This is an optimization exercise on Yosys and OpenROAD, whose aim is small area, a short achievable clock period and few clock cycles, not a production implementation.
Where RTL was checked, it was by simulation tests only, not by an equivalence proof against the original.
Not every run is shown, and edits may drop behaviour that the tests do not exercise.
Function not checked in runs 13 and 14: the RTL went through the layout flow alone.

==> flow/design.v <==
module gift_shop_part1(
    input clk,
    input rst,
    input [31:0] data_in,
    input valid_in,
    output ready,
    output reg finished,
    output [63:0] result
);
    assign ready = !rst;
    reg [1:0]  wc;
    reg [31:0] ra, rb;
    reg [2:0]  ke;       
    reg eph, sph;        
    reg [5:1]  sele, sels;   
    reg [4:1]  nsel;         
    reg        altp;         
    reg        zp;           
    reg [17:0] ws, wcr;
    reg        fr, e2, s2, z2;
    reg [16:0] bq;           
    reg [16:0] xr;
    reg [17:0] yr;
    reg [2:0]  ka, k3;
    reg [15:0] th;
    reg [33:0] scs, scc;
    reg s1p1, s1p2, s1p3, s2p1, s2p2, s2p3, defer3;
    reg [53:0] acc;
    reg        fresh;        
    reg [5:0]  rcnt;
    assign result = {10'd0, acc};
    function [6:0] m10; input [3:0] d;
        case (d) 4'd0: m10 = 0; 4'd1: m10 = 10; 4'd2: m10 = 20; 4'd3: m10 = 30; 4'd4: m10 = 40;
        4'd5: m10 = 50; 4'd6: m10 = 60; 4'd7: m10 = 70; 4'd8: m10 = 80; default: m10 = 90; endcase
    endfunction
    function [9:0] m100; input [3:0] d;
        case (d) 4'd0: m100 = 0; 4'd1: m100 = 100; 4'd2: m100 = 200; 4'd3: m100 = 300; 4'd4: m100 = 400;
        4'd5: m100 = 500; 4'd6: m100 = 600; 4'd7: m100 = 700; 4'd8: m100 = 800; default: m100 = 900; endcase
    endfunction
    function [13:0] m1000; input [3:0] d;
        case (d) 4'd0: m1000 = 0; 4'd1: m1000 = 1000; 4'd2: m1000 = 2000; 4'd3: m1000 = 3000; 4'd4: m1000 = 4000;
        4'd5: m1000 = 5000; 4'd6: m1000 = 6000; 4'd7: m1000 = 7000; 4'd8: m1000 = 8000; default: m1000 = 9000; endcase
    endfunction
    function [16:0] m10000; input [3:0] d;
        case (d) 4'd0: m10000 = 0; 4'd1: m10000 = 10000; 4'd2: m10000 = 20000; 4'd3: m10000 = 30000; 4'd4: m10000 = 40000;
        4'd5: m10000 = 50000; 4'd6: m10000 = 60000; 4'd7: m10000 = 70000; 4'd8: m10000 = 80000; default: m10000 = 90000; endcase
    endfunction
    function [16:0] hfac;    
        input [2:0] e;
        case (e)
            3'd1: hfac = 17'd11;
            3'd2: hfac = 17'd101;
            3'd3: hfac = 17'd1001;
            3'd4: hfac = 17'd10001;
            default: hfac = 17'd100001;
        endcase
    endfunction
    wire [39:0] ncand = (wc == 2'd1) ? {data_in[7:0], ra} : {data_in[15:0], rb[31:8]};
    reg  [3:0]  ndc;
    integer i;
    always @* begin
        ndc = 4'd1;
        for (i = 1; i < 10; i = i + 1)
            if (ncand[4*i +: 4] != 4'd0) ndc = i + 1;
    end
    wire [3:0] ed [0:9];
    wire [3:0] sd [0:9];
    genvar g;
    generate
        for (g = 0; g < 8; g = g + 1) begin : g_e
            assign ed[g] = ra[4*g +: 4];
        end
        for (g = 0; g < 6; g = g + 1) begin : g_s
            assign sd[g] = rb[8 + 4*g +: 4];
        end
    endgenerate
    assign ed[8] = rb[3:0];
    assign ed[9] = rb[7:4];
    assign sd[6] = rb[3:0];
    assign sd[7] = rb[7:4];
    assign sd[8] = ra[27:24];
    assign sd[9] = ra[31:28];
    reg [19:0] hd, ll;
    integer j, k;
    always @* begin
        hd = 20'd0;
        ll = 20'd0;
        for (j = 0; j < 5; j = j + 1)
            for (k = j + 1; k <= 5; k = k + 1) begin
                hd[4*j +: 4] = hd[4*j +: 4] | ({4{sele[k]}} & ed[j + k]) | ({4{sels[k]}} & sd[j + k]);
                ll[4*j +: 4] = ll[4*j +: 4] | ({4{sele[k]}} & ed[j]) | ({4{sels[k]}} & sd[j]);
            end
    end
    wire cmp_co;
    cout20 cmp(.a(ll), .b(~hd), .ci(eph), .co(cmp_co));
    wire fx = !cmp_co && !altp;
    wire [16:0] nc = (nsel[1] ? 17'd9 : 17'd0) | (nsel[2] ? 17'd99 : 17'd0)
                   | (nsel[3] ? 17'd999 : 17'd0) | (nsel[4] ? 17'd9999 : 17'd0);
    wire [17:0] v0 = {14'd0, hd[3:0]} - 18'd1;
    wire [6:0]  v1 = m10(hd[7:4]);
    wire [9:0]  v2 = m100(hd[11:8]);
    wire [13:0] v3 = m1000(hd[15:12]);
    wire [16:0] v4 = m10000(hd[19:16]) | nc;
    wire [17:0] ws_n, wc_n;
    tree_w tw(.v0(v0), .v1(v1), .v2(v2), .v3(v3), .v4(v4), .ws(ws_n), .wc(wc_n));
    wire [17:0] xb = e2 ? 18'h1ffff : {1'b0, bq};
    wire [17:0] us_ = xb ^ ws ^ wcr;
    wire [17:0] uc_ = (xb & ws) | (xb & wcr) | (ws & wcr);
    wire [17:0] u_s;
    padd18 uadd(.a(us_), .b({uc_[16:0], 1'b1}), .ci(!fr), .y(u_s));
    wire [16:0] vs_ = bq ^ ~ws[16:0] ^ ~wcr[16:0];
    wire [16:0] vc_ = (bq & ~ws[16:0]) | (bq & ~wcr[16:0]) | (~ws[16:0] & ~wcr[16:0]);
    wire [16:0] v_sum;
    padd17 vadd(.a(vs_), .b({vc_[15:0], 1'b1}), .ci(fr), .y(v_sum));
    wire [16:0] v_s = z2 ? 17'd0 : v_sum;
    wire [2:0] kn = (wc == 2'd1) ? ndc[3:1] : ke;
    wire alte = ndc[0];
    wire [3:0] k2 = {ke, 1'b0};
    wire alts = ndc != k2;
    wire [2:0] knine = (wc == 2'd1) ? ndc[3:1] : ke - 3'd1;
    wire [34:0] ms, mc;
    mul_cs mul(.a(xr), .b(yr), .s(ms), .c(mc));
    wire [53:0] ad_s = s2p3 ? {3'd0, scs, 17'd0} : {20'd0, scs};
    wire [53:0] ad_c = s2p3 ? {3'd0, scc, 17'd0} : {20'd0, scc};
    wire [53:0] base = (s2p1 || fresh) ? 54'd0 : acc;
    wire [53:0] a3s = base ^ ad_s ^ ad_c;
    wire [53:0] a3c = (base & ad_s) | (base & ad_c) | (ad_s & ad_c);
    wire [53:0] sum2;
    padd54 aadd(.a(a3s), .b({a3c[52:0], 1'b0}), .ci(1'b0), .y(sum2));
    wire load1 = s2;
    wire load2 = s2p1;
    wire want3 = s1p2 || defer3;
    wire load3 = want3 && !load1;
    always @(posedge clk) begin
        if (rst) begin
            wc <= 2'd0;
            sph <= 1'b0;
            s2 <= 1'b0;
            s1p1 <= 1'b0; s1p2 <= 1'b0; s1p3 <= 1'b0;
            s2p1 <= 1'b0; s2p2 <= 1'b0; s2p3 <= 1'b0;
            defer3 <= 1'b0;
            fresh <= 1'b1;
            finished <= 1'b0;
        end else begin
            sph <= valid_in && wc == 2'd2;
            s2 <= sph;
            if (valid_in) wc <= (wc == 2'd2) ? 2'd0 : wc + 2'd1;
            s1p1 <= load1;
            s1p2 <= load2;
            s1p3 <= load3;
            s2p1 <= s1p1;
            s2p2 <= s1p2;
            s2p3 <= s1p3;
            defer3 <= want3 && load1;
            if ((s2p2 || s2p3) && !finished) fresh <= 1'b0;
            if (s2p3 && rcnt == 6'd33) finished <= 1'b1;
        end
        eph <= valid_in && wc == 2'd1;
        e2 <= eph;
        for (j = 1; j <= 5; j = j + 1) begin
            sele[j] <= valid_in && wc == 2'd1 && !alte && kn == j;
            sels[j] <= valid_in && wc == 2'd2 && !alts && kn == j;
        end
        for (j = 1; j <= 4; j = j + 1)
            nsel[j] <= valid_in && (wc == 2'd1 ? alte : wc == 2'd2 ? alts : 1'b0) && knine == j;
        altp <= valid_in && (wc == 2'd1 ? alte : wc == 2'd2 ? alts : 1'b0);
        zp <= (ke == 3'd0) || (ndc > k2);
        if (fresh) rcnt <= 6'd0;
        else if (s2p3) rcnt <= rcnt + 6'd1;
        if (valid_in && wc == 2'd0) ra <= data_in;
        if (valid_in && wc == 2'd1) begin
            rb <= data_in;
            ke <= ndc[3:1];
        end
        if (valid_in && wc == 2'd2) begin
            rb[7:0] <= data_in[7:0];
            ra[31:24] <= data_in[15:8];
        end
        if (load1) begin
            xr <= v_s;
            yr <= u_s;
        end else if (load2) begin
            xr <= sum2[17:1];
            yr <= {1'b0, hfac(ka)};
        end else begin
            xr <= {1'b0, th};
            yr <= {1'b0, hfac(k3)};
        end
        if (load1) ka <= ke;
        if (load2) begin
            th <= sum2[33:18];
            k3 <= ka;
        end
        ws <= ws_n;
        wcr <= wc_n;
        fr <= fx;
        z2 <= zp;
        if (e2) bq <= u_s[16:0];
        if ((s2p2 || s2p3) && !finished) acc <= sum2;
        scs <= ms[33:0];
        scc <= mc[33:0];
    end
endmodule
module tree_w(input [17:0] v0, input [6:0] v1, input [9:0] v2, input [13:0] v3, input [16:0] v4, output [17:0] ws, output [17:0] wc);
  wire tw_s0 = v4[0] ^ v3[0];
  wire tw_c0 = v4[0] & v3[0];
  wire tw_s1 = v4[1] ^ v3[1] ^ v2[1];
  wire tw_c1 = (v4[1] & v3[1]) | (v4[1] & v2[1]) | (v3[1] & v2[1]);
  wire tw_s2 = v4[2] ^ v3[2] ^ v2[2];
  wire tw_c2 = (v4[2] & v3[2]) | (v4[2] & v2[2]) | (v3[2] & v2[2]);
  wire tw_s3 = v4[3] ^ v3[3] ^ v2[3];
  wire tw_c3 = (v4[3] & v3[3]) | (v4[3] & v2[3]) | (v3[3] & v2[3]);
  wire tw_s4 = v4[4] ^ v3[4] ^ v2[4];
  wire tw_c4 = (v4[4] & v3[4]) | (v4[4] & v2[4]) | (v3[4] & v2[4]);
  wire tw_s5 = v4[5] ^ v3[5] ^ v2[5];
  wire tw_c5 = (v4[5] & v3[5]) | (v4[5] & v2[5]) | (v3[5] & v2[5]);
  wire tw_s6 = v4[6] ^ v3[6] ^ v2[6];
  wire tw_c6 = (v4[6] & v3[6]) | (v4[6] & v2[6]) | (v3[6] & v2[6]);
  wire tw_s7 = v4[7] ^ v3[7];
  wire tw_c7 = v4[7] & v3[7];
  wire tw_s8 = v4[8] ^ v3[8];
  wire tw_c8 = v4[8] & v3[8];
  wire tw_s9 = v4[9] ^ v3[9];
  wire tw_c9 = v4[9] & v3[9];
  wire tw_s10 = v2[0] ^ v1[0];
  wire tw_c10 = v2[0] & v1[0];
  wire tw_s11 = v1[1] ^ v0[1] ^ tw_s1;
  wire tw_c11 = (v1[1] & v0[1]) | (v1[1] & tw_s1) | (v0[1] & tw_s1);
  wire tw_s12 = v1[2] ^ v0[2] ^ tw_s2;
  wire tw_c12 = (v1[2] & v0[2]) | (v1[2] & tw_s2) | (v0[2] & tw_s2);
  wire tw_s13 = v1[3] ^ v0[3] ^ tw_s3;
  wire tw_c13 = (v1[3] & v0[3]) | (v1[3] & tw_s3) | (v0[3] & tw_s3);
  wire tw_s14 = v1[4] ^ v0[4] ^ tw_s4;
  wire tw_c14 = (v1[4] & v0[4]) | (v1[4] & tw_s4) | (v0[4] & tw_s4);
  wire tw_s15 = v1[5] ^ v0[5] ^ tw_s5;
  wire tw_c15 = (v1[5] & v0[5]) | (v1[5] & tw_s5) | (v0[5] & tw_s5);
  wire tw_s16 = v1[6] ^ v0[6] ^ tw_s6;
  wire tw_c16 = (v1[6] & v0[6]) | (v1[6] & tw_s6) | (v0[6] & tw_s6);
  wire tw_s17 = v2[7] ^ v0[7] ^ tw_s7;
  wire tw_c17 = (v2[7] & v0[7]) | (v2[7] & tw_s7) | (v0[7] & tw_s7);
  wire tw_s18 = v2[8] ^ v0[8] ^ tw_s8;
  wire tw_c18 = (v2[8] & v0[8]) | (v2[8] & tw_s8) | (v0[8] & tw_s8);
  wire tw_s19 = v2[9] ^ v0[9] ^ tw_s9;
  wire tw_c19 = (v2[9] & v0[9]) | (v2[9] & tw_s9) | (v0[9] & tw_s9);
  wire tw_s20 = v4[10] ^ v3[10] ^ v0[10];
  wire tw_c20 = (v4[10] & v3[10]) | (v4[10] & v0[10]) | (v3[10] & v0[10]);
  wire tw_s21 = v4[11] ^ v3[11];
  wire tw_c21 = v4[11] & v3[11];
  wire tw_s22 = v4[12] ^ v3[12];
  wire tw_c22 = v4[12] & v3[12];
  wire tw_s23 = v4[13] ^ v3[13];
  wire tw_c23 = v4[13] & v3[13];
  wire tw_s24 = v0[0] ^ tw_s0;
  wire tw_c24 = v0[0] & tw_s0;
  wire tw_s25 = tw_c0 ^ tw_s11 ^ tw_c10;
  wire tw_c25 = (tw_c0 & tw_s11) | (tw_c0 & tw_c10) | (tw_s11 & tw_c10);
  wire tw_s26 = tw_c1 ^ tw_s12 ^ tw_c11;
  wire tw_c26 = (tw_c1 & tw_s12) | (tw_c1 & tw_c11) | (tw_s12 & tw_c11);
  wire tw_s27 = tw_c2 ^ tw_s13 ^ tw_c12;
  wire tw_c27 = (tw_c2 & tw_s13) | (tw_c2 & tw_c12) | (tw_s13 & tw_c12);
  wire tw_s28 = tw_c3 ^ tw_s14 ^ tw_c13;
  wire tw_c28 = (tw_c3 & tw_s14) | (tw_c3 & tw_c13) | (tw_s14 & tw_c13);
  wire tw_s29 = tw_c4 ^ tw_s15 ^ tw_c14;
  wire tw_c29 = (tw_c4 & tw_s15) | (tw_c4 & tw_c14) | (tw_s15 & tw_c14);
  wire tw_s30 = tw_c5 ^ tw_s16 ^ tw_c15;
  wire tw_c30 = (tw_c5 & tw_s16) | (tw_c5 & tw_c15) | (tw_s16 & tw_c15);
  wire tw_s31 = tw_c6 ^ tw_s17 ^ tw_c16;
  wire tw_c31 = (tw_c6 & tw_s17) | (tw_c6 & tw_c16) | (tw_s17 & tw_c16);
  wire tw_s32 = tw_c7 ^ tw_s18 ^ tw_c17;
  wire tw_c32 = (tw_c7 & tw_s18) | (tw_c7 & tw_c17) | (tw_s18 & tw_c17);
  wire tw_s33 = tw_c8 ^ tw_s19 ^ tw_c18;
  wire tw_c33 = (tw_c8 & tw_s19) | (tw_c8 & tw_c18) | (tw_s19 & tw_c18);
  wire tw_s34 = tw_c9 ^ tw_s20 ^ tw_c19;
  wire tw_c34 = (tw_c9 & tw_s20) | (tw_c9 & tw_c19) | (tw_s20 & tw_c19);
  wire tw_s35 = v0[11] ^ tw_s21 ^ tw_c20;
  wire tw_c35 = (v0[11] & tw_s21) | (v0[11] & tw_c20) | (tw_s21 & tw_c20);
  wire tw_s36 = v0[12] ^ tw_s22 ^ tw_c21;
  wire tw_c36 = (v0[12] & tw_s22) | (v0[12] & tw_c21) | (tw_s22 & tw_c21);
  wire tw_s37 = v0[13] ^ tw_s23 ^ tw_c22;
  wire tw_c37 = (v0[13] & tw_s23) | (v0[13] & tw_c22) | (tw_s23 & tw_c22);
  wire tw_s38 = v4[14] ^ v0[14] ^ tw_c23;
  wire tw_c38 = (v4[14] & v0[14]) | (v4[14] & tw_c23) | (v0[14] & tw_c23);
  wire tw_s39 = v4[15] ^ v0[15];
  wire tw_c39 = v4[15] & v0[15];
  wire tw_s40 = v4[16] ^ v0[16];
  wire tw_c40 = v4[16] & v0[16];
  wire [17:0] tw_ra = {tw_c40, tw_c39, tw_c38, tw_c37, tw_c36, tw_c35, tw_c34, tw_c33, tw_c32, tw_c31, tw_c30, tw_c29, tw_c28, tw_c27, tw_c26, tw_c25, tw_c24, tw_s24};
  wire [17:0] tw_rb = {v0[17], tw_s40, tw_s39, tw_s38, tw_s37, tw_s36, tw_s35, tw_s34, tw_s33, tw_s32, tw_s31, tw_s30, tw_s29, tw_s28, tw_s27, tw_s26, tw_s25, tw_s10};
  assign ws = tw_ra;
  assign wc = tw_rb;
endmodule
module mul_cs(input [16:0] a, input [17:0] b, output [34:0] s, output [34:0] c);
  wire pp_0_0 = a[0] & b[0];
  wire pp_0_1 = a[0] & b[1];
  wire pp_0_2 = a[0] & b[2];
  wire pp_0_3 = a[0] & b[3];
  wire pp_0_4 = a[0] & b[4];
  wire pp_0_5 = a[0] & b[5];
  wire pp_0_6 = a[0] & b[6];
  wire pp_0_7 = a[0] & b[7];
  wire pp_0_8 = a[0] & b[8];
  wire pp_0_9 = a[0] & b[9];
  wire pp_0_10 = a[0] & b[10];
  wire pp_0_11 = a[0] & b[11];
  wire pp_0_12 = a[0] & b[12];
  wire pp_0_13 = a[0] & b[13];
  wire pp_0_14 = a[0] & b[14];
  wire pp_0_15 = a[0] & b[15];
  wire pp_0_16 = a[0] & b[16];
  wire pp_0_17 = a[0] & b[17];
  wire pp_1_0 = a[1] & b[0];
  wire pp_1_1 = a[1] & b[1];
  wire pp_1_2 = a[1] & b[2];
  wire pp_1_3 = a[1] & b[3];
  wire pp_1_4 = a[1] & b[4];
  wire pp_1_5 = a[1] & b[5];
  wire pp_1_6 = a[1] & b[6];
  wire pp_1_7 = a[1] & b[7];
  wire pp_1_8 = a[1] & b[8];
  wire pp_1_9 = a[1] & b[9];
  wire pp_1_10 = a[1] & b[10];
  wire pp_1_11 = a[1] & b[11];
  wire pp_1_12 = a[1] & b[12];
  wire pp_1_13 = a[1] & b[13];
  wire pp_1_14 = a[1] & b[14];
  wire pp_1_15 = a[1] & b[15];
  wire pp_1_16 = a[1] & b[16];
  wire pp_1_17 = a[1] & b[17];
  wire pp_2_0 = a[2] & b[0];
  wire pp_2_1 = a[2] & b[1];
  wire pp_2_2 = a[2] & b[2];
  wire pp_2_3 = a[2] & b[3];
  wire pp_2_4 = a[2] & b[4];
  wire pp_2_5 = a[2] & b[5];
  wire pp_2_6 = a[2] & b[6];
  wire pp_2_7 = a[2] & b[7];
  wire pp_2_8 = a[2] & b[8];
  wire pp_2_9 = a[2] & b[9];
  wire pp_2_10 = a[2] & b[10];
  wire pp_2_11 = a[2] & b[11];
  wire pp_2_12 = a[2] & b[12];
  wire pp_2_13 = a[2] & b[13];
  wire pp_2_14 = a[2] & b[14];
  wire pp_2_15 = a[2] & b[15];
  wire pp_2_16 = a[2] & b[16];
  wire pp_2_17 = a[2] & b[17];
  wire pp_3_0 = a[3] & b[0];
  wire pp_3_1 = a[3] & b[1];
  wire pp_3_2 = a[3] & b[2];
  wire pp_3_3 = a[3] & b[3];
  wire pp_3_4 = a[3] & b[4];
  wire pp_3_5 = a[3] & b[5];
  wire pp_3_6 = a[3] & b[6];
  wire pp_3_7 = a[3] & b[7];
  wire pp_3_8 = a[3] & b[8];
  wire pp_3_9 = a[3] & b[9];
  wire pp_3_10 = a[3] & b[10];
  wire pp_3_11 = a[3] & b[11];
  wire pp_3_12 = a[3] & b[12];
  wire pp_3_13 = a[3] & b[13];
  wire pp_3_14 = a[3] & b[14];
  wire pp_3_15 = a[3] & b[15];
  wire pp_3_16 = a[3] & b[16];
  wire pp_3_17 = a[3] & b[17];
  wire pp_4_0 = a[4] & b[0];
  wire pp_4_1 = a[4] & b[1];
  wire pp_4_2 = a[4] & b[2];
  wire pp_4_3 = a[4] & b[3];
  wire pp_4_4 = a[4] & b[4];
  wire pp_4_5 = a[4] & b[5];
  wire pp_4_6 = a[4] & b[6];
  wire pp_4_7 = a[4] & b[7];
  wire pp_4_8 = a[4] & b[8];
  wire pp_4_9 = a[4] & b[9];
  wire pp_4_10 = a[4] & b[10];
  wire pp_4_11 = a[4] & b[11];
  wire pp_4_12 = a[4] & b[12];
  wire pp_4_13 = a[4] & b[13];
  wire pp_4_14 = a[4] & b[14];
  wire pp_4_15 = a[4] & b[15];
  wire pp_4_16 = a[4] & b[16];
  wire pp_4_17 = a[4] & b[17];
  wire pp_5_0 = a[5] & b[0];
  wire pp_5_1 = a[5] & b[1];
  wire pp_5_2 = a[5] & b[2];
  wire pp_5_3 = a[5] & b[3];
  wire pp_5_4 = a[5] & b[4];
  wire pp_5_5 = a[5] & b[5];
  wire pp_5_6 = a[5] & b[6];
  wire pp_5_7 = a[5] & b[7];
  wire pp_5_8 = a[5] & b[8];
  wire pp_5_9 = a[5] & b[9];
  wire pp_5_10 = a[5] & b[10];
  wire pp_5_11 = a[5] & b[11];
  wire pp_5_12 = a[5] & b[12];
  wire pp_5_13 = a[5] & b[13];
  wire pp_5_14 = a[5] & b[14];
  wire pp_5_15 = a[5] & b[15];
  wire pp_5_16 = a[5] & b[16];
  wire pp_5_17 = a[5] & b[17];
  wire pp_6_0 = a[6] & b[0];
  wire pp_6_1 = a[6] & b[1];
  wire pp_6_2 = a[6] & b[2];
  wire pp_6_3 = a[6] & b[3];
  wire pp_6_4 = a[6] & b[4];
  wire pp_6_5 = a[6] & b[5];
  wire pp_6_6 = a[6] & b[6];
  wire pp_6_7 = a[6] & b[7];
  wire pp_6_8 = a[6] & b[8];
  wire pp_6_9 = a[6] & b[9];
  wire pp_6_10 = a[6] & b[10];
  wire pp_6_11 = a[6] & b[11];
  wire pp_6_12 = a[6] & b[12];
  wire pp_6_13 = a[6] & b[13];
  wire pp_6_14 = a[6] & b[14];
  wire pp_6_15 = a[6] & b[15];
  wire pp_6_16 = a[6] & b[16];
  wire pp_6_17 = a[6] & b[17];
  wire pp_7_0 = a[7] & b[0];
  wire pp_7_1 = a[7] & b[1];
  wire pp_7_2 = a[7] & b[2];
  wire pp_7_3 = a[7] & b[3];
  wire pp_7_4 = a[7] & b[4];
  wire pp_7_5 = a[7] & b[5];
  wire pp_7_6 = a[7] & b[6];
  wire pp_7_7 = a[7] & b[7];
  wire pp_7_8 = a[7] & b[8];
  wire pp_7_9 = a[7] & b[9];
  wire pp_7_10 = a[7] & b[10];
  wire pp_7_11 = a[7] & b[11];
  wire pp_7_12 = a[7] & b[12];
  wire pp_7_13 = a[7] & b[13];
  wire pp_7_14 = a[7] & b[14];
  wire pp_7_15 = a[7] & b[15];
  wire pp_7_16 = a[7] & b[16];
  wire pp_7_17 = a[7] & b[17];
  wire pp_8_0 = a[8] & b[0];
  wire pp_8_1 = a[8] & b[1];
  wire pp_8_2 = a[8] & b[2];
  wire pp_8_3 = a[8] & b[3];
  wire pp_8_4 = a[8] & b[4];
  wire pp_8_5 = a[8] & b[5];
  wire pp_8_6 = a[8] & b[6];
  wire pp_8_7 = a[8] & b[7];
  wire pp_8_8 = a[8] & b[8];
  wire pp_8_9 = a[8] & b[9];
  wire pp_8_10 = a[8] & b[10];
  wire pp_8_11 = a[8] & b[11];
  wire pp_8_12 = a[8] & b[12];
  wire pp_8_13 = a[8] & b[13];
  wire pp_8_14 = a[8] & b[14];
  wire pp_8_15 = a[8] & b[15];
  wire pp_8_16 = a[8] & b[16];
  wire pp_8_17 = a[8] & b[17];
  wire pp_9_0 = a[9] & b[0];
  wire pp_9_1 = a[9] & b[1];
  wire pp_9_2 = a[9] & b[2];
  wire pp_9_3 = a[9] & b[3];
  wire pp_9_4 = a[9] & b[4];
  wire pp_9_5 = a[9] & b[5];
  wire pp_9_6 = a[9] & b[6];
  wire pp_9_7 = a[9] & b[7];
  wire pp_9_8 = a[9] & b[8];
  wire pp_9_9 = a[9] & b[9];
  wire pp_9_10 = a[9] & b[10];
  wire pp_9_11 = a[9] & b[11];
  wire pp_9_12 = a[9] & b[12];
  wire pp_9_13 = a[9] & b[13];
  wire pp_9_14 = a[9] & b[14];
  wire pp_9_15 = a[9] & b[15];
  wire pp_9_16 = a[9] & b[16];
  wire pp_9_17 = a[9] & b[17];
  wire pp_10_0 = a[10] & b[0];
  wire pp_10_1 = a[10] & b[1];
  wire pp_10_2 = a[10] & b[2];
  wire pp_10_3 = a[10] & b[3];
  wire pp_10_4 = a[10] & b[4];
  wire pp_10_5 = a[10] & b[5];
  wire pp_10_6 = a[10] & b[6];
  wire pp_10_7 = a[10] & b[7];
  wire pp_10_8 = a[10] & b[8];
  wire pp_10_9 = a[10] & b[9];
  wire pp_10_10 = a[10] & b[10];
  wire pp_10_11 = a[10] & b[11];
  wire pp_10_12 = a[10] & b[12];
  wire pp_10_13 = a[10] & b[13];
  wire pp_10_14 = a[10] & b[14];
  wire pp_10_15 = a[10] & b[15];
  wire pp_10_16 = a[10] & b[16];
  wire pp_10_17 = a[10] & b[17];
  wire pp_11_0 = a[11] & b[0];
  wire pp_11_1 = a[11] & b[1];
  wire pp_11_2 = a[11] & b[2];
  wire pp_11_3 = a[11] & b[3];
  wire pp_11_4 = a[11] & b[4];
  wire pp_11_5 = a[11] & b[5];
  wire pp_11_6 = a[11] & b[6];
  wire pp_11_7 = a[11] & b[7];
  wire pp_11_8 = a[11] & b[8];
  wire pp_11_9 = a[11] & b[9];
  wire pp_11_10 = a[11] & b[10];
  wire pp_11_11 = a[11] & b[11];
  wire pp_11_12 = a[11] & b[12];
  wire pp_11_13 = a[11] & b[13];
  wire pp_11_14 = a[11] & b[14];
  wire pp_11_15 = a[11] & b[15];
  wire pp_11_16 = a[11] & b[16];
  wire pp_11_17 = a[11] & b[17];
  wire pp_12_0 = a[12] & b[0];
  wire pp_12_1 = a[12] & b[1];
  wire pp_12_2 = a[12] & b[2];
  wire pp_12_3 = a[12] & b[3];
  wire pp_12_4 = a[12] & b[4];
  wire pp_12_5 = a[12] & b[5];
  wire pp_12_6 = a[12] & b[6];
  wire pp_12_7 = a[12] & b[7];
  wire pp_12_8 = a[12] & b[8];
  wire pp_12_9 = a[12] & b[9];
  wire pp_12_10 = a[12] & b[10];
  wire pp_12_11 = a[12] & b[11];
  wire pp_12_12 = a[12] & b[12];
  wire pp_12_13 = a[12] & b[13];
  wire pp_12_14 = a[12] & b[14];
  wire pp_12_15 = a[12] & b[15];
  wire pp_12_16 = a[12] & b[16];
  wire pp_12_17 = a[12] & b[17];
  wire pp_13_0 = a[13] & b[0];
  wire pp_13_1 = a[13] & b[1];
  wire pp_13_2 = a[13] & b[2];
  wire pp_13_3 = a[13] & b[3];
  wire pp_13_4 = a[13] & b[4];
  wire pp_13_5 = a[13] & b[5];
  wire pp_13_6 = a[13] & b[6];
  wire pp_13_7 = a[13] & b[7];
  wire pp_13_8 = a[13] & b[8];
  wire pp_13_9 = a[13] & b[9];
  wire pp_13_10 = a[13] & b[10];
  wire pp_13_11 = a[13] & b[11];
  wire pp_13_12 = a[13] & b[12];
  wire pp_13_13 = a[13] & b[13];
  wire pp_13_14 = a[13] & b[14];
  wire pp_13_15 = a[13] & b[15];
  wire pp_13_16 = a[13] & b[16];
  wire pp_13_17 = a[13] & b[17];
  wire pp_14_0 = a[14] & b[0];
  wire pp_14_1 = a[14] & b[1];
  wire pp_14_2 = a[14] & b[2];
  wire pp_14_3 = a[14] & b[3];
  wire pp_14_4 = a[14] & b[4];
  wire pp_14_5 = a[14] & b[5];
  wire pp_14_6 = a[14] & b[6];
  wire pp_14_7 = a[14] & b[7];
  wire pp_14_8 = a[14] & b[8];
  wire pp_14_9 = a[14] & b[9];
  wire pp_14_10 = a[14] & b[10];
  wire pp_14_11 = a[14] & b[11];
  wire pp_14_12 = a[14] & b[12];
  wire pp_14_13 = a[14] & b[13];
  wire pp_14_14 = a[14] & b[14];
  wire pp_14_15 = a[14] & b[15];
  wire pp_14_16 = a[14] & b[16];
  wire pp_14_17 = a[14] & b[17];
  wire pp_15_0 = a[15] & b[0];
  wire pp_15_1 = a[15] & b[1];
  wire pp_15_2 = a[15] & b[2];
  wire pp_15_3 = a[15] & b[3];
  wire pp_15_4 = a[15] & b[4];
  wire pp_15_5 = a[15] & b[5];
  wire pp_15_6 = a[15] & b[6];
  wire pp_15_7 = a[15] & b[7];
  wire pp_15_8 = a[15] & b[8];
  wire pp_15_9 = a[15] & b[9];
  wire pp_15_10 = a[15] & b[10];
  wire pp_15_11 = a[15] & b[11];
  wire pp_15_12 = a[15] & b[12];
  wire pp_15_13 = a[15] & b[13];
  wire pp_15_14 = a[15] & b[14];
  wire pp_15_15 = a[15] & b[15];
  wire pp_15_16 = a[15] & b[16];
  wire pp_15_17 = a[15] & b[17];
  wire pp_16_0 = a[16] & b[0];
  wire pp_16_1 = a[16] & b[1];
  wire pp_16_2 = a[16] & b[2];
  wire pp_16_3 = a[16] & b[3];
  wire pp_16_4 = a[16] & b[4];
  wire pp_16_5 = a[16] & b[5];
  wire pp_16_6 = a[16] & b[6];
  wire pp_16_7 = a[16] & b[7];
  wire pp_16_8 = a[16] & b[8];
  wire pp_16_9 = a[16] & b[9];
  wire pp_16_10 = a[16] & b[10];
  wire pp_16_11 = a[16] & b[11];
  wire pp_16_12 = a[16] & b[12];
  wire pp_16_13 = a[16] & b[13];
  wire pp_16_14 = a[16] & b[14];
  wire pp_16_15 = a[16] & b[15];
  wire pp_16_16 = a[16] & b[16];
  wire pp_16_17 = a[16] & b[17];
  wire hs0 = pp_13_0 ^ pp_12_1;
  wire hc0 = pp_13_0 & pp_12_1;
  wire fs1 = pp_14_0 ^ pp_13_1 ^ pp_12_2;
  wire fc1 = (pp_14_0 & pp_13_1) | (pp_14_0 & pp_12_2) | (pp_13_1 & pp_12_2);
  wire hs2 = pp_11_3 ^ pp_10_4;
  wire hc2 = pp_11_3 & pp_10_4;
  wire fs3 = pp_15_0 ^ pp_14_1 ^ pp_13_2;
  wire fc3 = (pp_15_0 & pp_14_1) | (pp_15_0 & pp_13_2) | (pp_14_1 & pp_13_2);
  wire fs4 = pp_12_3 ^ pp_11_4 ^ pp_10_5;
  wire fc4 = (pp_12_3 & pp_11_4) | (pp_12_3 & pp_10_5) | (pp_11_4 & pp_10_5);
  wire hs5 = pp_9_6 ^ pp_8_7;
  wire hc5 = pp_9_6 & pp_8_7;
  wire fs6 = pp_16_0 ^ pp_15_1 ^ pp_14_2;
  wire fc6 = (pp_16_0 & pp_15_1) | (pp_16_0 & pp_14_2) | (pp_15_1 & pp_14_2);
  wire fs7 = pp_13_3 ^ pp_12_4 ^ pp_11_5;
  wire fc7 = (pp_13_3 & pp_12_4) | (pp_13_3 & pp_11_5) | (pp_12_4 & pp_11_5);
  wire fs8 = pp_10_6 ^ pp_9_7 ^ pp_8_8;
  wire fc8 = (pp_10_6 & pp_9_7) | (pp_10_6 & pp_8_8) | (pp_9_7 & pp_8_8);
  wire hs9 = pp_7_9 ^ pp_6_10;
  wire hc9 = pp_7_9 & pp_6_10;
  wire fs10 = pp_16_1 ^ pp_15_2 ^ pp_14_3;
  wire fc10 = (pp_16_1 & pp_15_2) | (pp_16_1 & pp_14_3) | (pp_15_2 & pp_14_3);
  wire fs11 = pp_13_4 ^ pp_12_5 ^ pp_11_6;
  wire fc11 = (pp_13_4 & pp_12_5) | (pp_13_4 & pp_11_6) | (pp_12_5 & pp_11_6);
  wire fs12 = pp_10_7 ^ pp_9_8 ^ pp_8_9;
  wire fc12 = (pp_10_7 & pp_9_8) | (pp_10_7 & pp_8_9) | (pp_9_8 & pp_8_9);
  wire fs13 = pp_7_10 ^ pp_6_11 ^ pp_5_12;
  wire fc13 = (pp_7_10 & pp_6_11) | (pp_7_10 & pp_5_12) | (pp_6_11 & pp_5_12);
  wire fs14 = pp_16_2 ^ pp_15_3 ^ pp_14_4;
  wire fc14 = (pp_16_2 & pp_15_3) | (pp_16_2 & pp_14_4) | (pp_15_3 & pp_14_4);
  wire fs15 = pp_13_5 ^ pp_12_6 ^ pp_11_7;
  wire fc15 = (pp_13_5 & pp_12_6) | (pp_13_5 & pp_11_7) | (pp_12_6 & pp_11_7);
  wire fs16 = pp_10_8 ^ pp_9_9 ^ pp_8_10;
  wire fc16 = (pp_10_8 & pp_9_9) | (pp_10_8 & pp_8_10) | (pp_9_9 & pp_8_10);
  wire hs17 = pp_7_11 ^ pp_6_12;
  wire hc17 = pp_7_11 & pp_6_12;
  wire fs18 = pp_16_3 ^ pp_15_4 ^ pp_14_5;
  wire fc18 = (pp_16_3 & pp_15_4) | (pp_16_3 & pp_14_5) | (pp_15_4 & pp_14_5);
  wire fs19 = pp_13_6 ^ pp_12_7 ^ pp_11_8;
  wire fc19 = (pp_13_6 & pp_12_7) | (pp_13_6 & pp_11_8) | (pp_12_7 & pp_11_8);
  wire fs20 = pp_10_9 ^ pp_9_10 ^ pp_8_11;
  wire fc20 = (pp_10_9 & pp_9_10) | (pp_10_9 & pp_8_11) | (pp_9_10 & pp_8_11);
  wire fs21 = pp_16_4 ^ pp_15_5 ^ pp_14_6;
  wire fc21 = (pp_16_4 & pp_15_5) | (pp_16_4 & pp_14_6) | (pp_15_5 & pp_14_6);
  wire fs22 = pp_13_7 ^ pp_12_8 ^ pp_11_9;
  wire fc22 = (pp_13_7 & pp_12_8) | (pp_13_7 & pp_11_9) | (pp_12_8 & pp_11_9);
  wire fs23 = pp_16_5 ^ pp_15_6 ^ pp_14_7;
  wire fc23 = (pp_16_5 & pp_15_6) | (pp_16_5 & pp_14_7) | (pp_15_6 & pp_14_7);
  wire hs24 = pp_9_0 ^ pp_8_1;
  wire hc24 = pp_9_0 & pp_8_1;
  wire fs25 = pp_10_0 ^ pp_9_1 ^ pp_8_2;
  wire fc25 = (pp_10_0 & pp_9_1) | (pp_10_0 & pp_8_2) | (pp_9_1 & pp_8_2);
  wire hs26 = pp_7_3 ^ pp_6_4;
  wire hc26 = pp_7_3 & pp_6_4;
  wire fs27 = pp_11_0 ^ pp_10_1 ^ pp_9_2;
  wire fc27 = (pp_11_0 & pp_10_1) | (pp_11_0 & pp_9_2) | (pp_10_1 & pp_9_2);
  wire fs28 = pp_8_3 ^ pp_7_4 ^ pp_6_5;
  wire fc28 = (pp_8_3 & pp_7_4) | (pp_8_3 & pp_6_5) | (pp_7_4 & pp_6_5);
  wire hs29 = pp_5_6 ^ pp_4_7;
  wire hc29 = pp_5_6 & pp_4_7;
  wire fs30 = pp_12_0 ^ pp_11_1 ^ pp_10_2;
  wire fc30 = (pp_12_0 & pp_11_1) | (pp_12_0 & pp_10_2) | (pp_11_1 & pp_10_2);
  wire fs31 = pp_9_3 ^ pp_8_4 ^ pp_7_5;
  wire fc31 = (pp_9_3 & pp_8_4) | (pp_9_3 & pp_7_5) | (pp_8_4 & pp_7_5);
  wire fs32 = pp_6_6 ^ pp_5_7 ^ pp_4_8;
  wire fc32 = (pp_6_6 & pp_5_7) | (pp_6_6 & pp_4_8) | (pp_5_7 & pp_4_8);
  wire hs33 = pp_3_9 ^ pp_2_10;
  wire hc33 = pp_3_9 & pp_2_10;
  wire fs34 = pp_11_2 ^ pp_10_3 ^ pp_9_4;
  wire fc34 = (pp_11_2 & pp_10_3) | (pp_11_2 & pp_9_4) | (pp_10_3 & pp_9_4);
  wire fs35 = pp_8_5 ^ pp_7_6 ^ pp_6_7;
  wire fc35 = (pp_8_5 & pp_7_6) | (pp_8_5 & pp_6_7) | (pp_7_6 & pp_6_7);
  wire fs36 = pp_5_8 ^ pp_4_9 ^ pp_3_10;
  wire fc36 = (pp_5_8 & pp_4_9) | (pp_5_8 & pp_3_10) | (pp_4_9 & pp_3_10);
  wire fs37 = pp_2_11 ^ pp_1_12 ^ pp_0_13;
  wire fc37 = (pp_2_11 & pp_1_12) | (pp_2_11 & pp_0_13) | (pp_1_12 & pp_0_13);
  wire fs38 = pp_9_5 ^ pp_8_6 ^ pp_7_7;
  wire fc38 = (pp_9_5 & pp_8_6) | (pp_9_5 & pp_7_7) | (pp_8_6 & pp_7_7);
  wire fs39 = pp_6_8 ^ pp_5_9 ^ pp_4_10;
  wire fc39 = (pp_6_8 & pp_5_9) | (pp_6_8 & pp_4_10) | (pp_5_9 & pp_4_10);
  wire fs40 = pp_3_11 ^ pp_2_12 ^ pp_1_13;
  wire fc40 = (pp_3_11 & pp_2_12) | (pp_3_11 & pp_1_13) | (pp_2_12 & pp_1_13);
  wire fs41 = pp_0_14 ^ hs2 ^ fs1;
  wire fc41 = (pp_0_14 & hs2) | (pp_0_14 & fs1) | (hs2 & fs1);
  wire fs42 = pp_7_8 ^ pp_6_9 ^ pp_5_10;
  wire fc42 = (pp_7_8 & pp_6_9) | (pp_7_8 & pp_5_10) | (pp_6_9 & pp_5_10);
  wire fs43 = pp_4_11 ^ pp_3_12 ^ pp_2_13;
  wire fc43 = (pp_4_11 & pp_3_12) | (pp_4_11 & pp_2_13) | (pp_3_12 & pp_2_13);
  wire fs44 = pp_1_14 ^ pp_0_15 ^ hs5;
  wire fc44 = (pp_1_14 & pp_0_15) | (pp_1_14 & hs5) | (pp_0_15 & hs5);
  wire fs45 = fs4 ^ fs3 ^ hc2;
  wire fc45 = (fs4 & fs3) | (fs4 & hc2) | (fs3 & hc2);
  wire fs46 = pp_5_11 ^ pp_4_12 ^ pp_3_13;
  wire fc46 = (pp_5_11 & pp_4_12) | (pp_5_11 & pp_3_13) | (pp_4_12 & pp_3_13);
  wire fs47 = pp_2_14 ^ pp_1_15 ^ pp_0_16;
  wire fc47 = (pp_2_14 & pp_1_15) | (pp_2_14 & pp_0_16) | (pp_1_15 & pp_0_16);
  wire fs48 = hs9 ^ fs8 ^ fs7;
  wire fc48 = (hs9 & fs8) | (hs9 & fs7) | (fs8 & fs7);
  wire fs49 = fs6 ^ hc5 ^ fc4;
  wire fc49 = (fs6 & hc5) | (fs6 & fc4) | (hc5 & fc4);
  wire fs50 = pp_4_13 ^ pp_3_14 ^ pp_2_15;
  wire fc50 = (pp_4_13 & pp_3_14) | (pp_4_13 & pp_2_15) | (pp_3_14 & pp_2_15);
  wire fs51 = pp_1_16 ^ pp_0_17 ^ fs13;
  wire fc51 = (pp_1_16 & pp_0_17) | (pp_1_16 & fs13) | (pp_0_17 & fs13);
  wire fs52 = fs12 ^ fs11 ^ fs10;
  wire fc52 = (fs12 & fs11) | (fs12 & fs10) | (fs11 & fs10);
  wire fs53 = hc9 ^ fc8 ^ fc7;
  wire fc53 = (hc9 & fc8) | (hc9 & fc7) | (fc8 & fc7);
  wire fs54 = pp_5_13 ^ pp_4_14 ^ pp_3_15;
  wire fc54 = (pp_5_13 & pp_4_14) | (pp_5_13 & pp_3_15) | (pp_4_14 & pp_3_15);
  wire fs55 = pp_2_16 ^ pp_1_17 ^ hs17;
  wire fc55 = (pp_2_16 & pp_1_17) | (pp_2_16 & hs17) | (pp_1_17 & hs17);
  wire fs56 = fs16 ^ fs15 ^ fs14;
  wire fc56 = (fs16 & fs15) | (fs16 & fs14) | (fs15 & fs14);
  wire fs57 = fc13 ^ fc12 ^ fc11;
  wire fc57 = (fc13 & fc12) | (fc13 & fc11) | (fc12 & fc11);
  wire fs58 = pp_7_12 ^ pp_6_13 ^ pp_5_14;
  wire fc58 = (pp_7_12 & pp_6_13) | (pp_7_12 & pp_5_14) | (pp_6_13 & pp_5_14);
  wire fs59 = pp_4_15 ^ pp_3_16 ^ pp_2_17;
  wire fc59 = (pp_4_15 & pp_3_16) | (pp_4_15 & pp_2_17) | (pp_3_16 & pp_2_17);
  wire fs60 = fs20 ^ fs19 ^ fs18;
  wire fc60 = (fs20 & fs19) | (fs20 & fs18) | (fs19 & fs18);
  wire fs61 = hc17 ^ fc16 ^ fc15;
  wire fc61 = (hc17 & fc16) | (hc17 & fc15) | (fc16 & fc15);
  wire fs62 = pp_10_10 ^ pp_9_11 ^ pp_8_12;
  wire fc62 = (pp_10_10 & pp_9_11) | (pp_10_10 & pp_8_12) | (pp_9_11 & pp_8_12);
  wire fs63 = pp_7_13 ^ pp_6_14 ^ pp_5_15;
  wire fc63 = (pp_7_13 & pp_6_14) | (pp_7_13 & pp_5_15) | (pp_6_14 & pp_5_15);
  wire fs64 = pp_4_16 ^ pp_3_17 ^ fs22;
  wire fc64 = (pp_4_16 & pp_3_17) | (pp_4_16 & fs22) | (pp_3_17 & fs22);
  wire fs65 = fs21 ^ fc20 ^ fc19;
  wire fc65 = (fs21 & fc20) | (fs21 & fc19) | (fc20 & fc19);
  wire fs66 = pp_13_8 ^ pp_12_9 ^ pp_11_10;
  wire fc66 = (pp_13_8 & pp_12_9) | (pp_13_8 & pp_11_10) | (pp_12_9 & pp_11_10);
  wire fs67 = pp_10_11 ^ pp_9_12 ^ pp_8_13;
  wire fc67 = (pp_10_11 & pp_9_12) | (pp_10_11 & pp_8_13) | (pp_9_12 & pp_8_13);
  wire fs68 = pp_7_14 ^ pp_6_15 ^ pp_5_16;
  wire fc68 = (pp_7_14 & pp_6_15) | (pp_7_14 & pp_5_16) | (pp_6_15 & pp_5_16);
  wire fs69 = pp_4_17 ^ fs23 ^ fc22;
  wire fc69 = (pp_4_17 & fs23) | (pp_4_17 & fc22) | (fs23 & fc22);
  wire fs70 = pp_16_6 ^ pp_15_7 ^ pp_14_8;
  wire fc70 = (pp_16_6 & pp_15_7) | (pp_16_6 & pp_14_8) | (pp_15_7 & pp_14_8);
  wire fs71 = pp_13_9 ^ pp_12_10 ^ pp_11_11;
  wire fc71 = (pp_13_9 & pp_12_10) | (pp_13_9 & pp_11_11) | (pp_12_10 & pp_11_11);
  wire fs72 = pp_10_12 ^ pp_9_13 ^ pp_8_14;
  wire fc72 = (pp_10_12 & pp_9_13) | (pp_10_12 & pp_8_14) | (pp_9_13 & pp_8_14);
  wire fs73 = pp_7_15 ^ pp_6_16 ^ pp_5_17;
  wire fc73 = (pp_7_15 & pp_6_16) | (pp_7_15 & pp_5_17) | (pp_6_16 & pp_5_17);
  wire fs74 = pp_16_7 ^ pp_15_8 ^ pp_14_9;
  wire fc74 = (pp_16_7 & pp_15_8) | (pp_16_7 & pp_14_9) | (pp_15_8 & pp_14_9);
  wire fs75 = pp_13_10 ^ pp_12_11 ^ pp_11_12;
  wire fc75 = (pp_13_10 & pp_12_11) | (pp_13_10 & pp_11_12) | (pp_12_11 & pp_11_12);
  wire fs76 = pp_10_13 ^ pp_9_14 ^ pp_8_15;
  wire fc76 = (pp_10_13 & pp_9_14) | (pp_10_13 & pp_8_15) | (pp_9_14 & pp_8_15);
  wire fs77 = pp_16_8 ^ pp_15_9 ^ pp_14_10;
  wire fc77 = (pp_16_8 & pp_15_9) | (pp_16_8 & pp_14_10) | (pp_15_9 & pp_14_10);
  wire fs78 = pp_13_11 ^ pp_12_12 ^ pp_11_13;
  wire fc78 = (pp_13_11 & pp_12_12) | (pp_13_11 & pp_11_13) | (pp_12_12 & pp_11_13);
  wire fs79 = pp_16_9 ^ pp_15_10 ^ pp_14_11;
  wire fc79 = (pp_16_9 & pp_15_10) | (pp_16_9 & pp_14_11) | (pp_15_10 & pp_14_11);
  wire hs80 = pp_6_0 ^ pp_5_1;
  wire hc80 = pp_6_0 & pp_5_1;
  wire fs81 = pp_7_0 ^ pp_6_1 ^ pp_5_2;
  wire fc81 = (pp_7_0 & pp_6_1) | (pp_7_0 & pp_5_2) | (pp_6_1 & pp_5_2);
  wire hs82 = pp_4_3 ^ pp_3_4;
  wire hc82 = pp_4_3 & pp_3_4;
  wire fs83 = pp_8_0 ^ pp_7_1 ^ pp_6_2;
  wire fc83 = (pp_8_0 & pp_7_1) | (pp_8_0 & pp_6_2) | (pp_7_1 & pp_6_2);
  wire fs84 = pp_5_3 ^ pp_4_4 ^ pp_3_5;
  wire fc84 = (pp_5_3 & pp_4_4) | (pp_5_3 & pp_3_5) | (pp_4_4 & pp_3_5);
  wire hs85 = pp_2_6 ^ pp_1_7;
  wire hc85 = pp_2_6 & pp_1_7;
  wire fs86 = pp_7_2 ^ pp_6_3 ^ pp_5_4;
  wire fc86 = (pp_7_2 & pp_6_3) | (pp_7_2 & pp_5_4) | (pp_6_3 & pp_5_4);
  wire fs87 = pp_4_5 ^ pp_3_6 ^ pp_2_7;
  wire fc87 = (pp_4_5 & pp_3_6) | (pp_4_5 & pp_2_7) | (pp_3_6 & pp_2_7);
  wire fs88 = pp_1_8 ^ pp_0_9 ^ hs24;
  wire fc88 = (pp_1_8 & pp_0_9) | (pp_1_8 & hs24) | (pp_0_9 & hs24);
  wire fs89 = pp_5_5 ^ pp_4_6 ^ pp_3_7;
  wire fc89 = (pp_5_5 & pp_4_6) | (pp_5_5 & pp_3_7) | (pp_4_6 & pp_3_7);
  wire fs90 = pp_2_8 ^ pp_1_9 ^ pp_0_10;
  wire fc90 = (pp_2_8 & pp_1_9) | (pp_2_8 & pp_0_10) | (pp_1_9 & pp_0_10);
  wire fs91 = hs26 ^ fs25 ^ hc24;
  wire fc91 = (hs26 & fs25) | (hs26 & hc24) | (fs25 & hc24);
  wire fs92 = pp_3_8 ^ pp_2_9 ^ pp_1_10;
  wire fc92 = (pp_3_8 & pp_2_9) | (pp_3_8 & pp_1_10) | (pp_2_9 & pp_1_10);
  wire fs93 = pp_0_11 ^ hs29 ^ fs28;
  wire fc93 = (pp_0_11 & hs29) | (pp_0_11 & fs28) | (hs29 & fs28);
  wire fs94 = fs27 ^ hc26 ^ fc25;
  wire fc94 = (fs27 & hc26) | (fs27 & fc25) | (hc26 & fc25);
  wire fs95 = pp_1_11 ^ pp_0_12 ^ hs33;
  wire fc95 = (pp_1_11 & pp_0_12) | (pp_1_11 & hs33) | (pp_0_12 & hs33);
  wire fs96 = fs32 ^ fs31 ^ fs30;
  wire fc96 = (fs32 & fs31) | (fs32 & fs30) | (fs31 & fs30);
  wire fs97 = hc29 ^ fc28 ^ fc27;
  wire fc97 = (hc29 & fc28) | (hc29 & fc27) | (fc28 & fc27);
  wire fs98 = hs0 ^ fs37 ^ fs36;
  wire fc98 = (hs0 & fs37) | (hs0 & fs36) | (fs37 & fs36);
  wire fs99 = fs35 ^ fs34 ^ hc33;
  wire fc99 = (fs35 & fs34) | (fs35 & hc33) | (fs34 & hc33);
  wire fs100 = fc32 ^ fc31 ^ fc30;
  wire fc100 = (fc32 & fc31) | (fc32 & fc30) | (fc31 & fc30);
  wire fs101 = hc0 ^ fs41 ^ fs40;
  wire fc101 = (hc0 & fs41) | (hc0 & fs40) | (fs41 & fs40);
  wire fs102 = fs39 ^ fs38 ^ fc37;
  wire fc102 = (fs39 & fs38) | (fs39 & fc37) | (fs38 & fc37);
  wire fs103 = fc36 ^ fc35 ^ fc34;
  wire fc103 = (fc36 & fc35) | (fc36 & fc34) | (fc35 & fc34);
  wire fs104 = fc1 ^ fs45 ^ fs44;
  wire fc104 = (fc1 & fs45) | (fc1 & fs44) | (fs45 & fs44);
  wire fs105 = fs43 ^ fs42 ^ fc41;
  wire fc105 = (fs43 & fs42) | (fs43 & fc41) | (fs42 & fc41);
  wire fs106 = fc40 ^ fc39 ^ fc38;
  wire fc106 = (fc40 & fc39) | (fc40 & fc38) | (fc39 & fc38);
  wire fs107 = fc3 ^ fs49 ^ fs48;
  wire fc107 = (fc3 & fs49) | (fc3 & fs48) | (fs49 & fs48);
  wire fs108 = fs47 ^ fs46 ^ fc45;
  wire fc108 = (fs47 & fs46) | (fs47 & fc45) | (fs46 & fc45);
  wire fs109 = fc44 ^ fc43 ^ fc42;
  wire fc109 = (fc44 & fc43) | (fc44 & fc42) | (fc43 & fc42);
  wire fs110 = fc6 ^ fs53 ^ fs52;
  wire fc110 = (fc6 & fs53) | (fc6 & fs52) | (fs53 & fs52);
  wire fs111 = fs51 ^ fs50 ^ fc49;
  wire fc111 = (fs51 & fs50) | (fs51 & fc49) | (fs50 & fc49);
  wire fs112 = fc48 ^ fc47 ^ fc46;
  wire fc112 = (fc48 & fc47) | (fc48 & fc46) | (fc47 & fc46);
  wire fs113 = fc10 ^ fs57 ^ fs56;
  wire fc113 = (fc10 & fs57) | (fc10 & fs56) | (fs57 & fs56);
  wire fs114 = fs55 ^ fs54 ^ fc53;
  wire fc114 = (fs55 & fs54) | (fs55 & fc53) | (fs54 & fc53);
  wire fs115 = fc52 ^ fc51 ^ fc50;
  wire fc115 = (fc52 & fc51) | (fc52 & fc50) | (fc51 & fc50);
  wire fs116 = fc14 ^ fs61 ^ fs60;
  wire fc116 = (fc14 & fs61) | (fc14 & fs60) | (fs61 & fs60);
  wire fs117 = fs59 ^ fs58 ^ fc57;
  wire fc117 = (fs59 & fs58) | (fs59 & fc57) | (fs58 & fc57);
  wire fs118 = fc56 ^ fc55 ^ fc54;
  wire fc118 = (fc56 & fc55) | (fc56 & fc54) | (fc55 & fc54);
  wire fs119 = fc18 ^ fs65 ^ fs64;
  wire fc119 = (fc18 & fs65) | (fc18 & fs64) | (fs65 & fs64);
  wire fs120 = fs63 ^ fs62 ^ fc61;
  wire fc120 = (fs63 & fs62) | (fs63 & fc61) | (fs62 & fc61);
  wire fs121 = fc60 ^ fc59 ^ fc58;
  wire fc121 = (fc60 & fc59) | (fc60 & fc58) | (fc59 & fc58);
  wire fs122 = fc21 ^ fs69 ^ fs68;
  wire fc122 = (fc21 & fs69) | (fc21 & fs68) | (fs69 & fs68);
  wire fs123 = fs67 ^ fs66 ^ fc65;
  wire fc123 = (fs67 & fs66) | (fs67 & fc65) | (fs66 & fc65);
  wire fs124 = fc64 ^ fc63 ^ fc62;
  wire fc124 = (fc64 & fc63) | (fc64 & fc62) | (fc63 & fc62);
  wire fs125 = fc23 ^ fs73 ^ fs72;
  wire fc125 = (fc23 & fs73) | (fc23 & fs72) | (fs73 & fs72);
  wire fs126 = fs71 ^ fs70 ^ fc69;
  wire fc126 = (fs71 & fs70) | (fs71 & fc69) | (fs70 & fc69);
  wire fs127 = fc68 ^ fc67 ^ fc66;
  wire fc127 = (fc68 & fc67) | (fc68 & fc66) | (fc67 & fc66);
  wire fs128 = pp_7_16 ^ pp_6_17 ^ fs76;
  wire fc128 = (pp_7_16 & pp_6_17) | (pp_7_16 & fs76) | (pp_6_17 & fs76);
  wire fs129 = fs75 ^ fs74 ^ fc73;
  wire fc129 = (fs75 & fs74) | (fs75 & fc73) | (fs74 & fc73);
  wire fs130 = fc72 ^ fc71 ^ fc70;
  wire fc130 = (fc72 & fc71) | (fc72 & fc70) | (fc71 & fc70);
  wire fs131 = pp_10_14 ^ pp_9_15 ^ pp_8_16;
  wire fc131 = (pp_10_14 & pp_9_15) | (pp_10_14 & pp_8_16) | (pp_9_15 & pp_8_16);
  wire fs132 = pp_7_17 ^ fs78 ^ fs77;
  wire fc132 = (pp_7_17 & fs78) | (pp_7_17 & fs77) | (fs78 & fs77);
  wire fs133 = fc76 ^ fc75 ^ fc74;
  wire fc133 = (fc76 & fc75) | (fc76 & fc74) | (fc75 & fc74);
  wire fs134 = pp_13_12 ^ pp_12_13 ^ pp_11_14;
  wire fc134 = (pp_13_12 & pp_12_13) | (pp_13_12 & pp_11_14) | (pp_12_13 & pp_11_14);
  wire fs135 = pp_10_15 ^ pp_9_16 ^ pp_8_17;
  wire fc135 = (pp_10_15 & pp_9_16) | (pp_10_15 & pp_8_17) | (pp_9_16 & pp_8_17);
  wire fs136 = fs79 ^ fc78 ^ fc77;
  wire fc136 = (fs79 & fc78) | (fs79 & fc77) | (fc78 & fc77);
  wire fs137 = pp_16_10 ^ pp_15_11 ^ pp_14_12;
  wire fc137 = (pp_16_10 & pp_15_11) | (pp_16_10 & pp_14_12) | (pp_15_11 & pp_14_12);
  wire fs138 = pp_13_13 ^ pp_12_14 ^ pp_11_15;
  wire fc138 = (pp_13_13 & pp_12_14) | (pp_13_13 & pp_11_15) | (pp_12_14 & pp_11_15);
  wire fs139 = pp_10_16 ^ pp_9_17 ^ fc79;
  wire fc139 = (pp_10_16 & pp_9_17) | (pp_10_16 & fc79) | (pp_9_17 & fc79);
  wire fs140 = pp_16_11 ^ pp_15_12 ^ pp_14_13;
  wire fc140 = (pp_16_11 & pp_15_12) | (pp_16_11 & pp_14_13) | (pp_15_12 & pp_14_13);
  wire fs141 = pp_13_14 ^ pp_12_15 ^ pp_11_16;
  wire fc141 = (pp_13_14 & pp_12_15) | (pp_13_14 & pp_11_16) | (pp_12_15 & pp_11_16);
  wire fs142 = pp_16_12 ^ pp_15_13 ^ pp_14_14;
  wire fc142 = (pp_16_12 & pp_15_13) | (pp_16_12 & pp_14_14) | (pp_15_13 & pp_14_14);
  wire hs143 = pp_4_0 ^ pp_3_1;
  wire hc143 = pp_4_0 & pp_3_1;
  wire fs144 = pp_5_0 ^ pp_4_1 ^ pp_3_2;
  wire fc144 = (pp_5_0 & pp_4_1) | (pp_5_0 & pp_3_2) | (pp_4_1 & pp_3_2);
  wire hs145 = pp_2_3 ^ pp_1_4;
  wire hc145 = pp_2_3 & pp_1_4;
  wire fs146 = pp_4_2 ^ pp_3_3 ^ pp_2_4;
  wire fc146 = (pp_4_2 & pp_3_3) | (pp_4_2 & pp_2_4) | (pp_3_3 & pp_2_4);
  wire fs147 = pp_1_5 ^ pp_0_6 ^ hs80;
  wire fc147 = (pp_1_5 & pp_0_6) | (pp_1_5 & hs80) | (pp_0_6 & hs80);
  wire fs148 = pp_2_5 ^ pp_1_6 ^ pp_0_7;
  wire fc148 = (pp_2_5 & pp_1_6) | (pp_2_5 & pp_0_7) | (pp_1_6 & pp_0_7);
  wire fs149 = hs82 ^ fs81 ^ hc80;
  wire fc149 = (hs82 & fs81) | (hs82 & hc80) | (fs81 & hc80);
  wire fs150 = pp_0_8 ^ hs85 ^ fs84;
  wire fc150 = (pp_0_8 & hs85) | (pp_0_8 & fs84) | (hs85 & fs84);
  wire fs151 = fs83 ^ hc82 ^ fc81;
  wire fc151 = (fs83 & hc82) | (fs83 & fc81) | (hc82 & fc81);
  wire fs152 = fs88 ^ fs87 ^ fs86;
  wire fc152 = (fs88 & fs87) | (fs88 & fs86) | (fs87 & fs86);
  wire fs153 = hc85 ^ fc84 ^ fc83;
  wire fc153 = (hc85 & fc84) | (hc85 & fc83) | (fc84 & fc83);
  wire fs154 = fs91 ^ fs90 ^ fs89;
  wire fc154 = (fs91 & fs90) | (fs91 & fs89) | (fs90 & fs89);
  wire fs155 = fc88 ^ fc87 ^ fc86;
  wire fc155 = (fc88 & fc87) | (fc88 & fc86) | (fc87 & fc86);
  wire fs156 = fs94 ^ fs93 ^ fs92;
  wire fc156 = (fs94 & fs93) | (fs94 & fs92) | (fs93 & fs92);
  wire fs157 = fc91 ^ fc90 ^ fc89;
  wire fc157 = (fc91 & fc90) | (fc91 & fc89) | (fc90 & fc89);
  wire fs158 = fs97 ^ fs96 ^ fs95;
  wire fc158 = (fs97 & fs96) | (fs97 & fs95) | (fs96 & fs95);
  wire fs159 = fc94 ^ fc93 ^ fc92;
  wire fc159 = (fc94 & fc93) | (fc94 & fc92) | (fc93 & fc92);
  wire fs160 = fs100 ^ fs99 ^ fs98;
  wire fc160 = (fs100 & fs99) | (fs100 & fs98) | (fs99 & fs98);
  wire fs161 = fc97 ^ fc96 ^ fc95;
  wire fc161 = (fc97 & fc96) | (fc97 & fc95) | (fc96 & fc95);
  wire fs162 = fs103 ^ fs102 ^ fs101;
  wire fc162 = (fs103 & fs102) | (fs103 & fs101) | (fs102 & fs101);
  wire fs163 = fc100 ^ fc99 ^ fc98;
  wire fc163 = (fc100 & fc99) | (fc100 & fc98) | (fc99 & fc98);
  wire fs164 = fs106 ^ fs105 ^ fs104;
  wire fc164 = (fs106 & fs105) | (fs106 & fs104) | (fs105 & fs104);
  wire fs165 = fc103 ^ fc102 ^ fc101;
  wire fc165 = (fc103 & fc102) | (fc103 & fc101) | (fc102 & fc101);
  wire fs166 = fs109 ^ fs108 ^ fs107;
  wire fc166 = (fs109 & fs108) | (fs109 & fs107) | (fs108 & fs107);
  wire fs167 = fc106 ^ fc105 ^ fc104;
  wire fc167 = (fc106 & fc105) | (fc106 & fc104) | (fc105 & fc104);
  wire fs168 = fs112 ^ fs111 ^ fs110;
  wire fc168 = (fs112 & fs111) | (fs112 & fs110) | (fs111 & fs110);
  wire fs169 = fc109 ^ fc108 ^ fc107;
  wire fc169 = (fc109 & fc108) | (fc109 & fc107) | (fc108 & fc107);
  wire fs170 = fs115 ^ fs114 ^ fs113;
  wire fc170 = (fs115 & fs114) | (fs115 & fs113) | (fs114 & fs113);
  wire fs171 = fc112 ^ fc111 ^ fc110;
  wire fc171 = (fc112 & fc111) | (fc112 & fc110) | (fc111 & fc110);
  wire fs172 = fs118 ^ fs117 ^ fs116;
  wire fc172 = (fs118 & fs117) | (fs118 & fs116) | (fs117 & fs116);
  wire fs173 = fc115 ^ fc114 ^ fc113;
  wire fc173 = (fc115 & fc114) | (fc115 & fc113) | (fc114 & fc113);
  wire fs174 = fs121 ^ fs120 ^ fs119;
  wire fc174 = (fs121 & fs120) | (fs121 & fs119) | (fs120 & fs119);
  wire fs175 = fc118 ^ fc117 ^ fc116;
  wire fc175 = (fc118 & fc117) | (fc118 & fc116) | (fc117 & fc116);
  wire fs176 = fs124 ^ fs123 ^ fs122;
  wire fc176 = (fs124 & fs123) | (fs124 & fs122) | (fs123 & fs122);
  wire fs177 = fc121 ^ fc120 ^ fc119;
  wire fc177 = (fc121 & fc120) | (fc121 & fc119) | (fc120 & fc119);
  wire fs178 = fs127 ^ fs126 ^ fs125;
  wire fc178 = (fs127 & fs126) | (fs127 & fs125) | (fs126 & fs125);
  wire fs179 = fc124 ^ fc123 ^ fc122;
  wire fc179 = (fc124 & fc123) | (fc124 & fc122) | (fc123 & fc122);
  wire fs180 = fs130 ^ fs129 ^ fs128;
  wire fc180 = (fs130 & fs129) | (fs130 & fs128) | (fs129 & fs128);
  wire fs181 = fc127 ^ fc126 ^ fc125;
  wire fc181 = (fc127 & fc126) | (fc127 & fc125) | (fc126 & fc125);
  wire fs182 = fs133 ^ fs132 ^ fs131;
  wire fc182 = (fs133 & fs132) | (fs133 & fs131) | (fs132 & fs131);
  wire fs183 = fc130 ^ fc129 ^ fc128;
  wire fc183 = (fc130 & fc129) | (fc130 & fc128) | (fc129 & fc128);
  wire fs184 = fs136 ^ fs135 ^ fs134;
  wire fc184 = (fs136 & fs135) | (fs136 & fs134) | (fs135 & fs134);
  wire fs185 = fc133 ^ fc132 ^ fc131;
  wire fc185 = (fc133 & fc132) | (fc133 & fc131) | (fc132 & fc131);
  wire fs186 = fs139 ^ fs138 ^ fs137;
  wire fc186 = (fs139 & fs138) | (fs139 & fs137) | (fs138 & fs137);
  wire fs187 = fc136 ^ fc135 ^ fc134;
  wire fc187 = (fc136 & fc135) | (fc136 & fc134) | (fc135 & fc134);
  wire fs188 = pp_10_17 ^ fs141 ^ fs140;
  wire fc188 = (pp_10_17 & fs141) | (pp_10_17 & fs140) | (fs141 & fs140);
  wire fs189 = fc139 ^ fc138 ^ fc137;
  wire fc189 = (fc139 & fc138) | (fc139 & fc137) | (fc138 & fc137);
  wire fs190 = pp_13_15 ^ pp_12_16 ^ pp_11_17;
  wire fc190 = (pp_13_15 & pp_12_16) | (pp_13_15 & pp_11_17) | (pp_12_16 & pp_11_17);
  wire fs191 = fs142 ^ fc141 ^ fc140;
  wire fc191 = (fs142 & fc141) | (fs142 & fc140) | (fc141 & fc140);
  wire fs192 = pp_16_13 ^ pp_15_14 ^ pp_14_15;
  wire fc192 = (pp_16_13 & pp_15_14) | (pp_16_13 & pp_14_15) | (pp_15_14 & pp_14_15);
  wire fs193 = pp_13_16 ^ pp_12_17 ^ fc142;
  wire fc193 = (pp_13_16 & pp_12_17) | (pp_13_16 & fc142) | (pp_12_17 & fc142);
  wire fs194 = pp_16_14 ^ pp_15_15 ^ pp_14_16;
  wire fc194 = (pp_16_14 & pp_15_15) | (pp_16_14 & pp_14_16) | (pp_15_15 & pp_14_16);
  wire hs195 = pp_3_0 ^ pp_2_1;
  wire hc195 = pp_3_0 & pp_2_1;
  wire fs196 = pp_2_2 ^ pp_1_3 ^ pp_0_4;
  wire fc196 = (pp_2_2 & pp_1_3) | (pp_2_2 & pp_0_4) | (pp_1_3 & pp_0_4);
  wire fs197 = pp_0_5 ^ hs145 ^ fs144;
  wire fc197 = (pp_0_5 & hs145) | (pp_0_5 & fs144) | (hs145 & fs144);
  wire fs198 = fs147 ^ fs146 ^ hc145;
  wire fc198 = (fs147 & fs146) | (fs147 & hc145) | (fs146 & hc145);
  wire fs199 = fs149 ^ fs148 ^ fc147;
  wire fc199 = (fs149 & fs148) | (fs149 & fc147) | (fs148 & fc147);
  wire fs200 = fs151 ^ fs150 ^ fc149;
  wire fc200 = (fs151 & fs150) | (fs151 & fc149) | (fs150 & fc149);
  wire fs201 = fs153 ^ fs152 ^ fc151;
  wire fc201 = (fs153 & fs152) | (fs153 & fc151) | (fs152 & fc151);
  wire fs202 = fs155 ^ fs154 ^ fc153;
  wire fc202 = (fs155 & fs154) | (fs155 & fc153) | (fs154 & fc153);
  wire fs203 = fs157 ^ fs156 ^ fc155;
  wire fc203 = (fs157 & fs156) | (fs157 & fc155) | (fs156 & fc155);
  wire fs204 = fs159 ^ fs158 ^ fc157;
  wire fc204 = (fs159 & fs158) | (fs159 & fc157) | (fs158 & fc157);
  wire fs205 = fs161 ^ fs160 ^ fc159;
  wire fc205 = (fs161 & fs160) | (fs161 & fc159) | (fs160 & fc159);
  wire fs206 = fs163 ^ fs162 ^ fc161;
  wire fc206 = (fs163 & fs162) | (fs163 & fc161) | (fs162 & fc161);
  wire fs207 = fs165 ^ fs164 ^ fc163;
  wire fc207 = (fs165 & fs164) | (fs165 & fc163) | (fs164 & fc163);
  wire fs208 = fs167 ^ fs166 ^ fc165;
  wire fc208 = (fs167 & fs166) | (fs167 & fc165) | (fs166 & fc165);
  wire fs209 = fs169 ^ fs168 ^ fc167;
  wire fc209 = (fs169 & fs168) | (fs169 & fc167) | (fs168 & fc167);
  wire fs210 = fs171 ^ fs170 ^ fc169;
  wire fc210 = (fs171 & fs170) | (fs171 & fc169) | (fs170 & fc169);
  wire fs211 = fs173 ^ fs172 ^ fc171;
  wire fc211 = (fs173 & fs172) | (fs173 & fc171) | (fs172 & fc171);
  wire fs212 = fs175 ^ fs174 ^ fc173;
  wire fc212 = (fs175 & fs174) | (fs175 & fc173) | (fs174 & fc173);
  wire fs213 = fs177 ^ fs176 ^ fc175;
  wire fc213 = (fs177 & fs176) | (fs177 & fc175) | (fs176 & fc175);
  wire fs214 = fs179 ^ fs178 ^ fc177;
  wire fc214 = (fs179 & fs178) | (fs179 & fc177) | (fs178 & fc177);
  wire fs215 = fs181 ^ fs180 ^ fc179;
  wire fc215 = (fs181 & fs180) | (fs181 & fc179) | (fs180 & fc179);
  wire fs216 = fs183 ^ fs182 ^ fc181;
  wire fc216 = (fs183 & fs182) | (fs183 & fc181) | (fs182 & fc181);
  wire fs217 = fs185 ^ fs184 ^ fc183;
  wire fc217 = (fs185 & fs184) | (fs185 & fc183) | (fs184 & fc183);
  wire fs218 = fs187 ^ fs186 ^ fc185;
  wire fc218 = (fs187 & fs186) | (fs187 & fc185) | (fs186 & fc185);
  wire fs219 = fs189 ^ fs188 ^ fc187;
  wire fc219 = (fs189 & fs188) | (fs189 & fc187) | (fs188 & fc187);
  wire fs220 = fs191 ^ fs190 ^ fc189;
  wire fc220 = (fs191 & fs190) | (fs191 & fc189) | (fs190 & fc189);
  wire fs221 = fs193 ^ fs192 ^ fc191;
  wire fc221 = (fs193 & fs192) | (fs193 & fc191) | (fs192 & fc191);
  wire fs222 = pp_13_17 ^ fs194 ^ fc193;
  wire fc222 = (pp_13_17 & fs194) | (pp_13_17 & fc193) | (fs194 & fc193);
  wire fs223 = pp_16_15 ^ pp_15_16 ^ pp_14_17;
  wire fc223 = (pp_16_15 & pp_15_16) | (pp_16_15 & pp_14_17) | (pp_15_16 & pp_14_17);
  wire hs224 = pp_2_0 ^ pp_1_1;
  wire hc224 = pp_2_0 & pp_1_1;
  wire fs225 = pp_1_2 ^ pp_0_3 ^ hs195;
  wire fc225 = (pp_1_2 & pp_0_3) | (pp_1_2 & hs195) | (pp_0_3 & hs195);
  wire fs226 = hs143 ^ fs196 ^ hc195;
  wire fc226 = (hs143 & fs196) | (hs143 & hc195) | (fs196 & hc195);
  wire fs227 = hc143 ^ fs197 ^ fc196;
  wire fc227 = (hc143 & fs197) | (hc143 & fc196) | (fs197 & fc196);
  wire fs228 = fc144 ^ fs198 ^ fc197;
  wire fc228 = (fc144 & fs198) | (fc144 & fc197) | (fs198 & fc197);
  wire fs229 = fc146 ^ fs199 ^ fc198;
  wire fc229 = (fc146 & fs199) | (fc146 & fc198) | (fs199 & fc198);
  wire fs230 = fc148 ^ fs200 ^ fc199;
  wire fc230 = (fc148 & fs200) | (fc148 & fc199) | (fs200 & fc199);
  wire fs231 = fc150 ^ fs201 ^ fc200;
  wire fc231 = (fc150 & fs201) | (fc150 & fc200) | (fs201 & fc200);
  wire fs232 = fc152 ^ fs202 ^ fc201;
  wire fc232 = (fc152 & fs202) | (fc152 & fc201) | (fs202 & fc201);
  wire fs233 = fc154 ^ fs203 ^ fc202;
  wire fc233 = (fc154 & fs203) | (fc154 & fc202) | (fs203 & fc202);
  wire fs234 = fc156 ^ fs204 ^ fc203;
  wire fc234 = (fc156 & fs204) | (fc156 & fc203) | (fs204 & fc203);
  wire fs235 = fc158 ^ fs205 ^ fc204;
  wire fc235 = (fc158 & fs205) | (fc158 & fc204) | (fs205 & fc204);
  wire fs236 = fc160 ^ fs206 ^ fc205;
  wire fc236 = (fc160 & fs206) | (fc160 & fc205) | (fs206 & fc205);
  wire fs237 = fc162 ^ fs207 ^ fc206;
  wire fc237 = (fc162 & fs207) | (fc162 & fc206) | (fs207 & fc206);
  wire fs238 = fc164 ^ fs208 ^ fc207;
  wire fc238 = (fc164 & fs208) | (fc164 & fc207) | (fs208 & fc207);
  wire fs239 = fc166 ^ fs209 ^ fc208;
  wire fc239 = (fc166 & fs209) | (fc166 & fc208) | (fs209 & fc208);
  wire fs240 = fc168 ^ fs210 ^ fc209;
  wire fc240 = (fc168 & fs210) | (fc168 & fc209) | (fs210 & fc209);
  wire fs241 = fc170 ^ fs211 ^ fc210;
  wire fc241 = (fc170 & fs211) | (fc170 & fc210) | (fs211 & fc210);
  wire fs242 = fc172 ^ fs212 ^ fc211;
  wire fc242 = (fc172 & fs212) | (fc172 & fc211) | (fs212 & fc211);
  wire fs243 = fc174 ^ fs213 ^ fc212;
  wire fc243 = (fc174 & fs213) | (fc174 & fc212) | (fs213 & fc212);
  wire fs244 = fc176 ^ fs214 ^ fc213;
  wire fc244 = (fc176 & fs214) | (fc176 & fc213) | (fs214 & fc213);
  wire fs245 = fc178 ^ fs215 ^ fc214;
  wire fc245 = (fc178 & fs215) | (fc178 & fc214) | (fs215 & fc214);
  wire fs246 = fc180 ^ fs216 ^ fc215;
  wire fc246 = (fc180 & fs216) | (fc180 & fc215) | (fs216 & fc215);
  wire fs247 = fc182 ^ fs217 ^ fc216;
  wire fc247 = (fc182 & fs217) | (fc182 & fc216) | (fs217 & fc216);
  wire fs248 = fc184 ^ fs218 ^ fc217;
  wire fc248 = (fc184 & fs218) | (fc184 & fc217) | (fs218 & fc217);
  wire fs249 = fc186 ^ fs219 ^ fc218;
  wire fc249 = (fc186 & fs219) | (fc186 & fc218) | (fs219 & fc218);
  wire fs250 = fc188 ^ fs220 ^ fc219;
  wire fc250 = (fc188 & fs220) | (fc188 & fc219) | (fs220 & fc219);
  wire fs251 = fc190 ^ fs221 ^ fc220;
  wire fc251 = (fc190 & fs221) | (fc190 & fc220) | (fs221 & fc220);
  wire fs252 = fc192 ^ fs222 ^ fc221;
  wire fc252 = (fc192 & fs222) | (fc192 & fc221) | (fs222 & fc221);
  wire fs253 = fc194 ^ fs223 ^ fc222;
  wire fc253 = (fc194 & fs223) | (fc194 & fc222) | (fs223 & fc222);
  wire fs254 = pp_16_16 ^ pp_15_17 ^ fc223;
  wire fc254 = (pp_16_16 & pp_15_17) | (pp_16_16 & fc223) | (pp_15_17 & fc223);
  wire [34:0] ra = {1'b0, fc254, fc253, fc252, fc251, fc250, fc249, fc248, fc247, fc246, fc245, fc244, fc243, fc242, fc241, fc240, fc239, fc238, fc237, fc236, fc235, fc234, fc233, fc232, fc231, fc230, fc229, fc228, fc227, fc226, fc225, hc224, hs224, pp_0_1, pp_0_0};
  wire [34:0] rb = {1'b0, pp_16_17, fs254, fs253, fs252, fs251, fs250, fs249, fs248, fs247, fs246, fs245, fs244, fs243, fs242, fs241, fs240, fs239, fs238, fs237, fs236, fs235, fs234, fs233, fs232, fs231, fs230, fs229, fs228, fs227, fs226, fs225, pp_0_2, pp_1_0, 1'b0};
  assign s = ra;
  assign c = rb;
endmodule
module padd54(input [53:0] a, input [53:0] b, input ci, output [53:0] y);
  wire [53:0] p0 = a ^ b;
  wire [53:0] g0 = a & b;
  wire gc0 = g0[0] | (p0[0] & ci);
  wire ng0 = g0[1] | (p0[1] & gc0);
  wire ng1 = g0[3] | (p0[3] & g0[2]);
  wire np1 = p0[3] & p0[2];
  wire ng2 = g0[5] | (p0[5] & g0[4]);
  wire np2 = p0[5] & p0[4];
  wire ng3 = g0[7] | (p0[7] & g0[6]);
  wire np3 = p0[7] & p0[6];
  wire ng4 = g0[9] | (p0[9] & g0[8]);
  wire np4 = p0[9] & p0[8];
  wire ng5 = g0[11] | (p0[11] & g0[10]);
  wire np5 = p0[11] & p0[10];
  wire ng6 = g0[13] | (p0[13] & g0[12]);
  wire np6 = p0[13] & p0[12];
  wire ng7 = g0[15] | (p0[15] & g0[14]);
  wire np7 = p0[15] & p0[14];
  wire ng8 = g0[17] | (p0[17] & g0[16]);
  wire np8 = p0[17] & p0[16];
  wire ng9 = g0[19] | (p0[19] & g0[18]);
  wire np9 = p0[19] & p0[18];
  wire ng10 = g0[21] | (p0[21] & g0[20]);
  wire np10 = p0[21] & p0[20];
  wire ng11 = g0[23] | (p0[23] & g0[22]);
  wire np11 = p0[23] & p0[22];
  wire ng12 = g0[25] | (p0[25] & g0[24]);
  wire np12 = p0[25] & p0[24];
  wire ng13 = g0[27] | (p0[27] & g0[26]);
  wire np13 = p0[27] & p0[26];
  wire ng14 = g0[29] | (p0[29] & g0[28]);
  wire np14 = p0[29] & p0[28];
  wire ng15 = g0[31] | (p0[31] & g0[30]);
  wire np15 = p0[31] & p0[30];
  wire ng16 = g0[33] | (p0[33] & g0[32]);
  wire np16 = p0[33] & p0[32];
  wire ng17 = g0[35] | (p0[35] & g0[34]);
  wire np17 = p0[35] & p0[34];
  wire ng18 = g0[37] | (p0[37] & g0[36]);
  wire np18 = p0[37] & p0[36];
  wire ng19 = g0[39] | (p0[39] & g0[38]);
  wire np19 = p0[39] & p0[38];
  wire ng20 = g0[41] | (p0[41] & g0[40]);
  wire np20 = p0[41] & p0[40];
  wire ng21 = g0[43] | (p0[43] & g0[42]);
  wire np21 = p0[43] & p0[42];
  wire ng22 = g0[45] | (p0[45] & g0[44]);
  wire np22 = p0[45] & p0[44];
  wire ng23 = g0[47] | (p0[47] & g0[46]);
  wire np23 = p0[47] & p0[46];
  wire ng24 = g0[49] | (p0[49] & g0[48]);
  wire np24 = p0[49] & p0[48];
  wire ng25 = g0[51] | (p0[51] & g0[50]);
  wire np25 = p0[51] & p0[50];
  wire ng26 = g0[53] | (p0[53] & g0[52]);
  wire np26 = p0[53] & p0[52];
  wire ng27 = g0[2] | (p0[2] & ng0);
  wire ng28 = ng1 | (np1 & ng0);
  wire ng29 = g0[6] | (p0[6] & ng2);
  wire np29 = p0[6] & np2;
  wire ng30 = ng3 | (np3 & ng2);
  wire np30 = np3 & np2;
  wire ng31 = g0[10] | (p0[10] & ng4);
  wire np31 = p0[10] & np4;
  wire ng32 = ng5 | (np5 & ng4);
  wire np32 = np5 & np4;
  wire ng33 = g0[14] | (p0[14] & ng6);
  wire np33 = p0[14] & np6;
  wire ng34 = ng7 | (np7 & ng6);
  wire np34 = np7 & np6;
  wire ng35 = g0[18] | (p0[18] & ng8);
  wire np35 = p0[18] & np8;
  wire ng36 = ng9 | (np9 & ng8);
  wire np36 = np9 & np8;
  wire ng37 = g0[22] | (p0[22] & ng10);
  wire np37 = p0[22] & np10;
  wire ng38 = ng11 | (np11 & ng10);
  wire np38 = np11 & np10;
  wire ng39 = g0[26] | (p0[26] & ng12);
  wire np39 = p0[26] & np12;
  wire ng40 = ng13 | (np13 & ng12);
  wire np40 = np13 & np12;
  wire ng41 = g0[30] | (p0[30] & ng14);
  wire np41 = p0[30] & np14;
  wire ng42 = ng15 | (np15 & ng14);
  wire np42 = np15 & np14;
  wire ng43 = g0[34] | (p0[34] & ng16);
  wire np43 = p0[34] & np16;
  wire ng44 = ng17 | (np17 & ng16);
  wire np44 = np17 & np16;
  wire ng45 = g0[38] | (p0[38] & ng18);
  wire np45 = p0[38] & np18;
  wire ng46 = ng19 | (np19 & ng18);
  wire np46 = np19 & np18;
  wire ng47 = g0[42] | (p0[42] & ng20);
  wire np47 = p0[42] & np20;
  wire ng48 = ng21 | (np21 & ng20);
  wire np48 = np21 & np20;
  wire ng49 = g0[46] | (p0[46] & ng22);
  wire np49 = p0[46] & np22;
  wire ng50 = ng23 | (np23 & ng22);
  wire np50 = np23 & np22;
  wire ng51 = g0[50] | (p0[50] & ng24);
  wire np51 = p0[50] & np24;
  wire ng52 = ng25 | (np25 & ng24);
  wire np52 = np25 & np24;
  wire ng53 = g0[4] | (p0[4] & ng28);
  wire ng54 = ng2 | (np2 & ng28);
  wire ng55 = ng29 | (np29 & ng28);
  wire ng56 = ng30 | (np30 & ng28);
  wire ng57 = g0[12] | (p0[12] & ng32);
  wire np57 = p0[12] & np32;
  wire ng58 = ng6 | (np6 & ng32);
  wire np58 = np6 & np32;
  wire ng59 = ng33 | (np33 & ng32);
  wire np59 = np33 & np32;
  wire ng60 = ng34 | (np34 & ng32);
  wire np60 = np34 & np32;
  wire ng61 = g0[20] | (p0[20] & ng36);
  wire np61 = p0[20] & np36;
  wire ng62 = ng10 | (np10 & ng36);
  wire np62 = np10 & np36;
  wire ng63 = ng37 | (np37 & ng36);
  wire np63 = np37 & np36;
  wire ng64 = ng38 | (np38 & ng36);
  wire np64 = np38 & np36;
  wire ng65 = g0[28] | (p0[28] & ng40);
  wire np65 = p0[28] & np40;
  wire ng66 = ng14 | (np14 & ng40);
  wire np66 = np14 & np40;
  wire ng67 = ng41 | (np41 & ng40);
  wire np67 = np41 & np40;
  wire ng68 = ng42 | (np42 & ng40);
  wire np68 = np42 & np40;
  wire ng69 = g0[36] | (p0[36] & ng44);
  wire np69 = p0[36] & np44;
  wire ng70 = ng18 | (np18 & ng44);
  wire np70 = np18 & np44;
  wire ng71 = ng45 | (np45 & ng44);
  wire np71 = np45 & np44;
  wire ng72 = ng46 | (np46 & ng44);
  wire np72 = np46 & np44;
  wire ng73 = g0[44] | (p0[44] & ng48);
  wire np73 = p0[44] & np48;
  wire ng74 = ng22 | (np22 & ng48);
  wire np74 = np22 & np48;
  wire ng75 = ng49 | (np49 & ng48);
  wire np75 = np49 & np48;
  wire ng76 = ng50 | (np50 & ng48);
  wire np76 = np50 & np48;
  wire ng77 = g0[52] | (p0[52] & ng52);
  wire np77 = p0[52] & np52;
  wire ng78 = ng26 | (np26 & ng52);
  wire np78 = np26 & np52;
  wire ng79 = g0[8] | (p0[8] & ng56);
  wire ng80 = ng4 | (np4 & ng56);
  wire ng81 = ng31 | (np31 & ng56);
  wire ng82 = ng32 | (np32 & ng56);
  wire ng83 = ng57 | (np57 & ng56);
  wire ng84 = ng58 | (np58 & ng56);
  wire ng85 = ng59 | (np59 & ng56);
  wire ng86 = ng60 | (np60 & ng56);
  wire ng87 = g0[24] | (p0[24] & ng64);
  wire np87 = p0[24] & np64;
  wire ng88 = ng12 | (np12 & ng64);
  wire np88 = np12 & np64;
  wire ng89 = ng39 | (np39 & ng64);
  wire np89 = np39 & np64;
  wire ng90 = ng40 | (np40 & ng64);
  wire np90 = np40 & np64;
  wire ng91 = ng65 | (np65 & ng64);
  wire np91 = np65 & np64;
  wire ng92 = ng66 | (np66 & ng64);
  wire np92 = np66 & np64;
  wire ng93 = ng67 | (np67 & ng64);
  wire np93 = np67 & np64;
  wire ng94 = ng68 | (np68 & ng64);
  wire np94 = np68 & np64;
  wire ng95 = g0[40] | (p0[40] & ng72);
  wire np95 = p0[40] & np72;
  wire ng96 = ng20 | (np20 & ng72);
  wire np96 = np20 & np72;
  wire ng97 = ng47 | (np47 & ng72);
  wire np97 = np47 & np72;
  wire ng98 = ng48 | (np48 & ng72);
  wire np98 = np48 & np72;
  wire ng99 = ng73 | (np73 & ng72);
  wire np99 = np73 & np72;
  wire ng100 = ng74 | (np74 & ng72);
  wire np100 = np74 & np72;
  wire ng101 = ng75 | (np75 & ng72);
  wire np101 = np75 & np72;
  wire ng102 = ng76 | (np76 & ng72);
  wire np102 = np76 & np72;
  wire ng103 = g0[16] | (p0[16] & ng86);
  wire ng104 = ng8 | (np8 & ng86);
  wire ng105 = ng35 | (np35 & ng86);
  wire ng106 = ng36 | (np36 & ng86);
  wire ng107 = ng61 | (np61 & ng86);
  wire ng108 = ng62 | (np62 & ng86);
  wire ng109 = ng63 | (np63 & ng86);
  wire ng110 = ng64 | (np64 & ng86);
  wire ng111 = ng87 | (np87 & ng86);
  wire ng112 = ng88 | (np88 & ng86);
  wire ng113 = ng89 | (np89 & ng86);
  wire ng114 = ng90 | (np90 & ng86);
  wire ng115 = ng91 | (np91 & ng86);
  wire ng116 = ng92 | (np92 & ng86);
  wire ng117 = ng93 | (np93 & ng86);
  wire ng118 = ng94 | (np94 & ng86);
  wire ng119 = g0[48] | (p0[48] & ng102);
  wire np119 = p0[48] & np102;
  wire ng120 = ng24 | (np24 & ng102);
  wire np120 = np24 & np102;
  wire ng121 = ng51 | (np51 & ng102);
  wire np121 = np51 & np102;
  wire ng122 = ng52 | (np52 & ng102);
  wire np122 = np52 & np102;
  wire ng123 = ng77 | (np77 & ng102);
  wire np123 = np77 & np102;
  wire ng124 = ng78 | (np78 & ng102);
  wire np124 = np78 & np102;
  wire ng125 = g0[32] | (p0[32] & ng118);
  wire ng126 = ng16 | (np16 & ng118);
  wire ng127 = ng43 | (np43 & ng118);
  wire ng128 = ng44 | (np44 & ng118);
  wire ng129 = ng69 | (np69 & ng118);
  wire ng130 = ng70 | (np70 & ng118);
  wire ng131 = ng71 | (np71 & ng118);
  wire ng132 = ng72 | (np72 & ng118);
  wire ng133 = ng95 | (np95 & ng118);
  wire ng134 = ng96 | (np96 & ng118);
  wire ng135 = ng97 | (np97 & ng118);
  wire ng136 = ng98 | (np98 & ng118);
  wire ng137 = ng99 | (np99 & ng118);
  wire ng138 = ng100 | (np100 & ng118);
  wire ng139 = ng101 | (np101 & ng118);
  wire ng140 = ng102 | (np102 & ng118);
  wire ng141 = ng119 | (np119 & ng118);
  wire ng142 = ng120 | (np120 & ng118);
  wire ng143 = ng121 | (np121 & ng118);
  wire ng144 = ng122 | (np122 & ng118);
  wire ng145 = ng123 | (np123 & ng118);
  wire ng146 = ng124 | (np124 & ng118);
  wire [53:0] cc = {ng145, ng144, ng143, ng142, ng141, ng140, ng139, ng138, ng137, ng136, ng135, ng134, ng133, ng132, ng131, ng130, ng129, ng128, ng127, ng126, ng125, ng118, ng117, ng116, ng115, ng114, ng113, ng112, ng111, ng110, ng109, ng108, ng107, ng106, ng105, ng104, ng103, ng86, ng85, ng84, ng83, ng82, ng81, ng80, ng79, ng56, ng55, ng54, ng53, ng28, ng27, ng0, gc0, ci};
  assign y = p0 ^ cc;
endmodule
module padd18(input [17:0] a, input [17:0] b, input ci, output [17:0] y);
  wire [17:0] p0 = a ^ b;
  wire [17:0] g0 = a & b;
  wire gc0 = g0[0] | (p0[0] & ci);
  wire ng0 = g0[1] | (p0[1] & gc0);
  wire ng1 = g0[3] | (p0[3] & g0[2]);
  wire np1 = p0[3] & p0[2];
  wire ng2 = g0[5] | (p0[5] & g0[4]);
  wire np2 = p0[5] & p0[4];
  wire ng3 = g0[7] | (p0[7] & g0[6]);
  wire np3 = p0[7] & p0[6];
  wire ng4 = g0[9] | (p0[9] & g0[8]);
  wire np4 = p0[9] & p0[8];
  wire ng5 = g0[11] | (p0[11] & g0[10]);
  wire np5 = p0[11] & p0[10];
  wire ng6 = g0[13] | (p0[13] & g0[12]);
  wire np6 = p0[13] & p0[12];
  wire ng7 = g0[15] | (p0[15] & g0[14]);
  wire np7 = p0[15] & p0[14];
  wire ng8 = g0[17] | (p0[17] & g0[16]);
  wire np8 = p0[17] & p0[16];
  wire ng9 = g0[2] | (p0[2] & ng0);
  wire ng10 = ng1 | (np1 & ng0);
  wire ng11 = g0[6] | (p0[6] & ng2);
  wire np11 = p0[6] & np2;
  wire ng12 = ng3 | (np3 & ng2);
  wire np12 = np3 & np2;
  wire ng13 = g0[10] | (p0[10] & ng4);
  wire np13 = p0[10] & np4;
  wire ng14 = ng5 | (np5 & ng4);
  wire np14 = np5 & np4;
  wire ng15 = g0[14] | (p0[14] & ng6);
  wire np15 = p0[14] & np6;
  wire ng16 = ng7 | (np7 & ng6);
  wire np16 = np7 & np6;
  wire ng17 = g0[4] | (p0[4] & ng10);
  wire ng18 = ng2 | (np2 & ng10);
  wire ng19 = ng11 | (np11 & ng10);
  wire ng20 = ng12 | (np12 & ng10);
  wire ng21 = g0[12] | (p0[12] & ng14);
  wire np21 = p0[12] & np14;
  wire ng22 = ng6 | (np6 & ng14);
  wire np22 = np6 & np14;
  wire ng23 = ng15 | (np15 & ng14);
  wire np23 = np15 & np14;
  wire ng24 = ng16 | (np16 & ng14);
  wire np24 = np16 & np14;
  wire ng25 = g0[8] | (p0[8] & ng20);
  wire ng26 = ng4 | (np4 & ng20);
  wire ng27 = ng13 | (np13 & ng20);
  wire ng28 = ng14 | (np14 & ng20);
  wire ng29 = ng21 | (np21 & ng20);
  wire ng30 = ng22 | (np22 & ng20);
  wire ng31 = ng23 | (np23 & ng20);
  wire ng32 = ng24 | (np24 & ng20);
  wire ng33 = g0[16] | (p0[16] & ng32);
  wire ng34 = ng8 | (np8 & ng32);
  wire [17:0] cc = {ng33, ng32, ng31, ng30, ng29, ng28, ng27, ng26, ng25, ng20, ng19, ng18, ng17, ng10, ng9, ng0, gc0, ci};
  assign y = p0 ^ cc;
endmodule
module padd17(input [16:0] a, input [16:0] b, input ci, output [16:0] y);
  wire [16:0] p0 = a ^ b;
  wire [16:0] g0 = a & b;
  wire gc0 = g0[0] | (p0[0] & ci);
  wire ng0 = g0[1] | (p0[1] & gc0);
  wire ng1 = g0[3] | (p0[3] & g0[2]);
  wire np1 = p0[3] & p0[2];
  wire ng2 = g0[5] | (p0[5] & g0[4]);
  wire np2 = p0[5] & p0[4];
  wire ng3 = g0[7] | (p0[7] & g0[6]);
  wire np3 = p0[7] & p0[6];
  wire ng4 = g0[9] | (p0[9] & g0[8]);
  wire np4 = p0[9] & p0[8];
  wire ng5 = g0[11] | (p0[11] & g0[10]);
  wire np5 = p0[11] & p0[10];
  wire ng6 = g0[13] | (p0[13] & g0[12]);
  wire np6 = p0[13] & p0[12];
  wire ng7 = g0[15] | (p0[15] & g0[14]);
  wire np7 = p0[15] & p0[14];
  wire ng8 = g0[2] | (p0[2] & ng0);
  wire ng9 = ng1 | (np1 & ng0);
  wire ng10 = g0[6] | (p0[6] & ng2);
  wire np10 = p0[6] & np2;
  wire ng11 = ng3 | (np3 & ng2);
  wire np11 = np3 & np2;
  wire ng12 = g0[10] | (p0[10] & ng4);
  wire np12 = p0[10] & np4;
  wire ng13 = ng5 | (np5 & ng4);
  wire np13 = np5 & np4;
  wire ng14 = g0[14] | (p0[14] & ng6);
  wire np14 = p0[14] & np6;
  wire ng15 = ng7 | (np7 & ng6);
  wire np15 = np7 & np6;
  wire ng16 = g0[4] | (p0[4] & ng9);
  wire ng17 = ng2 | (np2 & ng9);
  wire ng18 = ng10 | (np10 & ng9);
  wire ng19 = ng11 | (np11 & ng9);
  wire ng20 = g0[12] | (p0[12] & ng13);
  wire np20 = p0[12] & np13;
  wire ng21 = ng6 | (np6 & ng13);
  wire np21 = np6 & np13;
  wire ng22 = ng14 | (np14 & ng13);
  wire np22 = np14 & np13;
  wire ng23 = ng15 | (np15 & ng13);
  wire np23 = np15 & np13;
  wire ng24 = g0[8] | (p0[8] & ng19);
  wire ng25 = ng4 | (np4 & ng19);
  wire ng26 = ng12 | (np12 & ng19);
  wire ng27 = ng13 | (np13 & ng19);
  wire ng28 = ng20 | (np20 & ng19);
  wire ng29 = ng21 | (np21 & ng19);
  wire ng30 = ng22 | (np22 & ng19);
  wire ng31 = ng23 | (np23 & ng19);
  wire ng32 = g0[16] | (p0[16] & ng31);
  wire [16:0] cc = {ng31, ng30, ng29, ng28, ng27, ng26, ng25, ng24, ng19, ng18, ng17, ng16, ng9, ng8, ng0, gc0, ci};
  assign y = p0 ^ cc;
endmodule
module cout20(input [19:0] a, input [19:0] b, input ci, output co);
  wire [19:0] p0 = a ^ b;
  wire [19:0] g0 = a & b;
  wire gc0 = g0[0] | (p0[0] & ci);
  wire cg0 = g0[1] | (p0[1] & gc0);
  wire cp0 = p0[1] & p0[0];
  wire cg1 = g0[3] | (p0[3] & g0[2]);
  wire cp1 = p0[3] & p0[2];
  wire cg2 = g0[5] | (p0[5] & g0[4]);
  wire cp2 = p0[5] & p0[4];
  wire cg3 = g0[7] | (p0[7] & g0[6]);
  wire cp3 = p0[7] & p0[6];
  wire cg4 = g0[9] | (p0[9] & g0[8]);
  wire cp4 = p0[9] & p0[8];
  wire cg5 = g0[11] | (p0[11] & g0[10]);
  wire cp5 = p0[11] & p0[10];
  wire cg6 = g0[13] | (p0[13] & g0[12]);
  wire cp6 = p0[13] & p0[12];
  wire cg7 = g0[15] | (p0[15] & g0[14]);
  wire cp7 = p0[15] & p0[14];
  wire cg8 = g0[17] | (p0[17] & g0[16]);
  wire cp8 = p0[17] & p0[16];
  wire cg9 = g0[19] | (p0[19] & g0[18]);
  wire cp9 = p0[19] & p0[18];
  wire cg10 = cg1 | (cp1 & cg0);
  wire cp10 = cp1 & cp0;
  wire cg11 = cg3 | (cp3 & cg2);
  wire cp11 = cp3 & cp2;
  wire cg12 = cg5 | (cp5 & cg4);
  wire cp12 = cp5 & cp4;
  wire cg13 = cg7 | (cp7 & cg6);
  wire cp13 = cp7 & cp6;
  wire cg14 = cg9 | (cp9 & cg8);
  wire cp14 = cp9 & cp8;
  wire cg15 = cg11 | (cp11 & cg10);
  wire cp15 = cp11 & cp10;
  wire cg16 = cg13 | (cp13 & cg12);
  wire cp16 = cp13 & cp12;
  wire cg17 = cg16 | (cp16 & cg15);
  wire cp17 = cp16 & cp15;
  wire cg18 = cg14 | (cp14 & cg17);
  wire cp18 = cp14 & cp17;
  assign co = cg18;
endmodule
==> flow/run.sh <==
#!/bin/bash
# synth_recipe.tcl (not shown) runs the flow's synth.tcl, then flattens the netlist and writes it again
# the make line also repeats each setting of config.mk as NAME=value (left out here)
make -C /OpenROAD-flow-scripts/flow DESIGN_CONFIG=/design/flow/config.mk WORK_HOME=/design/flow/orfs CLKGATE_MAP_FILE= SYNTH_SCRIPT=/design/flow/synth_recipe.tcl finish
==> flow/config.mk <==
export PLATFORM = sky130hd
export DESIGN_NAME = gift_shop_part1
export DESIGN_NICKNAME = gift_shop_part1
export VERILOG_FILES = /design/flow/design.v
export SDC_FILE = /design/flow/constraint.sdc
export NUM_CORES = 4
export LEC_CHECK = 0
export CAP_MARGIN = 20
export CORE_MARGIN = 2
export CORE_UTILIZATION = 40
export PLACE_DENSITY = 0.6
export SETUP_SLACK_MARGIN = 5
export SLEW_MARGIN = 20
==> flow/constraint.sdc <==
create_clock -name core_clock -period 10.0 [get_ports {clk}]
set_input_delay 2.0000 -clock core_clock [delete_from_list [all_inputs] [get_ports {clk}]]
set_output_delay 2.0000 -clock core_clock [all_outputs]
set_load 0.01 [all_outputs]
==> summary.md, run 1 <==
| Metric | Value |
|---|---|
| Status | `complete, no violations` |
| DP Area | `0.02883 mm2` |
| M1 GR Usage | `0.2624` |
| Die X | `263.4 um` |
| Pin count of the biggest net entering global routing | `64` |
| DRC | `0` |
| Clock root buffer | `clkbuf_16` |
| Adder-Cell Fraction of Synth Area | `0.3374` |
| Met2 GRT Util | `0.3822` |
| TAP cells | `873` |
| Non-clk buf share | `0.04063` |
| Req. time, crit path | `8.00 ns` |
| Final clock-cell share | `0.04312` |
| Synth Area in Compound Gates | `0.08341` |
| RSZ-0062 raised after global routing | `yes` |
| Hold Crit Start | `zp$_DFF_P_` |
| Gr busiest metal | `met2` |
| Pre-CTS setup slack | `4.670 ns` |
| Max-cap violations | `0` |
| DR iter-0 viols | `1,029` |
| Multi-input logic area | `approximately 0.017 mm2` |
| Synth Warn # | `1` |
| Synth cell types | `70` |
| Share of cells above drive strength 1 | `0.06535` |
| Xor-xnor portion of the synthesized cell area | `0.02766` |
| Initial antenna violation count | `2` |
| Arr. time, crit path | `2.92 ns` |
| Crit path time final | `a little under 5 ns` |
| I/O pin cnt | `101` |
| Seq_cells | `335` |
| Antenna-violating nets left | `0` |
| FILL cells | `around 6,300` |
| Hold Slack | `about 0.34 ns` |
| Cts repair resizes | `3` |
| Worst setup SP type | `input port` |
| Die ar. | `0.06937 mm2` |
| Clock-pin slew on the worst setup and hold paths | `around 0.060 ns` |
| Setup Fix Bufs, Post-CTS | `0` |
| Post-CTS Hold Buffers | `0` |
| Final Skew | `0.02258 ns` |
| FP Rows | `95` |
| Setup_tns | `0 ns` |
| Grt ovf | `0` |
| Cells after synthesis | `2,519` |
| Max FO, Critical Path | `12` |
| Average cell area after synthesis | `between 10 and 15 um2` |
| M1 WL | `approximately 30 mm` |
| Dpl hpwl | `55.86 mm` |
| Max-slew headroom | `0.2888` |
Testbench counts for the RTL of run 1, summed over its fixed seeds: cycles 6,976.
==> run 1: how the worst min path moves through the flow <==
| stage | end | cells after the start |
|---|---|---|
| final | z2$_DFF_P_ | 0 |
| after global routing | z2$_DFF_P_ | 0 |
| after CTS | z2$_DFF_P_ | 0 |
| after detailed placement | z2$_DFF_P_ | 0 |
| after global placement | z2$_DFF_P_ | 0 |
| after floorplan | z2$_DFF_P_ | 0 |
==> run 1: Yosys cell counts, types with 8 or more instances <==
cell type and instances:
nor2_1 88, o21a_1 10, and3_1 13, a221oi_1 15
and2_1 342, o211ai_1 8, edfxtp_1 160, a22o_1 32
a21o_1 30, buf_4 11, o21bai_1 9, nand2b_1 14
nand3_1 21, mux2i_1 15, nand4_1 16, dfxtp_1 175
nand2_1 143, nor3_1 11, inv_1 356, o22ai_1 9
ha_1 153, nor2b_1 56, or2_2 11, mux2_2 41
clkbuf_1 76, o21ai_0 44, a22oi_1 37, a21oi_1 65
a31oi_1 9, xnor2_1 44, or3_1 11, a211oi_1 8
fa_1 358, nor4_1 14, xor2_1 41
==> run 1: critical path, cell delays in order <==
cell	delay [ns]
clkdlybuf4s15_2	0.28
inv_1	0.11
clkdlybuf4s50_1	0.53
Run 1, sequential cells grouped by signal name:
Other sequential cells in the stronger gray, the rest of the logic in the fainter gray.
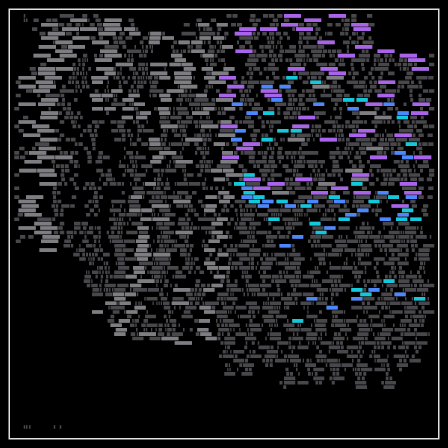
`scs`: marked blue, flops 34. `scc`: marked cyan, flops 33. `acc`: marked purple, flops 54.
Layout Utilization: 0.4510
register cell area after layout: 0.008314 mm2
sequential portion of the cell area: 0.2755

Run 1, supply voltage drop heat map:
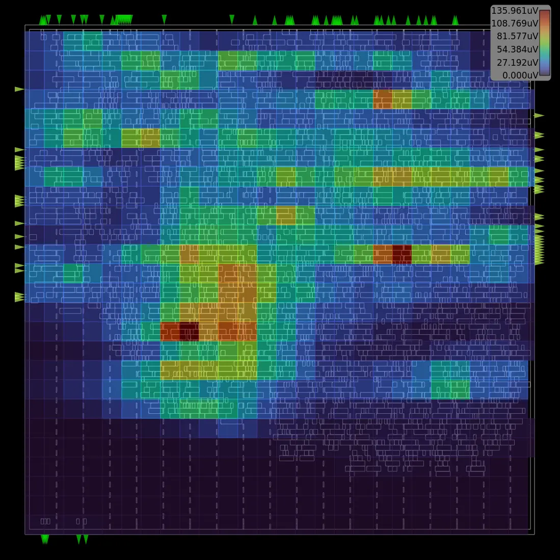

Run 1, metal 4:
Bar = 100 um. Supply wires on this layer in gray. Cells faint in the background.
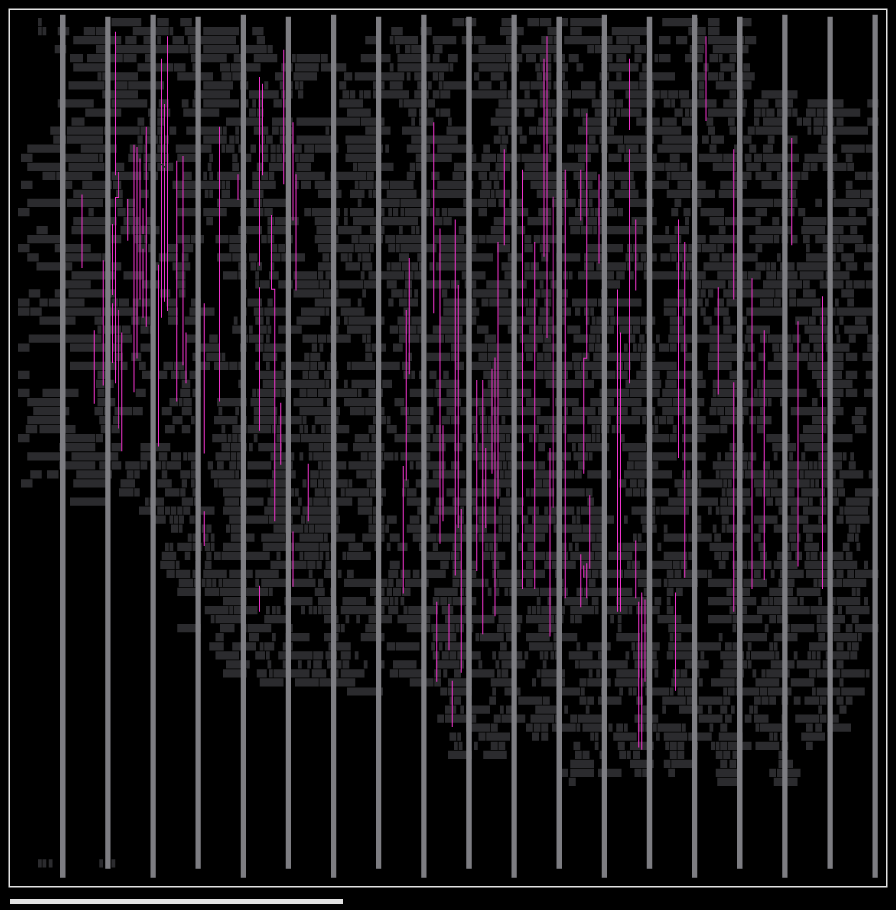
75 nets have wire on it. The layer carries 4,500 um of wire. The layer holds 6.1% of the routed length.
drt total wl: 74.23 mm
routed via count: 18,450

==> run 2: changes to the inputs <==
==> flow/flow/run.sh (new file) <==
#!/bin/bash
set -euo pipefail
bash standard.sh BUFFER_PORTS_ARGS="-buffer_cell sky130_fd_sc_hd__buf_4" finish > standard_make.log 2>&1
==> flow/standard.sh (new file) <==
#!/bin/bash
# synth_recipe.tcl (not shown) runs the flow's synth.tcl, then flattens the netlist and writes it again
# the make line also repeats each setting of config.mk as NAME=value (left out here)
make -C /OpenROAD-flow-scripts/flow DESIGN_CONFIG=/design/flow/config.mk WORK_HOME=/design/flow/orfs CLKGATE_MAP_FILE= SYNTH_SCRIPT=/design/flow/synth_recipe.tcl "${@:-finish}"
removed: flow/run.sh
==> run 2 against run 1 <==
Effect of this change:
- setup slack better by 0.22 ns
- clock skew is 0.0027 ns higher
- cell area is 0.74% lower
- fmax is 4.6% higher
- count of clock-buffer cells in the layout is 3 lower
- synthesized area stayed put
- critical endpoint is now yr[17]$_SDFF_PN0_
- die area stayed put
==> summary.md, run 2 <==
| Metric | Value |
|---|---|
| Most frequent cells after synthesis | `358 x fa_1, 356 x inv_1, 342 x and2_1` |
| FP Rows | `95 (unchanged)` |
| Crit. path cell count | `18 (+15)` |
| Layout Utilization | `0.4477 (-0.003328)` |
| Final Instance Area | `0.02996 mm2` |
| Crit-path leading delay family | `compound AO/OA/AOI/OAI gates` |
| Worst setup SP type | `flip-flop` |
| Cells after synthesis | `2,519 (unchanged)` |
| DP Area | `0.02857 mm2 (-0.91%)` |
| Max-cap violations | `0 (unchanged)` |
| Final setup violation count | `0` |
| Post-CTS Hold Buffers | `0 (unchanged)` |
| Worst path cell trace | `buf_4 -> or2_2 -> ha_1 -> inv_1 -> ha_1 -> fa_1 -> nor2b_1 -> o21ai_0 -> a21boi_0 -> o311ai_0 -> o21ai_0 -> a41oi_1 -> a21oi_1 -> a21o_1 -> fa_1 -> xor2_1 -> xnor2_1 -> and2_1` |
| Part of the cycle the worst path needs | `0.4700` |
| Hold Slack | `0.3424 ns (-0.001002 ns)` |
| Adder-Cell Fraction of Synth Area | `0.3374 (unchanged)` |
| DR iter-0 viols | `1,170 (+14%)` |
| Req. time, crit path | `10.45 ns (+2.45 ns)` |
| Clock root buffer | `clkbuf_16` |
| Dpl hpwl | `56.86 mm (+1.8%)` |
| Final Skew | `0.02526 ns (+0.002681 ns)` |
| Synth Warn # | `1 (unchanged)` |
| Max FO, Critical Path | `34 (+22)` |
| Grt ovf | `0 (unchanged)` |
| FILL cells | `6,216 (-0.59%)` |
| DR pass1 iterations | `5` |
| Crit path time final | `4.700 ns (-0.2177 ns)` |
| Crit-path max cell delay | `0.60 ns (+0.07 ns)` |
| RSZ-0062 raised after global routing | `no` |
| Crit-path slowest cell | `o311ai_0` |
| M1 GR Usage | `0.2677 (+0.005336)` |
| Met2 GRT Util | `0.3883 (+0.006078)` |
| #FFs+latches synth | `335` |
| Pin count of the biggest net entering global routing | `59 (-7.8%)` |
| Share of cells above drive strength 1 | `0.09555 (+0.03020)` |
| Core Region | `approximately 0.067 mm2` |
| Commonest non-fill, non-tap cell in the layout | `fa_1` |
| Die X | `263.4 um (unchanged)` |
| Arr. time, crit path | `5.15 ns (+2.23 ns)` |
| Vias in the first global route | `20,330` |
| Antenna-violating nets left | `0 (unchanged)` |
| Xor-xnor portion of the synthesized cell area | `0.02766 (unchanged)` |
| DRC | `0 (unchanged)` |
| Overall routing resource usage | `0.2217` |
| Average cell area after synthesis | `10.68 um2 (unchanged)` |
| Top-count cell post-synth | `fa_1` |
| Setup_tns | `0 ns (unchanged)` |
| Status | `complete, no violations` |
| Worst hold path depth | `0 (unchanged)` |
| Worst path bufs/invs | `2 (-1)` |
| Clock-pin slew on the worst setup and hold paths | `0.06 ns (about the same)` |
| Die H | `263.4 um` |
| Top_reg_cell synth | `dfxtp_1` |
| Max-slew headroom | `0.3320 (+0.04317)` |
-- run 2: cell counts after synthesis --
No cell type changed its count.
-- run 2: worst paths after layout --
kind	startpoint	to	slack, ns
worst max-delay path	e2$_DFF_P_	yr[17]$_SDFF_PN0_	5.30
worst max register to register	e2$_DFF_P_	yr[17]$_SDFF_PN0_	5.30
worst min-delay path	zp$_DFF_P_	z2$_DFF_P_	0.34
worst min register to register	zp$_DFF_P_	z2$_DFF_P_	0.34
-- run 2: final cells by class --
cell class / count / area, um2 / area share
multi-input combinational: 1739 / 16900 / 0.5642
sequential: 335 / 8314 / 0.2775
inverter: 357 / 1340 / 0.04473
tap: 873 / 1092 / 0.03646
clock buffer: 51 / 1041 / 0.03475
timing repair buffer: 124 / 958.4 / 0.03199
clock inverter: 21 / 302.8 / 0.01011
antenna: 3 / 7.507 / 0.0002506
-- run 2: cells by family (layout without fill, tap and decap cells) --
logic type,Yosys count,count (layout)
other,1,13
and+or+nand+nor,758,758
muxes,56,56
buffers and inverters,454,553
DFF,335,335
xor gates and xnor gates,85,85
AOI/OAI and AO/OA,319,319
adders and majority gates,511,511
-- run 2: timing repair --
action,in CTS,in global routing
resized for setup,0,2
endpoints found under the setup margin,0,7
buffers inserted,0,1
Run 2, supply voltage drop heat map:
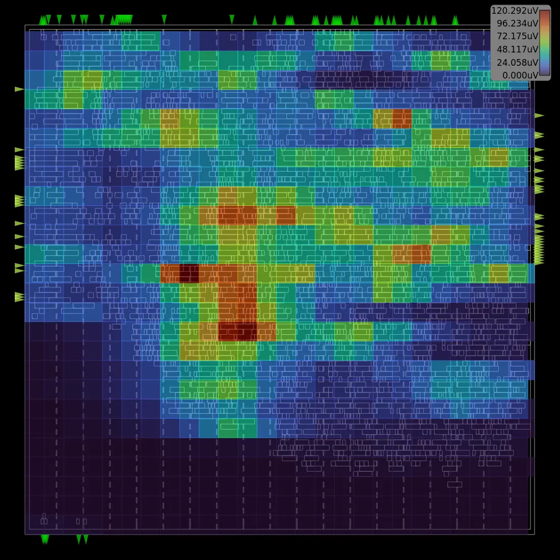

Run 2, sequential cells grouped by signal name:
Other sequential cells in the stronger gray, the rest of the logic in the fainter gray.
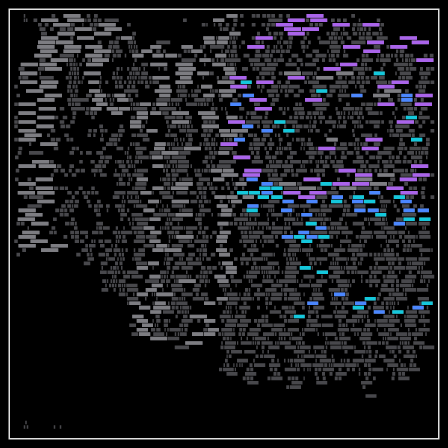
`scc`: marked cyan, flops 33. `scs`: marked blue, flops 34. `acc`: marked purple, flops 54.
Another 214 sequential cells are not colored.
sequential portion of the cell area: 0.2775

Run 2, I/O nets highlighted:
Bar = 100 um.
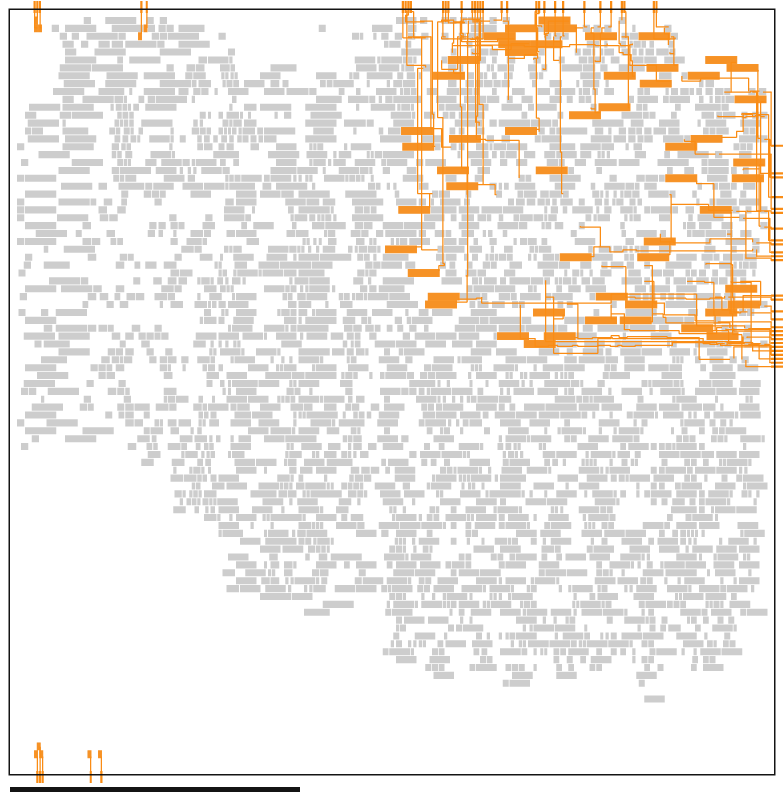
`result`: marked orange, bits 64, direction output, edge 32 top, 27 right, 5 bottom, end cells 64, buffers 54, wire 3,220 um.
# port buffers: 90
I/O pin cnt: 101

Run 2, metal 4:
Bar = 100 um. Supply wires on this layer in gray. Cells faint in the background.
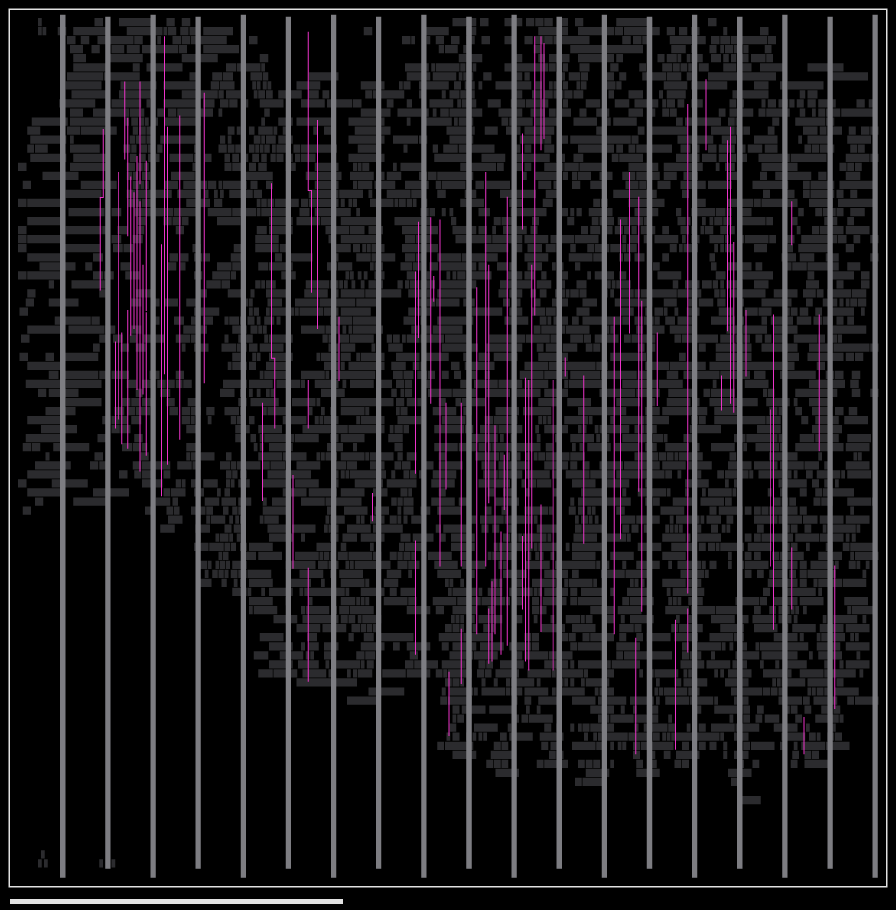
The layer holds 5.7% of the routed length. 65 nets have wire on it.
drt total wl: 75.53 mm
routed via count: 18,630

==> run 3: changes to the inputs <==
==> flow/flow/run.sh (replaced) <==
#!/bin/bash
set -euo pipefail
bash standard.sh BUFFER_PORTS_ARGS="-buffer_cell sky130_fd_sc_hd__buf_4" SETUP_SLACK_MARGIN=5.7 finish > standard_make.log 2>&1
==> run 3 against run 2 <==
Effect of this change:
- core utilization is 0.35 points higher
- count of clock-buffer cells in the layout is 6 higher
- cell area is 0.79% higher
- synthesized cell count stayed put
- via count is 0.31% lower
- clock skew is 0.00098 ns higher
- routed wire length is 0.61% higher
- final cell count is 0.20% higher
- global-route usage is 0.052 points lower
- critical path type is now input port to output port
==> summary.md, run 3 <==
| Metric | Value |
|---|---|
| Status | `complete, no violations` |
| Share of cells above drive strength 1 | `0.1058 (+0.01030)` |
| Vias in the first global route | `20,060 (-1.3%)` |
| Clock-pin slew on the worst setup and hold paths | `0.06 ns (about the same)` |
| Met2 GRT Util | `0.4007 (+0.01237)` |
| Die H | `263.4 um (unchanged)` |
| #FFs+latches synth | `335 (unchanged)` |
| DRC | `0 (unchanged)` |
| Adder-Cell Fraction of Synth Area | `0.3374 (unchanged)` |
| Commonest non-fill, non-tap cell in the layout | `fa_1` |
| Worst path cell trace | `buf_12 -> inv_2 -> buf_4` |
| # port buffers | `90 (unchanged)` |
| Die X | `263.4 um (unchanged)` |
| Synth Warn # | `1 (unchanged)` |
| DR pass1 iterations | `7 (+2)` |
| Crit-path leading delay family | `buffers and inverters` |
| Max-slew headroom | `0.3255 (-0.006475)` |
| Most frequent cells after synthesis | `358 x fa_1, 356 x inv_1, 342 x and2_1` |
| Pin count of the biggest net entering global routing | `56 (-5.1%)` |
| Worst hold path depth | `0 (unchanged)` |
| Antenna-violating nets left | `0 (unchanged)` |
| Reg-to-reg endpoint | `scc[16]$_DFF_P_` |
| Worst path bufs/invs | `3 (+1)` |
| Top_reg_cell synth | `dfxtp_1` |
| Setup_tns | `0 ns (unchanged)` |
| Req. time, crit path | `8.00 ns (-2.45 ns)` |
| Overall routing resource usage | `0.2212 (-0.0005233)` |
| Post-CTS Hold Buffers | `0 (unchanged)` |
| Average cell area after synthesis | `10.68 um2 (unchanged)` |
| DR iter-0 viols | `1,120 (-4.3%)` |
| Dpl hpwl | `56.87 mm (about the same)` |
| Grt ovf | `0 (unchanged)` |
| Hold Crit Start | `zp$_DFF_P_` |
| Top-count cell post-synth | `fa_1` |
| Final Skew | `0.02624 ns (+0.0009782 ns)` |
| M1 GR Usage | `0.2657 (-0.002012)` |
[run 3: area by class of cell]
class,count,area (um2)
Antenna cell,1,2.502
Clock buffer,57,1116
Clock inverter,16,226.5
Fill cell,6203,36730
Inverter,357,1340
Multi-Input combinational cell,1739,16980
Sequential cell,335,8334
Tap cell,873,1092
Timing Repair Buffer,132,1106
[run 3: repair_timing]
item / in CTS / in global routing
resized for setup: 25 / 16
endpoints found under the setup margin: 64 / 22
pin swaps: 0 / 3
gates cloned: 1 / 1
setup buffers: 1 / 6
[run 3: stage by stage]
stage	hold WS [ns]	worst slack, ns	cell area [um2]
after floorplan	0.3096	5.717	26950
after global placement	0.3169	5.290	28560
after detailed placement	0.3136	5.072	28570
after CTS	0.3306	5.708	30040
after global routing	0.3442	5.702	30190
final	0.3306	5.726	30190
[run 3: worst register-to-register path: stages, from the launching register on]
cell and delay (ns):
dfxtp_2 0.64, and2_1 0.23, fa_1 0.43, fa_1 0.56
inv_1 0.05, fa_1 0.51, inv_1 0.05, fa_1 0.49
inv_1 0.06, fa_1 0.51, inv_1 0.06, fa_1 0.45
Run 3, I/O nets highlighted:
Bar = 100 um.
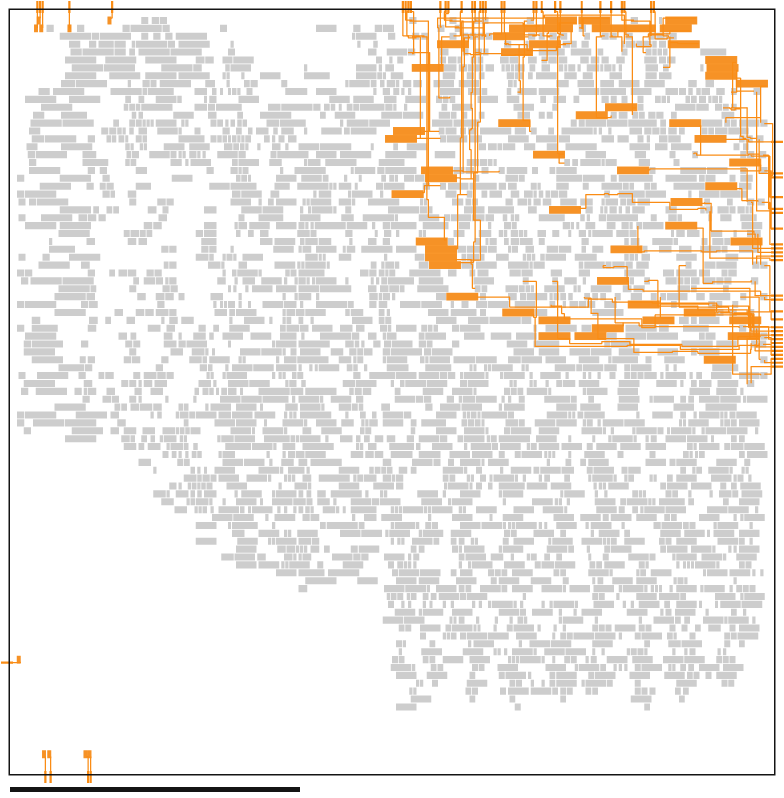
`result`: marked orange, bits 64, direction output, edge 32 top, 27 right, 4 bottom, 1 left, end cells 64, buffers 54, wire 3,230 um.

Run 3, supply voltage drop heat map:
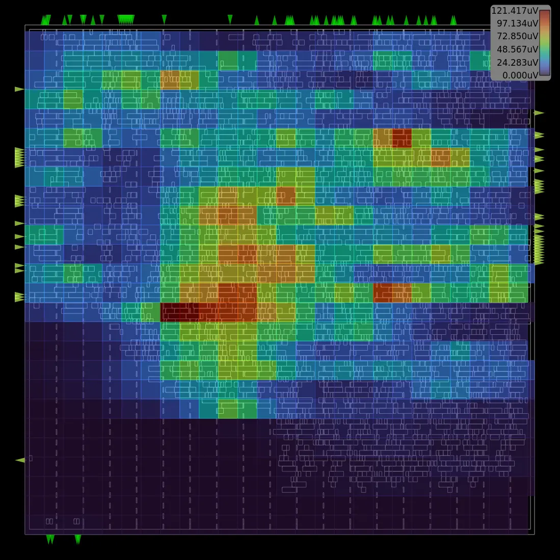

Run 3, sequential cells grouped by signal name:
Other sequential cells in the stronger gray, the rest of the logic in the fainter gray.
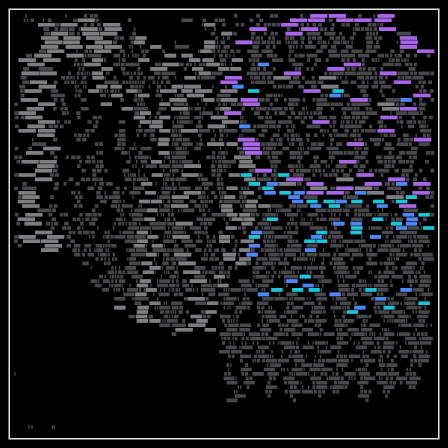
`scc`: marked cyan, flops 33. `scs`: marked blue, flops 34. `acc`: marked purple, flops 54.
Another 214 sequential cells are not colored.
Layout Utilization: 0.4512

Run 3, metal 4:
Bar = 100 um. Supply wires on this layer in gray. Cells faint in the background.
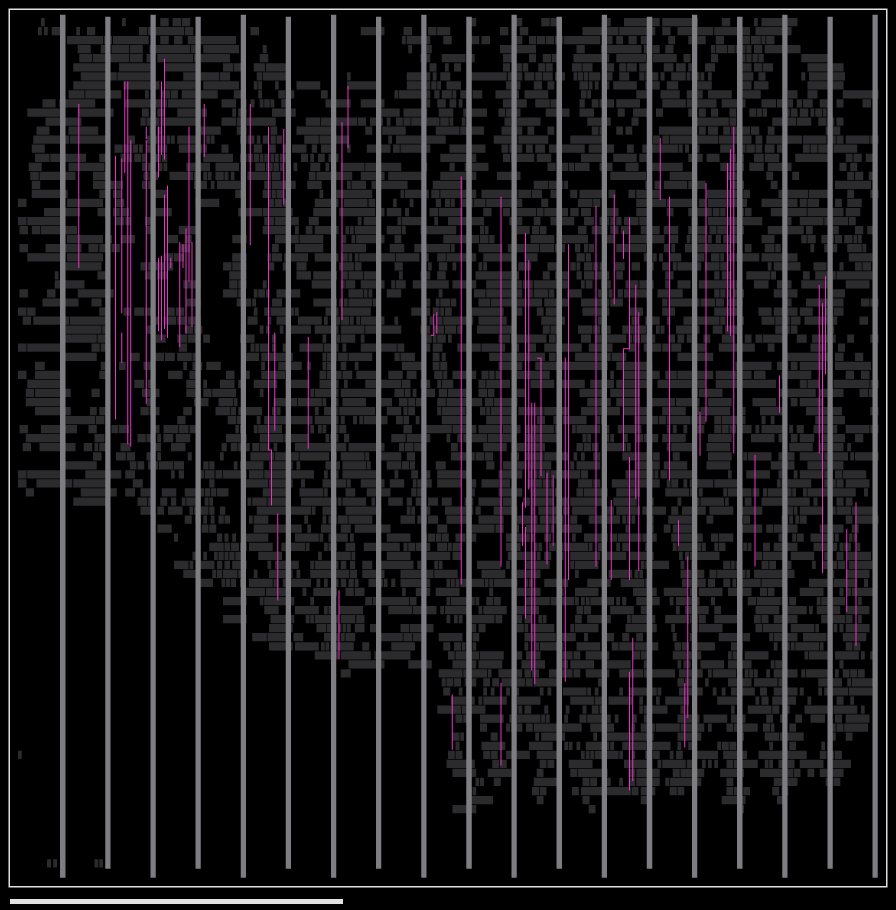
The layer holds 4.5% of the routed length. 59 nets have wire on it. The layer carries 3,380 um of wire. The longest straight run is 122 um. The wires run mostly vertical.
drt total wl: 76.00 mm
routed via count: 18,570

==> run 4: changes to the inputs <==
--- a/flow/design.v
+++ b/flow/design.v
@@ -104,5 +104,5 @@
     wire [17:0] ws_n, wc_n;
     tree_w tw(.v0(v0), .v1(v1), .v2(v2), .v3(v3), .v4(v4), .ws(ws_n), .wc(wc_n));
-    wire [17:0] xb = e2 ? 18'h1ffff : {1'b0, bq};
+    wire [17:0] xb = {1'b0, bq};
     wire [17:0] us_ = xb ^ ws ^ wcr;
     wire [17:0] uc_ = (xb & ws) | (xb & wcr) | (ws & wcr);
@@ -197,4 +197,5 @@
         z2 <= zp;
         if (e2) bq <= u_s[16:0];
+        else if (eph) bq <= 17'h1ffff;
         if ((s2p2 || s2p3) && !finished) acc <= sum2;
         scs <= ms[33:0];
==> flow/flow/run.sh (replaced) <==
#!/bin/bash
set -euo pipefail
bash standard.sh BUFFER_PORTS_ARGS="-buffer_cell sky130_fd_sc_hd__buf_1" SETUP_SLACK_MARGIN=5.7 finish > standard_make.log 2>&1
--- a/flow/config.mk
+++ b/flow/config.mk
@@ -9,4 +9,5 @@
 export CORE_MARGIN = 2
 export CORE_UTILIZATION = 40
+export CTS_BUF_LIST = sky130_fd_sc_hd__clkbuf_4 sky130_fd_sc_hd__clkbuf_8
 export PLACE_DENSITY = 0.6
 export SETUP_SLACK_MARGIN = 5
==> run 4 against run 3 <==
Effect of this change:
- synthesized area grew 0.28%
- fmax shrank 0.11%
- cell area shrank 1.0%
- critical path depth is the same
- register-to-register slack gained 0.06 ns
- still clean on timing, DRC and antenna
- synthesized cell count grew 0.44%
==> summary.md, run 4 <==
| Metric | Value |
|---|---|
| Status | `complete, no violations` |
| Die X | `263.8 um (+0.14%)` |
| Seq_cells | `335 (unchanged)` |
| Most frequent cells after synthesis | `358 x fa_1, 340 x and2_1, 325 x inv_1` |
| Cts repair resizes | `18 (-28%)` |
| Max FO, Critical Path | `13` |
| Reg-to-reg endpoint | `acc[52]$_DFFE_PP_` |
| Worst hold path depth | `0 (unchanged)` |
| Worst path bufs/invs | `3 (unchanged)` |
| Worst setup SP type | `input port` |
| Diodes inserted | `1 (unchanged)` |
| Comb_multi_in | `1,775 (+2.1%)` |
| Crit-path leading delay family | `buffers and inverters` |
| DR iter-0 viols | `1,304 (+16%)` |
| WS Path Type | `input port to output port` |
| Vias in the first global route | `20,310 (+1.2%)` |
| Grt ovf | `0 (unchanged)` |
| DRC | `0 (unchanged)` |
| Top_reg_cell synth | `dfxtp_1` |
| Share of cells above drive strength 1 | `0.08694 (-0.01890)` |
| Max-slew headroom | `0.2582 (-0.06731)` |
| # port buffers | `90 (unchanged)` |
| Async SR Flop Fraction | `0` |
| Hold Crit Start | `zp$_DFF_P_` |
| Clock buffer cells | `76 (+33%)` |
| Hold EP | `z2$_DFF_P_` |
| TAP cells | `873 (unchanged)` |
| Top-count cell post-synth | `fa_1` |
| Bufs w/o clock | `138 (+4.5%)` |
| Final Skew | `0.02264 ns (-0.003601 ns)` |
| DR pass1 iterations | `5 (-2)` |
| Clock-pin slew on the worst setup and hold paths | `0.06 ns (about the same)` |
| Clk sinks | `335` |
| Antenna-violating nets left | `0 (unchanged)` |
| Req. time, crit path | `8.00 ns (about the same)` |
| Sequential portion of the cell area | `0.2786 (+0.002519)` |
| Cells after synthesis | `approximately 2,500` |
| Fraction of area in multi-input gates | `0.5743 (+0.01205)` |
| Pin count of the biggest net entering global routing | `58 (+3.6%)` |
| Layout Utilization | `0.4458 (-0.005410)` |
| Overall routing resource usage | `0.2239 (+0.002735)` |
| Dpl hpwl | `57.90 mm (+1.8%)` |
| Slew @ Worst Pin | `1.102 ns` |
| FILL cells | `6,379 (+2.8%)` |
| Commonest non-fill, non-tap cell in the layout | `fa_1` |
| Worst path cell trace | `buf_8 -> inv_2 -> buf_6` |
| Final clock-cell share | `0.04212 (-0.002345)` |
| Post-CTS Hold Buffers | `0 (unchanged)` |
| Non-CTS inverters | `329 (-7.8%)` |
| Non-clk buf share | `0.02709 (-0.009544)` |
| Average cell area after synthesis | `10.67 um2 (-0.15%)` |
| Synth Warn # | `1 (unchanged)` |
| #FFs+latches synth | `335 (unchanged)` |
| Multi-input logic area | `0.01716 mm2 (+1.1%)` |
| Die H | `263.8 um (+0.14%)` |
| Adder-Cell Fraction of Synth Area | `0.3369 (-0.0005834)` |
| Leading cell category by total area | `multi-input gates` |
Testbench counts for the RTL of run 4, summed over its fixed seeds: cycles 6,976.
## run 4: kinds of logic (layout without fill, tap and decap cells)
kind of cell	after synthesis	in the layout
compound gates	327	327
fa+ha+maj	512	512
mux	54	54
flops	335	335
buf+inv	429	570
xor+xnor	82	82
simple gates	790	790
other cells	1	11
## run 4: per-stage QoR
stage	area (um2)	instances	setup slack [ns]	hold slack [ns]
after global placement	28310	3435	5.202	0.3184
after detailed placement	28310	3435	5.059	0.3297
final	29880	3554	5.721	0.3396
after global routing	29880	3554	5.666	0.3509
after floorplan	27030	2539	5.713	0.3096
after CTS	29700	3544	5.702	0.3444
## run 4: per-layer routing
metal  GRT usage  part of all wire  routed length [um]  vias up
met3     0.03001             0.054                4170      173
li1            -                 -                   -     8505
met4     0.09659             0.045                3497        0
met2      0.3953              0.51               38970      607
met5           0                 0                   0        -
met1      0.2742              0.40               30490     9666
Run 4, supply voltage drop heat map:
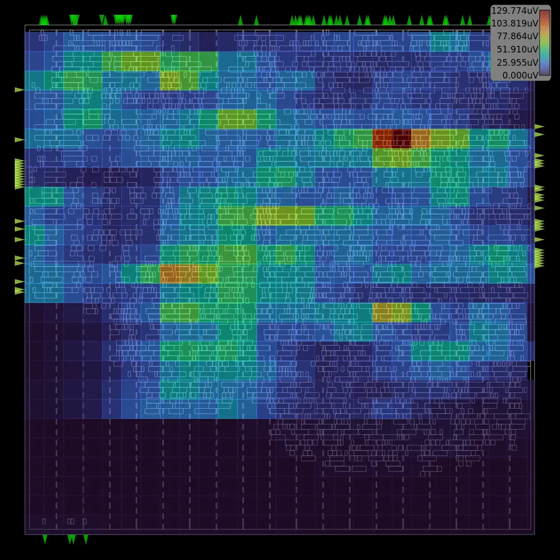

Run 4, I/O nets highlighted:
Bar = 100 um.
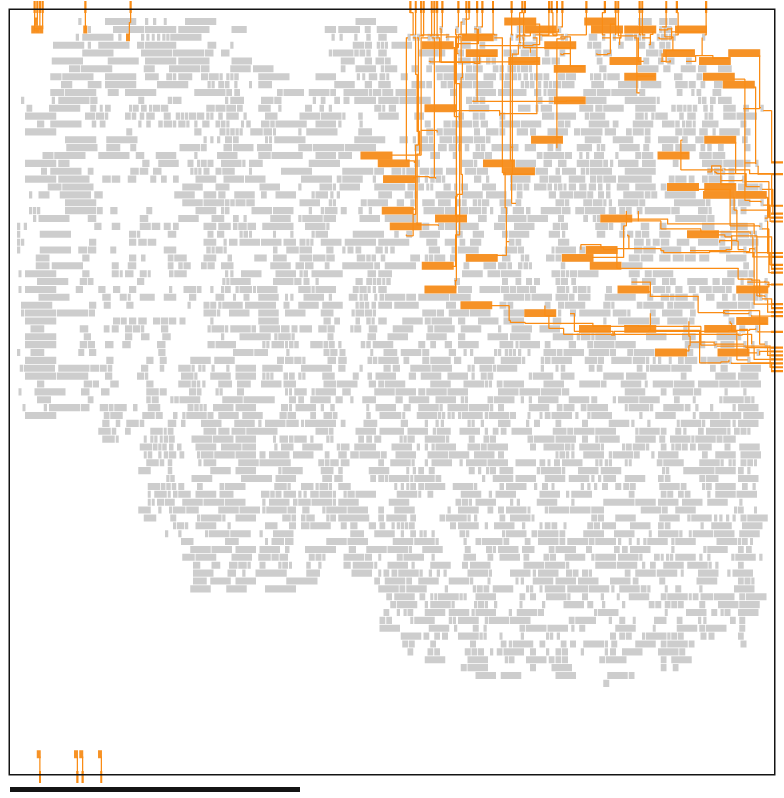
`result`: marked orange, bits 64, direction output, edge 36 top, 24 right, 4 bottom, end cells 64, buffers 54, wire 3,030 um.

Run 4, a small window of the routed layout:
Bar = 10 um. Window x 117 to 147, y 117 to 147 um. Cells in gray, sequential cells in the stronger gray; small squares are vias.
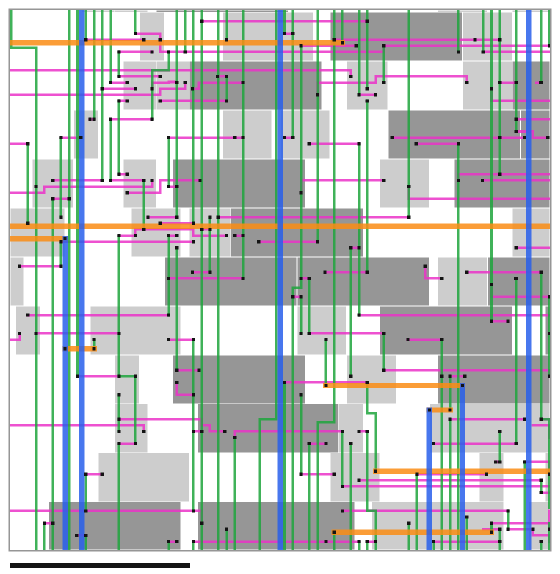
M4: marked blue. M3: marked orange. M2: marked green. M1: marked magenta.
Sequential cells in the window: 14. Netlist names of flops here include `xr` (5), `yr` (4), `scc` (3). Most frequent: dfxtp_1 (12), buf_4 (7). 43 logic cells have their middle in the window.

Run 4, the routed nets:
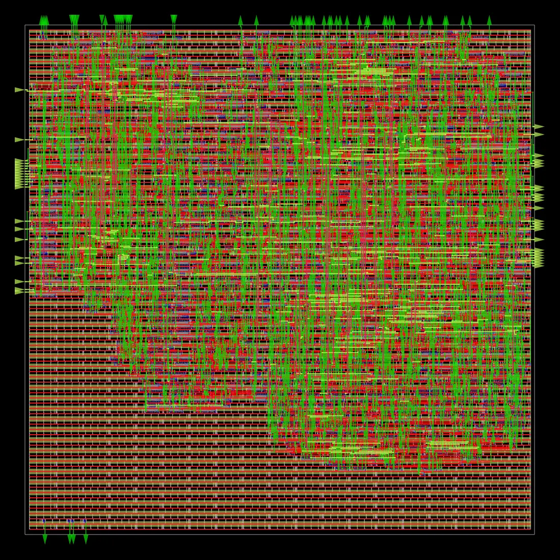
Routed wire per std cell: 21.70 um
routed via count: 18,950
drt total wl: 77.13 mm
Top Metal Used: met4
M1 WL: 30.49 mm

==> run 5: changes to the inputs <==
==> flow/flow/run.sh (replaced) <==
#!/bin/bash
set -euo pipefail
bash standard.sh BUFFER_PORTS_ARGS="-buffer_cell sky130_fd_sc_hd__buf_2" SETUP_SLACK_MARGIN=5.7 finish > standard_make.log 2>&1
--- a/flow/config.mk
+++ b/flow/config.mk
@@ -9,5 +9,4 @@
 export CORE_MARGIN = 2
 export CORE_UTILIZATION = 40
-export CTS_BUF_LIST = sky130_fd_sc_hd__clkbuf_4 sky130_fd_sc_hd__clkbuf_8
 export PLACE_DENSITY = 0.6
 export SETUP_SLACK_MARGIN = 5
==> run 5 against run 4 <==
Effect of this change:
- still clean on timing, DRC and antenna
- routed wire length is 1.2% lower
- count of clock-buffer cells in the layout down 26
- via count shrank 1.3%
- sequential cell count did not move
- synthesized cell count unchanged
==> summary.md, run 5 <==
| Metric | Value |
|---|---|
| Status | `complete, no violations` |
| Antenna-violating nets left | `0 (unchanged)` |
| Top Metal Used | `met4` |
| Non-CTS inverters | `329 (unchanged)` |
| Post-CTS Hold Buffers | `0 (unchanged)` |
| Hold EP | `z2$_DFF_P_` |
| Clk sinks | `335 (unchanged)` |
| Reg-to-reg endpoint | `acc[31]$_DFFE_PP_` |
| Non-clk buf share | `0.02806 (+0.0009751)` |
| DRC | `0 (unchanged)` |
| Pre-CTS setup slack | `5.086 ns (+0.02669 ns)` |
| Average cell area after synthesis | `10.67 um2 (unchanged)` |
| Final clock-cell share | `0.04360 (+0.001480)` |
| Metal2 WL | `38.41 mm (-1.4%)` |
| Die H | `263.8 um (unchanged)` |
| Final Skew | `0.01464 ns (-0.008003 ns)` |
| Worst path cell trace | `buf_12 -> inv_2 -> buf_6` |
| Grt ovf | `0 (unchanged)` |
| Async SR Flop Fraction | `0 (unchanged)` |
| Met3 usage | `0.02535 (-0.004661)` |
| Req. time, crit path | `8.00 ns (about the same)` |
| Final Instance Area | `0.02996 mm2 (+0.26%)` |
| Top_reg_cell synth | `dfxtp_1` |
| Seq_cells | `335 (unchanged)` |
| Slew @ Worst Pin | `1.080 ns (-0.02216 ns)` |
| Die X | `263.8 um (unchanged)` |
| Clock buffer cells | `50 (-34%)` |
| Multi-input logic area | `0.01713 mm2 (-0.17%)` |
| M1 GR Usage | `0.2761 (+0.001893)` |
| Min setup slack post-route | `5.723 ns (+0.002180 ns)` |
| Non-Filler Instances | `3,511 (-1.2%)` |
| Fraction of area in multi-input gates | `0.5719 (-0.002424)` |
| Worst hold path depth | `0 (unchanged)` |
-- run 5: cell count changes in the layout (fill, tap and decap cells not counted), moves of 3 or more --
cell / change
clkinv_2: -3
clkbuf_4: -15
dfxtp_1: -7
bufinv_16: -4
dfxtp_4: +6
inv_4: +3
clkbuf_8: -56
buf_2: +89
clkinv_1: -6
buf_4: -13
buf_1: -88
clkbuf_16: +39
clkbuf_1: +4
-- run 5: cell families after synthesis --
kind of cell | share of synthesized area
AND/OR/NAND/NOR | 0.1619
adder cells (fa/ha/maj) | 0.3369
buffers and inverters | 0.06115
flip-flops | 0.3078
AO/OA/AOI/OAI | 0.08354
XOR/XNOR | 0.02661
multiplexers | 0.02193
other | 0.0001389
-- run 5: how the worst max path moves through the flow --
stage                            start           endpoint  cells after the start
floorplan              s2p3$_SDFF_PP0_  acc[52]$_DFFE_PP_                     13
global placement       s2p3$_SDFF_PP0_  acc[42]$_DFFE_PP_                     12
detailed placement     s2p3$_SDFF_PP0_  acc[44]$_DFFE_PP_                     12
CTS                 fresh$_SDFFE_PP1P_     xr[15]$_DFF_P_                     15
global route        fresh$_SDFFE_PP1P_  acc[31]$_DFFE_PP_                     13
finish                             rst              ready                      3
Run 5, a small window of the routed layout:
Bar = 10 um. Window x 117 to 147, y 117 to 147 um. Cells in gray, sequential cells in the stronger gray; small squares are vias.
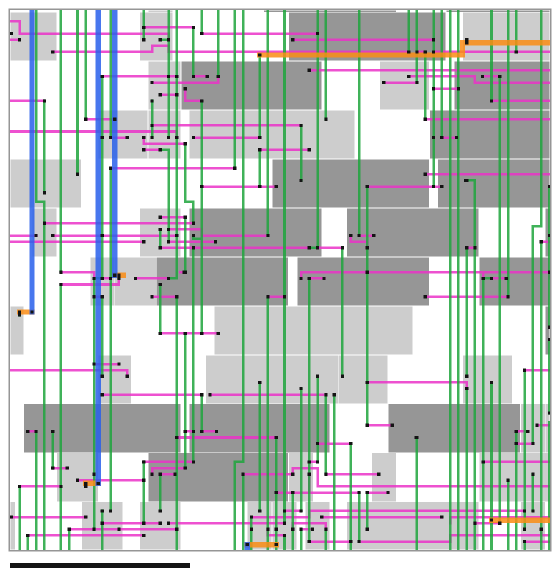

Run 5, I/O nets highlighted:
Bar = 100 um.
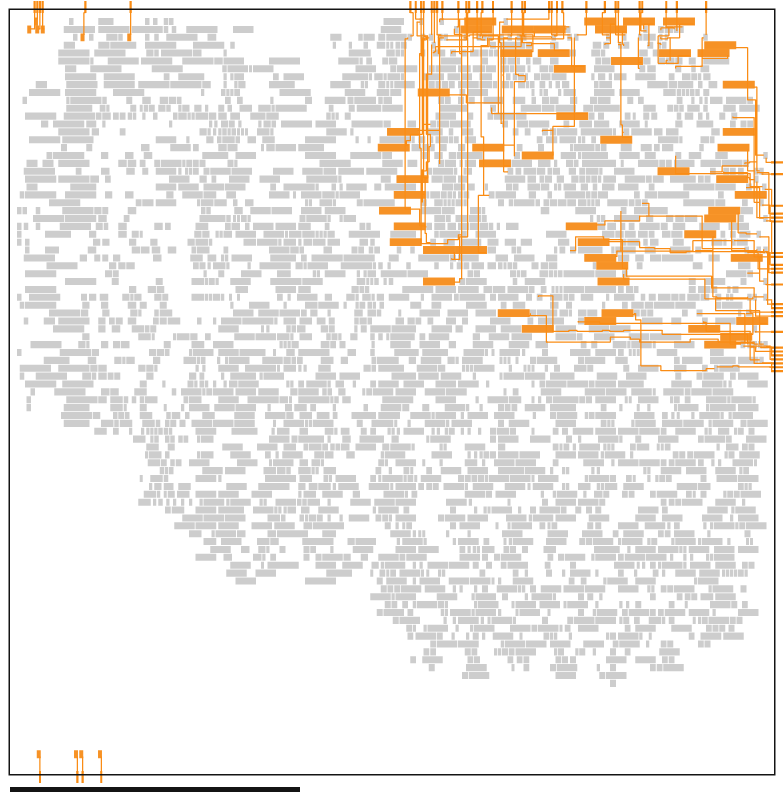

Run 5, metal 4:
Bar = 100 um. Supply wires on this layer in gray. Cells faint in the background.
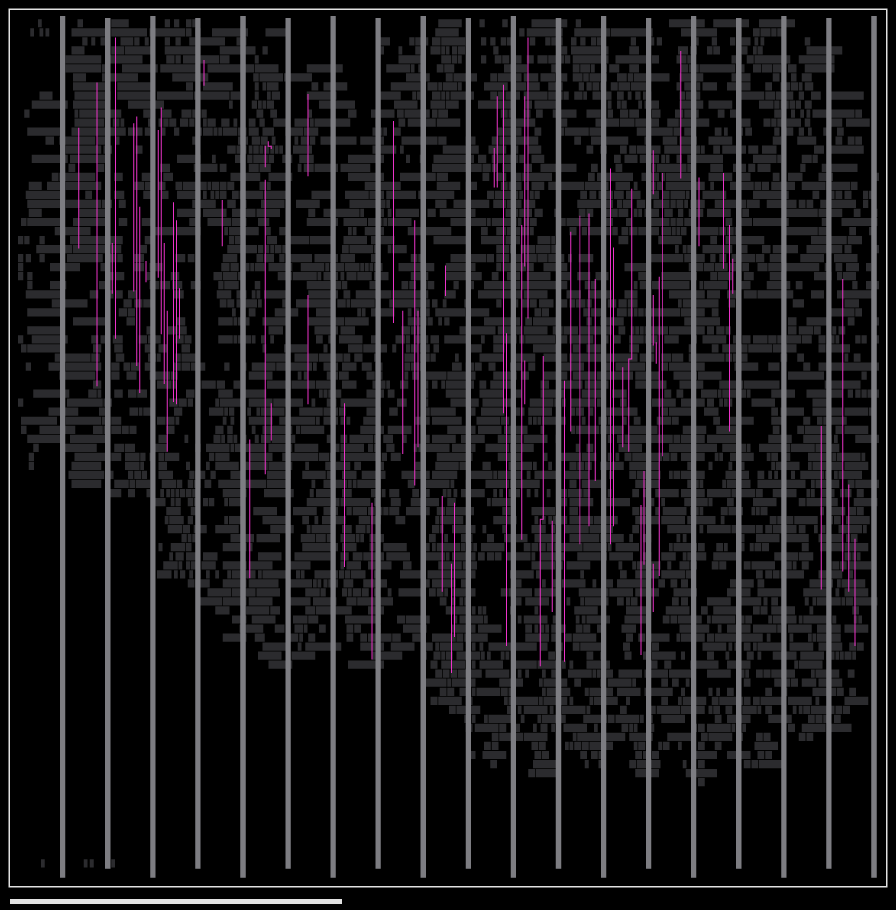
The layer holds 4.4% of the routed length. The layer carries 3,350 um of wire. 56 nets have wire on it. The wires run mostly vertical. The longest straight run is 113 um.
routed via count: 18,710
drt total wl: 76.20 mm

Run 5, supply voltage drop heat map:
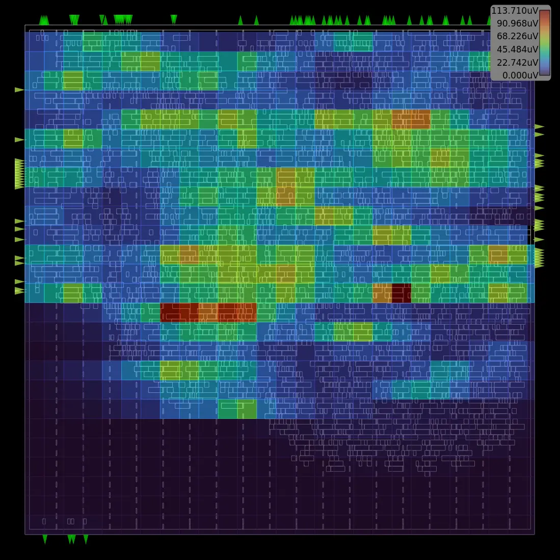

==> run 6: changes to the inputs <==
==> flow/flow/run.sh (replaced) <==
#!/bin/bash
set -euo pipefail
R=orfs/results/sky130hd/gift_shop_part1/base
KNOBS=(BUFFER_PORTS_ARGS="-buffer_cell sky130_fd_sc_hd__buf_1" SETUP_SLACK_MARGIN=5.7)
bash standard.sh "${KNOBS[@]}" synth > standard_synth.log 2>&1
cp $R/1_2_yosys.v $R/1_2_yosys.orig.v
python3 flow/polar.py $R/1_2_yosys.orig.v $R/1_2_yosys.v > polar.log 2>&1
rm -f $R/1_synth.odb
bash standard.sh "${KNOBS[@]}" finish > standard_make.log 2>&1
==> flow/flow/polar.py (new file) <==
#!/usr/bin/env python3
"""Inverter-aware polarity optimization of a Yosys-written gate netlist.

Full adders are self-dual: FA(~a,~b,~c) = (~sum, ~cout). Flipping a full adder
(inverting all its inputs and outputs) and swapping and2 <-> nand2 drivers lets
most inverters between adders disappear. The function of the netlist does not
change; registers and ports are untouched.

usage: polar.py in.v out.v
"""
import re, sys
from collections import defaultdict

OUT_PINS = {"X", "Y", "Q", "Q_N", "SUM", "COUT", "HI", "LO"}
P = "sky130_fd_sc_hd__"
AREA = {"inv_1": 3.7536, "and2_1": 6.256, "nand2_1": 3.7536, "and2_0": 6.256}

def main(src, dst):
    text = open(src).read()
    mstart = text.index("module ")
    # cell instances: type name ( .PIN(net), ... );
    cell_re = re.compile(r"^(\s*)(" + P + r"\w+)\s+(\S+)\s*\((.*?)\);\n", re.S | re.M)
    pin_re = re.compile(r"\.(\w+)\(([^()]*)\)")
    cells = []
    for m in cell_re.finditer(text):
        pins = [(p, n.strip()) for p, n in pin_re.findall(m.group(4))]
        cells.append({"type": m.group(2)[len(P):], "name": m.group(3), "pins": pins,
                      "span": m.span(), "indent": m.group(1)})
    # ports
    hdr = text[mstart:text.index(";", mstart)]
    outports = set(); inports = set()
    for kind, rng, names in re.findall(r"^\s*(input|output)\s+(\[[^\]]*\])?\s*([^;]+);", text, re.M):
        for nm in names.split(","):
            nm = nm.strip()
            if rng:
                hi, lo = map(int, rng[1:-1].split(":"))
                bits = [f"{nm}[{i}]" for i in range(min(hi, lo), max(hi, lo) + 1)]
            else:
                bits = [nm]
            (outports if kind == "output" else inports).update(bits)
    # assigns may alias nets; be conservative: nets used in assigns are fixed
    assigned = set()
    for lhs, rhs in re.findall(r"^\s*assign\s+(.+?)\s*=\s*(.+?);", text, re.M):
        for part in re.findall(r"[\\\w\[\]\.$]+", lhs + " " + rhs):
            assigned.add(part)
    driver = {}
    loads = defaultdict(list)
    for ci, c in enumerate(cells):
        for p, n in c["pins"]:
            if p in OUT_PINS:
                driver[n] = (ci, p)
            else:
                loads[n].append((ci, p))
    def is_inv(c):
        return c["type"].startswith("inv_") or c["type"].startswith("clkinv_")
    # roots: follow inverters back
    def root(n):
        par = 0
        seen = 0
        while n in driver and is_inv(cells[driver[n][0]]) and seen < 10:
            ci = driver[n][0]
            n = dict(cells[ci]["pins"])["A"]
            par ^= 1
            seen += 1
        return n, par
    inv_cells = [ci for ci, c in enumerate(cells) if is_inv(c)]
    # removable inverters: output net internal, not assigned, not a port
    removable = set()
    for ci in inv_cells:
        y = dict(cells[ci]["pins"])["Y"]
        if y in outports or y in assigned or y in inports:
            continue
        removable.add(ci)
    # load requirements: for every non-removable-inverter load pin, (root, parity)
    reqs = []  # (ci, pin, root, parity)
    for ci, c in enumerate(cells):
        if ci in removable:
            continue
        for p, n in c["pins"]:
            if p in OUT_PINS:
                continue
            r, par = root_limited(n, driver, cells, removable)
            reqs.append((ci, p, r, par, n))
    # output ports fed by removable inverters: keep those inverters (mark non-removable)
    for n in list(outports):
        if n in driver and driver[n][0] in removable:
            removable.discard(driver[n][0])
    # recompute after discard
    reqs = []
    for ci, c in enumerate(cells):
        if ci in removable:
            continue
        for p, n in c["pins"]:
            if p in OUT_PINS:
                continue
            r, par = root_limited(n, driver, cells, removable)
            reqs.append((ci, p, r, par, n))
    flippable_fa = {ci for ci, c in enumerate(cells) if c["type"] in ("fa_1", "fa_2", "fa_4")}
    flippable_g = {ci for ci, c in enumerate(cells) if c["type"] in ("and2_1", "nand2_1", "and2_0")}
    x = defaultdict(int)
    by_root = defaultdict(list)
    for i, (ci, p, r, par, n) in enumerate(reqs):
        by_root[r].append(i)
    def drv_flip(r):
        if r in driver:
            ci = driver[r][0]
            if ci in flippable_fa or ci in flippable_g:
                return x[ci]
        return 0
    def need(i):
        ci, p, r, par, n = reqs[i]
        lx = x[ci] if ci in flippable_fa else 0
        return par ^ drv_flip(r) ^ lx
    def root_cost(r):
        return AREA["inv_1"] if any(need(i) for i in by_root[r]) else 0.0
    def cell_cost(ci):
        if ci in flippable_g:
            t = cells[ci]["type"]
            a_and = 6.256; a_nand = 3.7536
            is_and_now = (t.startswith("and2")) ^ bool(x[ci])
            return a_and if is_and_now else a_nand
        return 0.0
    # roots touched by a cell: its outputs and its input roots
    touch = defaultdict(set)
    for i, (ci, p, r, par, n) in enumerate(reqs):
        if ci in flippable_fa:
            touch[ci].add(r)
    for ci in flippable_fa | flippable_g:
        for p, n in cells[ci]["pins"]:
            if p in OUT_PINS:
                touch[ci].add(n)
    def local(ci):
        return sum(root_cost(r) for r in touch[ci]) + cell_cost(ci)
    before = sum(root_cost(r) for r in by_root) + sum(cell_cost(ci) for ci in flippable_g)
    improved = True
    it = 0
    while improved and it < 50:
        improved = False
        it += 1
        for ci in sorted(flippable_fa | flippable_g):
            c0 = local(ci)
            x[ci] ^= 1
            c1 = local(ci)
            if c1 < c0 - 1e-9:
                improved = True
            else:
                x[ci] ^= 1
    after = sum(root_cost(r) for r in by_root) + sum(cell_cost(ci) for ci in flippable_g)
    orig_inv = len(removable) * AREA["inv_1"]
    print(f"removable inverters {len(removable)}, fa {len(flippable_fa)}, gates {len(flippable_g)}; "
          f"cost before {before:.1f} (plus {orig_inv:.1f} of old inverters), after {after:.1f}, iterations {it}",
          file=sys.stderr)
    # rewrite
    def esc(n):
        return n + " " if n.startswith("\\") else n
    new_inv = {}
    extra_wires = []
    out_cells = []
    k = 0
    for r in by_root:
        if any(need(i) for i in by_root[r]):
            nn = f"_polar_n{k}_"
            new_inv[r] = nn
            extra_wires.append(nn)
            out_cells.append(f"  {P}inv_1 _polar_i{k}_ (\n    .A({esc(r)}),\n    .Y({nn})\n  );\n")
            k += 1
    def esc(n):
        return n + " " if n.startswith("\\") else n
    pin_sub = {}
    for i, (ci, p, r, par, n) in enumerate(reqs):
        pin_sub[(ci, p)] = new_inv[r] if need(i) else r
    pieces = []
    last = 0
    for ci, c in enumerate(cells):
        s, e = c["span"]
        pieces.append(text[last:s])
        last = e
        if ci in removable:
            continue
        t = c["type"]
        if ci in flippable_g and x[ci]:
            t = {"and2_1": "nand2_1", "and2_0": "nand2_1", "nand2_1": "and2_1"}[t]
        pins = []
        for p, n in c["pins"]:
            if p in OUT_PINS:
                if ci in flippable_g and x[ci]:
                    p = "Y" if t.startswith("nand") else "X"
                pins.append(f".{p}({esc(n)})")
            else:
                pins.append(f".{p}({esc(pin_sub[(ci, p)])})")
        pieces.append(f"{c['indent']}{P}{t} {c['name']} (\n    " + ",\n    ".join(pins) + "\n  );\n")
    pieces.append(text[last:])
    out = "".join(pieces)
    # declare new wires and add new inverters before endmodule
    decl = "".join(f"  wire {w};\n" for w in extra_wires)
    i = out.index(";", out.index("module ")) + 2
    out = out[:i] + decl + out[i:]
    j = out.rindex("endmodule")
    out = out[:j] + "".join(out_cells) + out[j:]
    open(dst, "w").write(out)
    print(f"new inverters {k}, removed {len(removable)}", file=sys.stderr)

def root_limited(n, driver, cells, removable):
    par = 0
    for _ in range(20):
        if n in driver and driver[n][0] in removable:
            n = dict(cells[driver[n][0]]["pins"])["A"]
            par ^= 1
        else:
            break
    return n, par

if __name__ == "__main__":
    main(sys.argv[1], sys.argv[2])
--- a/flow/config.mk
+++ b/flow/config.mk
@@ -9,4 +9,5 @@
 export CORE_MARGIN = 2
 export CORE_UTILIZATION = 40
+export CTS_BUF_LIST = sky130_fd_sc_hd__clkbuf_4 sky130_fd_sc_hd__clkbuf_8
 export PLACE_DENSITY = 0.6
 export SETUP_SLACK_MARGIN = 5
==> run 6 against run 5 <==
Effect of this change:
- worst hold slack better by 0.0065 ns
- synthesized cell count shrank 8.1%
- clock skew rose by 0.023 ns
- critical path depth did not move
- setup slack improved by 0.0014 ns
- cell area fell by 2.8%
- non-clock buffer count increased by 5
- register-to-register slack better by 0.05 ns
- largest cell class unchanged
- global-route usage is 0.82 points higher
==> summary.md, run 6 <==
| Metric | Value |
|---|---|
| Die H | `260.3 um (-1.3%)` |
| Die X | `260.3 um (-1.3%)` |
| Pin count of the biggest net entering global routing | `58` |
| Grt ovf | `0 (unchanged)` |
| I/O pin cnt | `between 100 and 150` |
| Metal2 WL | `37.86 mm (-1.4%)` |
| Worst setup startpoint | `rst` |
| Arr. time, crit path | `2.28 ns` |
| M1 GR Usage | `0.2960 (+0.01993)` |
| Met3 usage | `0.03021 (+0.004852)` |
| Worst path cell trace | `buf_8 -> inv_2 -> buf_6` |
| Final Skew | `0.03755 ns (+0.02291 ns)` |
| Layout area overhead | `10.89%` |
| Biggest register | `acc` |
| Commonest non-fill, non-tap cell in the layout | `and2_1` |
| Slew @ Worst Pin | `0.9195 ns (-0.1608 ns)` |
| DRC | `0 (unchanged)` |
| Slew Viols, Final | `0` |
| Pre-CTS setup slack | `4.995 ns (-0.09095 ns)` |
| Average cell area after synthesis | `11.29 um2 (+5.9%)` |
| Max FO, Critical Path | `13` |
| Status | `complete, no violations` |
| Max Freq | `0.2339 GHz` |
| Non-Filler Instances | `3,324 (-5.3%)` |
| Top Metal Used | `met4` |
| Worst R2R Start | `s2p3$_SDFF_PP0_` |
| Gr busiest metal | `met2` |
| Max-cap violations | `0` |
| H-tree depth | `2` |
| RSZ-0062 raised after global routing | `yes` |
| Hold Crit Start | `zp$_DFF_P_` |
| Min setup slack post-route | `5.725 ns (+0.001370 ns)` |
| Final estimated routing congestion in global placement | `0.9952` |
| Clk sinks | `335 (unchanged)` |
| Placed insts | `between 3,000 and 4,000` |
| Final Instance Area | `0.02913 mm2 (-2.8%)` |
| Req. time, crit path | `8.00 ns (about the same)` |
| Antenna-violating nets left | `0 (unchanged)` |
| Post-CTS Hold Buffers | `0 (unchanged)` |
| HP Class | `flip-flop to flip-flop` |
| Layout Utilization | `0.4503` |
-- run 6: cell count changes in the layout (fill, tap and decap cells not counted), moves of 4 or more --
cell,before,now
inv_1,324,123
buf_1,0,88
clkinv_2,7,11
and2_1,340,359
clkbuf_16,41,2
dfxtp_2,5,16
clkbuf_4,0,14
dfxtp_4,9,2
dfxtp_1,161,157
clkbuf_8,5,68
clkbuf_1,4,0
nand2_1,157,138
buf_2,89,0
-- run 6: final timing paths --
check                           to  slack, ns  depth (start not counted)
hold reg to reg         z2$_DFF_P_       0.34                          0
hold / removal          z2$_DFF_P_       0.34                          0
setup reg to reg  th[15]$_DFFE_PP_       5.81                         14
setup / recovery             ready       5.72                          3
-- run 6: area by class of cell --
type,count,area (um2)
Clock buffer,82,1041
Sequential cell,335,8335
Clock inverter,19,231.5
Inverter,125,469.2
Multi-Input combinational cell,1775,17200
Timing Repair Buffer,132,778.2
Fill cell,6037,35570
Tap cell,855,1070
Antenna cell,1,2.502
-- run 6: repair_timing --
action,in CTS,in global routing
buffers inserted,7,10
gates resized for setup,18,28
pin swaps,2,7
gates cloned,1,2
setup endpoints to repair,57,43
Run 6, the routed nets:
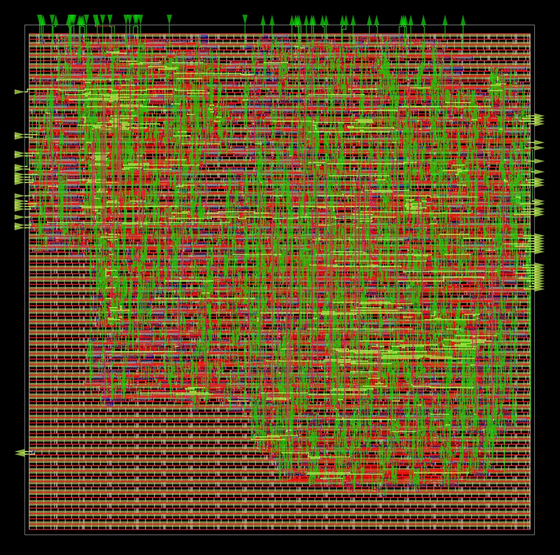
M1 WL: 32.29 mm
drt total wl: 77.95 mm
overall routing resource usage: 0.2311
Routed wire per std cell: 23.45 um
metal3 WL: 4.107 mm

Run 6, supply voltage drop heat map:
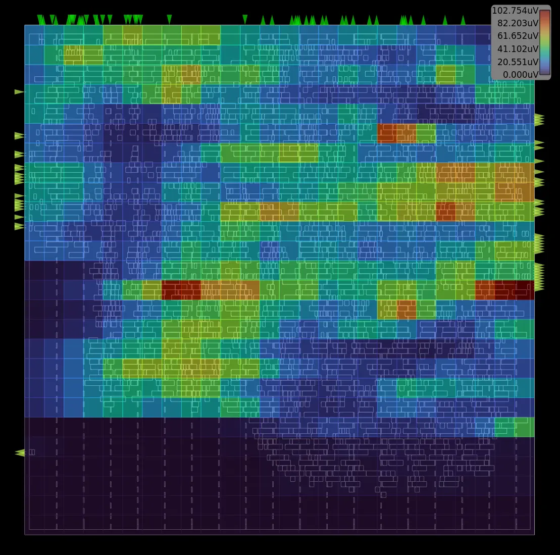

Run 6, metal 4:
Bar = 100 um. Supply wires on this layer in gray. Cells faint in the background.
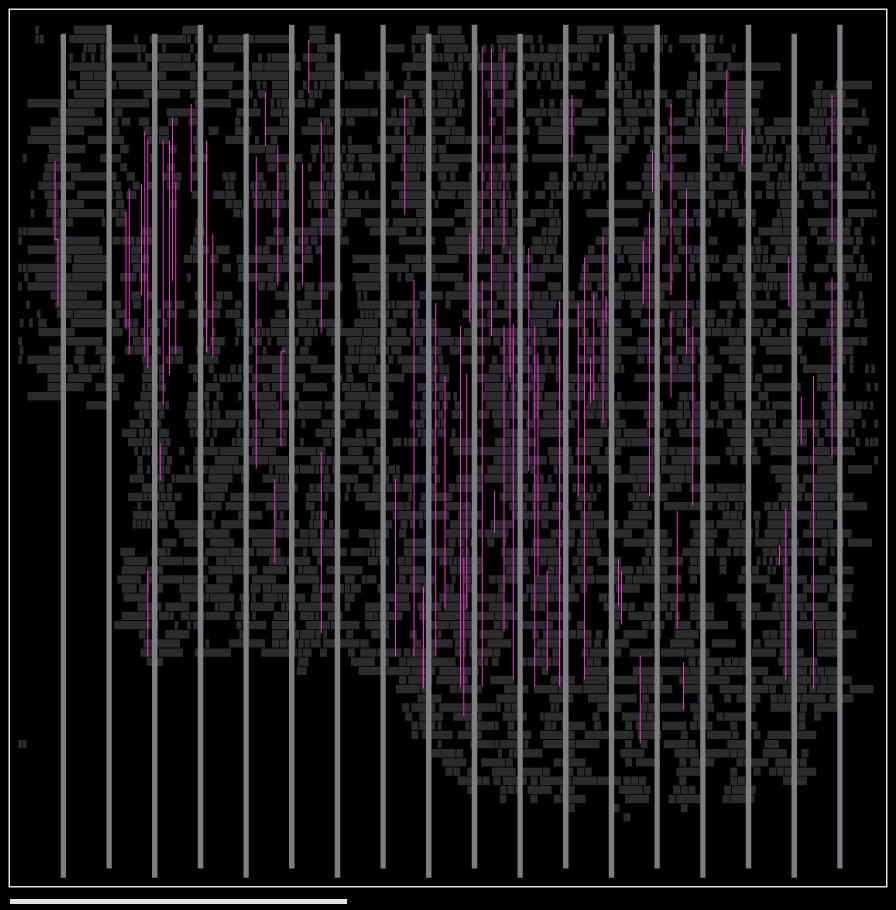
routed via count: 18,270

Run 6, a small window of the routed layout:
Bar = 10 um. Window x 115 to 145, y 115 to 145 um. Cells in gray, sequential cells in the stronger gray; small squares are vias.
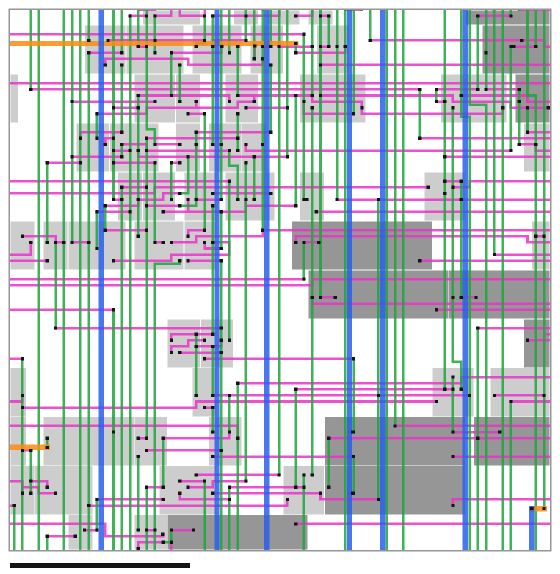
M2: marked green. M4: marked blue. M1: marked magenta. M3: marked orange.
Netlist names of flops here include `yr` (5), `xr` (2). 50 logic cells have their middle in the window. Sequential cells in the window: 7. Most frequent: a21oi_1 (7), nor2_1 (7), dfxtp_2 (5).

==> run 7: changes to the inputs <==
--- a/flow/flow/polar.py
+++ b/flow/flow/polar.py
@@ -14,7 +14,25 @@
 OUT_PINS = {"X", "Y", "Q", "Q_N", "SUM", "COUT", "HI", "LO"}
 P = "sky130_fd_sc_hd__"
-AREA = {"inv_1": 3.7536, "and2_1": 6.256, "nand2_1": 3.7536, "and2_0": 6.256}
+PAIRS = [("and2", "nand2"), ("or2", "nor2"), ("and3", "nand3"), ("or3", "nor3"), ("xor2", "xnor2"),
+         ("a21o", "a21oi"), ("o21a", "o21ai"), ("a22o", "a22oi"), ("o22a", "o22ai"), ("a31o", "a31oi"),
+         ("a211o", "a211oi"), ("o211a", "o211ai"), ("mux2", "mux2i"), ("and4", "nand4"), ("or4", "nor4")]
+AREA = {}
+def load_areas():
+    lib = open("/OpenROAD-flow-scripts/flow/platforms/sky130hd/lib/sky130_fd_sc_hd__tt_025C_1v80.lib").read()
+    for m in re.finditer(r'cell \("?sky130_fd_sc_hd__(\w+)"?\)\s*\{', lib):
+        seg = lib[m.end():m.end() + 60000]
+        AREA[m.group(1)] = float(re.search(r"area\s*:\s*([\d.]+)", seg).group(1))
+COMP = {}
+def build_comp():
+    for a, b in PAIRS:
+        for d in ("0", "1", "2", "4"):
+            x, y = f"{a}_{d}", f"{b}_{d}"
+            if x in AREA and y in AREA:
+                COMP[x] = y
+                COMP[y] = x
 
 def main(src, dst):
+    load_areas()
+    build_comp()
     text = open(src).read()
     mstart = text.index("module ")
@@ -97,5 +115,5 @@
             reqs.append((ci, p, r, par, n))
     flippable_fa = {ci for ci, c in enumerate(cells) if c["type"] in ("fa_1", "fa_2", "fa_4")}
-    flippable_g = {ci for ci, c in enumerate(cells) if c["type"] in ("and2_1", "nand2_1", "and2_0")}
+    flippable_g = {ci for ci, c in enumerate(cells) if c["type"] in COMP}
     x = defaultdict(int)
     by_root = defaultdict(list)
@@ -117,7 +135,5 @@
         if ci in flippable_g:
             t = cells[ci]["type"]
-            a_and = 6.256; a_nand = 3.7536
-            is_and_now = (t.startswith("and2")) ^ bool(x[ci])
-            return a_and if is_and_now else a_nand
+            return AREA[COMP[t]] if x[ci] else AREA[t]
         return 0.0
     # roots touched by a cell: its outputs and its input roots
@@ -146,5 +162,29 @@
             else:
                 x[ci] ^= 1
-    after = sum(root_cost(r) for r in by_root) + sum(cell_cost(ci) for ci in flippable_g)
+    import random
+    rnd = random.Random(1)
+    allc = sorted(flippable_fa | flippable_g)
+    def total():
+        return sum(root_cost(r) for r in by_root) + sum(cell_cost(ci) for ci in flippable_g)
+    best = total(); bestx = dict(x)
+    for rnd_i in range(30):
+        for ci in rnd.sample(allc, max(1, len(allc) // 20)):
+            x[ci] ^= 1
+        improved = True
+        while improved:
+            improved = False
+            for ci in allc:
+                c0 = local(ci)
+                x[ci] ^= 1
+                if local(ci) < c0 - 1e-9:
+                    improved = True
+                else:
+                    x[ci] ^= 1
+        t = total()
+        if t < best - 1e-9:
+            best = t; bestx = dict(x)
+        else:
+            x.clear(); x.update(bestx)
+    after = total()
     orig_inv = len(removable) * AREA["inv_1"]
     print(f"removable inverters {len(removable)}, fa {len(flippable_fa)}, gates {len(flippable_g)}; "
@@ -180,10 +220,10 @@
         t = c["type"]
         if ci in flippable_g and x[ci]:
-            t = {"and2_1": "nand2_1", "and2_0": "nand2_1", "nand2_1": "and2_1"}[t]
+            t = COMP[t]
         pins = []
         for p, n in c["pins"]:
             if p in OUT_PINS:
-                if ci in flippable_g and x[ci]:
-                    p = "Y" if t.startswith("nand") else "X"
+                if ci in flippable_g and x[ci] and p in ("X", "Y"):
+                    p = "Y" if p == "X" else "X"
                 pins.append(f".{p}({esc(n)})")
             else:
--- a/flow/config.mk
+++ b/flow/config.mk
@@ -8,7 +8,7 @@
 export CAP_MARGIN = 20
 export CORE_MARGIN = 2
-export CORE_UTILIZATION = 40
+export CORE_UTILIZATION = 60
 export CTS_BUF_LIST = sky130_fd_sc_hd__clkbuf_4 sky130_fd_sc_hd__clkbuf_8
-export PLACE_DENSITY = 0.6
+export PLACE_DENSITY = 0.75
 export SETUP_SLACK_MARGIN = 5
 export SLEW_MARGIN = 20
==> run 7 against run 6 <==
Effect of this change:
- still clean
- worst hold slack lost 0.0020 ns
- cell area is 0.14% lower
- routed wire length fell by 4.1%
- critical path depth is the same
- die area is 33% lower
- global-route usage is 10 points higher
- first-iteration DRC count rose by 8.3%
- fmax hardly changed
==> summary.md, run 7 <==
| Metric | Value |
|---|---|
| Clk sinks | `335 (unchanged)` |
| Final Skew | `0.03592 ns (-0.001630 ns)` |
| Slew @ Worst Pin | `1.034 ns (+0.1143 ns)` |
| Grt ovf | `0 (unchanged)` |
| Worst hold path depth | `0 (unchanged)` |
| R2r setup slk | `5.74 ns (-0.07 ns)` |
| Reg-to-reg endpoint | `acc[52]$_DFFE_PP_` |
| HP Class | `flip-flop to flip-flop` |
| Max-cap violations | `0 (unchanged)` |
| Non-Filler Instances | `3,067 (-7.7%)` |
| Hold Crit Start | `zp$_DFF_P_` |
| M1 GR Usage | `0.4001 (+0.1041)` |
| Overall routing resource usage | `0.3344 (+0.1033)` |
| Commonest non-fill, non-tap cell in the layout | `fa_1` |
| Worst R2R Start | `s2p3$_SDFF_PP0_` |
| Final estimated routing congestion in global placement | `0.9389 (-5.7%)` |
| Placed insts | `2,927 (-8.6%)` |
| Biggest register | `acc` |
| H-tree depth | `2 (unchanged)` |
| Arr. time, crit path | `2.28 ns (about the same)` |
| Metal3 WL | `5.016 mm (+22%)` |
| Layout area overhead | `10.82% (about the same)` |
| FILL cells | `3,266 (-46%)` |
| Status | `complete, no violations` |
| Routed wire per std cell | `24.37 um (+3.9%)` |
| Die H | `213.2 um (-18%)` |
| Worst path cell trace | `buf_8 -> inv_2 -> buf_6` |
| Req. time, crit path | `8.00 ns (about the same)` |
| Slew Viols, Final | `0 (unchanged)` |
| Hold EP | `z2$_DFF_P_` |
| Gr busiest metal | `met2` |
| Max FO, Critical Path | `13 (unchanged)` |
| Pre-CTS setup slack | `4.737 ns (-0.2579 ns)` |
| I/O pin cnt | `101 (unchanged)` |
| Worst setup SP type | `input port` |
| Worst setup endpoint | `ready` |
| Met3 usage | `0.04780 (+0.01760)` |
[run 7: cell type report]
type	instances	area, um2	area share
inverter	121	457.9	0.01574
clock inverter	22	186.4	0.006409
multi-input combinational	1775	17370	0.5971
clock buffer	84	1056	0.03630
timing repair buffer	143	952.2	0.03273
antenna	2	5.005	0.0001720
sequential	335	8332	0.2864
tap	585	732.0	0.02516
[run 7: critical path, delay by kind of cell]
| kind | cells | cell delay [ns] |
|---|---|---|
| buffers and inverters | 3 | 0.27 |
[run 7: repair_timing]
item / in CTS / in global routing
pin swaps: 3 / 22
endpoints found under the setup margin: 59 / 49
setup buffers: 3 / 21
cloned: 4 / 4
gates resized for setup: 25 / 48
[run 7: stage by stage]
step	cell area, um2	util
after floorplan	26290	-
after global placement	27120	0.6283
after detailed placement	27120	0.6283
after CTS	28610	0.6628
after global routing	29090	0.6737
final	29090	0.6738
Run 7, I/O nets highlighted:
Bar = 50 um.
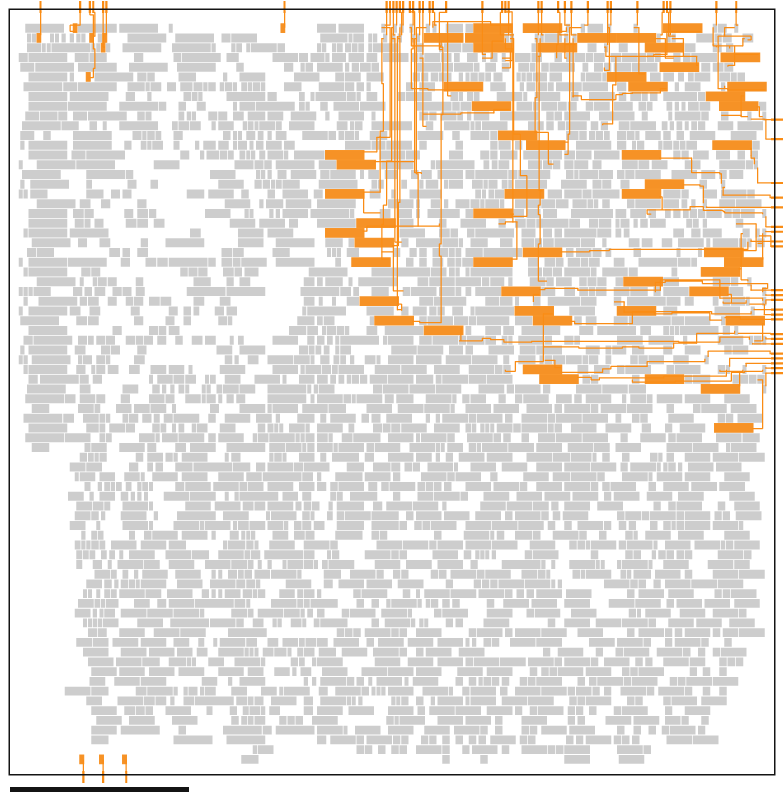
`result`: marked orange, bits 64, direction output, edge 38 top, 23 right, 3 bottom, end cells 64, buffers 54, wire 2,600 um.

Run 7, sequential cells grouped by signal name:
Other sequential cells in the stronger gray, the rest of the logic in the fainter gray.
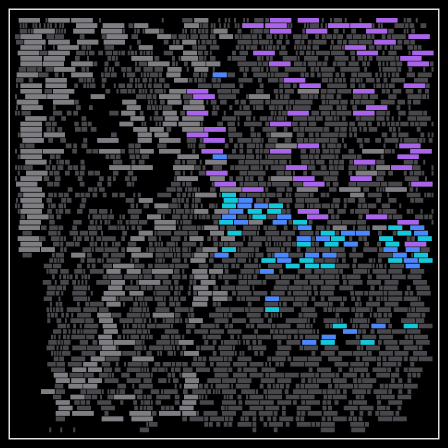
`scc`: marked cyan, flops 33. `acc`: marked purple, flops 54. `scs`: marked blue, flops 34.
sequential portion of the cell area: 0.2864
Layout Utilization: 0.6738

Run 7, the routed nets:
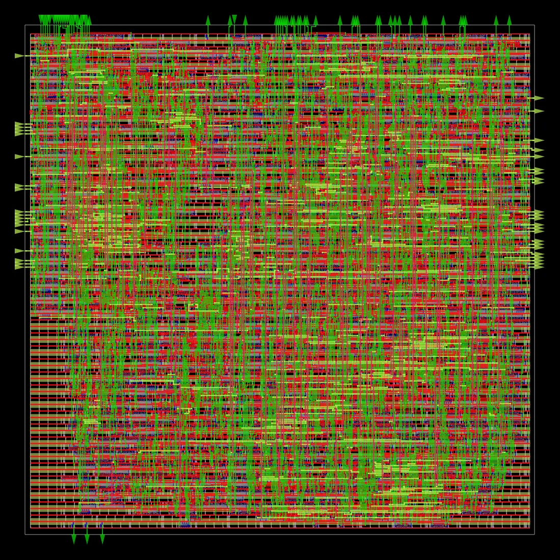
metal2 WL: 36.63 mm
M1 WL: 27.65 mm

Run 7, metal 4:
Bar = 50 um. Supply wires on this layer in gray. Cells faint in the background.
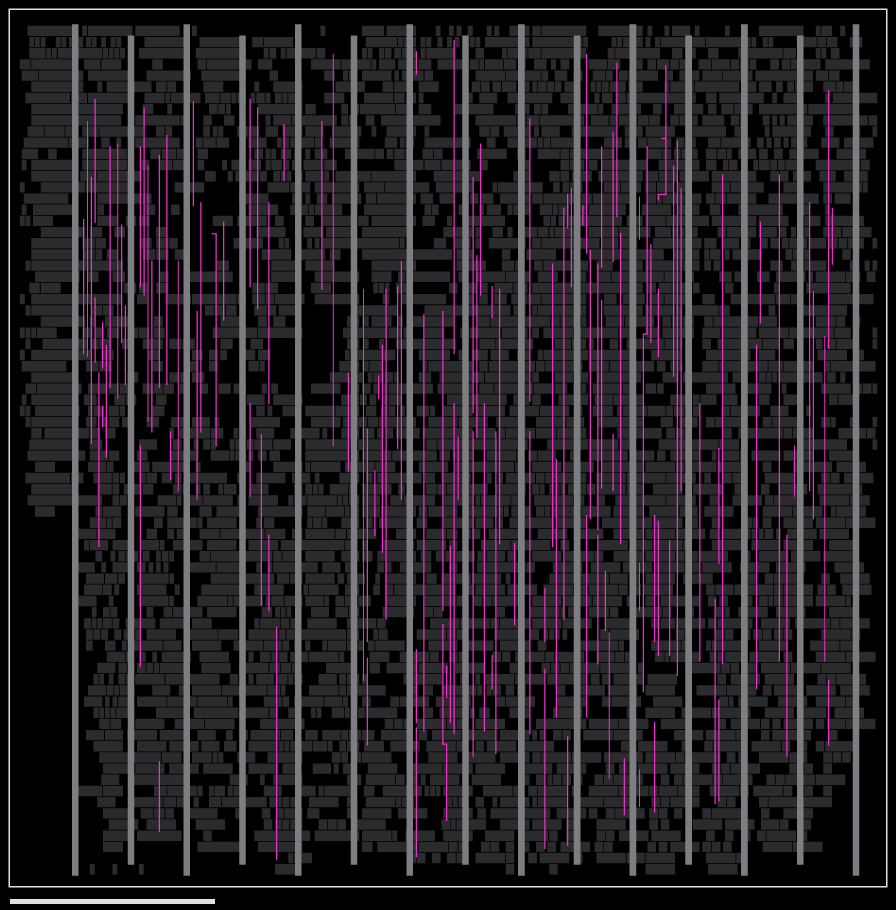
The layer carries 5,460 um of wire. The layer holds 7.3% of the routed length. 100 nets have wire on it. The longest straight run is 130 um. The wires run mostly vertical.
drt total wl: 74.75 mm
routed via count: 18,570

==> run 8: changes to the inputs <==
--- a/flow/flow/polar.py
+++ b/flow/flow/polar.py
@@ -164,4 +164,31 @@
     import random
     rnd = random.Random(1)
+    # second start: every full adder flipped, with the gates that feed them; keep the better
+    def greedy():
+        improved = True
+        while improved:
+            improved = False
+            for ci in sorted(flippable_fa | flippable_g):
+                c0 = local(ci)
+                x[ci] ^= 1
+                if local(ci) < c0 - 1e-9:
+                    improved = True
+                else:
+                    x[ci] ^= 1
+    def total0():
+        return sum(root_cost(r) for r in by_root) + sum(cell_cost(ci) for ci in flippable_g)
+    xa = dict(x); ca = total0()
+    x.clear()
+    feeds_fa = set()
+    for i, (ci, p, r, par, n) in enumerate(reqs):
+        if ci in flippable_fa and r in driver and driver[r][0] in flippable_g:
+            feeds_fa.add(driver[r][0])
+    for ci in flippable_fa | feeds_fa:
+        x[ci] = 1
+    greedy()
+    cb = total0()
+    print(f"start A {ca:.1f}, start B {cb:.1f}", file=sys.stderr)
+    if ca <= cb:
+        x.clear(); x.update(xa)
     allc = sorted(flippable_fa | flippable_g)
     def total():
--- a/flow/config.mk
+++ b/flow/config.mk
@@ -8,7 +8,7 @@
 export CAP_MARGIN = 20
 export CORE_MARGIN = 2
-export CORE_UTILIZATION = 60
+export CORE_UTILIZATION = 30
 export CTS_BUF_LIST = sky130_fd_sc_hd__clkbuf_4 sky130_fd_sc_hd__clkbuf_8
-export PLACE_DENSITY = 0.75
+export PLACE_DENSITY = 0.5
 export SETUP_SLACK_MARGIN = 5
 export SLEW_MARGIN = 20
==> run 8 against run 7 <==
Effect of this change:
- critical path type unchanged
- routed wire length up 9.9%
- count of clock-buffer cells in the layout increased by 7
- first-iteration DRC count shrank 25%
- sequential cell count did not move
- worst hold slack worse by 0.0099 ns
==> summary.md, run 8 <==
| Metric | Value |
|---|---|
| Status | `complete, no violations` |
| Biggest register | `acc` |
| Met2 GRT Util | `0.3183` |
| Clk sinks | `335 (unchanged)` |
| Gr busiest metal | `met2` |
| Min setup slack post-route | `roughly 5.7 ns` |
| HP Class | `flip-flop to flip-flop` |
| DR iter-0 viols | `1,069` |
| Hold Crit Start | `zp$_DFF_P_` |
| DP Area | `0.02791 mm2 (+2.9%)` |
| M1 GR Usage | `0.2289 (-0.1711)` |
| Grt ovf | `0 (unchanged)` |
| Commonest non-fill, non-tap cell in the layout | `and2_1` |
| RSZ-0062 raised after global routing | `yes` |
| Non-Filler Instances | `3,631 (+18%)` |
| Diodes inserted | `0 (-2)` |
| Slew Viols, Final | `0 (unchanged)` |
| Met3 usage | `0.03266 (-0.01514)` |
| Final Skew | `0.04515 ns (+0.009227 ns)` |
| Final Instance Area | `0.02953 mm2 (+1.5%)` |
| Arr. time, crit path | `2.27 ns (about the same)` |
| Worst setup SP type | `input port` |
| Share of cells above drive strength 1 | `0.1006` |
| M1 WL | `34.41 mm (+24%)` |
| Final estimated routing congestion in global placement | `0.9116 (-2.9%)` |
| Max-cap violations | `0 (unchanged)` |
| Top Metal Used | `met4` |
| Layout area overhead | `12.49%` |
| H-tree depth | `2 (unchanged)` |
| Placed insts | `3,507 (+20%)` |
| Die H | `299.8 um (+41%)` |
| I/O pin cnt | `101 (unchanged)` |
| Cts bufs inserted | `59` |
| Routed wire per std cell | `22.63 um (-7.1%)` |
| Slew @ Worst Pin | `1.049 ns (+0.01496 ns)` |
| Worst R2R Start | `s2p3$_SDFF_PP0_` |
| Req. time, crit path | `8.00 ns (about the same)` |
| Pre-CTS setup slack | `4.699 ns (-0.03818 ns)` |
-- run 8: critical path, cell delays in order --
cell	delay [ns]
buf_12	0.12
inv_4	0.05
buf_6	0.09
-- run 8: worst paths after layout --
path                             to  slack [ns]  depth (start not counted)
setup / recovery              ready        5.73                          3
hold / removal           z2$_DFF_P_        0.33                          0
setup reg to reg  acc[42]$_DFFE_PP_        5.83                         13
hold reg to reg          z2$_DFF_P_        0.33                          0
-- run 8: final cells by class --
class	count	area (um2)
fillers	8732	57220
multi-input cells	1775	17230
flip-flops and latches	335	8323
well taps	1155	1445
clock buffers	91	1121
repair buffers	134	790.8
inverters	121	460.4
clock inverters	20	160.2
-- run 8: timing repair --
item | 4_1_cts | 5_1_grt
endpoints found under the setup margin | 65 | 34
resized for setup | 27 | 19
cloned | 1 | 1
pin swaps | 2 | 5
setup buffers | 7 | 4
Run 8, sequential cells grouped by signal name:
Other sequential cells in the stronger gray, the rest of the logic in the fainter gray.
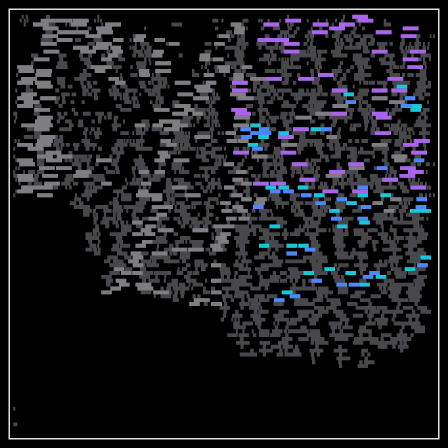
`acc`: marked purple, flops 54. `scs`: marked blue, flops 34. `scc`: marked cyan, flops 33.
Another 214 sequential cells are not colored.
Layout Utilization: 0.3404
sequential portion of the cell area: 0.2819
register cell area after layout: 0.008323 mm2

Run 8, the routed nets:
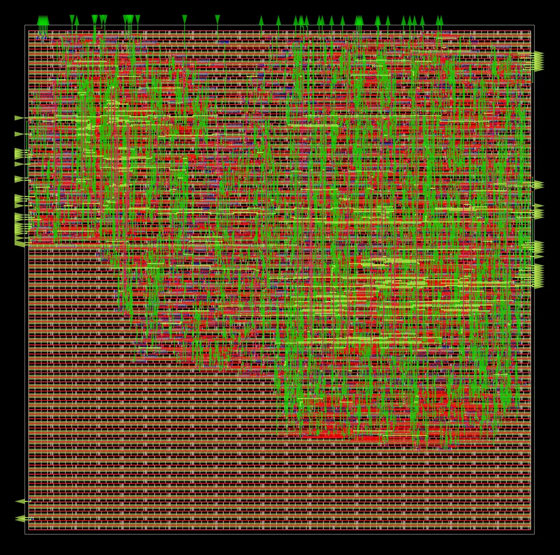
metal3 WL: 4.280 mm
metal2 WL: 40.42 mm
routed via count: 18,030
drt total wl: 82.17 mm

Run 8, a small window of the routed layout:
Bar = 10 um. Window x 135 to 165, y 135 to 165 um. Cells in gray, sequential cells in the stronger gray; small squares are vias.
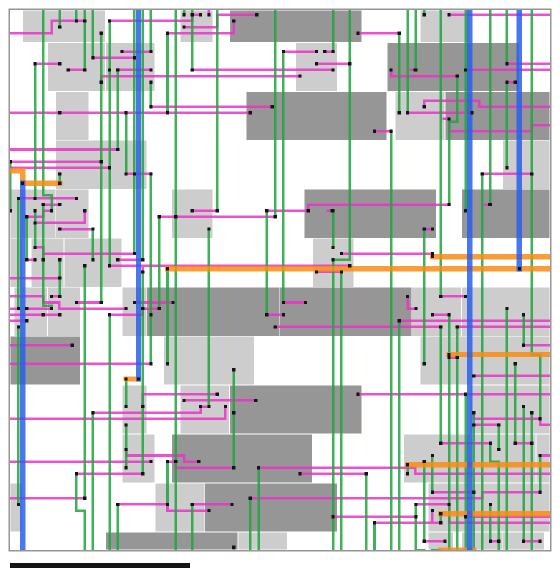
M4: marked blue. M2: marked green. M3: marked orange. M1: marked magenta.
Sequential cells in the window: 11. 44 logic cells have their middle in the window. Netlist names of flops here include `yr` (7), `xr` (4). Most frequent: dfxtp_1 (8), fa_1 (5), buf_4 (5).

Run 8, metal 4:
Bar = 100 um. Supply wires on this layer in gray. Cells faint in the background.
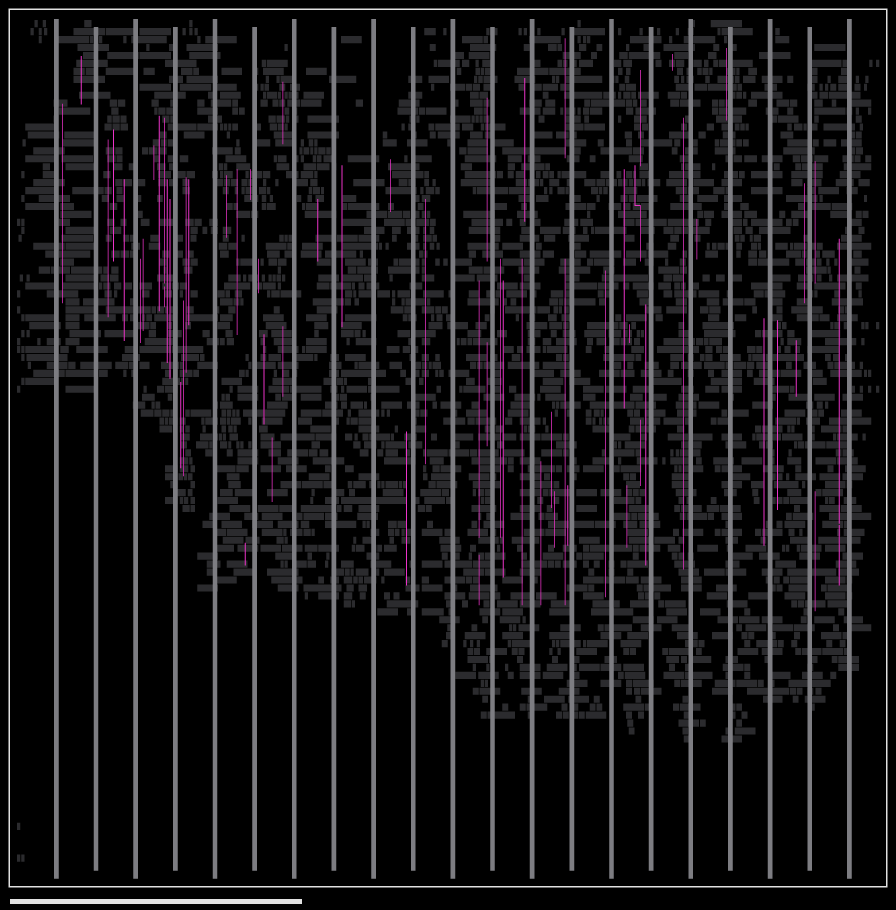

==> run 9: changes to the inputs <==
--- a/flow/config.mk
+++ b/flow/config.mk
@@ -8,7 +8,9 @@
 export CAP_MARGIN = 20
 export CORE_MARGIN = 2
-export CORE_UTILIZATION = 30
-export CTS_BUF_LIST = sky130_fd_sc_hd__clkbuf_4 sky130_fd_sc_hd__clkbuf_8
-export PLACE_DENSITY = 0.5
+export CORE_UTILIZATION = 40
+export CTS_BUF_LIST = sky130_fd_sc_hd__clkbuf_8 sky130_fd_sc_hd__clkbuf_16
+export CTS_CLUSTER_DIAMETER = 80
+export CTS_CLUSTER_SIZE = 20
+export PLACE_DENSITY = 0.6
 export SETUP_SLACK_MARGIN = 5
 export SLEW_MARGIN = 20
==> run 9 against run 8 <==
Effect of this change:
- sequential cell count is the same
- worst hold slack gained 0.0050 ns
- setup slack lost 0.0034 ns
==> summary.md, run 9 <==
| Metric | Value |
|---|---|
| Req. time, crit path | `8.00 ns (about the same)` |
| Final Instance Area | `0.02851 mm2 (-3.4%)` |
| Non-Filler Instances | `3,252 (-10%)` |
| Die H | `260.2 um (-13%)` |
| Status | `complete, no violations` |
| FILL cells | `6,077 (-30%)` |
| R2r setup slk | `5.84 ns (about the same)` |
| Drt total wl | `75.12 mm (-8.6%)` |
| Share of cells above drive strength 1 | `0.07056 (-0.03000)` |
| Arr. time, crit path | `2.27 ns (about the same)` |
| Worst hold path depth | `0 (unchanged)` |
| HP Class | `flip-flop to flip-flop` |
| Hold EP | `z2$_DFF_P_` |
| Clk sinks | `335 (unchanged)` |
| Max-cap violations | `0 (unchanged)` |
| Final estimated routing congestion in global placement | `0.9114 (about the same)` |
| Placed insts | `3,201 (-8.7%)` |
| Routed via count | `18,030 (-0.017%)` |
| Hold Crit Start | `zp$_DFF_P_` |
| Worst setup SP type | `input port` |
| Layout area overhead | `8.613%` |
| RSZ-0062 raised after global routing | `yes` |
| Final Skew | `0.02474 ns (-0.02041 ns)` |
| Routed wire per std cell | `23.10 um (+2.1%)` |
| Min setup slack post-route | `5.731 ns (-0.003380 ns)` |
| Biggest register | `acc` |
| R2R depth | `7 (-6)` |
| Cts bufs inserted | `23 (-61%)` |
| DR iter-0 viols | `1,311 (+23%)` |
| Slew Viols, Final | `0 (unchanged)` |
| Grt ovf | `0 (unchanged)` |
| Multi-input logic area | `0.01724 mm2 (about the same)` |
| H-tree depth | `1 (-1)` |
| Worst R2R Start | `yr[11]$_SDFF_PN0_` |
| Slew @ Worst Pin | `1.042 ns (-0.006739 ns)` |
run 9: layer usage:
metal | wire length, um | vias up | global-route usage
met5 | 0 | - | 0
met4 | 3279 | 0 | 0.08254
met3 | 3523 | 149 | 0.02329
met2 | 37060 | 621 | 0.3862
met1 | 31260 | 9282 | 0.2891
li1 | - | 7973 | -
run 9: worst max-delay path, stage by stage:
cell and delay (ns):
buf_8 0.12, inv_4 0.05, buf_6 0.09
run 9: what timing repair did:
action | CTS | global route
endpoints found under the setup margin | 60 | 44
gates cloned | 1 | 1
pin swaps | 2 | 3
resized for setup | 21 | 34
buffers inserted | 4 | 2
hold buffers | 0 | 0
run 9: cell type report:
class | instances | area share
multi-input cells | 1775 | 0.6048
flip-flops and latches | 335 | 0.2921
well taps | 855 | 0.03752
repair buffers | 123 | 0.02422
clock buffers | 23 | 0.02019
inverters | 121 | 0.01615
clock inverters | 18 | 0.004827
diodes | 2 | 0.0001755
Run 9, I/O nets highlighted:
Bar = 100 um.
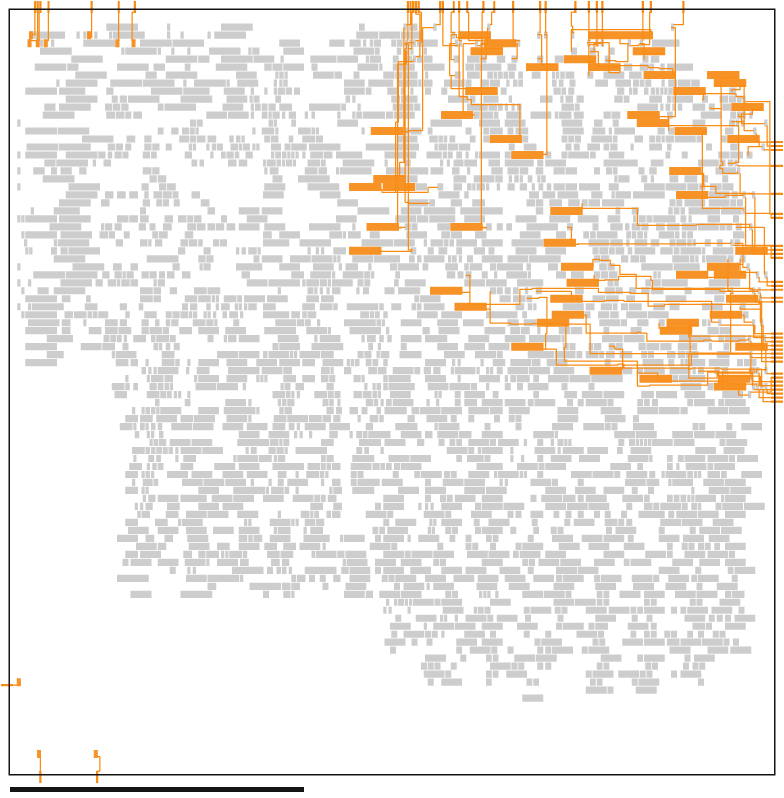
`result`: marked orange, bits 64, direction output, edge 32 right, 29 top, 2 bottom, 1 left, end cells 64, buffers 54, wire 3,100 um.

Run 9, a small window of the routed layout:
Bar = 10 um. Window x 115 to 145, y 115 to 145 um. Cells in gray, sequential cells in the stronger gray; small squares are vias.
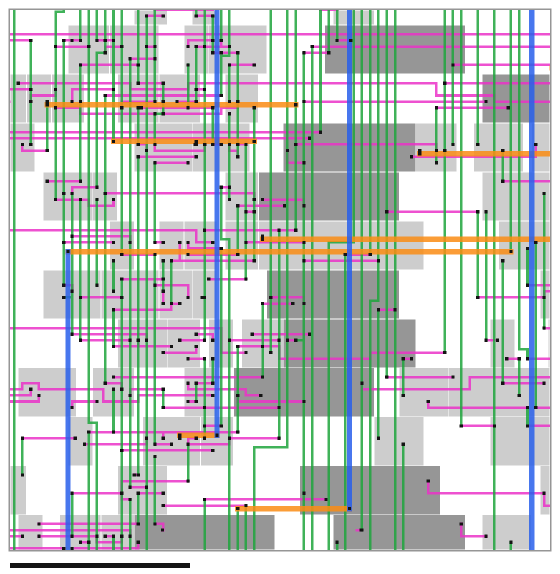
M4: marked blue. M2: marked green. M1: marked magenta. M3: marked orange.
Sequential cells in the window: 10. Netlist names of flops here include `xr` (5), `yr` (5). Most frequent: nor2_1 (6), a21oi_1 (6). 57 logic cells have their middle in the window.

Run 9, sequential cells grouped by signal name:
Other sequential cells in the stronger gray, the rest of the logic in the fainter gray.
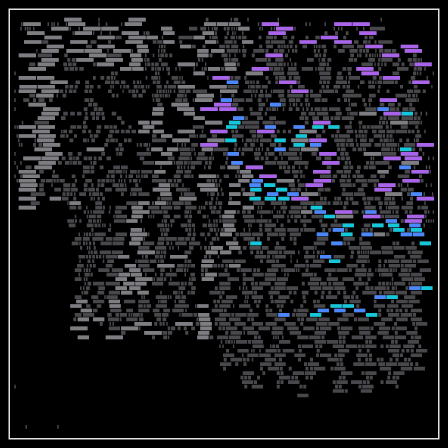
`scc`: marked cyan, flops 33. `scs`: marked blue, flops 34. `acc`: marked purple, flops 54.
Another 214 sequential cells are not colored.
sequential portion of the cell area: 0.2921
register cell area after layout: 0.008328 mm2

Run 9, supply voltage drop heat map:
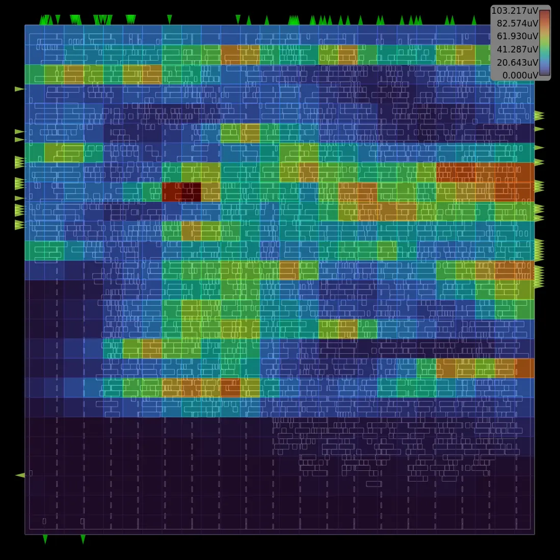

==> run 10: changes to the inputs <==
--- a/flow/config.mk
+++ b/flow/config.mk
@@ -9,7 +9,7 @@
 export CORE_MARGIN = 2
 export CORE_UTILIZATION = 40
-export CTS_BUF_LIST = sky130_fd_sc_hd__clkbuf_8 sky130_fd_sc_hd__clkbuf_16
-export CTS_CLUSTER_DIAMETER = 80
-export CTS_CLUSTER_SIZE = 20
+export CTS_BUF_LIST = sky130_fd_sc_hd__clkbuf_16
+export CTS_CLUSTER_DIAMETER = 100
+export CTS_CLUSTER_SIZE = 25
 export PLACE_DENSITY = 0.6
 export SETUP_SLACK_MARGIN = 5
==> run 10 against run 9 <==
Effect of this change:
- still clean on timing, DRC and antenna
- fmax hardly changed
- global-route usage about the same
- count of clock-buffer cells in the layout down 4
- synthesized area stayed put
- critical path depth did not move
- routed wire length is 0.19% lower
- clock skew fell by 0.0034 ns
- via count down 0.19%
- sequential cell count unchanged
- die area unchanged
- largest cell class unchanged
- highest routed layer unchanged
==> summary.md, run 10 <==
| Metric | Value |
|---|---|
| Synth Warn # | `1` |
| Largest registers | `acc: 54 flops, scs: 34 flops, scc: 33 flops` |
| Arr. time, crit path | `2.27 ns (about the same)` |
| Grt ovf | `0 (unchanged)` |
| Die H | `260.2 um (unchanged)` |
| Worst hold path depth | `0 (unchanged)` |
| Worst setup SP type | `input port` |
| Slew @ Worst Pin | `1.027 ns (-0.01489 ns)` |
| Via density | `5.549` |
| R2R depth | `7 (unchanged)` |
| Worst R2R Start | `yr[11]$_SDFF_PN0_` |
| Diodes inserted | `0 (-2)` |
| Crit-path max cell delay | `0.12 ns (about the same)` |
| Gr busiest metal | `met2` |
| Crit-path slowest cell | `buf_8` |
| Met2 GRT Util | `0.3869 (+0.0006649)` |
| DR iter-0 viols | `1,339 (+2.1%)` |
| Metal3 WL | `3.462 mm (-1.7%)` |
| Overall routing resource usage | `0.2230` |
| Layout area overhead | `8.046%` |
| Antenna-violating nets left | `0` |
| Dpl hpwl | `56.76 mm` |
| Post-CTS Hold Buffers | `0 (unchanged)` |
| Status | `complete, no violations` |
| Hold EP | `z2$_DFF_P_` |
| Final estimated routing congestion in global placement | `0.9114 (unchanged)` |
| Max-cap violations | `0 (unchanged)` |
| Share of cells above drive strength 1 | `0.06787 (-0.002696)` |
| WS Path Type | `input port to output port` |
| Die ar. | `between 0.06 and 0.07 mm2` |
| Req. time, crit path | `8.00 ns (about the same)` |
| Clk sinks | `335 (unchanged)` |
| M1 WL | `31.26 mm (about the same)` |
| H-tree depth | `1 (unchanged)` |
| Metal2 WL | `37.12 mm (+0.17%)` |
| Max reg flops | `54` |
| Hold Crit Start | `zp$_DFF_P_` |
| # port buffers | `90` |
| Multi-input logic area | `0.01724 mm2 (about the same)` |
| Cell Area, Synth | `0.02625 mm2` |
| Final Instance Area | `0.02836 mm2 (-0.52%)` |
| Final Skew | `0.02135 ns (-0.003383 ns)` |
| R2r setup slk | `5.82 ns (-0.02 ns)` |
| Register cell area after layout | `0.008329 mm2 (about the same)` |
| Biggest register | `acc` |
| Met3 usage | `0.02222 (-0.001072)` |
| Slew Viols, Final | `0 (unchanged)` |
| Min setup slack post-route | `5.731 ns (+0.0003900 ns)` |
| Die X | `260.2 um` |
| Top Metal Used | `met4` |
| M1 GR Usage | `0.2894 (+0.0003524)` |
| Worst path cell trace | `buf_8 -> inv_4 -> buf_6` |
| FILL cells | `6,100 (+0.38%)` |
| Average cell area after synthesis | `around 11 um2` |
| Cts bufs inserted | `18 (-22%)` |
| HP Class | `flip-flop to flip-flop` |
| Routed wire per std cell | `23.13 um (+0.12%)` |
| RSZ-0062 raised after global routing | `no` |
run 10: through the flow:
stage / cells / hold slack (ns) / utilization
3_3_place_gp: 3201 / 0.3142 / 0.4249
4_1_cts: 3238 / 0.3401 / 0.4359
5_1_grt: 3242 / 0.3455 / 0.4384
6_report: 3242 / 0.3389 / 0.4384
3_5_place_dp: 3201 / 0.3147 / 0.4249
2_1_floorplan: 2331 / 0.3096 / -
run 10: timing repair:
item,CTS,global route
pin swaps,1,5
resized for setup,23,31
endpoints found under the setup margin,61,45
buffers inserted,4,3
cloned,1,1
run 10: critical path: cells and delay by family:
family / cells / cell delay (ns)
buffers and inverters: 3 / 0.26
run 10: area by class of cell:
cell class                 count  share of cell area
inverter                     121             0.01623
clock buffer                  19             0.01676
clock inverter                13            0.002779
timing repair buffer         124             0.02493
tap                          855             0.03772
sequential                   335              0.2937
multi-input combinational   1775              0.6079
Run 10, supply voltage drop heat map:
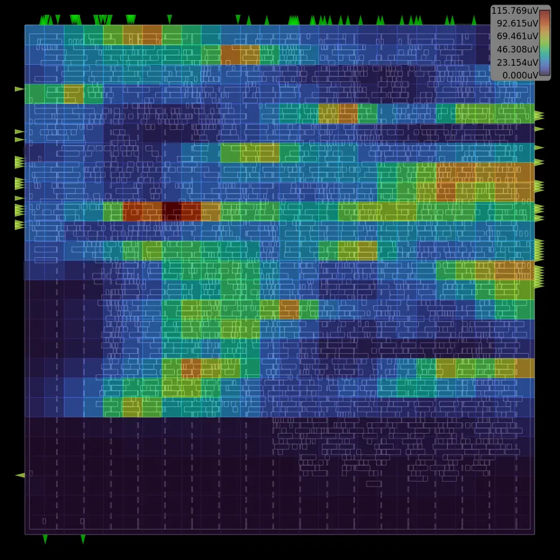

Run 10, a small window of the routed layout:
Bar = 10 um. Window x 115 to 145, y 115 to 145 um. Cells in gray, sequential cells in the stronger gray; small squares are vias.
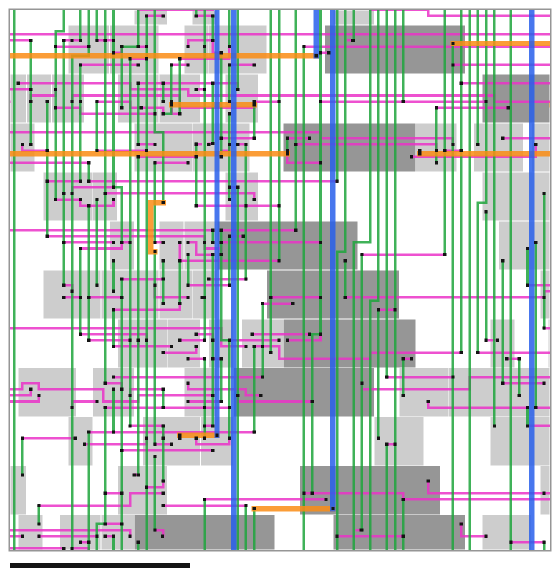
M3: marked orange. M4: marked blue. M1: marked magenta. M2: marked green.
Netlist names of flops here include `xr` (5), `yr` (5). Sequential cells in the window: 10. 55 logic cells have their middle in the window. Most frequent: nor2_1 (6), a21oi_1 (6).

Run 10, metal 4:
Bar = 100 um. Supply wires on this layer in gray. Cells faint in the background.
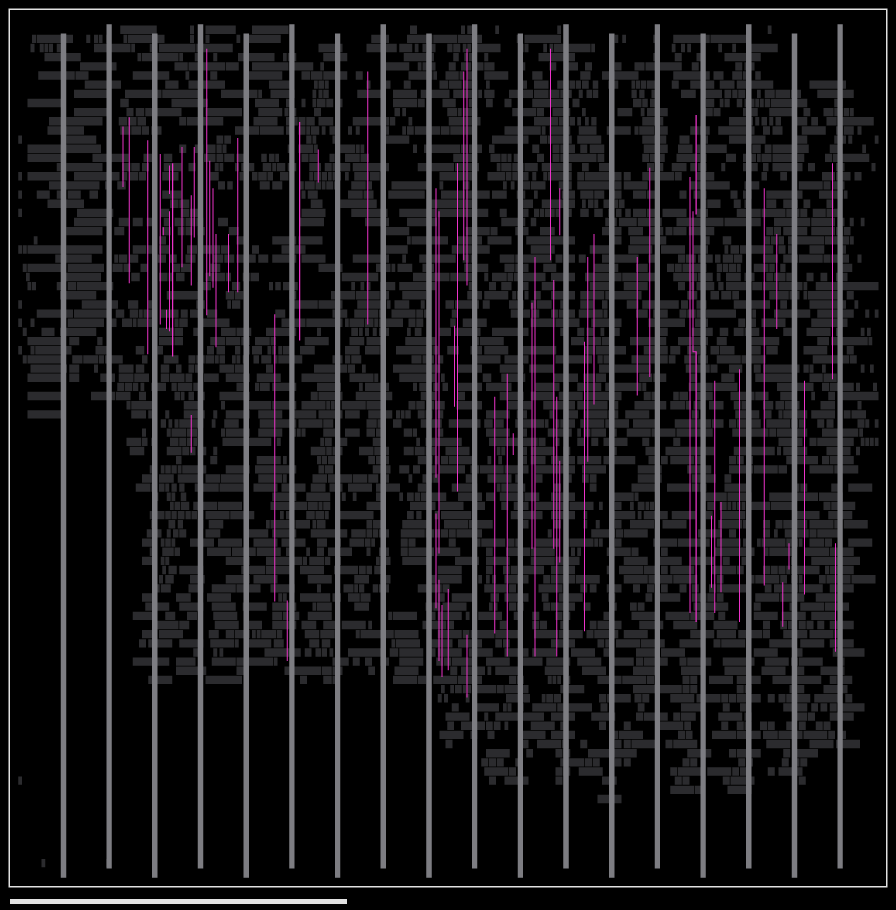
The wires run mostly vertical. The layer holds 4.2% of the routed length.
drt total wl: 74.98 mm
routed via count: 17,990

Run 10, I/O nets highlighted:
Bar = 100 um.
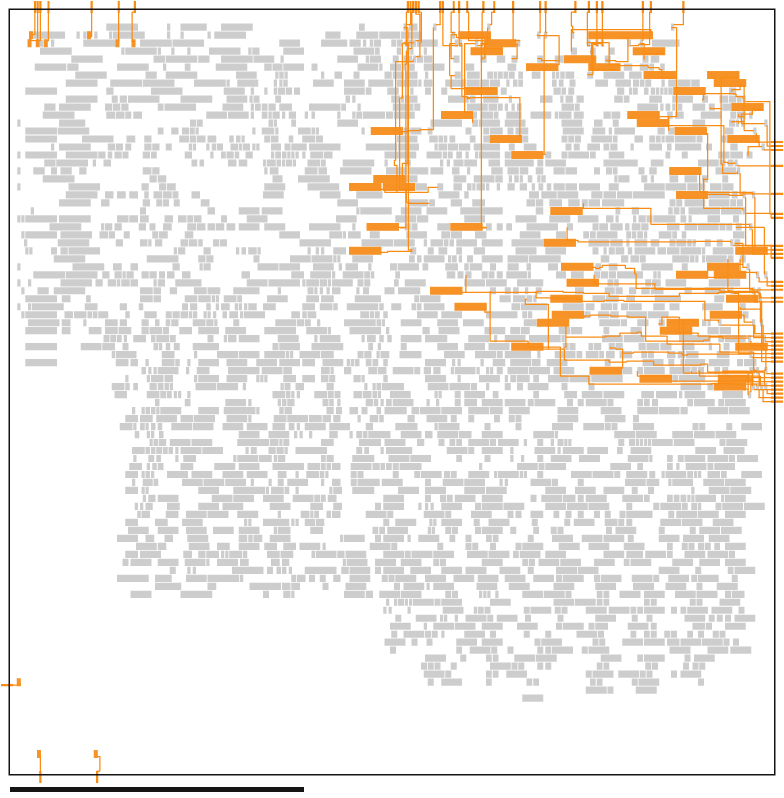

==> run 11: changes to the inputs <==
--- a/flow/flow/run.sh
+++ b/flow/flow/run.sh
@@ -2,5 +2,6 @@
 set -euo pipefail
 R=orfs/results/sky130hd/gift_shop_part1/base
-KNOBS=(BUFFER_PORTS_ARGS="-buffer_cell sky130_fd_sc_hd__buf_1" SETUP_SLACK_MARGIN=5.7)
+CTS="-sink_clustering_enable -repair_clock_nets -sink_clustering_size 20 -sink_clustering_max_diameter 80 -buf_list {sky130_fd_sc_hd__clkbuf_8 sky130_fd_sc_hd__clkbuf_16} -dont_use_dummy_load"
+KNOBS=(BUFFER_PORTS_ARGS="-buffer_cell sky130_fd_sc_hd__buf_1" SETUP_SLACK_MARGIN=5.7 CTS_ARGS="$CTS")
 bash standard.sh "${KNOBS[@]}" synth > standard_synth.log 2>&1
 cp $R/1_2_yosys.v $R/1_2_yosys.orig.v
--- a/flow/config.mk
+++ b/flow/config.mk
@@ -9,7 +9,4 @@
 export CORE_MARGIN = 2
 export CORE_UTILIZATION = 40
-export CTS_BUF_LIST = sky130_fd_sc_hd__clkbuf_16
-export CTS_CLUSTER_DIAMETER = 100
-export CTS_CLUSTER_SIZE = 25
 export PLACE_DENSITY = 0.6
 export SETUP_SLACK_MARGIN = 5
==> run 11 against run 10 <==
Effect of this change:
- still clean on timing, DRC and antenna
- cell area hardly changed
- first-iteration DRC count is 0.60% higher
- global-route usage hardly changed
- largest cell class unchanged
==> summary.md, run 11 <==
| Metric | Value |
|---|---|
| Status | `complete, no violations` |
| Min setup slack post-route | `5.731 ns (-0.0005900 ns)` |
| R2R depth | `7 (unchanged)` |
| Clk sinks | `335 (unchanged)` |
| Req. time, crit path | `8.00 ns (about the same)` |
| Die X | `260.2 um (unchanged)` |
| Setup_tns | `0 ns` |
| Cell Area, Synth | `0.02625 mm2 (unchanged)` |
| H-tree depth | `1 (unchanged)` |
| Antenna-violating nets left | `0 (unchanged)` |
| Cts repair resizes | `24 (+4.3%)` |
| Clk buf depth | `3` |
| Largest registers | `acc: 54 flops, scs: 34 flops, scc: 33 flops` |
| Final Instance Area | `0.02838 mm2 (about the same)` |
| Share of cells above drive strength 1 | `0.06728 (-0.0005842)` |
| Pre-CTS setup slack | `around 4.8 ns` |
| Layout area overhead | `8.112% (about the same)` |
| DR iter-0 viols | `1,347 (+0.60%)` |
| RSZ-0062 raised after global routing | `yes` |
| Hold Slack | `0.3323 ns (-0.006559 ns)` |
| Die H | `260.2 um (unchanged)` |
| Crit path time final | `4.269 ns` |
| Fin nets | `roughly 2,900` |
| Via density | `5.571 (+0.40%)` |
| Cts bufs inserted | `23 (+5)` |
| Hold Crit Start | `zp$_DFF_P_` |
| Max-cap violations | `0 (unchanged)` |
| Routed wire per std cell | `23.23 um (+0.42%)` |
| Biggest register | `acc` |
| Dpl hpwl | `56.76 mm (unchanged)` |
| Slew @ Worst Pin | `1.040 ns (+0.01312 ns)` |
| Hold EP | `z2$_DFF_P_` |
| Slew Viols, Final | `0 (unchanged)` |
| Grt ovf | `0 (unchanged)` |
| Max reg flops | `54 (unchanged)` |
| Final Skew | `0.03871 ns (+0.01736 ns)` |
| WS Path Type | `input port to output port` |
| Final estimated routing congestion in global placement | `0.9114 (unchanged)` |
| Arr. time, crit path | `2.27 ns (about the same)` |
| Average cell area after synthesis | `11.30 um2 (unchanged)` |
| # port buffers | `90 (unchanged)` |
| Worst R2R Start | `yr[11]$_SDFF_PN0_` |
| Routed via count | `18,020 (+0.16%)` |
| Placed insts | `3,201 (unchanged)` |
| Die ar. | `0.06769 mm2 (unchanged)` |
| DRC | `0` |
| Synth Warn # | `1 (unchanged)` |
| Setup Fix Bufs, Post-CTS | `3 (-1)` |
| Worst setup SP type | `input port` |
| Non-Filler Instances | `3,234 (-0.25%)` |
| R2r setup slk | `5.83 ns (about the same)` |
| Worst hold path depth | `0 (unchanged)` |
| Post-CTS Hold Buffers | `0 (unchanged)` |
| I/O pin cnt | `roughly 100` |
| HP Class | `flip-flop to flip-flop` |
-- run 11: critical path, stage by stage --
cell and delay (ns):
buf_8 0.12, inv_4 0.05, buf_6 0.09
-- run 11: cell type report --
class	count	area (um2)
clock buffers	23	575.6
diodes	1	2.502
repair buffers	124	698.2
fillers	6086	36320
inverters	121	460.4
flip-flops and latches	335	8328
multi-input cells	1775	17250
well taps	855	1070
-- run 11: metrics by stage --
step | utilization
after floorplan | -
after global placement | 0.4249
after detailed placement | 0.4249
after CTS | 0.4360
after global routing | 0.4386
final | 0.4387
-- run 11: layer usage --
layer,vias up,GRT usage,wire length (um),share of wire
li1,7961,-,-,-
met1,9270,0.2873,30670,0.41
met2,636,0.3866,37200,0.50
met3,151,0.02476,3959,0.053
met4,0,0.08270,3283,0.044
met5,-,0,0,0
Run 11, a small window of the routed layout:
Bar = 10 um. Window x 115 to 145, y 115 to 145 um. Cells in gray, sequential cells in the stronger gray; small squares are vias.
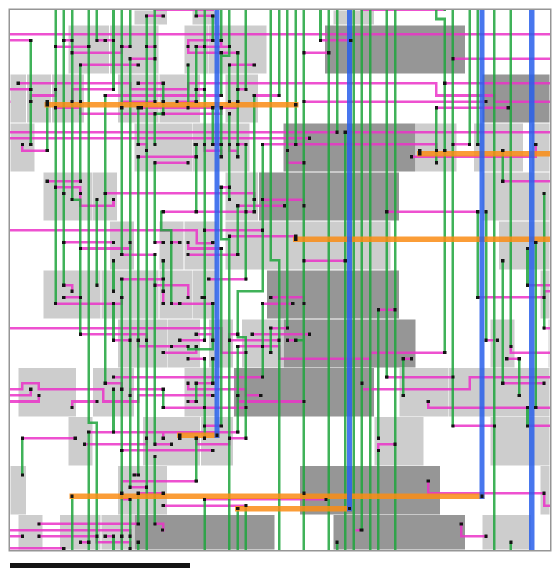
M4: marked blue. M2: marked green. M3: marked orange. M1: marked magenta.
Sequential cells in the window: 10. Netlist names of flops here include `xr` (5), `yr` (5). Most frequent: nor2_1 (6), a21oi_1 (6). 56 logic cells have their middle in the window.

Run 11, I/O nets highlighted:
Bar = 100 um.
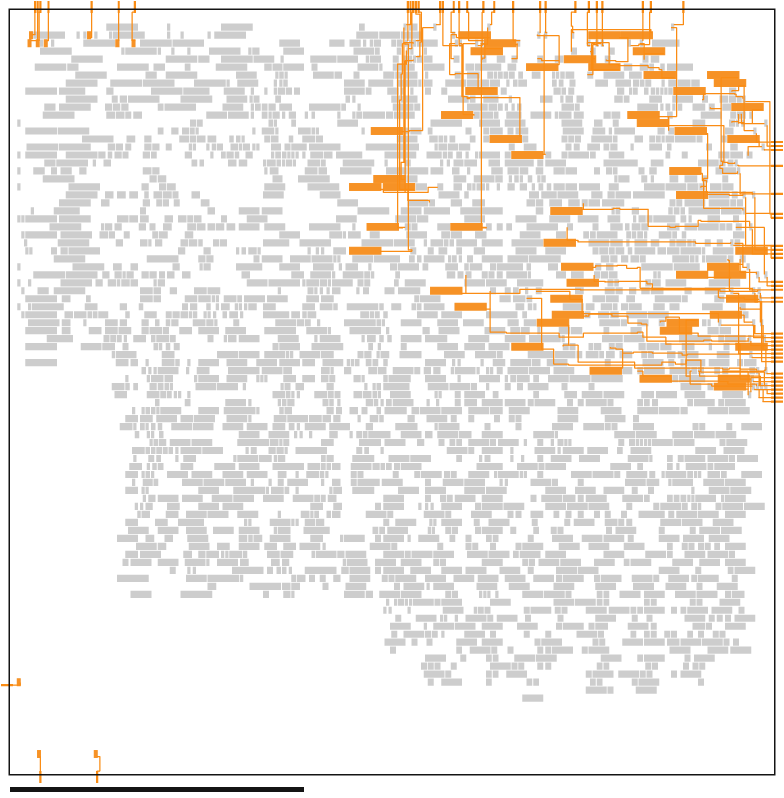
`result`: marked orange, bits 64, direction output, edge 32 right, 29 top, 2 bottom, 1 left, end cells 64, buffers 54, wire 3,080 um.

Run 11, supply voltage drop heat map:
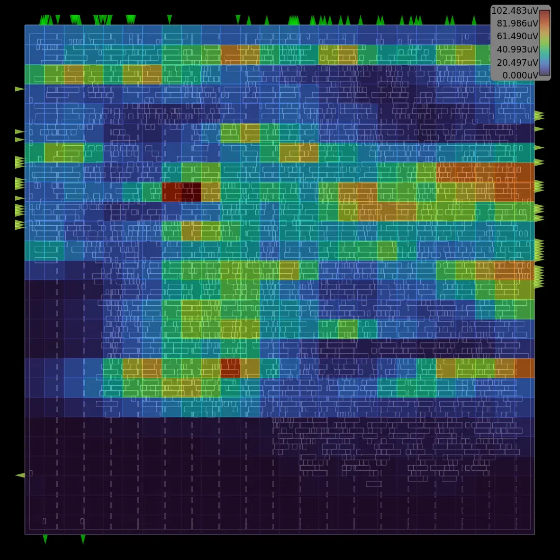

Run 11, the routed nets:
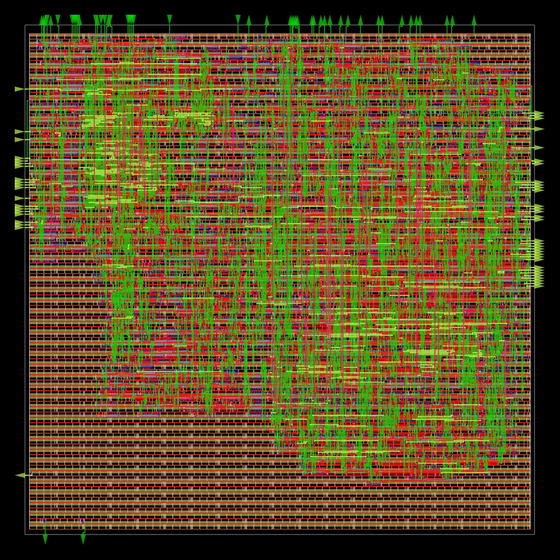
M1 WL: 30.67 mm
overall routing resource usage: 0.2230
drt total wl: 75.11 mm

==> run 12: changes to the inputs <==
==> flow/flow/run.sh (replaced) <==
#!/bin/bash
set -euo pipefail
R=orfs/results/sky130hd/gift_shop_part1/base
CTS="-sink_clustering_enable -repair_clock_nets -sink_clustering_size 25 -sink_clustering_max_diameter 100 -buf_list {sky130_fd_sc_hd__clkbuf_16} -dont_use_dummy_load"
KNOBS=(BUFFER_PORTS_ARGS="-buffer_cell sky130_fd_sc_hd__buf_1" SETUP_SLACK_MARGIN=5.7 CTS_ARGS="$CTS")
bash standard.sh "${KNOBS[@]}" synth > standard_synth.log 2>&1
cp $R/1_2_yosys.v $R/1_2_yosys.orig.v
python3 flow/polar.py $R/1_2_yosys.orig.v $R/1_2_yosys.v > polar.log 2>&1
rm -f $R/1_synth.odb
bash standard.sh "${KNOBS[@]}" finish > standard_make.log 2>&1
==> run 12 against run 11 <==
Effect of this change:
- still clean
- first-iteration DRC count rose by 3.6%
- worst hold slack better by 0.0047 ns
- synthesized cell count unchanged
- final cell count rose by 0.25%
- register-to-register slack worse by 0.07 ns
- via count up 0.22%
- sequential cell count is the same
- critical path depth did not move
- core utilization up 0.24 points
- critical endpoint unchanged
==> summary.md, run 12 <==
| Metric | Value |
|---|---|
| Status | `complete, no violations` |
| Worst hold path depth | `0 (unchanged)` |
| Die ar. | `0.06769 mm2 (unchanged)` |
| H-tree depth | `1 (unchanged)` |
| WS Path Type | `input port to output port` |
| Cts bufs inserted | `18 (-22%)` |
| Worst path cell trace | `buf_8 -> inv_4 -> buf_6` |
| Slew @ Worst Pin | `1.018 ns (-0.02188 ns)` |
| Crit-path leading delay family | `buffers and inverters` |
| Worst path bufs/invs | `3 (unchanged)` |
| Non-Filler Instances | `3,242 (+0.25%)` |
| Average cell area after synthesis | `11.30 um2 (unchanged)` |
| Die H | `260.2 um (unchanged)` |
| Grt ovf | `0 (unchanged)` |
| Worst R2R Start | `s2p3$_SDFF_PP0_` |
| Layout area overhead | `8.694%` |
| Largest registers | `acc: 54 flops, scs: 34 flops, scc: 33 flops` |
| Clk sinks | `335 (unchanged)` |
| Crit-path max cell delay | `0.12 ns (about the same)` |
| Cts repair resizes | `24 (unchanged)` |
| Crit path time final | `4.269 ns (-0.0006100 ns)` |
| Pre-CTS setup slack | `4.804 ns (unchanged)` |
| FILL cells | `6,078 (-0.13%)` |
| Max-cap violations | `0 (unchanged)` |
| Req. time, crit path | `8.00 ns (about the same)` |
| Fin nets | `2,935 (+0.31%)` |
| I/O pin cnt | `101 (unchanged)` |
| Setup Fix Bufs, Post-CTS | `4 (+1)` |
| Overall routing resource usage | `0.2230 (about the same)` |
| Final Skew | `0.03959 ns (+0.0008775 ns)` |
| Layout Utilization | `0.4410 (+0.002359)` |
| Synth Warn # | `1 (unchanged)` |
| Antenna-violating nets left | `0 (unchanged)` |
| Hold Slack | `0.3371 ns (+0.004742 ns)` |
| Hold Crit Start | `zp$_DFF_P_` |
| Crit-path slowest cell | `buf_8` |
| Die X | `260.2 um (unchanged)` |
| Slew Viols, Final | `0 (unchanged)` |
| Min setup slack post-route | `5.731 ns (+0.0006100 ns)` |
| Final estimated routing congestion in global placement | `0.9114 (unchanged)` |
| R2r setup slk | `5.76 ns (-0.07 ns)` |
| RSZ-0062 raised after global routing | `yes` |
| Post-CTS Hold Buffers | `0 (unchanged)` |
-- run 12: routing by layer --
layer	routed length, um	part of all wire	up-vias	GRT usage
li1	-	-	7978	-
met1	31360	0.41	9293	0.2898
met2	37480	0.49	654	0.3885
met3	3975	0.052	132	0.02212
met4	3060	0.040	0	0.07667
met5	0	0	-	0
-- run 12: worst max path at each step --
stage / startpoint / endpoint / slack, ns / cells past startpoint
6_report: rst / ready / 5.73 / 3
3_3_place_gp: s2p3$_SDFF_PP0_ / acc[42]$_DFFE_PP_ / 4.92 / 13
3_5_place_dp: s2p3$_SDFF_PP0_ / acc[42]$_DFFE_PP_ / 4.80 / 13
2_1_floorplan: valid_in / ra[0]$_DFFE_PP_ / 5.70 / 2
5_1_grt: s2p3$_SDFF_PP0_ / acc[52]$_DFFE_PP_ / 5.66 / 13
4_1_cts: s2p3$_SDFF_PP0_ / acc[42]$_DFFE_PP_ / 5.69 / 13
-- run 12: layout make-up --
cell class | instances | area (um2) | area share
inverters | 121 | 460.4 | 0.01614
repair buffers | 138 | 885.9 | 0.03105
clock buffers | 18 | 450.4 | 0.01579
multi-input cells | 1775 | 17330 | 0.6075
well taps | 855 | 1070 | 0.03749
flip-flops and latches | 335 | 8333 | 0.2921
Run 12, a small window of the routed layout:
Bar = 10 um. Window x 115 to 145, y 115 to 145 um. Cells in gray, sequential cells in the stronger gray; small squares are vias.
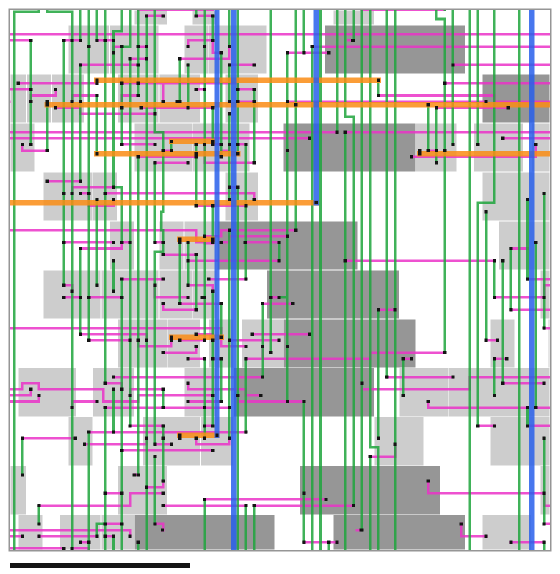

Run 12, supply voltage drop heat map:
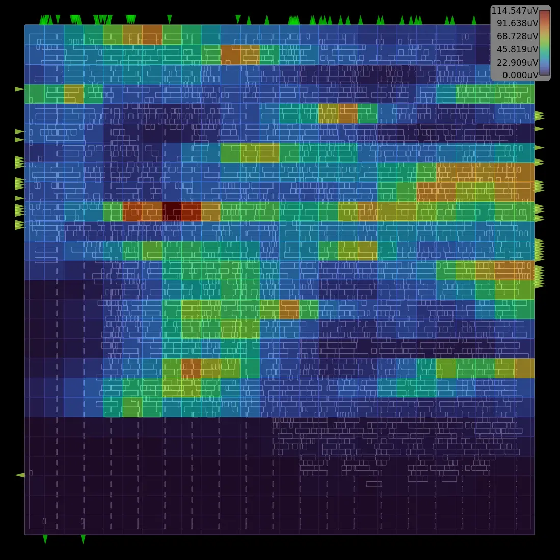

Run 12, I/O nets highlighted:
Bar = 100 um.
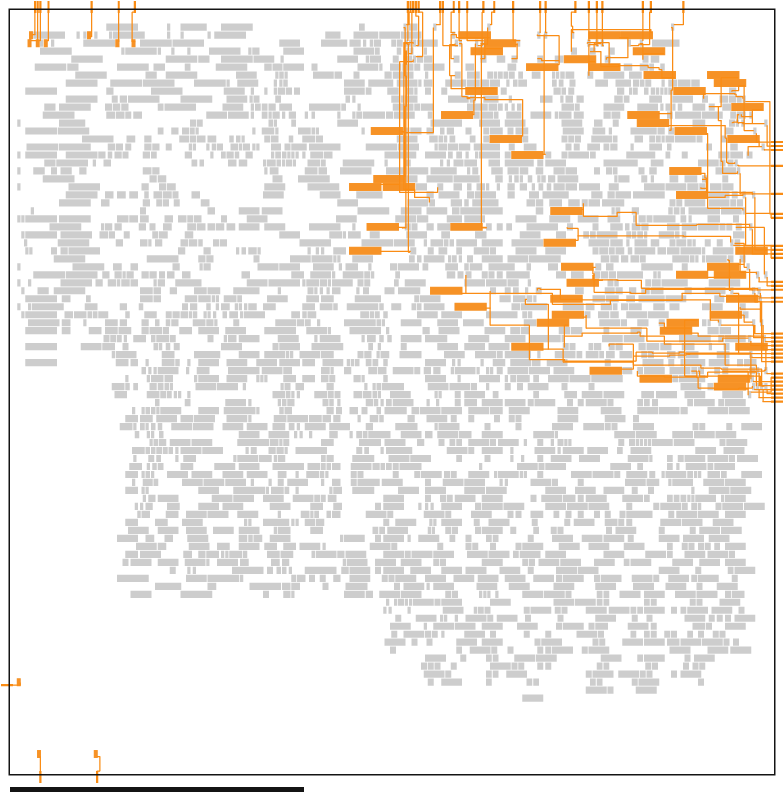
`result`: marked orange, bits 64, direction output, edge 32 right, 29 top, 2 bottom, 1 left, end cells 64, buffers 54, wire 3,080 um.

Run 12, metal 4:
Bar = 100 um. Supply wires on this layer in gray. Cells faint in the background.
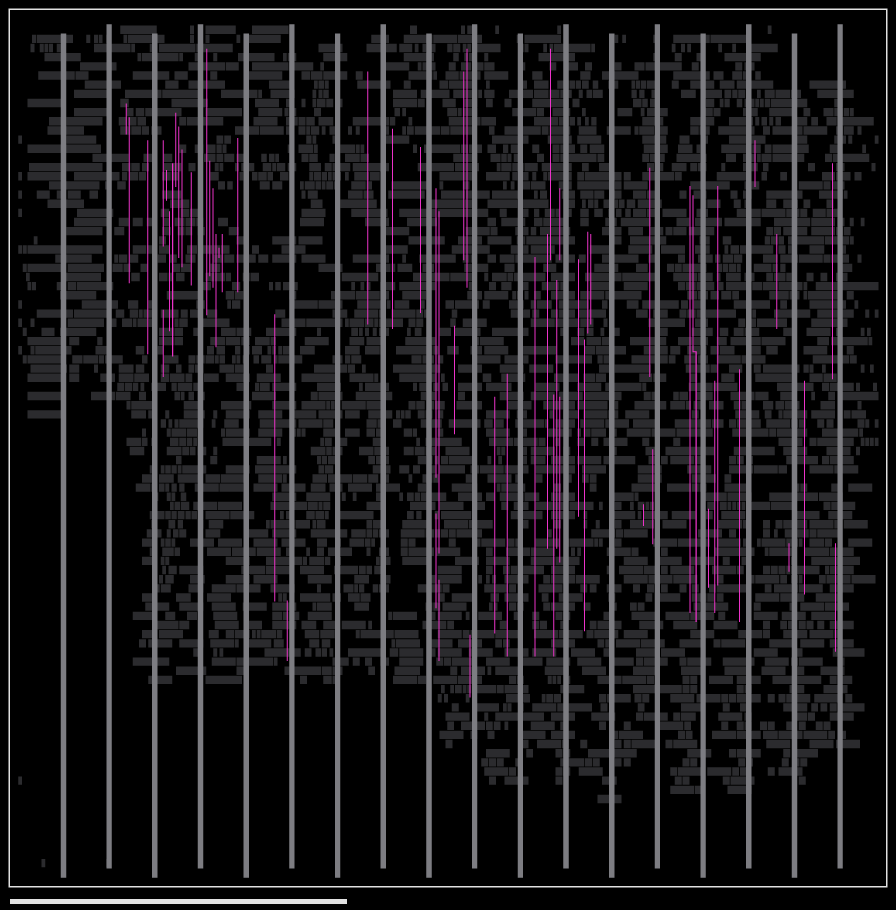
The layer holds 4.0% of the routed length. 53 nets have wire on it. The wires run mostly vertical.
routed via count: 18,060
drt total wl: 75.88 mm

==> run 13: changes to the inputs <==
--- a/flow/design.v
+++ b/flow/design.v
@@ -13,6 +13,4 @@
     reg [2:0]  ke;       
     reg eph, sph;        
-    reg [5:1]  sele, sels;   
-    reg [4:1]  nsel;         
     reg        altp;         
     reg        zp;           
@@ -56,11 +54,15 @@
         endcase
     endfunction
-    wire [39:0] ncand = (wc == 2'd1) ? {data_in[7:0], ra} : {data_in[15:0], rb[31:8]};
+    wire [39:0] ecand = {data_in[7:0], ra};
+    wire [39:0] scand = {data_in[15:0], rb[31:8]};
+    reg  [9:0]  nz;
     reg  [3:0]  ndc;
     integer i;
     always @* begin
+        for (i = 0; i < 10; i = i + 1)
+            nz[i] = (wc == 2'd1) ? (ecand[4*i +: 4] != 4'd0) : (scand[4*i +: 4] != 4'd0);
         ndc = 4'd1;
         for (i = 1; i < 10; i = i + 1)
-            if (ncand[4*i +: 4] != 4'd0) ndc = i + 1;
+            if (nz[i]) ndc = i + 1;
     end
     wire [3:0] ed [0:9];
@@ -81,6 +83,16 @@
     assign sd[8] = ra[27:24];
     assign sd[9] = ra[31:28];
-    reg [19:0] hd, ll;
     integer j, k;
+    reg [5:1] sele, sels;
+    reg [4:1] nsel;
+    always @* begin
+        for (j = 1; j <= 5; j = j + 1) begin
+            sele[j] = eph && !altp && ke == j;
+            sels[j] = sph && !altp && ke == j;
+        end
+        for (j = 1; j <= 4; j = j + 1)
+            nsel[j] = altp && ((eph && ke == j) || (sph && ke == j + 1));
+    end
+    reg [19:0] hd, ll;
     always @* begin
         hd = 20'd0;
@@ -114,9 +126,7 @@
     padd17 vadd(.a(vs_), .b({vc_[15:0], 1'b1}), .ci(fr), .y(v_sum));
     wire [16:0] v_s = z2 ? 17'd0 : v_sum;
-    wire [2:0] kn = (wc == 2'd1) ? ndc[3:1] : ke;
     wire alte = ndc[0];
     wire [3:0] k2 = {ke, 1'b0};
     wire alts = ndc != k2;
-    wire [2:0] knine = (wc == 2'd1) ? ndc[3:1] : ke - 3'd1;
     wire [34:0] ms, mc;
     mul_cs mul(.a(xr), .b(yr), .s(ms), .c(mc));
@@ -158,10 +168,4 @@
         eph <= valid_in && wc == 2'd1;
         e2 <= eph;
-        for (j = 1; j <= 5; j = j + 1) begin
-            sele[j] <= valid_in && wc == 2'd1 && !alte && kn == j;
-            sels[j] <= valid_in && wc == 2'd2 && !alts && kn == j;
-        end
-        for (j = 1; j <= 4; j = j + 1)
-            nsel[j] <= valid_in && (wc == 2'd1 ? alte : wc == 2'd2 ? alts : 1'b0) && knine == j;
         altp <= valid_in && (wc == 2'd1 ? alte : wc == 2'd2 ? alts : 1'b0);
         zp <= (ke == 3'd0) || (ndc > k2);
==> flow/flow/run.sh (replaced) <==
#!/bin/bash
set -euo pipefail
R=orfs/results/sky130hd/gift_shop_part1/base
KNOBS=(BUFFER_PORTS_ARGS="-buffer_cell sky130_fd_sc_hd__buf_1" SETUP_SLACK_MARGIN=5.7)
bash standard.sh "${KNOBS[@]}" synth > standard_synth.log 2>&1
cp $R/1_2_yosys.v $R/1_2_yosys.orig.v
python3 flow/polar.py $R/1_2_yosys.orig.v $R/1_2_yosys.v > polar.log 2>&1
rm -f $R/1_synth.odb
bash standard.sh "${KNOBS[@]}" finish > standard_make.log 2>&1
--- a/flow/config.mk
+++ b/flow/config.mk
@@ -9,4 +9,7 @@
 export CORE_MARGIN = 2
 export CORE_UTILIZATION = 40
+export CTS_BUF_LIST = sky130_fd_sc_hd__clkbuf_8 sky130_fd_sc_hd__clkbuf_16
+export CTS_CLUSTER_DIAMETER = 80
+export CTS_CLUSTER_SIZE = 20
 export PLACE_DENSITY = 0.6
 export SETUP_SLACK_MARGIN = 5
==> run 13 against run 12 <==
Effect of this change:
- sequential share of layout area down 0.81 points
- still clean
- global-route usage down 0.23 points
- via count down 3.0%
- critical path type unchanged
- non-clock buffer count up 10
- core utilization up 0.80 points
==> summary.md, run 13 <==
| Metric | Value |
|---|---|
| Die H | `257.3 um (-1.1%)` |
| Grt ovf | `0 (unchanged)` |
| Antenna-violating nets left | `0 (unchanged)` |
| Pre-CTS setup slack | `4.711 ns (-0.09316 ns)` |
| Die ar. | `0.06619 mm2 (-2.2%)` |
| Layout area overhead | `10.58%` |
| H-tree depth | `1 (unchanged)` |
| Req. time, crit path | `8.00 ns (about the same)` |
| Crit-path leading delay family | `buffers and inverters` |
| Met2 GRT Util | `0.3815 (-0.007043)` |
| Average cell area after synthesis | `11.28 um2 (-0.19%)` |
| Largest registers | `acc: 54 flops, scs: 34 flops, scc: 33 flops` |
| FILL cells | `5,848 (-3.8%)` |
| Top Metal Used | `met4` |
| RSZ-0062 raised after global routing | `yes` |
| WS Path Type | `input port to output port` |
| Slew @ Worst Pin | `0.9330 ns (-0.08534 ns)` |
| I/O pin cnt | `101 (unchanged)` |
| Slew Viols, Final | `0 (unchanged)` |
| Crit-path slowest cell | `buf_12` |
| Worst setup startpoint | `rst` |
| Final estimated routing congestion in global placement | `0.9499 (+4.2%)` |
| Worst path bufs/invs | `4 (+1)` |
| Overall routing resource usage | `0.2207 (-0.002313)` |
| Worst R2R Start | `s2p1$_SDFF_PP0_` |
| Layout Utilization | `0.4490 (+0.007963)` |
| Fin nets | `2,902 (-1.1%)` |
| Status | `complete, no violations` |
| Final Skew | `0.01883 ns (-0.02077 ns)` |
| Hold Slack | `0.3388 ns (+0.001669 ns)` |
| Metal2 WL | `35.32 mm (-5.8%)` |
| Min setup slack post-route | `5.629 ns (-0.1022 ns)` |
| Max FO, Critical Path | `2` |
| Met3 usage | `0.03221 (+0.01009)` |
| Max-cap violations | `0 (unchanged)` |
| Clk sinks | `321 (-4.2%)` |
| M1 WL | `29.95 mm (-4.5%)` |
| Non-Filler Instances | `3,221 (-0.65%)` |
| Cts bufs inserted | `23 (+5)` |
| Gr busiest metal | `met2` |
==> run 13: final timing paths <==
kind	to	cells after the start
worst min-delay path	z2$_DFF_P_	0
worst min register to register	z2$_DFF_P_	0
worst max-delay path	ready	4
worst max register to register	acc[51]$_DFFE_PP_	17
==> run 13: repair_timing <==
| item | CTS | global route |
|---|---|---|
| gates cloned | 4 | 1 |
| setup buffers | 11 | 17 |
| resized for setup | 27 | 60 |
| setup endpoints to repair | 88 | 59 |
| hold buffers | 0 | 0 |
| pin swaps | 4 | 20 |
==> run 13: area by class of cell <==
| class | count | area (um2) | area share |
|---|---|---|---|
| clock inverter | 16 | 116.4 | 0.004101 |
| antenna | 1 | 2.502 | 0.00008819 |
| multi-input combinational | 1738 | 17090 | 0.6025 |
| tap | 846 | 1059 | 0.03731 |
| timing repair buffer | 148 | 949.7 | 0.03347 |
| clock buffer | 25 | 614.3 | 0.02165 |
| inverter | 126 | 480.5 | 0.01693 |
| sequential | 321 | 8058 | 0.2840 |
Run 13, the routed nets:
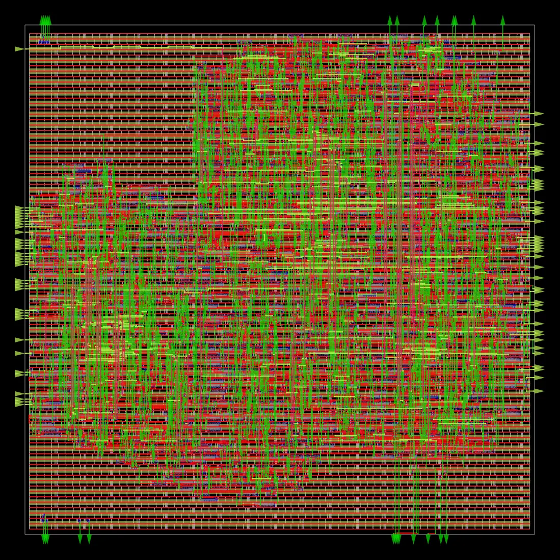
routed via count: 17,510
metal3 WL: 3.969 mm

Run 13, a small window of the routed layout:
Bar = 10 um. Window x 114 to 144, y 114 to 144 um. Cells in gray, sequential cells in the stronger gray; small squares are vias.
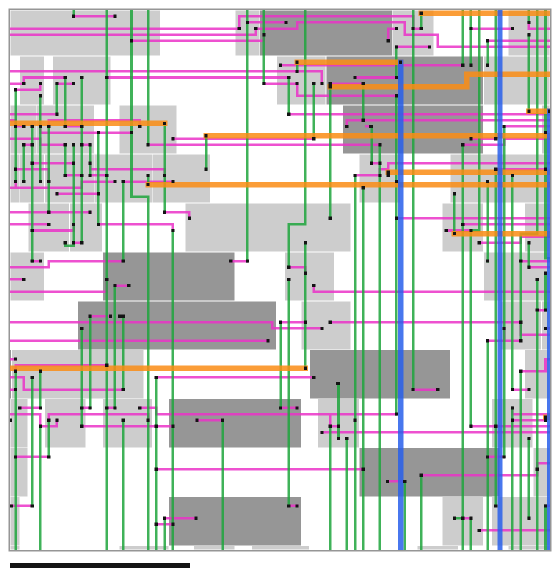
M1: marked magenta. M4: marked blue. M3: marked orange. M2: marked green.
Most frequent: and2_1 (5), fa_1 (4), dfxtp_1 (4). Sequential cells in the window: 9. Netlist names of flops here include `xr` (3), `yr` (3). 41 logic cells have their middle in the window.

Run 13, I/O nets highlighted:
Bar = 100 um.
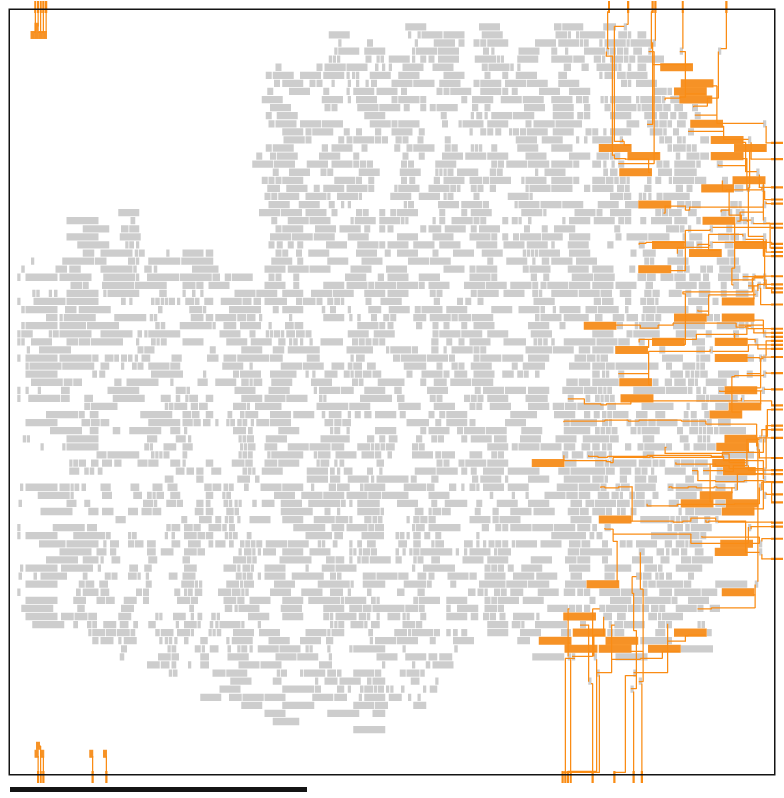
`result`: marked orange, bits 64, direction output, edge 40 right, 13 bottom, 11 top, end cells 64, buffers 54, wire 2,780 um.

Run 13, metal 4:
Bar = 100 um. Supply wires on this layer in gray. Cells faint in the background.
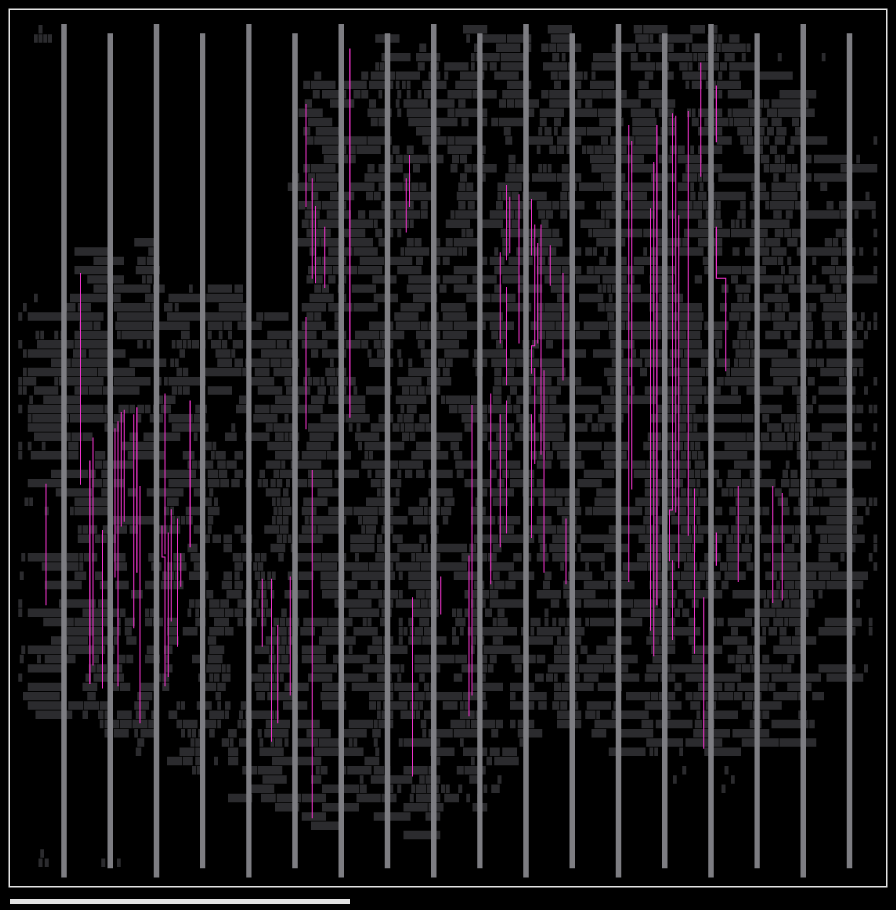
The layer holds 5.0% of the routed length. The longest straight run is 145 um. 59 nets have wire on it. The layer carries 3,650 um of wire. The wires run mostly vertical.
drt total wl: 72.89 mm

==> run 14: changes to the inputs <==
--- a/flow/config.mk
+++ b/flow/config.mk
@@ -9,7 +9,7 @@
 export CORE_MARGIN = 2
 export CORE_UTILIZATION = 40
-export CTS_BUF_LIST = sky130_fd_sc_hd__clkbuf_8 sky130_fd_sc_hd__clkbuf_16
-export CTS_CLUSTER_DIAMETER = 80
-export CTS_CLUSTER_SIZE = 20
+export CTS_BUF_LIST = sky130_fd_sc_hd__clkbuf_16
+export CTS_CLUSTER_DIAMETER = 100
+export CTS_CLUSTER_SIZE = 25
 export PLACE_DENSITY = 0.6
 export SETUP_SLACK_MARGIN = 5
==> run 14 against run 13 <==
Effect of this change:
- fmax about the same
- global-route usage barely moved
- synthesized area is the same
- largest cell class unchanged
- sequential share of layout area hardly changed
- first-iteration DRC count is 4.0% higher
- register-to-register slack improved by 0.03 ns
- die area unchanged
==> summary.md, run 14 <==
| Metric | Value |
|---|---|
| Fin nets | `2,901 (-0.034%)` |
| Routed via count | `17,400 (-0.62%)` |
| Post-CTS Hold Buffers | `0 (unchanged)` |
| Final estimated routing congestion in global placement | `0.9499 (unchanged)` |
| Drt total wl | `72.65 mm (-0.33%)` |
| Largest registers | `acc: 54 flops, scs: 34 flops, scc: 33 flops` |
| Status | `complete, no violations` |
| Hold Slack | `0.3352 ns (-0.003534 ns)` |
| FILL cells | `5,851 (+0.051%)` |
| Die H | `257.3 um (unchanged)` |
| H-tree depth | `1 (unchanged)` |
| Clk sinks | `321 (unchanged)` |
| Bufs w/o clock | `150 (+1.4%)` |
| I/O pin cnt | `101 (unchanged)` |
| Multi-input logic area | `0.01705 mm2 (-0.26%)` |
| Final Skew | `0.05355 ns (+0.03473 ns)` |
| Worst path bufs/invs | `4 (unchanged)` |
| Worst hold path depth | `0 (unchanged)` |
| Average cell area after synthesis | `11.28 um2 (unchanged)` |
| Gr busiest metal | `met2` |
| Final clock-cell share | `0.02485 (-0.0009052)` |
| Pre-CTS setup slack | `4.711 ns (unchanged)` |
| Max-cap violations | `0 (unchanged)` |
| Crit-path leading delay family | `buffers and inverters` |
| Comb_multi_in | `1,738 (unchanged)` |
run 14: layer usage:
layer,part of all wire,vias to the layer above,wire length (um)
met5,0,-,0
met4,0.047,0,3391
met3,0.053,157,3836
met2,0.49,591,35460
met1,0.41,8859,29970
li1,-,7793,-
run 14: final timing paths:
check / from / end / slack (ns)
setup / recovery: rst / ready / 5.63
setup reg to reg: s2p1$_SDFF_PP0_ / acc[51]$_DFFE_PP_ / 5.78
hold / removal: zp$_DFF_P_ / z2$_DFF_P_ / 0.34
hold reg to reg: zp$_DFF_P_ / z2$_DFF_P_ / 0.34
run 14: stage by stage:
step	std cells
after global placement	3146
after CTS	3197
after floorplan	2283
after detailed placement	3146
final	3218
after global routing	3218
Run 14, supply voltage drop heat map:
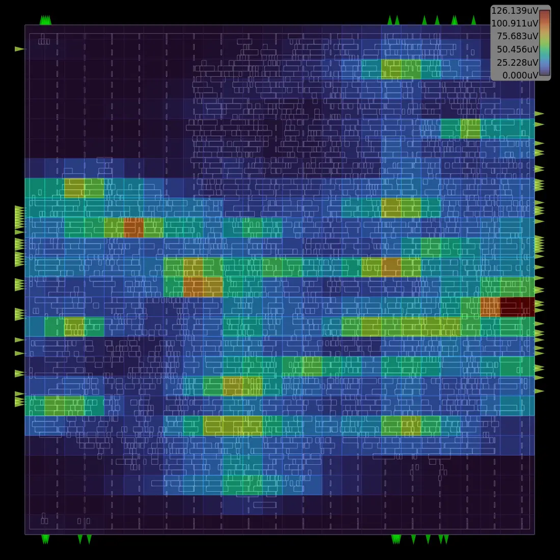

Run 14, sequential cells grouped by signal name:
Other sequential cells in the stronger gray, the rest of the logic in the fainter gray.
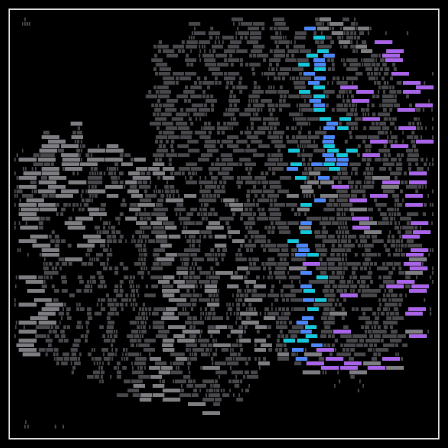
`acc`: marked purple, flops 54, where a vertical strip on the right. `scs`: marked blue, flops 34. `scc`: marked cyan, flops 33, where a vertical strip on the right.
Another 200 sequential cells are not colored.
sequential portion of the cell area: 0.2842
Layout Utilization: 0.4486

Run 14, a small window of the routed layout:
Bar = 10 um. Window x 114 to 144, y 114 to 144 um. Cells in gray, sequential cells in the stronger gray; small squares are vias.
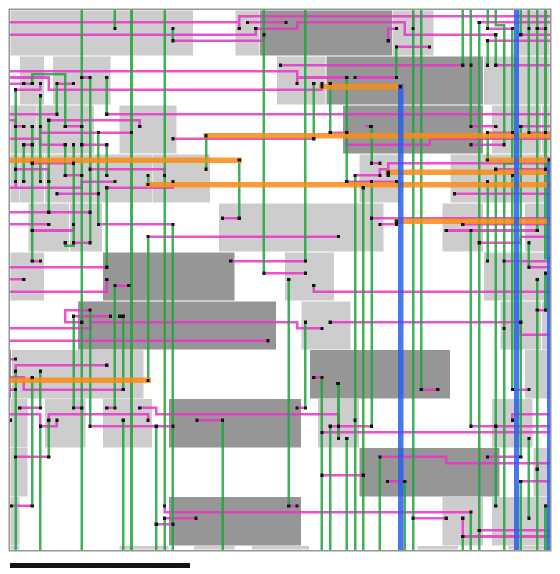
M4: marked blue. M3: marked orange. M1: marked magenta. M2: marked green.
Most frequent: and2_1 (6), fa_1 (4), dfxtp_1 (4). 42 logic cells have their middle in the window. Sequential cells in the window: 9. Netlist names of flops here include `xr` (3), `yr` (3).

Run 14, I/O nets highlighted:
Bar = 100 um.
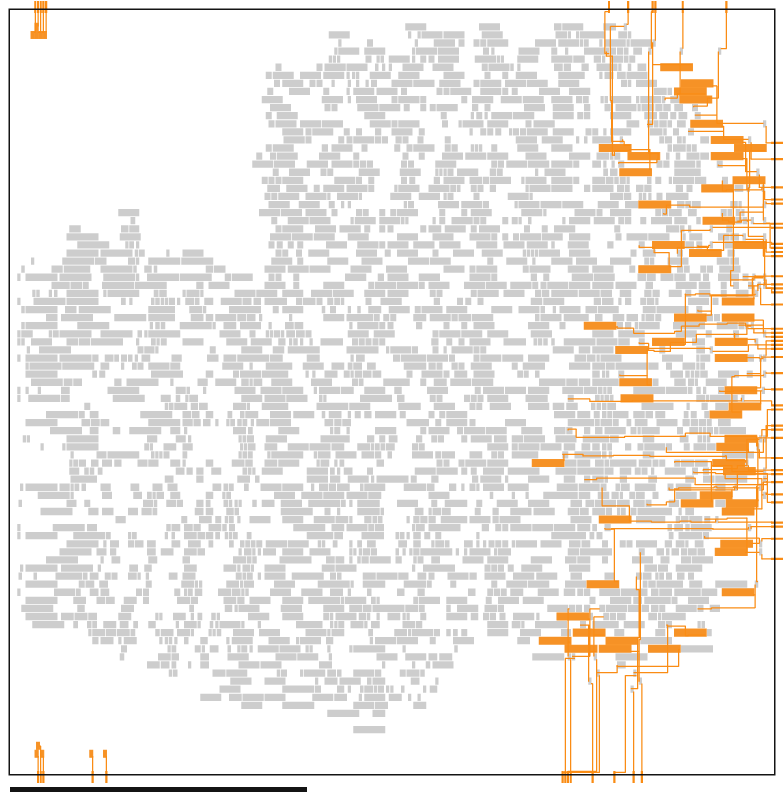
`result`: marked orange, bits 64, direction output, edge 40 right, 13 bottom, 11 top, end cells 64, buffers 54, wire 2,770 um.

==> run 15: changes to the inputs <==
--- a/flow/design.v
+++ b/flow/design.v
@@ -138,32 +138,30 @@
     wire [53:0] sum2;
     padd54 aadd(.a(a3s), .b({a3c[52:0], 1'b0}), .ci(1'b0), .y(sum2));
-    wire load1 = s2;
-    wire load2 = s2p1;
+    reg  r1;
+    wire load1 = s2 && !r1;
+    wire load2 = s2p1 && !r1;
     wire want3 = s1p2 || defer3;
-    wire load3 = want3 && !load1;
+    wire load3 = want3 && !load1 && !r1;
+    wire accw  = (s2p2 || s2p3) && !finished && !r1;
     always @(posedge clk) begin
         if (rst) begin
             wc <= 2'd0;
-            sph <= 1'b0;
-            s2 <= 1'b0;
-            s1p1 <= 1'b0; s1p2 <= 1'b0; s1p3 <= 1'b0;
-            s2p1 <= 1'b0; s2p2 <= 1'b0; s2p3 <= 1'b0;
-            defer3 <= 1'b0;
-            fresh <= 1'b1;
             finished <= 1'b0;
         end else begin
-            sph <= valid_in && wc == 2'd2;
-            s2 <= sph;
             if (valid_in) wc <= (wc == 2'd2) ? 2'd0 : wc + 2'd1;
-            s1p1 <= load1;
-            s1p2 <= load2;
-            s1p3 <= load3;
-            s2p1 <= s1p1;
-            s2p2 <= s1p2;
-            s2p3 <= s1p3;
-            defer3 <= want3 && load1;
-            if ((s2p2 || s2p3) && !finished) fresh <= 1'b0;
-            if (s2p3 && rcnt == 6'd33) finished <= 1'b1;
+            if (s2p3 && rcnt == 6'd33 && !r1) finished <= 1'b1;
         end
+        r1 <= rst;
+        sph <= valid_in && wc == 2'd2;
+        s2 <= sph && !r1;
+        s1p1 <= load1;
+        s1p2 <= load2;
+        s1p3 <= load3;
+        s2p1 <= s1p1 && !r1;
+        s2p2 <= s1p2 && !r1;
+        s2p3 <= s1p3 && !r1;
+        defer3 <= want3 && load1;
+        if (r1) fresh <= 1'b1;
+        else if (accw) fresh <= 1'b0;
         eph <= valid_in && wc == 2'd1;
         e2 <= eph;
@@ -202,5 +200,5 @@
         if (e2) bq <= u_s[16:0];
         else if (eph) bq <= 17'h1ffff;
-        if ((s2p2 || s2p3) && !finished) acc <= sum2;
+        if (accw) acc <= sum2;
         scs <= ms[33:0];
         scc <= mc[33:0];
==> run 15 against run 14 <==
Effect of this change:
- core utilization is 0.54 points lower
- fmax grew 2.3%
- count of clock-buffer cells in the layout down 3
- clock skew down 0.021 ns
- setup slack better by 0.098 ns
- global-route usage grew 0.19 points
- final cell count down 0.68%
- first-iteration DRC count fell by 19%
- die area about the same
- synthesized cell count shrank 1.3%
- critical endpoint unchanged
- highest routed layer unchanged
==> summary.md, run 15 <==
| Metric | Value |
|---|---|
| Status | `complete, no violations` |
| DR pass1 iterations | `6` |
| I/O pin cnt | `101 (unchanged)` |
| Metal2 WL | `38.13 mm (+7.5%)` |
| Clk sinks | `322 (+0.31%)` |
| Crit-path leading delay family | `buffers and inverters` |
| Fin nets | `2,880 (-0.72%)` |
| Met2 GRT Util | `0.4039` |
| FILL cells | `5,891 (+0.68%)` |
| Metal3 WL | `3.502 mm (-8.7%)` |
| R2r setup slk | `5.83 ns (+0.05 ns)` |
| Grt ovf | `0` |
| Crit. path cell count | `3` |
| Worst R2R Start | `s2p3$_DFF_P_` |
| FP Rows | `92` |
| Top Metal Used | `met4` |
| Worst setup endpoint | `ready` |
| Cts bufs inserted | `18` |
| Average cell area after synthesis | `11.43 um2 (+1.3%)` |
| Req. time, crit path | `about 8.0 ns` |
| Reg-to-reg endpoint | `acc[43]$_DFFE_PP_` |
| Worst setup SP type | `input port` |
| Vias in the first global route | `between 15,000 and 20,000` |
| Hold Crit Start | `zp$_DFF_P_` |
| Worst path bufs/invs | `3 (-1)` |
| H-tree depth | `1 (unchanged)` |
| Gr busiest metal | `met2` |
| Worst skew pair latency | `about 0.56 ns` |
| Routed via count | `17,440 (+0.24%)` |
| Largest registers | `acc: 54 flops, scs: 34 flops, scc: 33 flops` |
| Worst hold path depth | `0 (unchanged)` |
| Hold Slack | `0.3493 ns (+0.01412 ns)` |
| Hold EP | `z2$_DFF_P_` |
| Pin count of the biggest net entering global routing | `56` |
| Final Skew | `0.03304 ns (-0.02051 ns)` |
| Max-cap violations | `0 (unchanged)` |
| Die H | `257.2 um (about the same)` |
Testbench counts for the RTL of run 15, summed over its fixed seeds: cycles 6,976.
==> run 15: per-stage QoR <==
step	area, um2	setup WS, ns	cells	util
2_1_floorplan	25680	5.757	2253	-
5_1_grt	28010	5.621	3194	0.4432
4_1_cts	27770	5.702	3177	0.4395
3_5_place_dp	26940	5.041	3128	0.4263
6_report	28010	5.731	3196	0.4432
3_3_place_gp	26940	5.179	3127	0.4262
==> run 15: repair_timing <==
action | 4_1_cts | 5_1_grt
pin swaps | 5 | 15
hold buffers | 0 | 0
setup buffers | 16 | 15
cloned | 1 | 1
endpoints found under the setup margin | 63 | 38
resized for setup | 30 | 27
==> run 15: cell type report <==
cell class              count  area [um2]  area share
well taps                 846        1059     0.03779
multi-input cells        1722       16940      0.6047
flip-flops and latches    322        8073      0.2882
clock buffers              19       475.5     0.01697
clock inverters            13       90.09    0.003216
inverters                 117       439.2     0.01568
repair buffers            155       930.9     0.03323
diodes                      2       5.005   0.0001787
Run 15, a small window of the routed layout:
Bar = 10 um. Window x 114 to 144, y 114 to 144 um. Cells in gray, sequential cells in the stronger gray; small squares are vias.
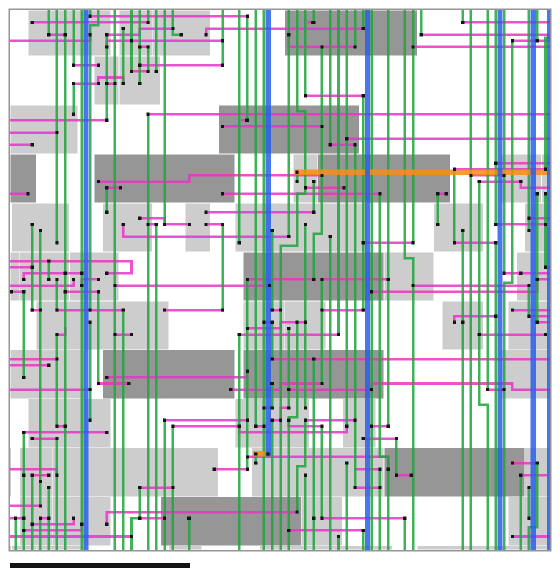
M3: marked orange. M2: marked green. M4: marked blue. M1: marked magenta.
Sequential cells in the window: 9. Netlist names of flops here include `xr` (5), `yr` (4). 43 logic cells have their middle in the window. Most frequent: and2_1 (8), dfxtp_2 (6).

Run 15, the routed nets:
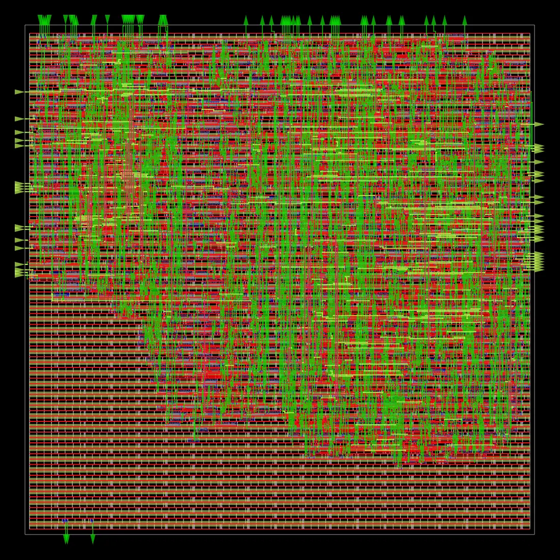
Routed wire per std cell: 22.88 um
M1 WL: 29.01 mm
drt total wl: 73.14 mm

Run 15, supply voltage drop heat map:
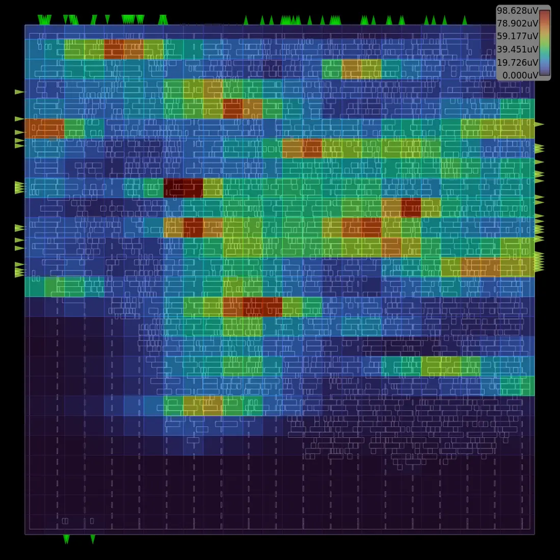

Run 15, sequential cells grouped by signal name:
Other sequential cells in the stronger gray, the rest of the logic in the fainter gray.
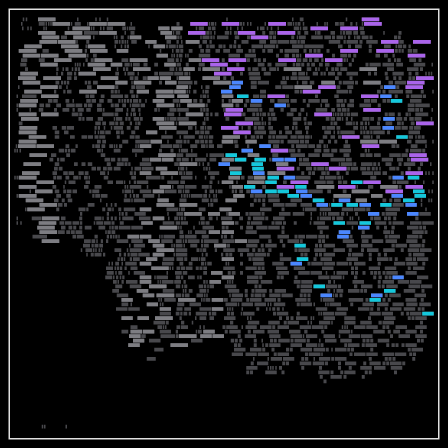
`scs`: marked blue, flops 34. `acc`: marked purple, flops 54. `scc`: marked cyan, flops 33.
Another 201 sequential cells are not colored.
register cell area after layout: 0.008073 mm2
Layout Utilization: 0.4432

==> run 16: changes to the inputs <==
--- a/flow/config.mk
+++ b/flow/config.mk
@@ -9,7 +9,7 @@
 export CORE_MARGIN = 2
 export CORE_UTILIZATION = 40
-export CTS_BUF_LIST = sky130_fd_sc_hd__clkbuf_16
-export CTS_CLUSTER_DIAMETER = 100
-export CTS_CLUSTER_SIZE = 25
+export CTS_BUF_LIST = sky130_fd_sc_hd__clkbuf_8 sky130_fd_sc_hd__clkbuf_16
+export CTS_CLUSTER_DIAMETER = 80
+export CTS_CLUSTER_SIZE = 20
 export PLACE_DENSITY = 0.6
 export SETUP_SLACK_MARGIN = 5
==> run 16 against run 15 <==
Effect of this change:
- still clean on timing, DRC and antenna
- register-to-register slack worse by 0.02 ns
- synthesized area is the same
- sequential share of layout area is 0.24 points lower
- fmax barely moved
- core utilization increased by 0.38 points
- clock skew down 0.0048 ns
- global-route usage hardly changed
- worst hold slack lost 0.0047 ns
- largest cell class unchanged
==> summary.md, run 16 <==
| Metric | Value |
|---|---|
| Largest registers | `acc: 54 flops, scs: 34 flops, scc: 33 flops` |
| Worst path bufs/invs | `3 (unchanged)` |
| Post-CTS Hold Buffers | `0 (unchanged)` |
| Pre-CTS setup slack | `5.041 ns (unchanged)` |
| Met2 GRT Util | `0.4003 (-0.003594)` |
| I/O pin cnt | `101 (unchanged)` |
| Die H | `257.2 um (unchanged)` |
| Hold EP | `z2$_DFF_P_` |
| Pin count of the biggest net entering global routing | `56 (unchanged)` |
| Grt ovf | `0 (unchanged)` |
| Worst skew pair latency | `0.56 ns (about the same)` |
| Antenna-violating nets left | `0` |
| Average cell area after synthesis | `11.43 um2 (unchanged)` |
| Cts bufs inserted | `24 (+6)` |
| Final clock-cell share | `0.02848 (+0.008286)` |
| Drt total wl | `73.19 mm (about the same)` |
| Final-report hold violation count | `0` |
| Min setup slack post-route | `5.731 ns (-0.0002100 ns)` |
| Max-cap violations | `0 (unchanged)` |
| DR pass1 iterations | `5 (-1)` |
| H-tree depth | `1 (unchanged)` |
| Final Skew | `0.02828 ns (-0.004764 ns)` |
| Fraction of area in multi-input gates | `0.5995 (-0.005212)` |
| Diodes inserted | `0 (-2)` |
| Status | `complete, no violations` |
| Fin nets | `2,887 (+0.24%)` |
| Dpl hpwl | `55.07 mm` |
| Comb_multi_in | `1,722 (unchanged)` |
| Crit-path leading delay family | `buffers and inverters` |
| Reg-to-reg endpoint | `scc[19]$_DFF_P_` |
| Top Metal Used | `met4` |
| FILL cells | `5,860 (-0.53%)` |
| Leading cell category by total area | `multi-input gates` |
| Req. time, crit path | `8.00 ns (about the same)` |
| Clk sinks | `322 (unchanged)` |
| Hold Slack | `0.3446 ns (-0.004711 ns)` |
| Non-CTS inverters | `117 (unchanged)` |
| Worst R2R Start | `yr[11]$_SDFF_PN0_` |
| R2r setup slk | `5.81 ns (-0.02 ns)` |
| Non-clk buf share | `0.03322 (about the same)` |
| Placed insts | `3,128 (unchanged)` |
| Die ar. | `roughly 0.066 mm2` |
| Worst setup SP type | `input port` |
| Clock buffer cells | `27 (+8)` |
| Worst hold path depth | `0 (unchanged)` |
| Hold Crit Start | `zp$_DFF_P_` |
-- run 16: worst max path at each step --
stage | start | to | slack [ns] | cells past startpoint
2_1_floorplan | s2p3$_DFF_P_ | acc[33]$_DFFE_PP_ | 5.76 | 16
3_3_place_gp | s2p3$_DFF_P_ | acc[33]$_DFFE_PP_ | 5.18 | 15
3_5_place_dp | s2p3$_DFF_P_ | acc[33]$_DFFE_PP_ | 5.04 | 15
4_1_cts | fresh$_SDFFE_PP1P_ | th[15]$_DFFE_PP_ | 5.70 | 16
5_1_grt | bq[1]$_SDFFCE_PN1P_ | yr[17]$_SDFF_PN0_ | 5.66 | 16
6_report | rst | ready | 5.73 | 3
-- run 16: metrics by stage --
| stage | util | area (um2) |
|---|---|---|
| final | 0.4471 | 28250 |
| after global routing | 0.4471 | 28250 |
| after CTS | 0.4432 | 28010 |
| after detailed placement | 0.4263 | 26940 |
| after global placement | 0.4262 | 26940 |
| after floorplan | - | 25680 |
-- run 16: timing repair --
item                                    4_1_cts  5_1_grt
resized for setup                            29       28
endpoints found under the setup margin       64       37
cloned                                        1        1
buffers inserted                             16       16
pin swaps                                     5       14
Run 16, I/O nets highlighted:
Bar = 100 um.
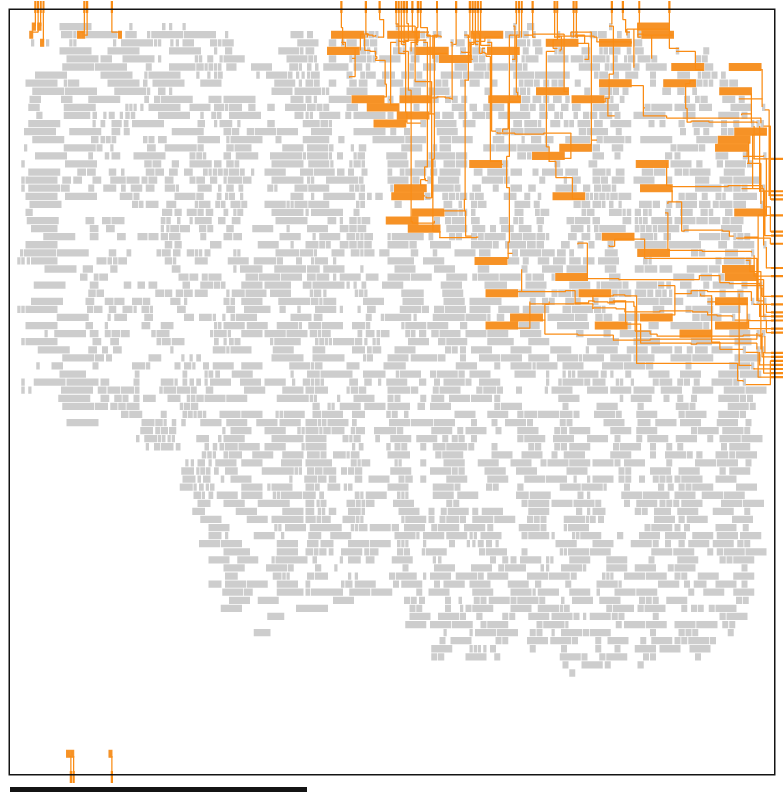

Run 16, the routed nets:
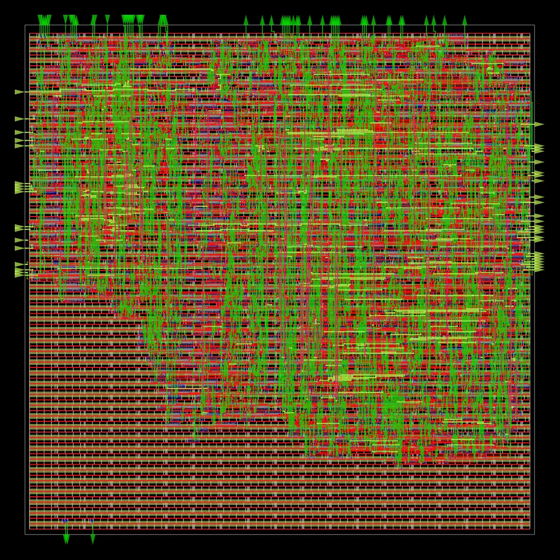
M1 WL: 29.16 mm
Routed wire per std cell: 22.82 um
metal3 WL: 3.264 mm
routed via count: 17,550

Run 16, sequential cells grouped by signal name:
Other sequential cells in the stronger gray, the rest of the logic in the fainter gray.
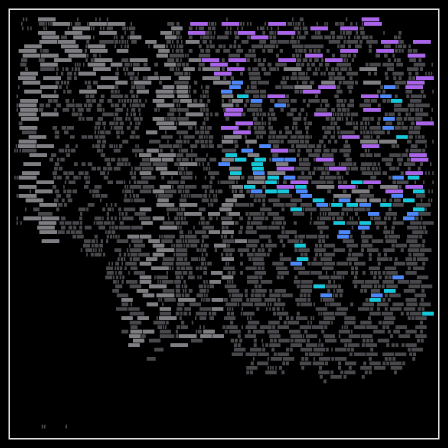
`scs`: marked blue, flops 34. `acc`: marked purple, flops 54. `scc`: marked cyan, flops 33.
Another 201 sequential cells are not colored.
register cell area after layout: 0.008074 mm2
sequential portion of the cell area: 0.2858
Layout Utilization: 0.4471

Run 16, supply voltage drop heat map:
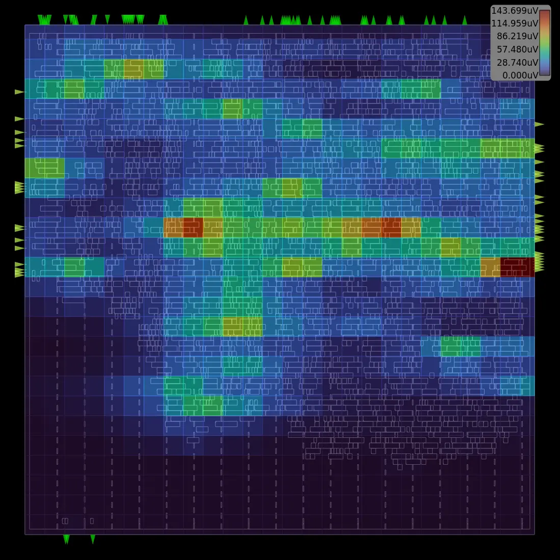

separate check: timing with driven ports:
The flow's constraints put no driver on any port. The routed layouts listed below were extracted and timed again, unchanged, in two steps.
Step 1 sets driving cells, clkbuf_16 on the clock port and buf_2 on the other inputs (assumed; they add their load-dependent delay and slew).
Step 2 moves the port delays by t, midway between the first and last clock arrival at a register: inputs arrive t later, outputs are due t later. That takes back most of the time a late clock gives input paths.
Slacks: ideal / step 1 / step 2; pairs: ideal / step 1.
run	t, ns	setup WS [ns]	worst slew at a driven data input, ns	cell pins on the clock port's net
run 1	0.618	5.082 / 5.061 / 4.867	0.04	1
run 2	0.617	5.300 / 5.300 / 5.165	0.04	1
run 3	0.618	5.726 / 5.667 / 5.302	0.06	1
run 4	0.719	5.721 / 5.673 / 5.165	0.05	1
run 5	0.621	5.723 / 5.672 / 5.258	0.06	1
run 6	0.718	5.725 / 5.675 / 5.232	0.05	1
run 7	0.707	5.724 / 5.676 / 5.199	0.05	1
run 8	0.712	5.734 / 5.679 / 5.190	0.06	1
run 9	0.603	5.731 / 5.679 / 5.244	0.05	1
run 10	0.595	5.731 / 5.681 / 5.313	0.05	1
run 11	0.589	5.731 / 5.679 / 5.244	0.05	1
run 12	0.585	5.731 / 5.681 / 5.248	0.05	1
run 13	0.611	5.629 / 5.588 / 5.588	0.04	1
run 14	0.605	5.633 / 5.596 / 5.596	0.04	1
run 15	0.594	5.731 / 5.706 / 5.591	0.03	1
run 16	0.607	5.731 / 5.706 / 5.567	0.04	1
After both steps every run listed still meets setup and hold. The setup slack of run 4, which loses most, moves by -0.048 ns with the drivers and by -0.556 ns with both steps.
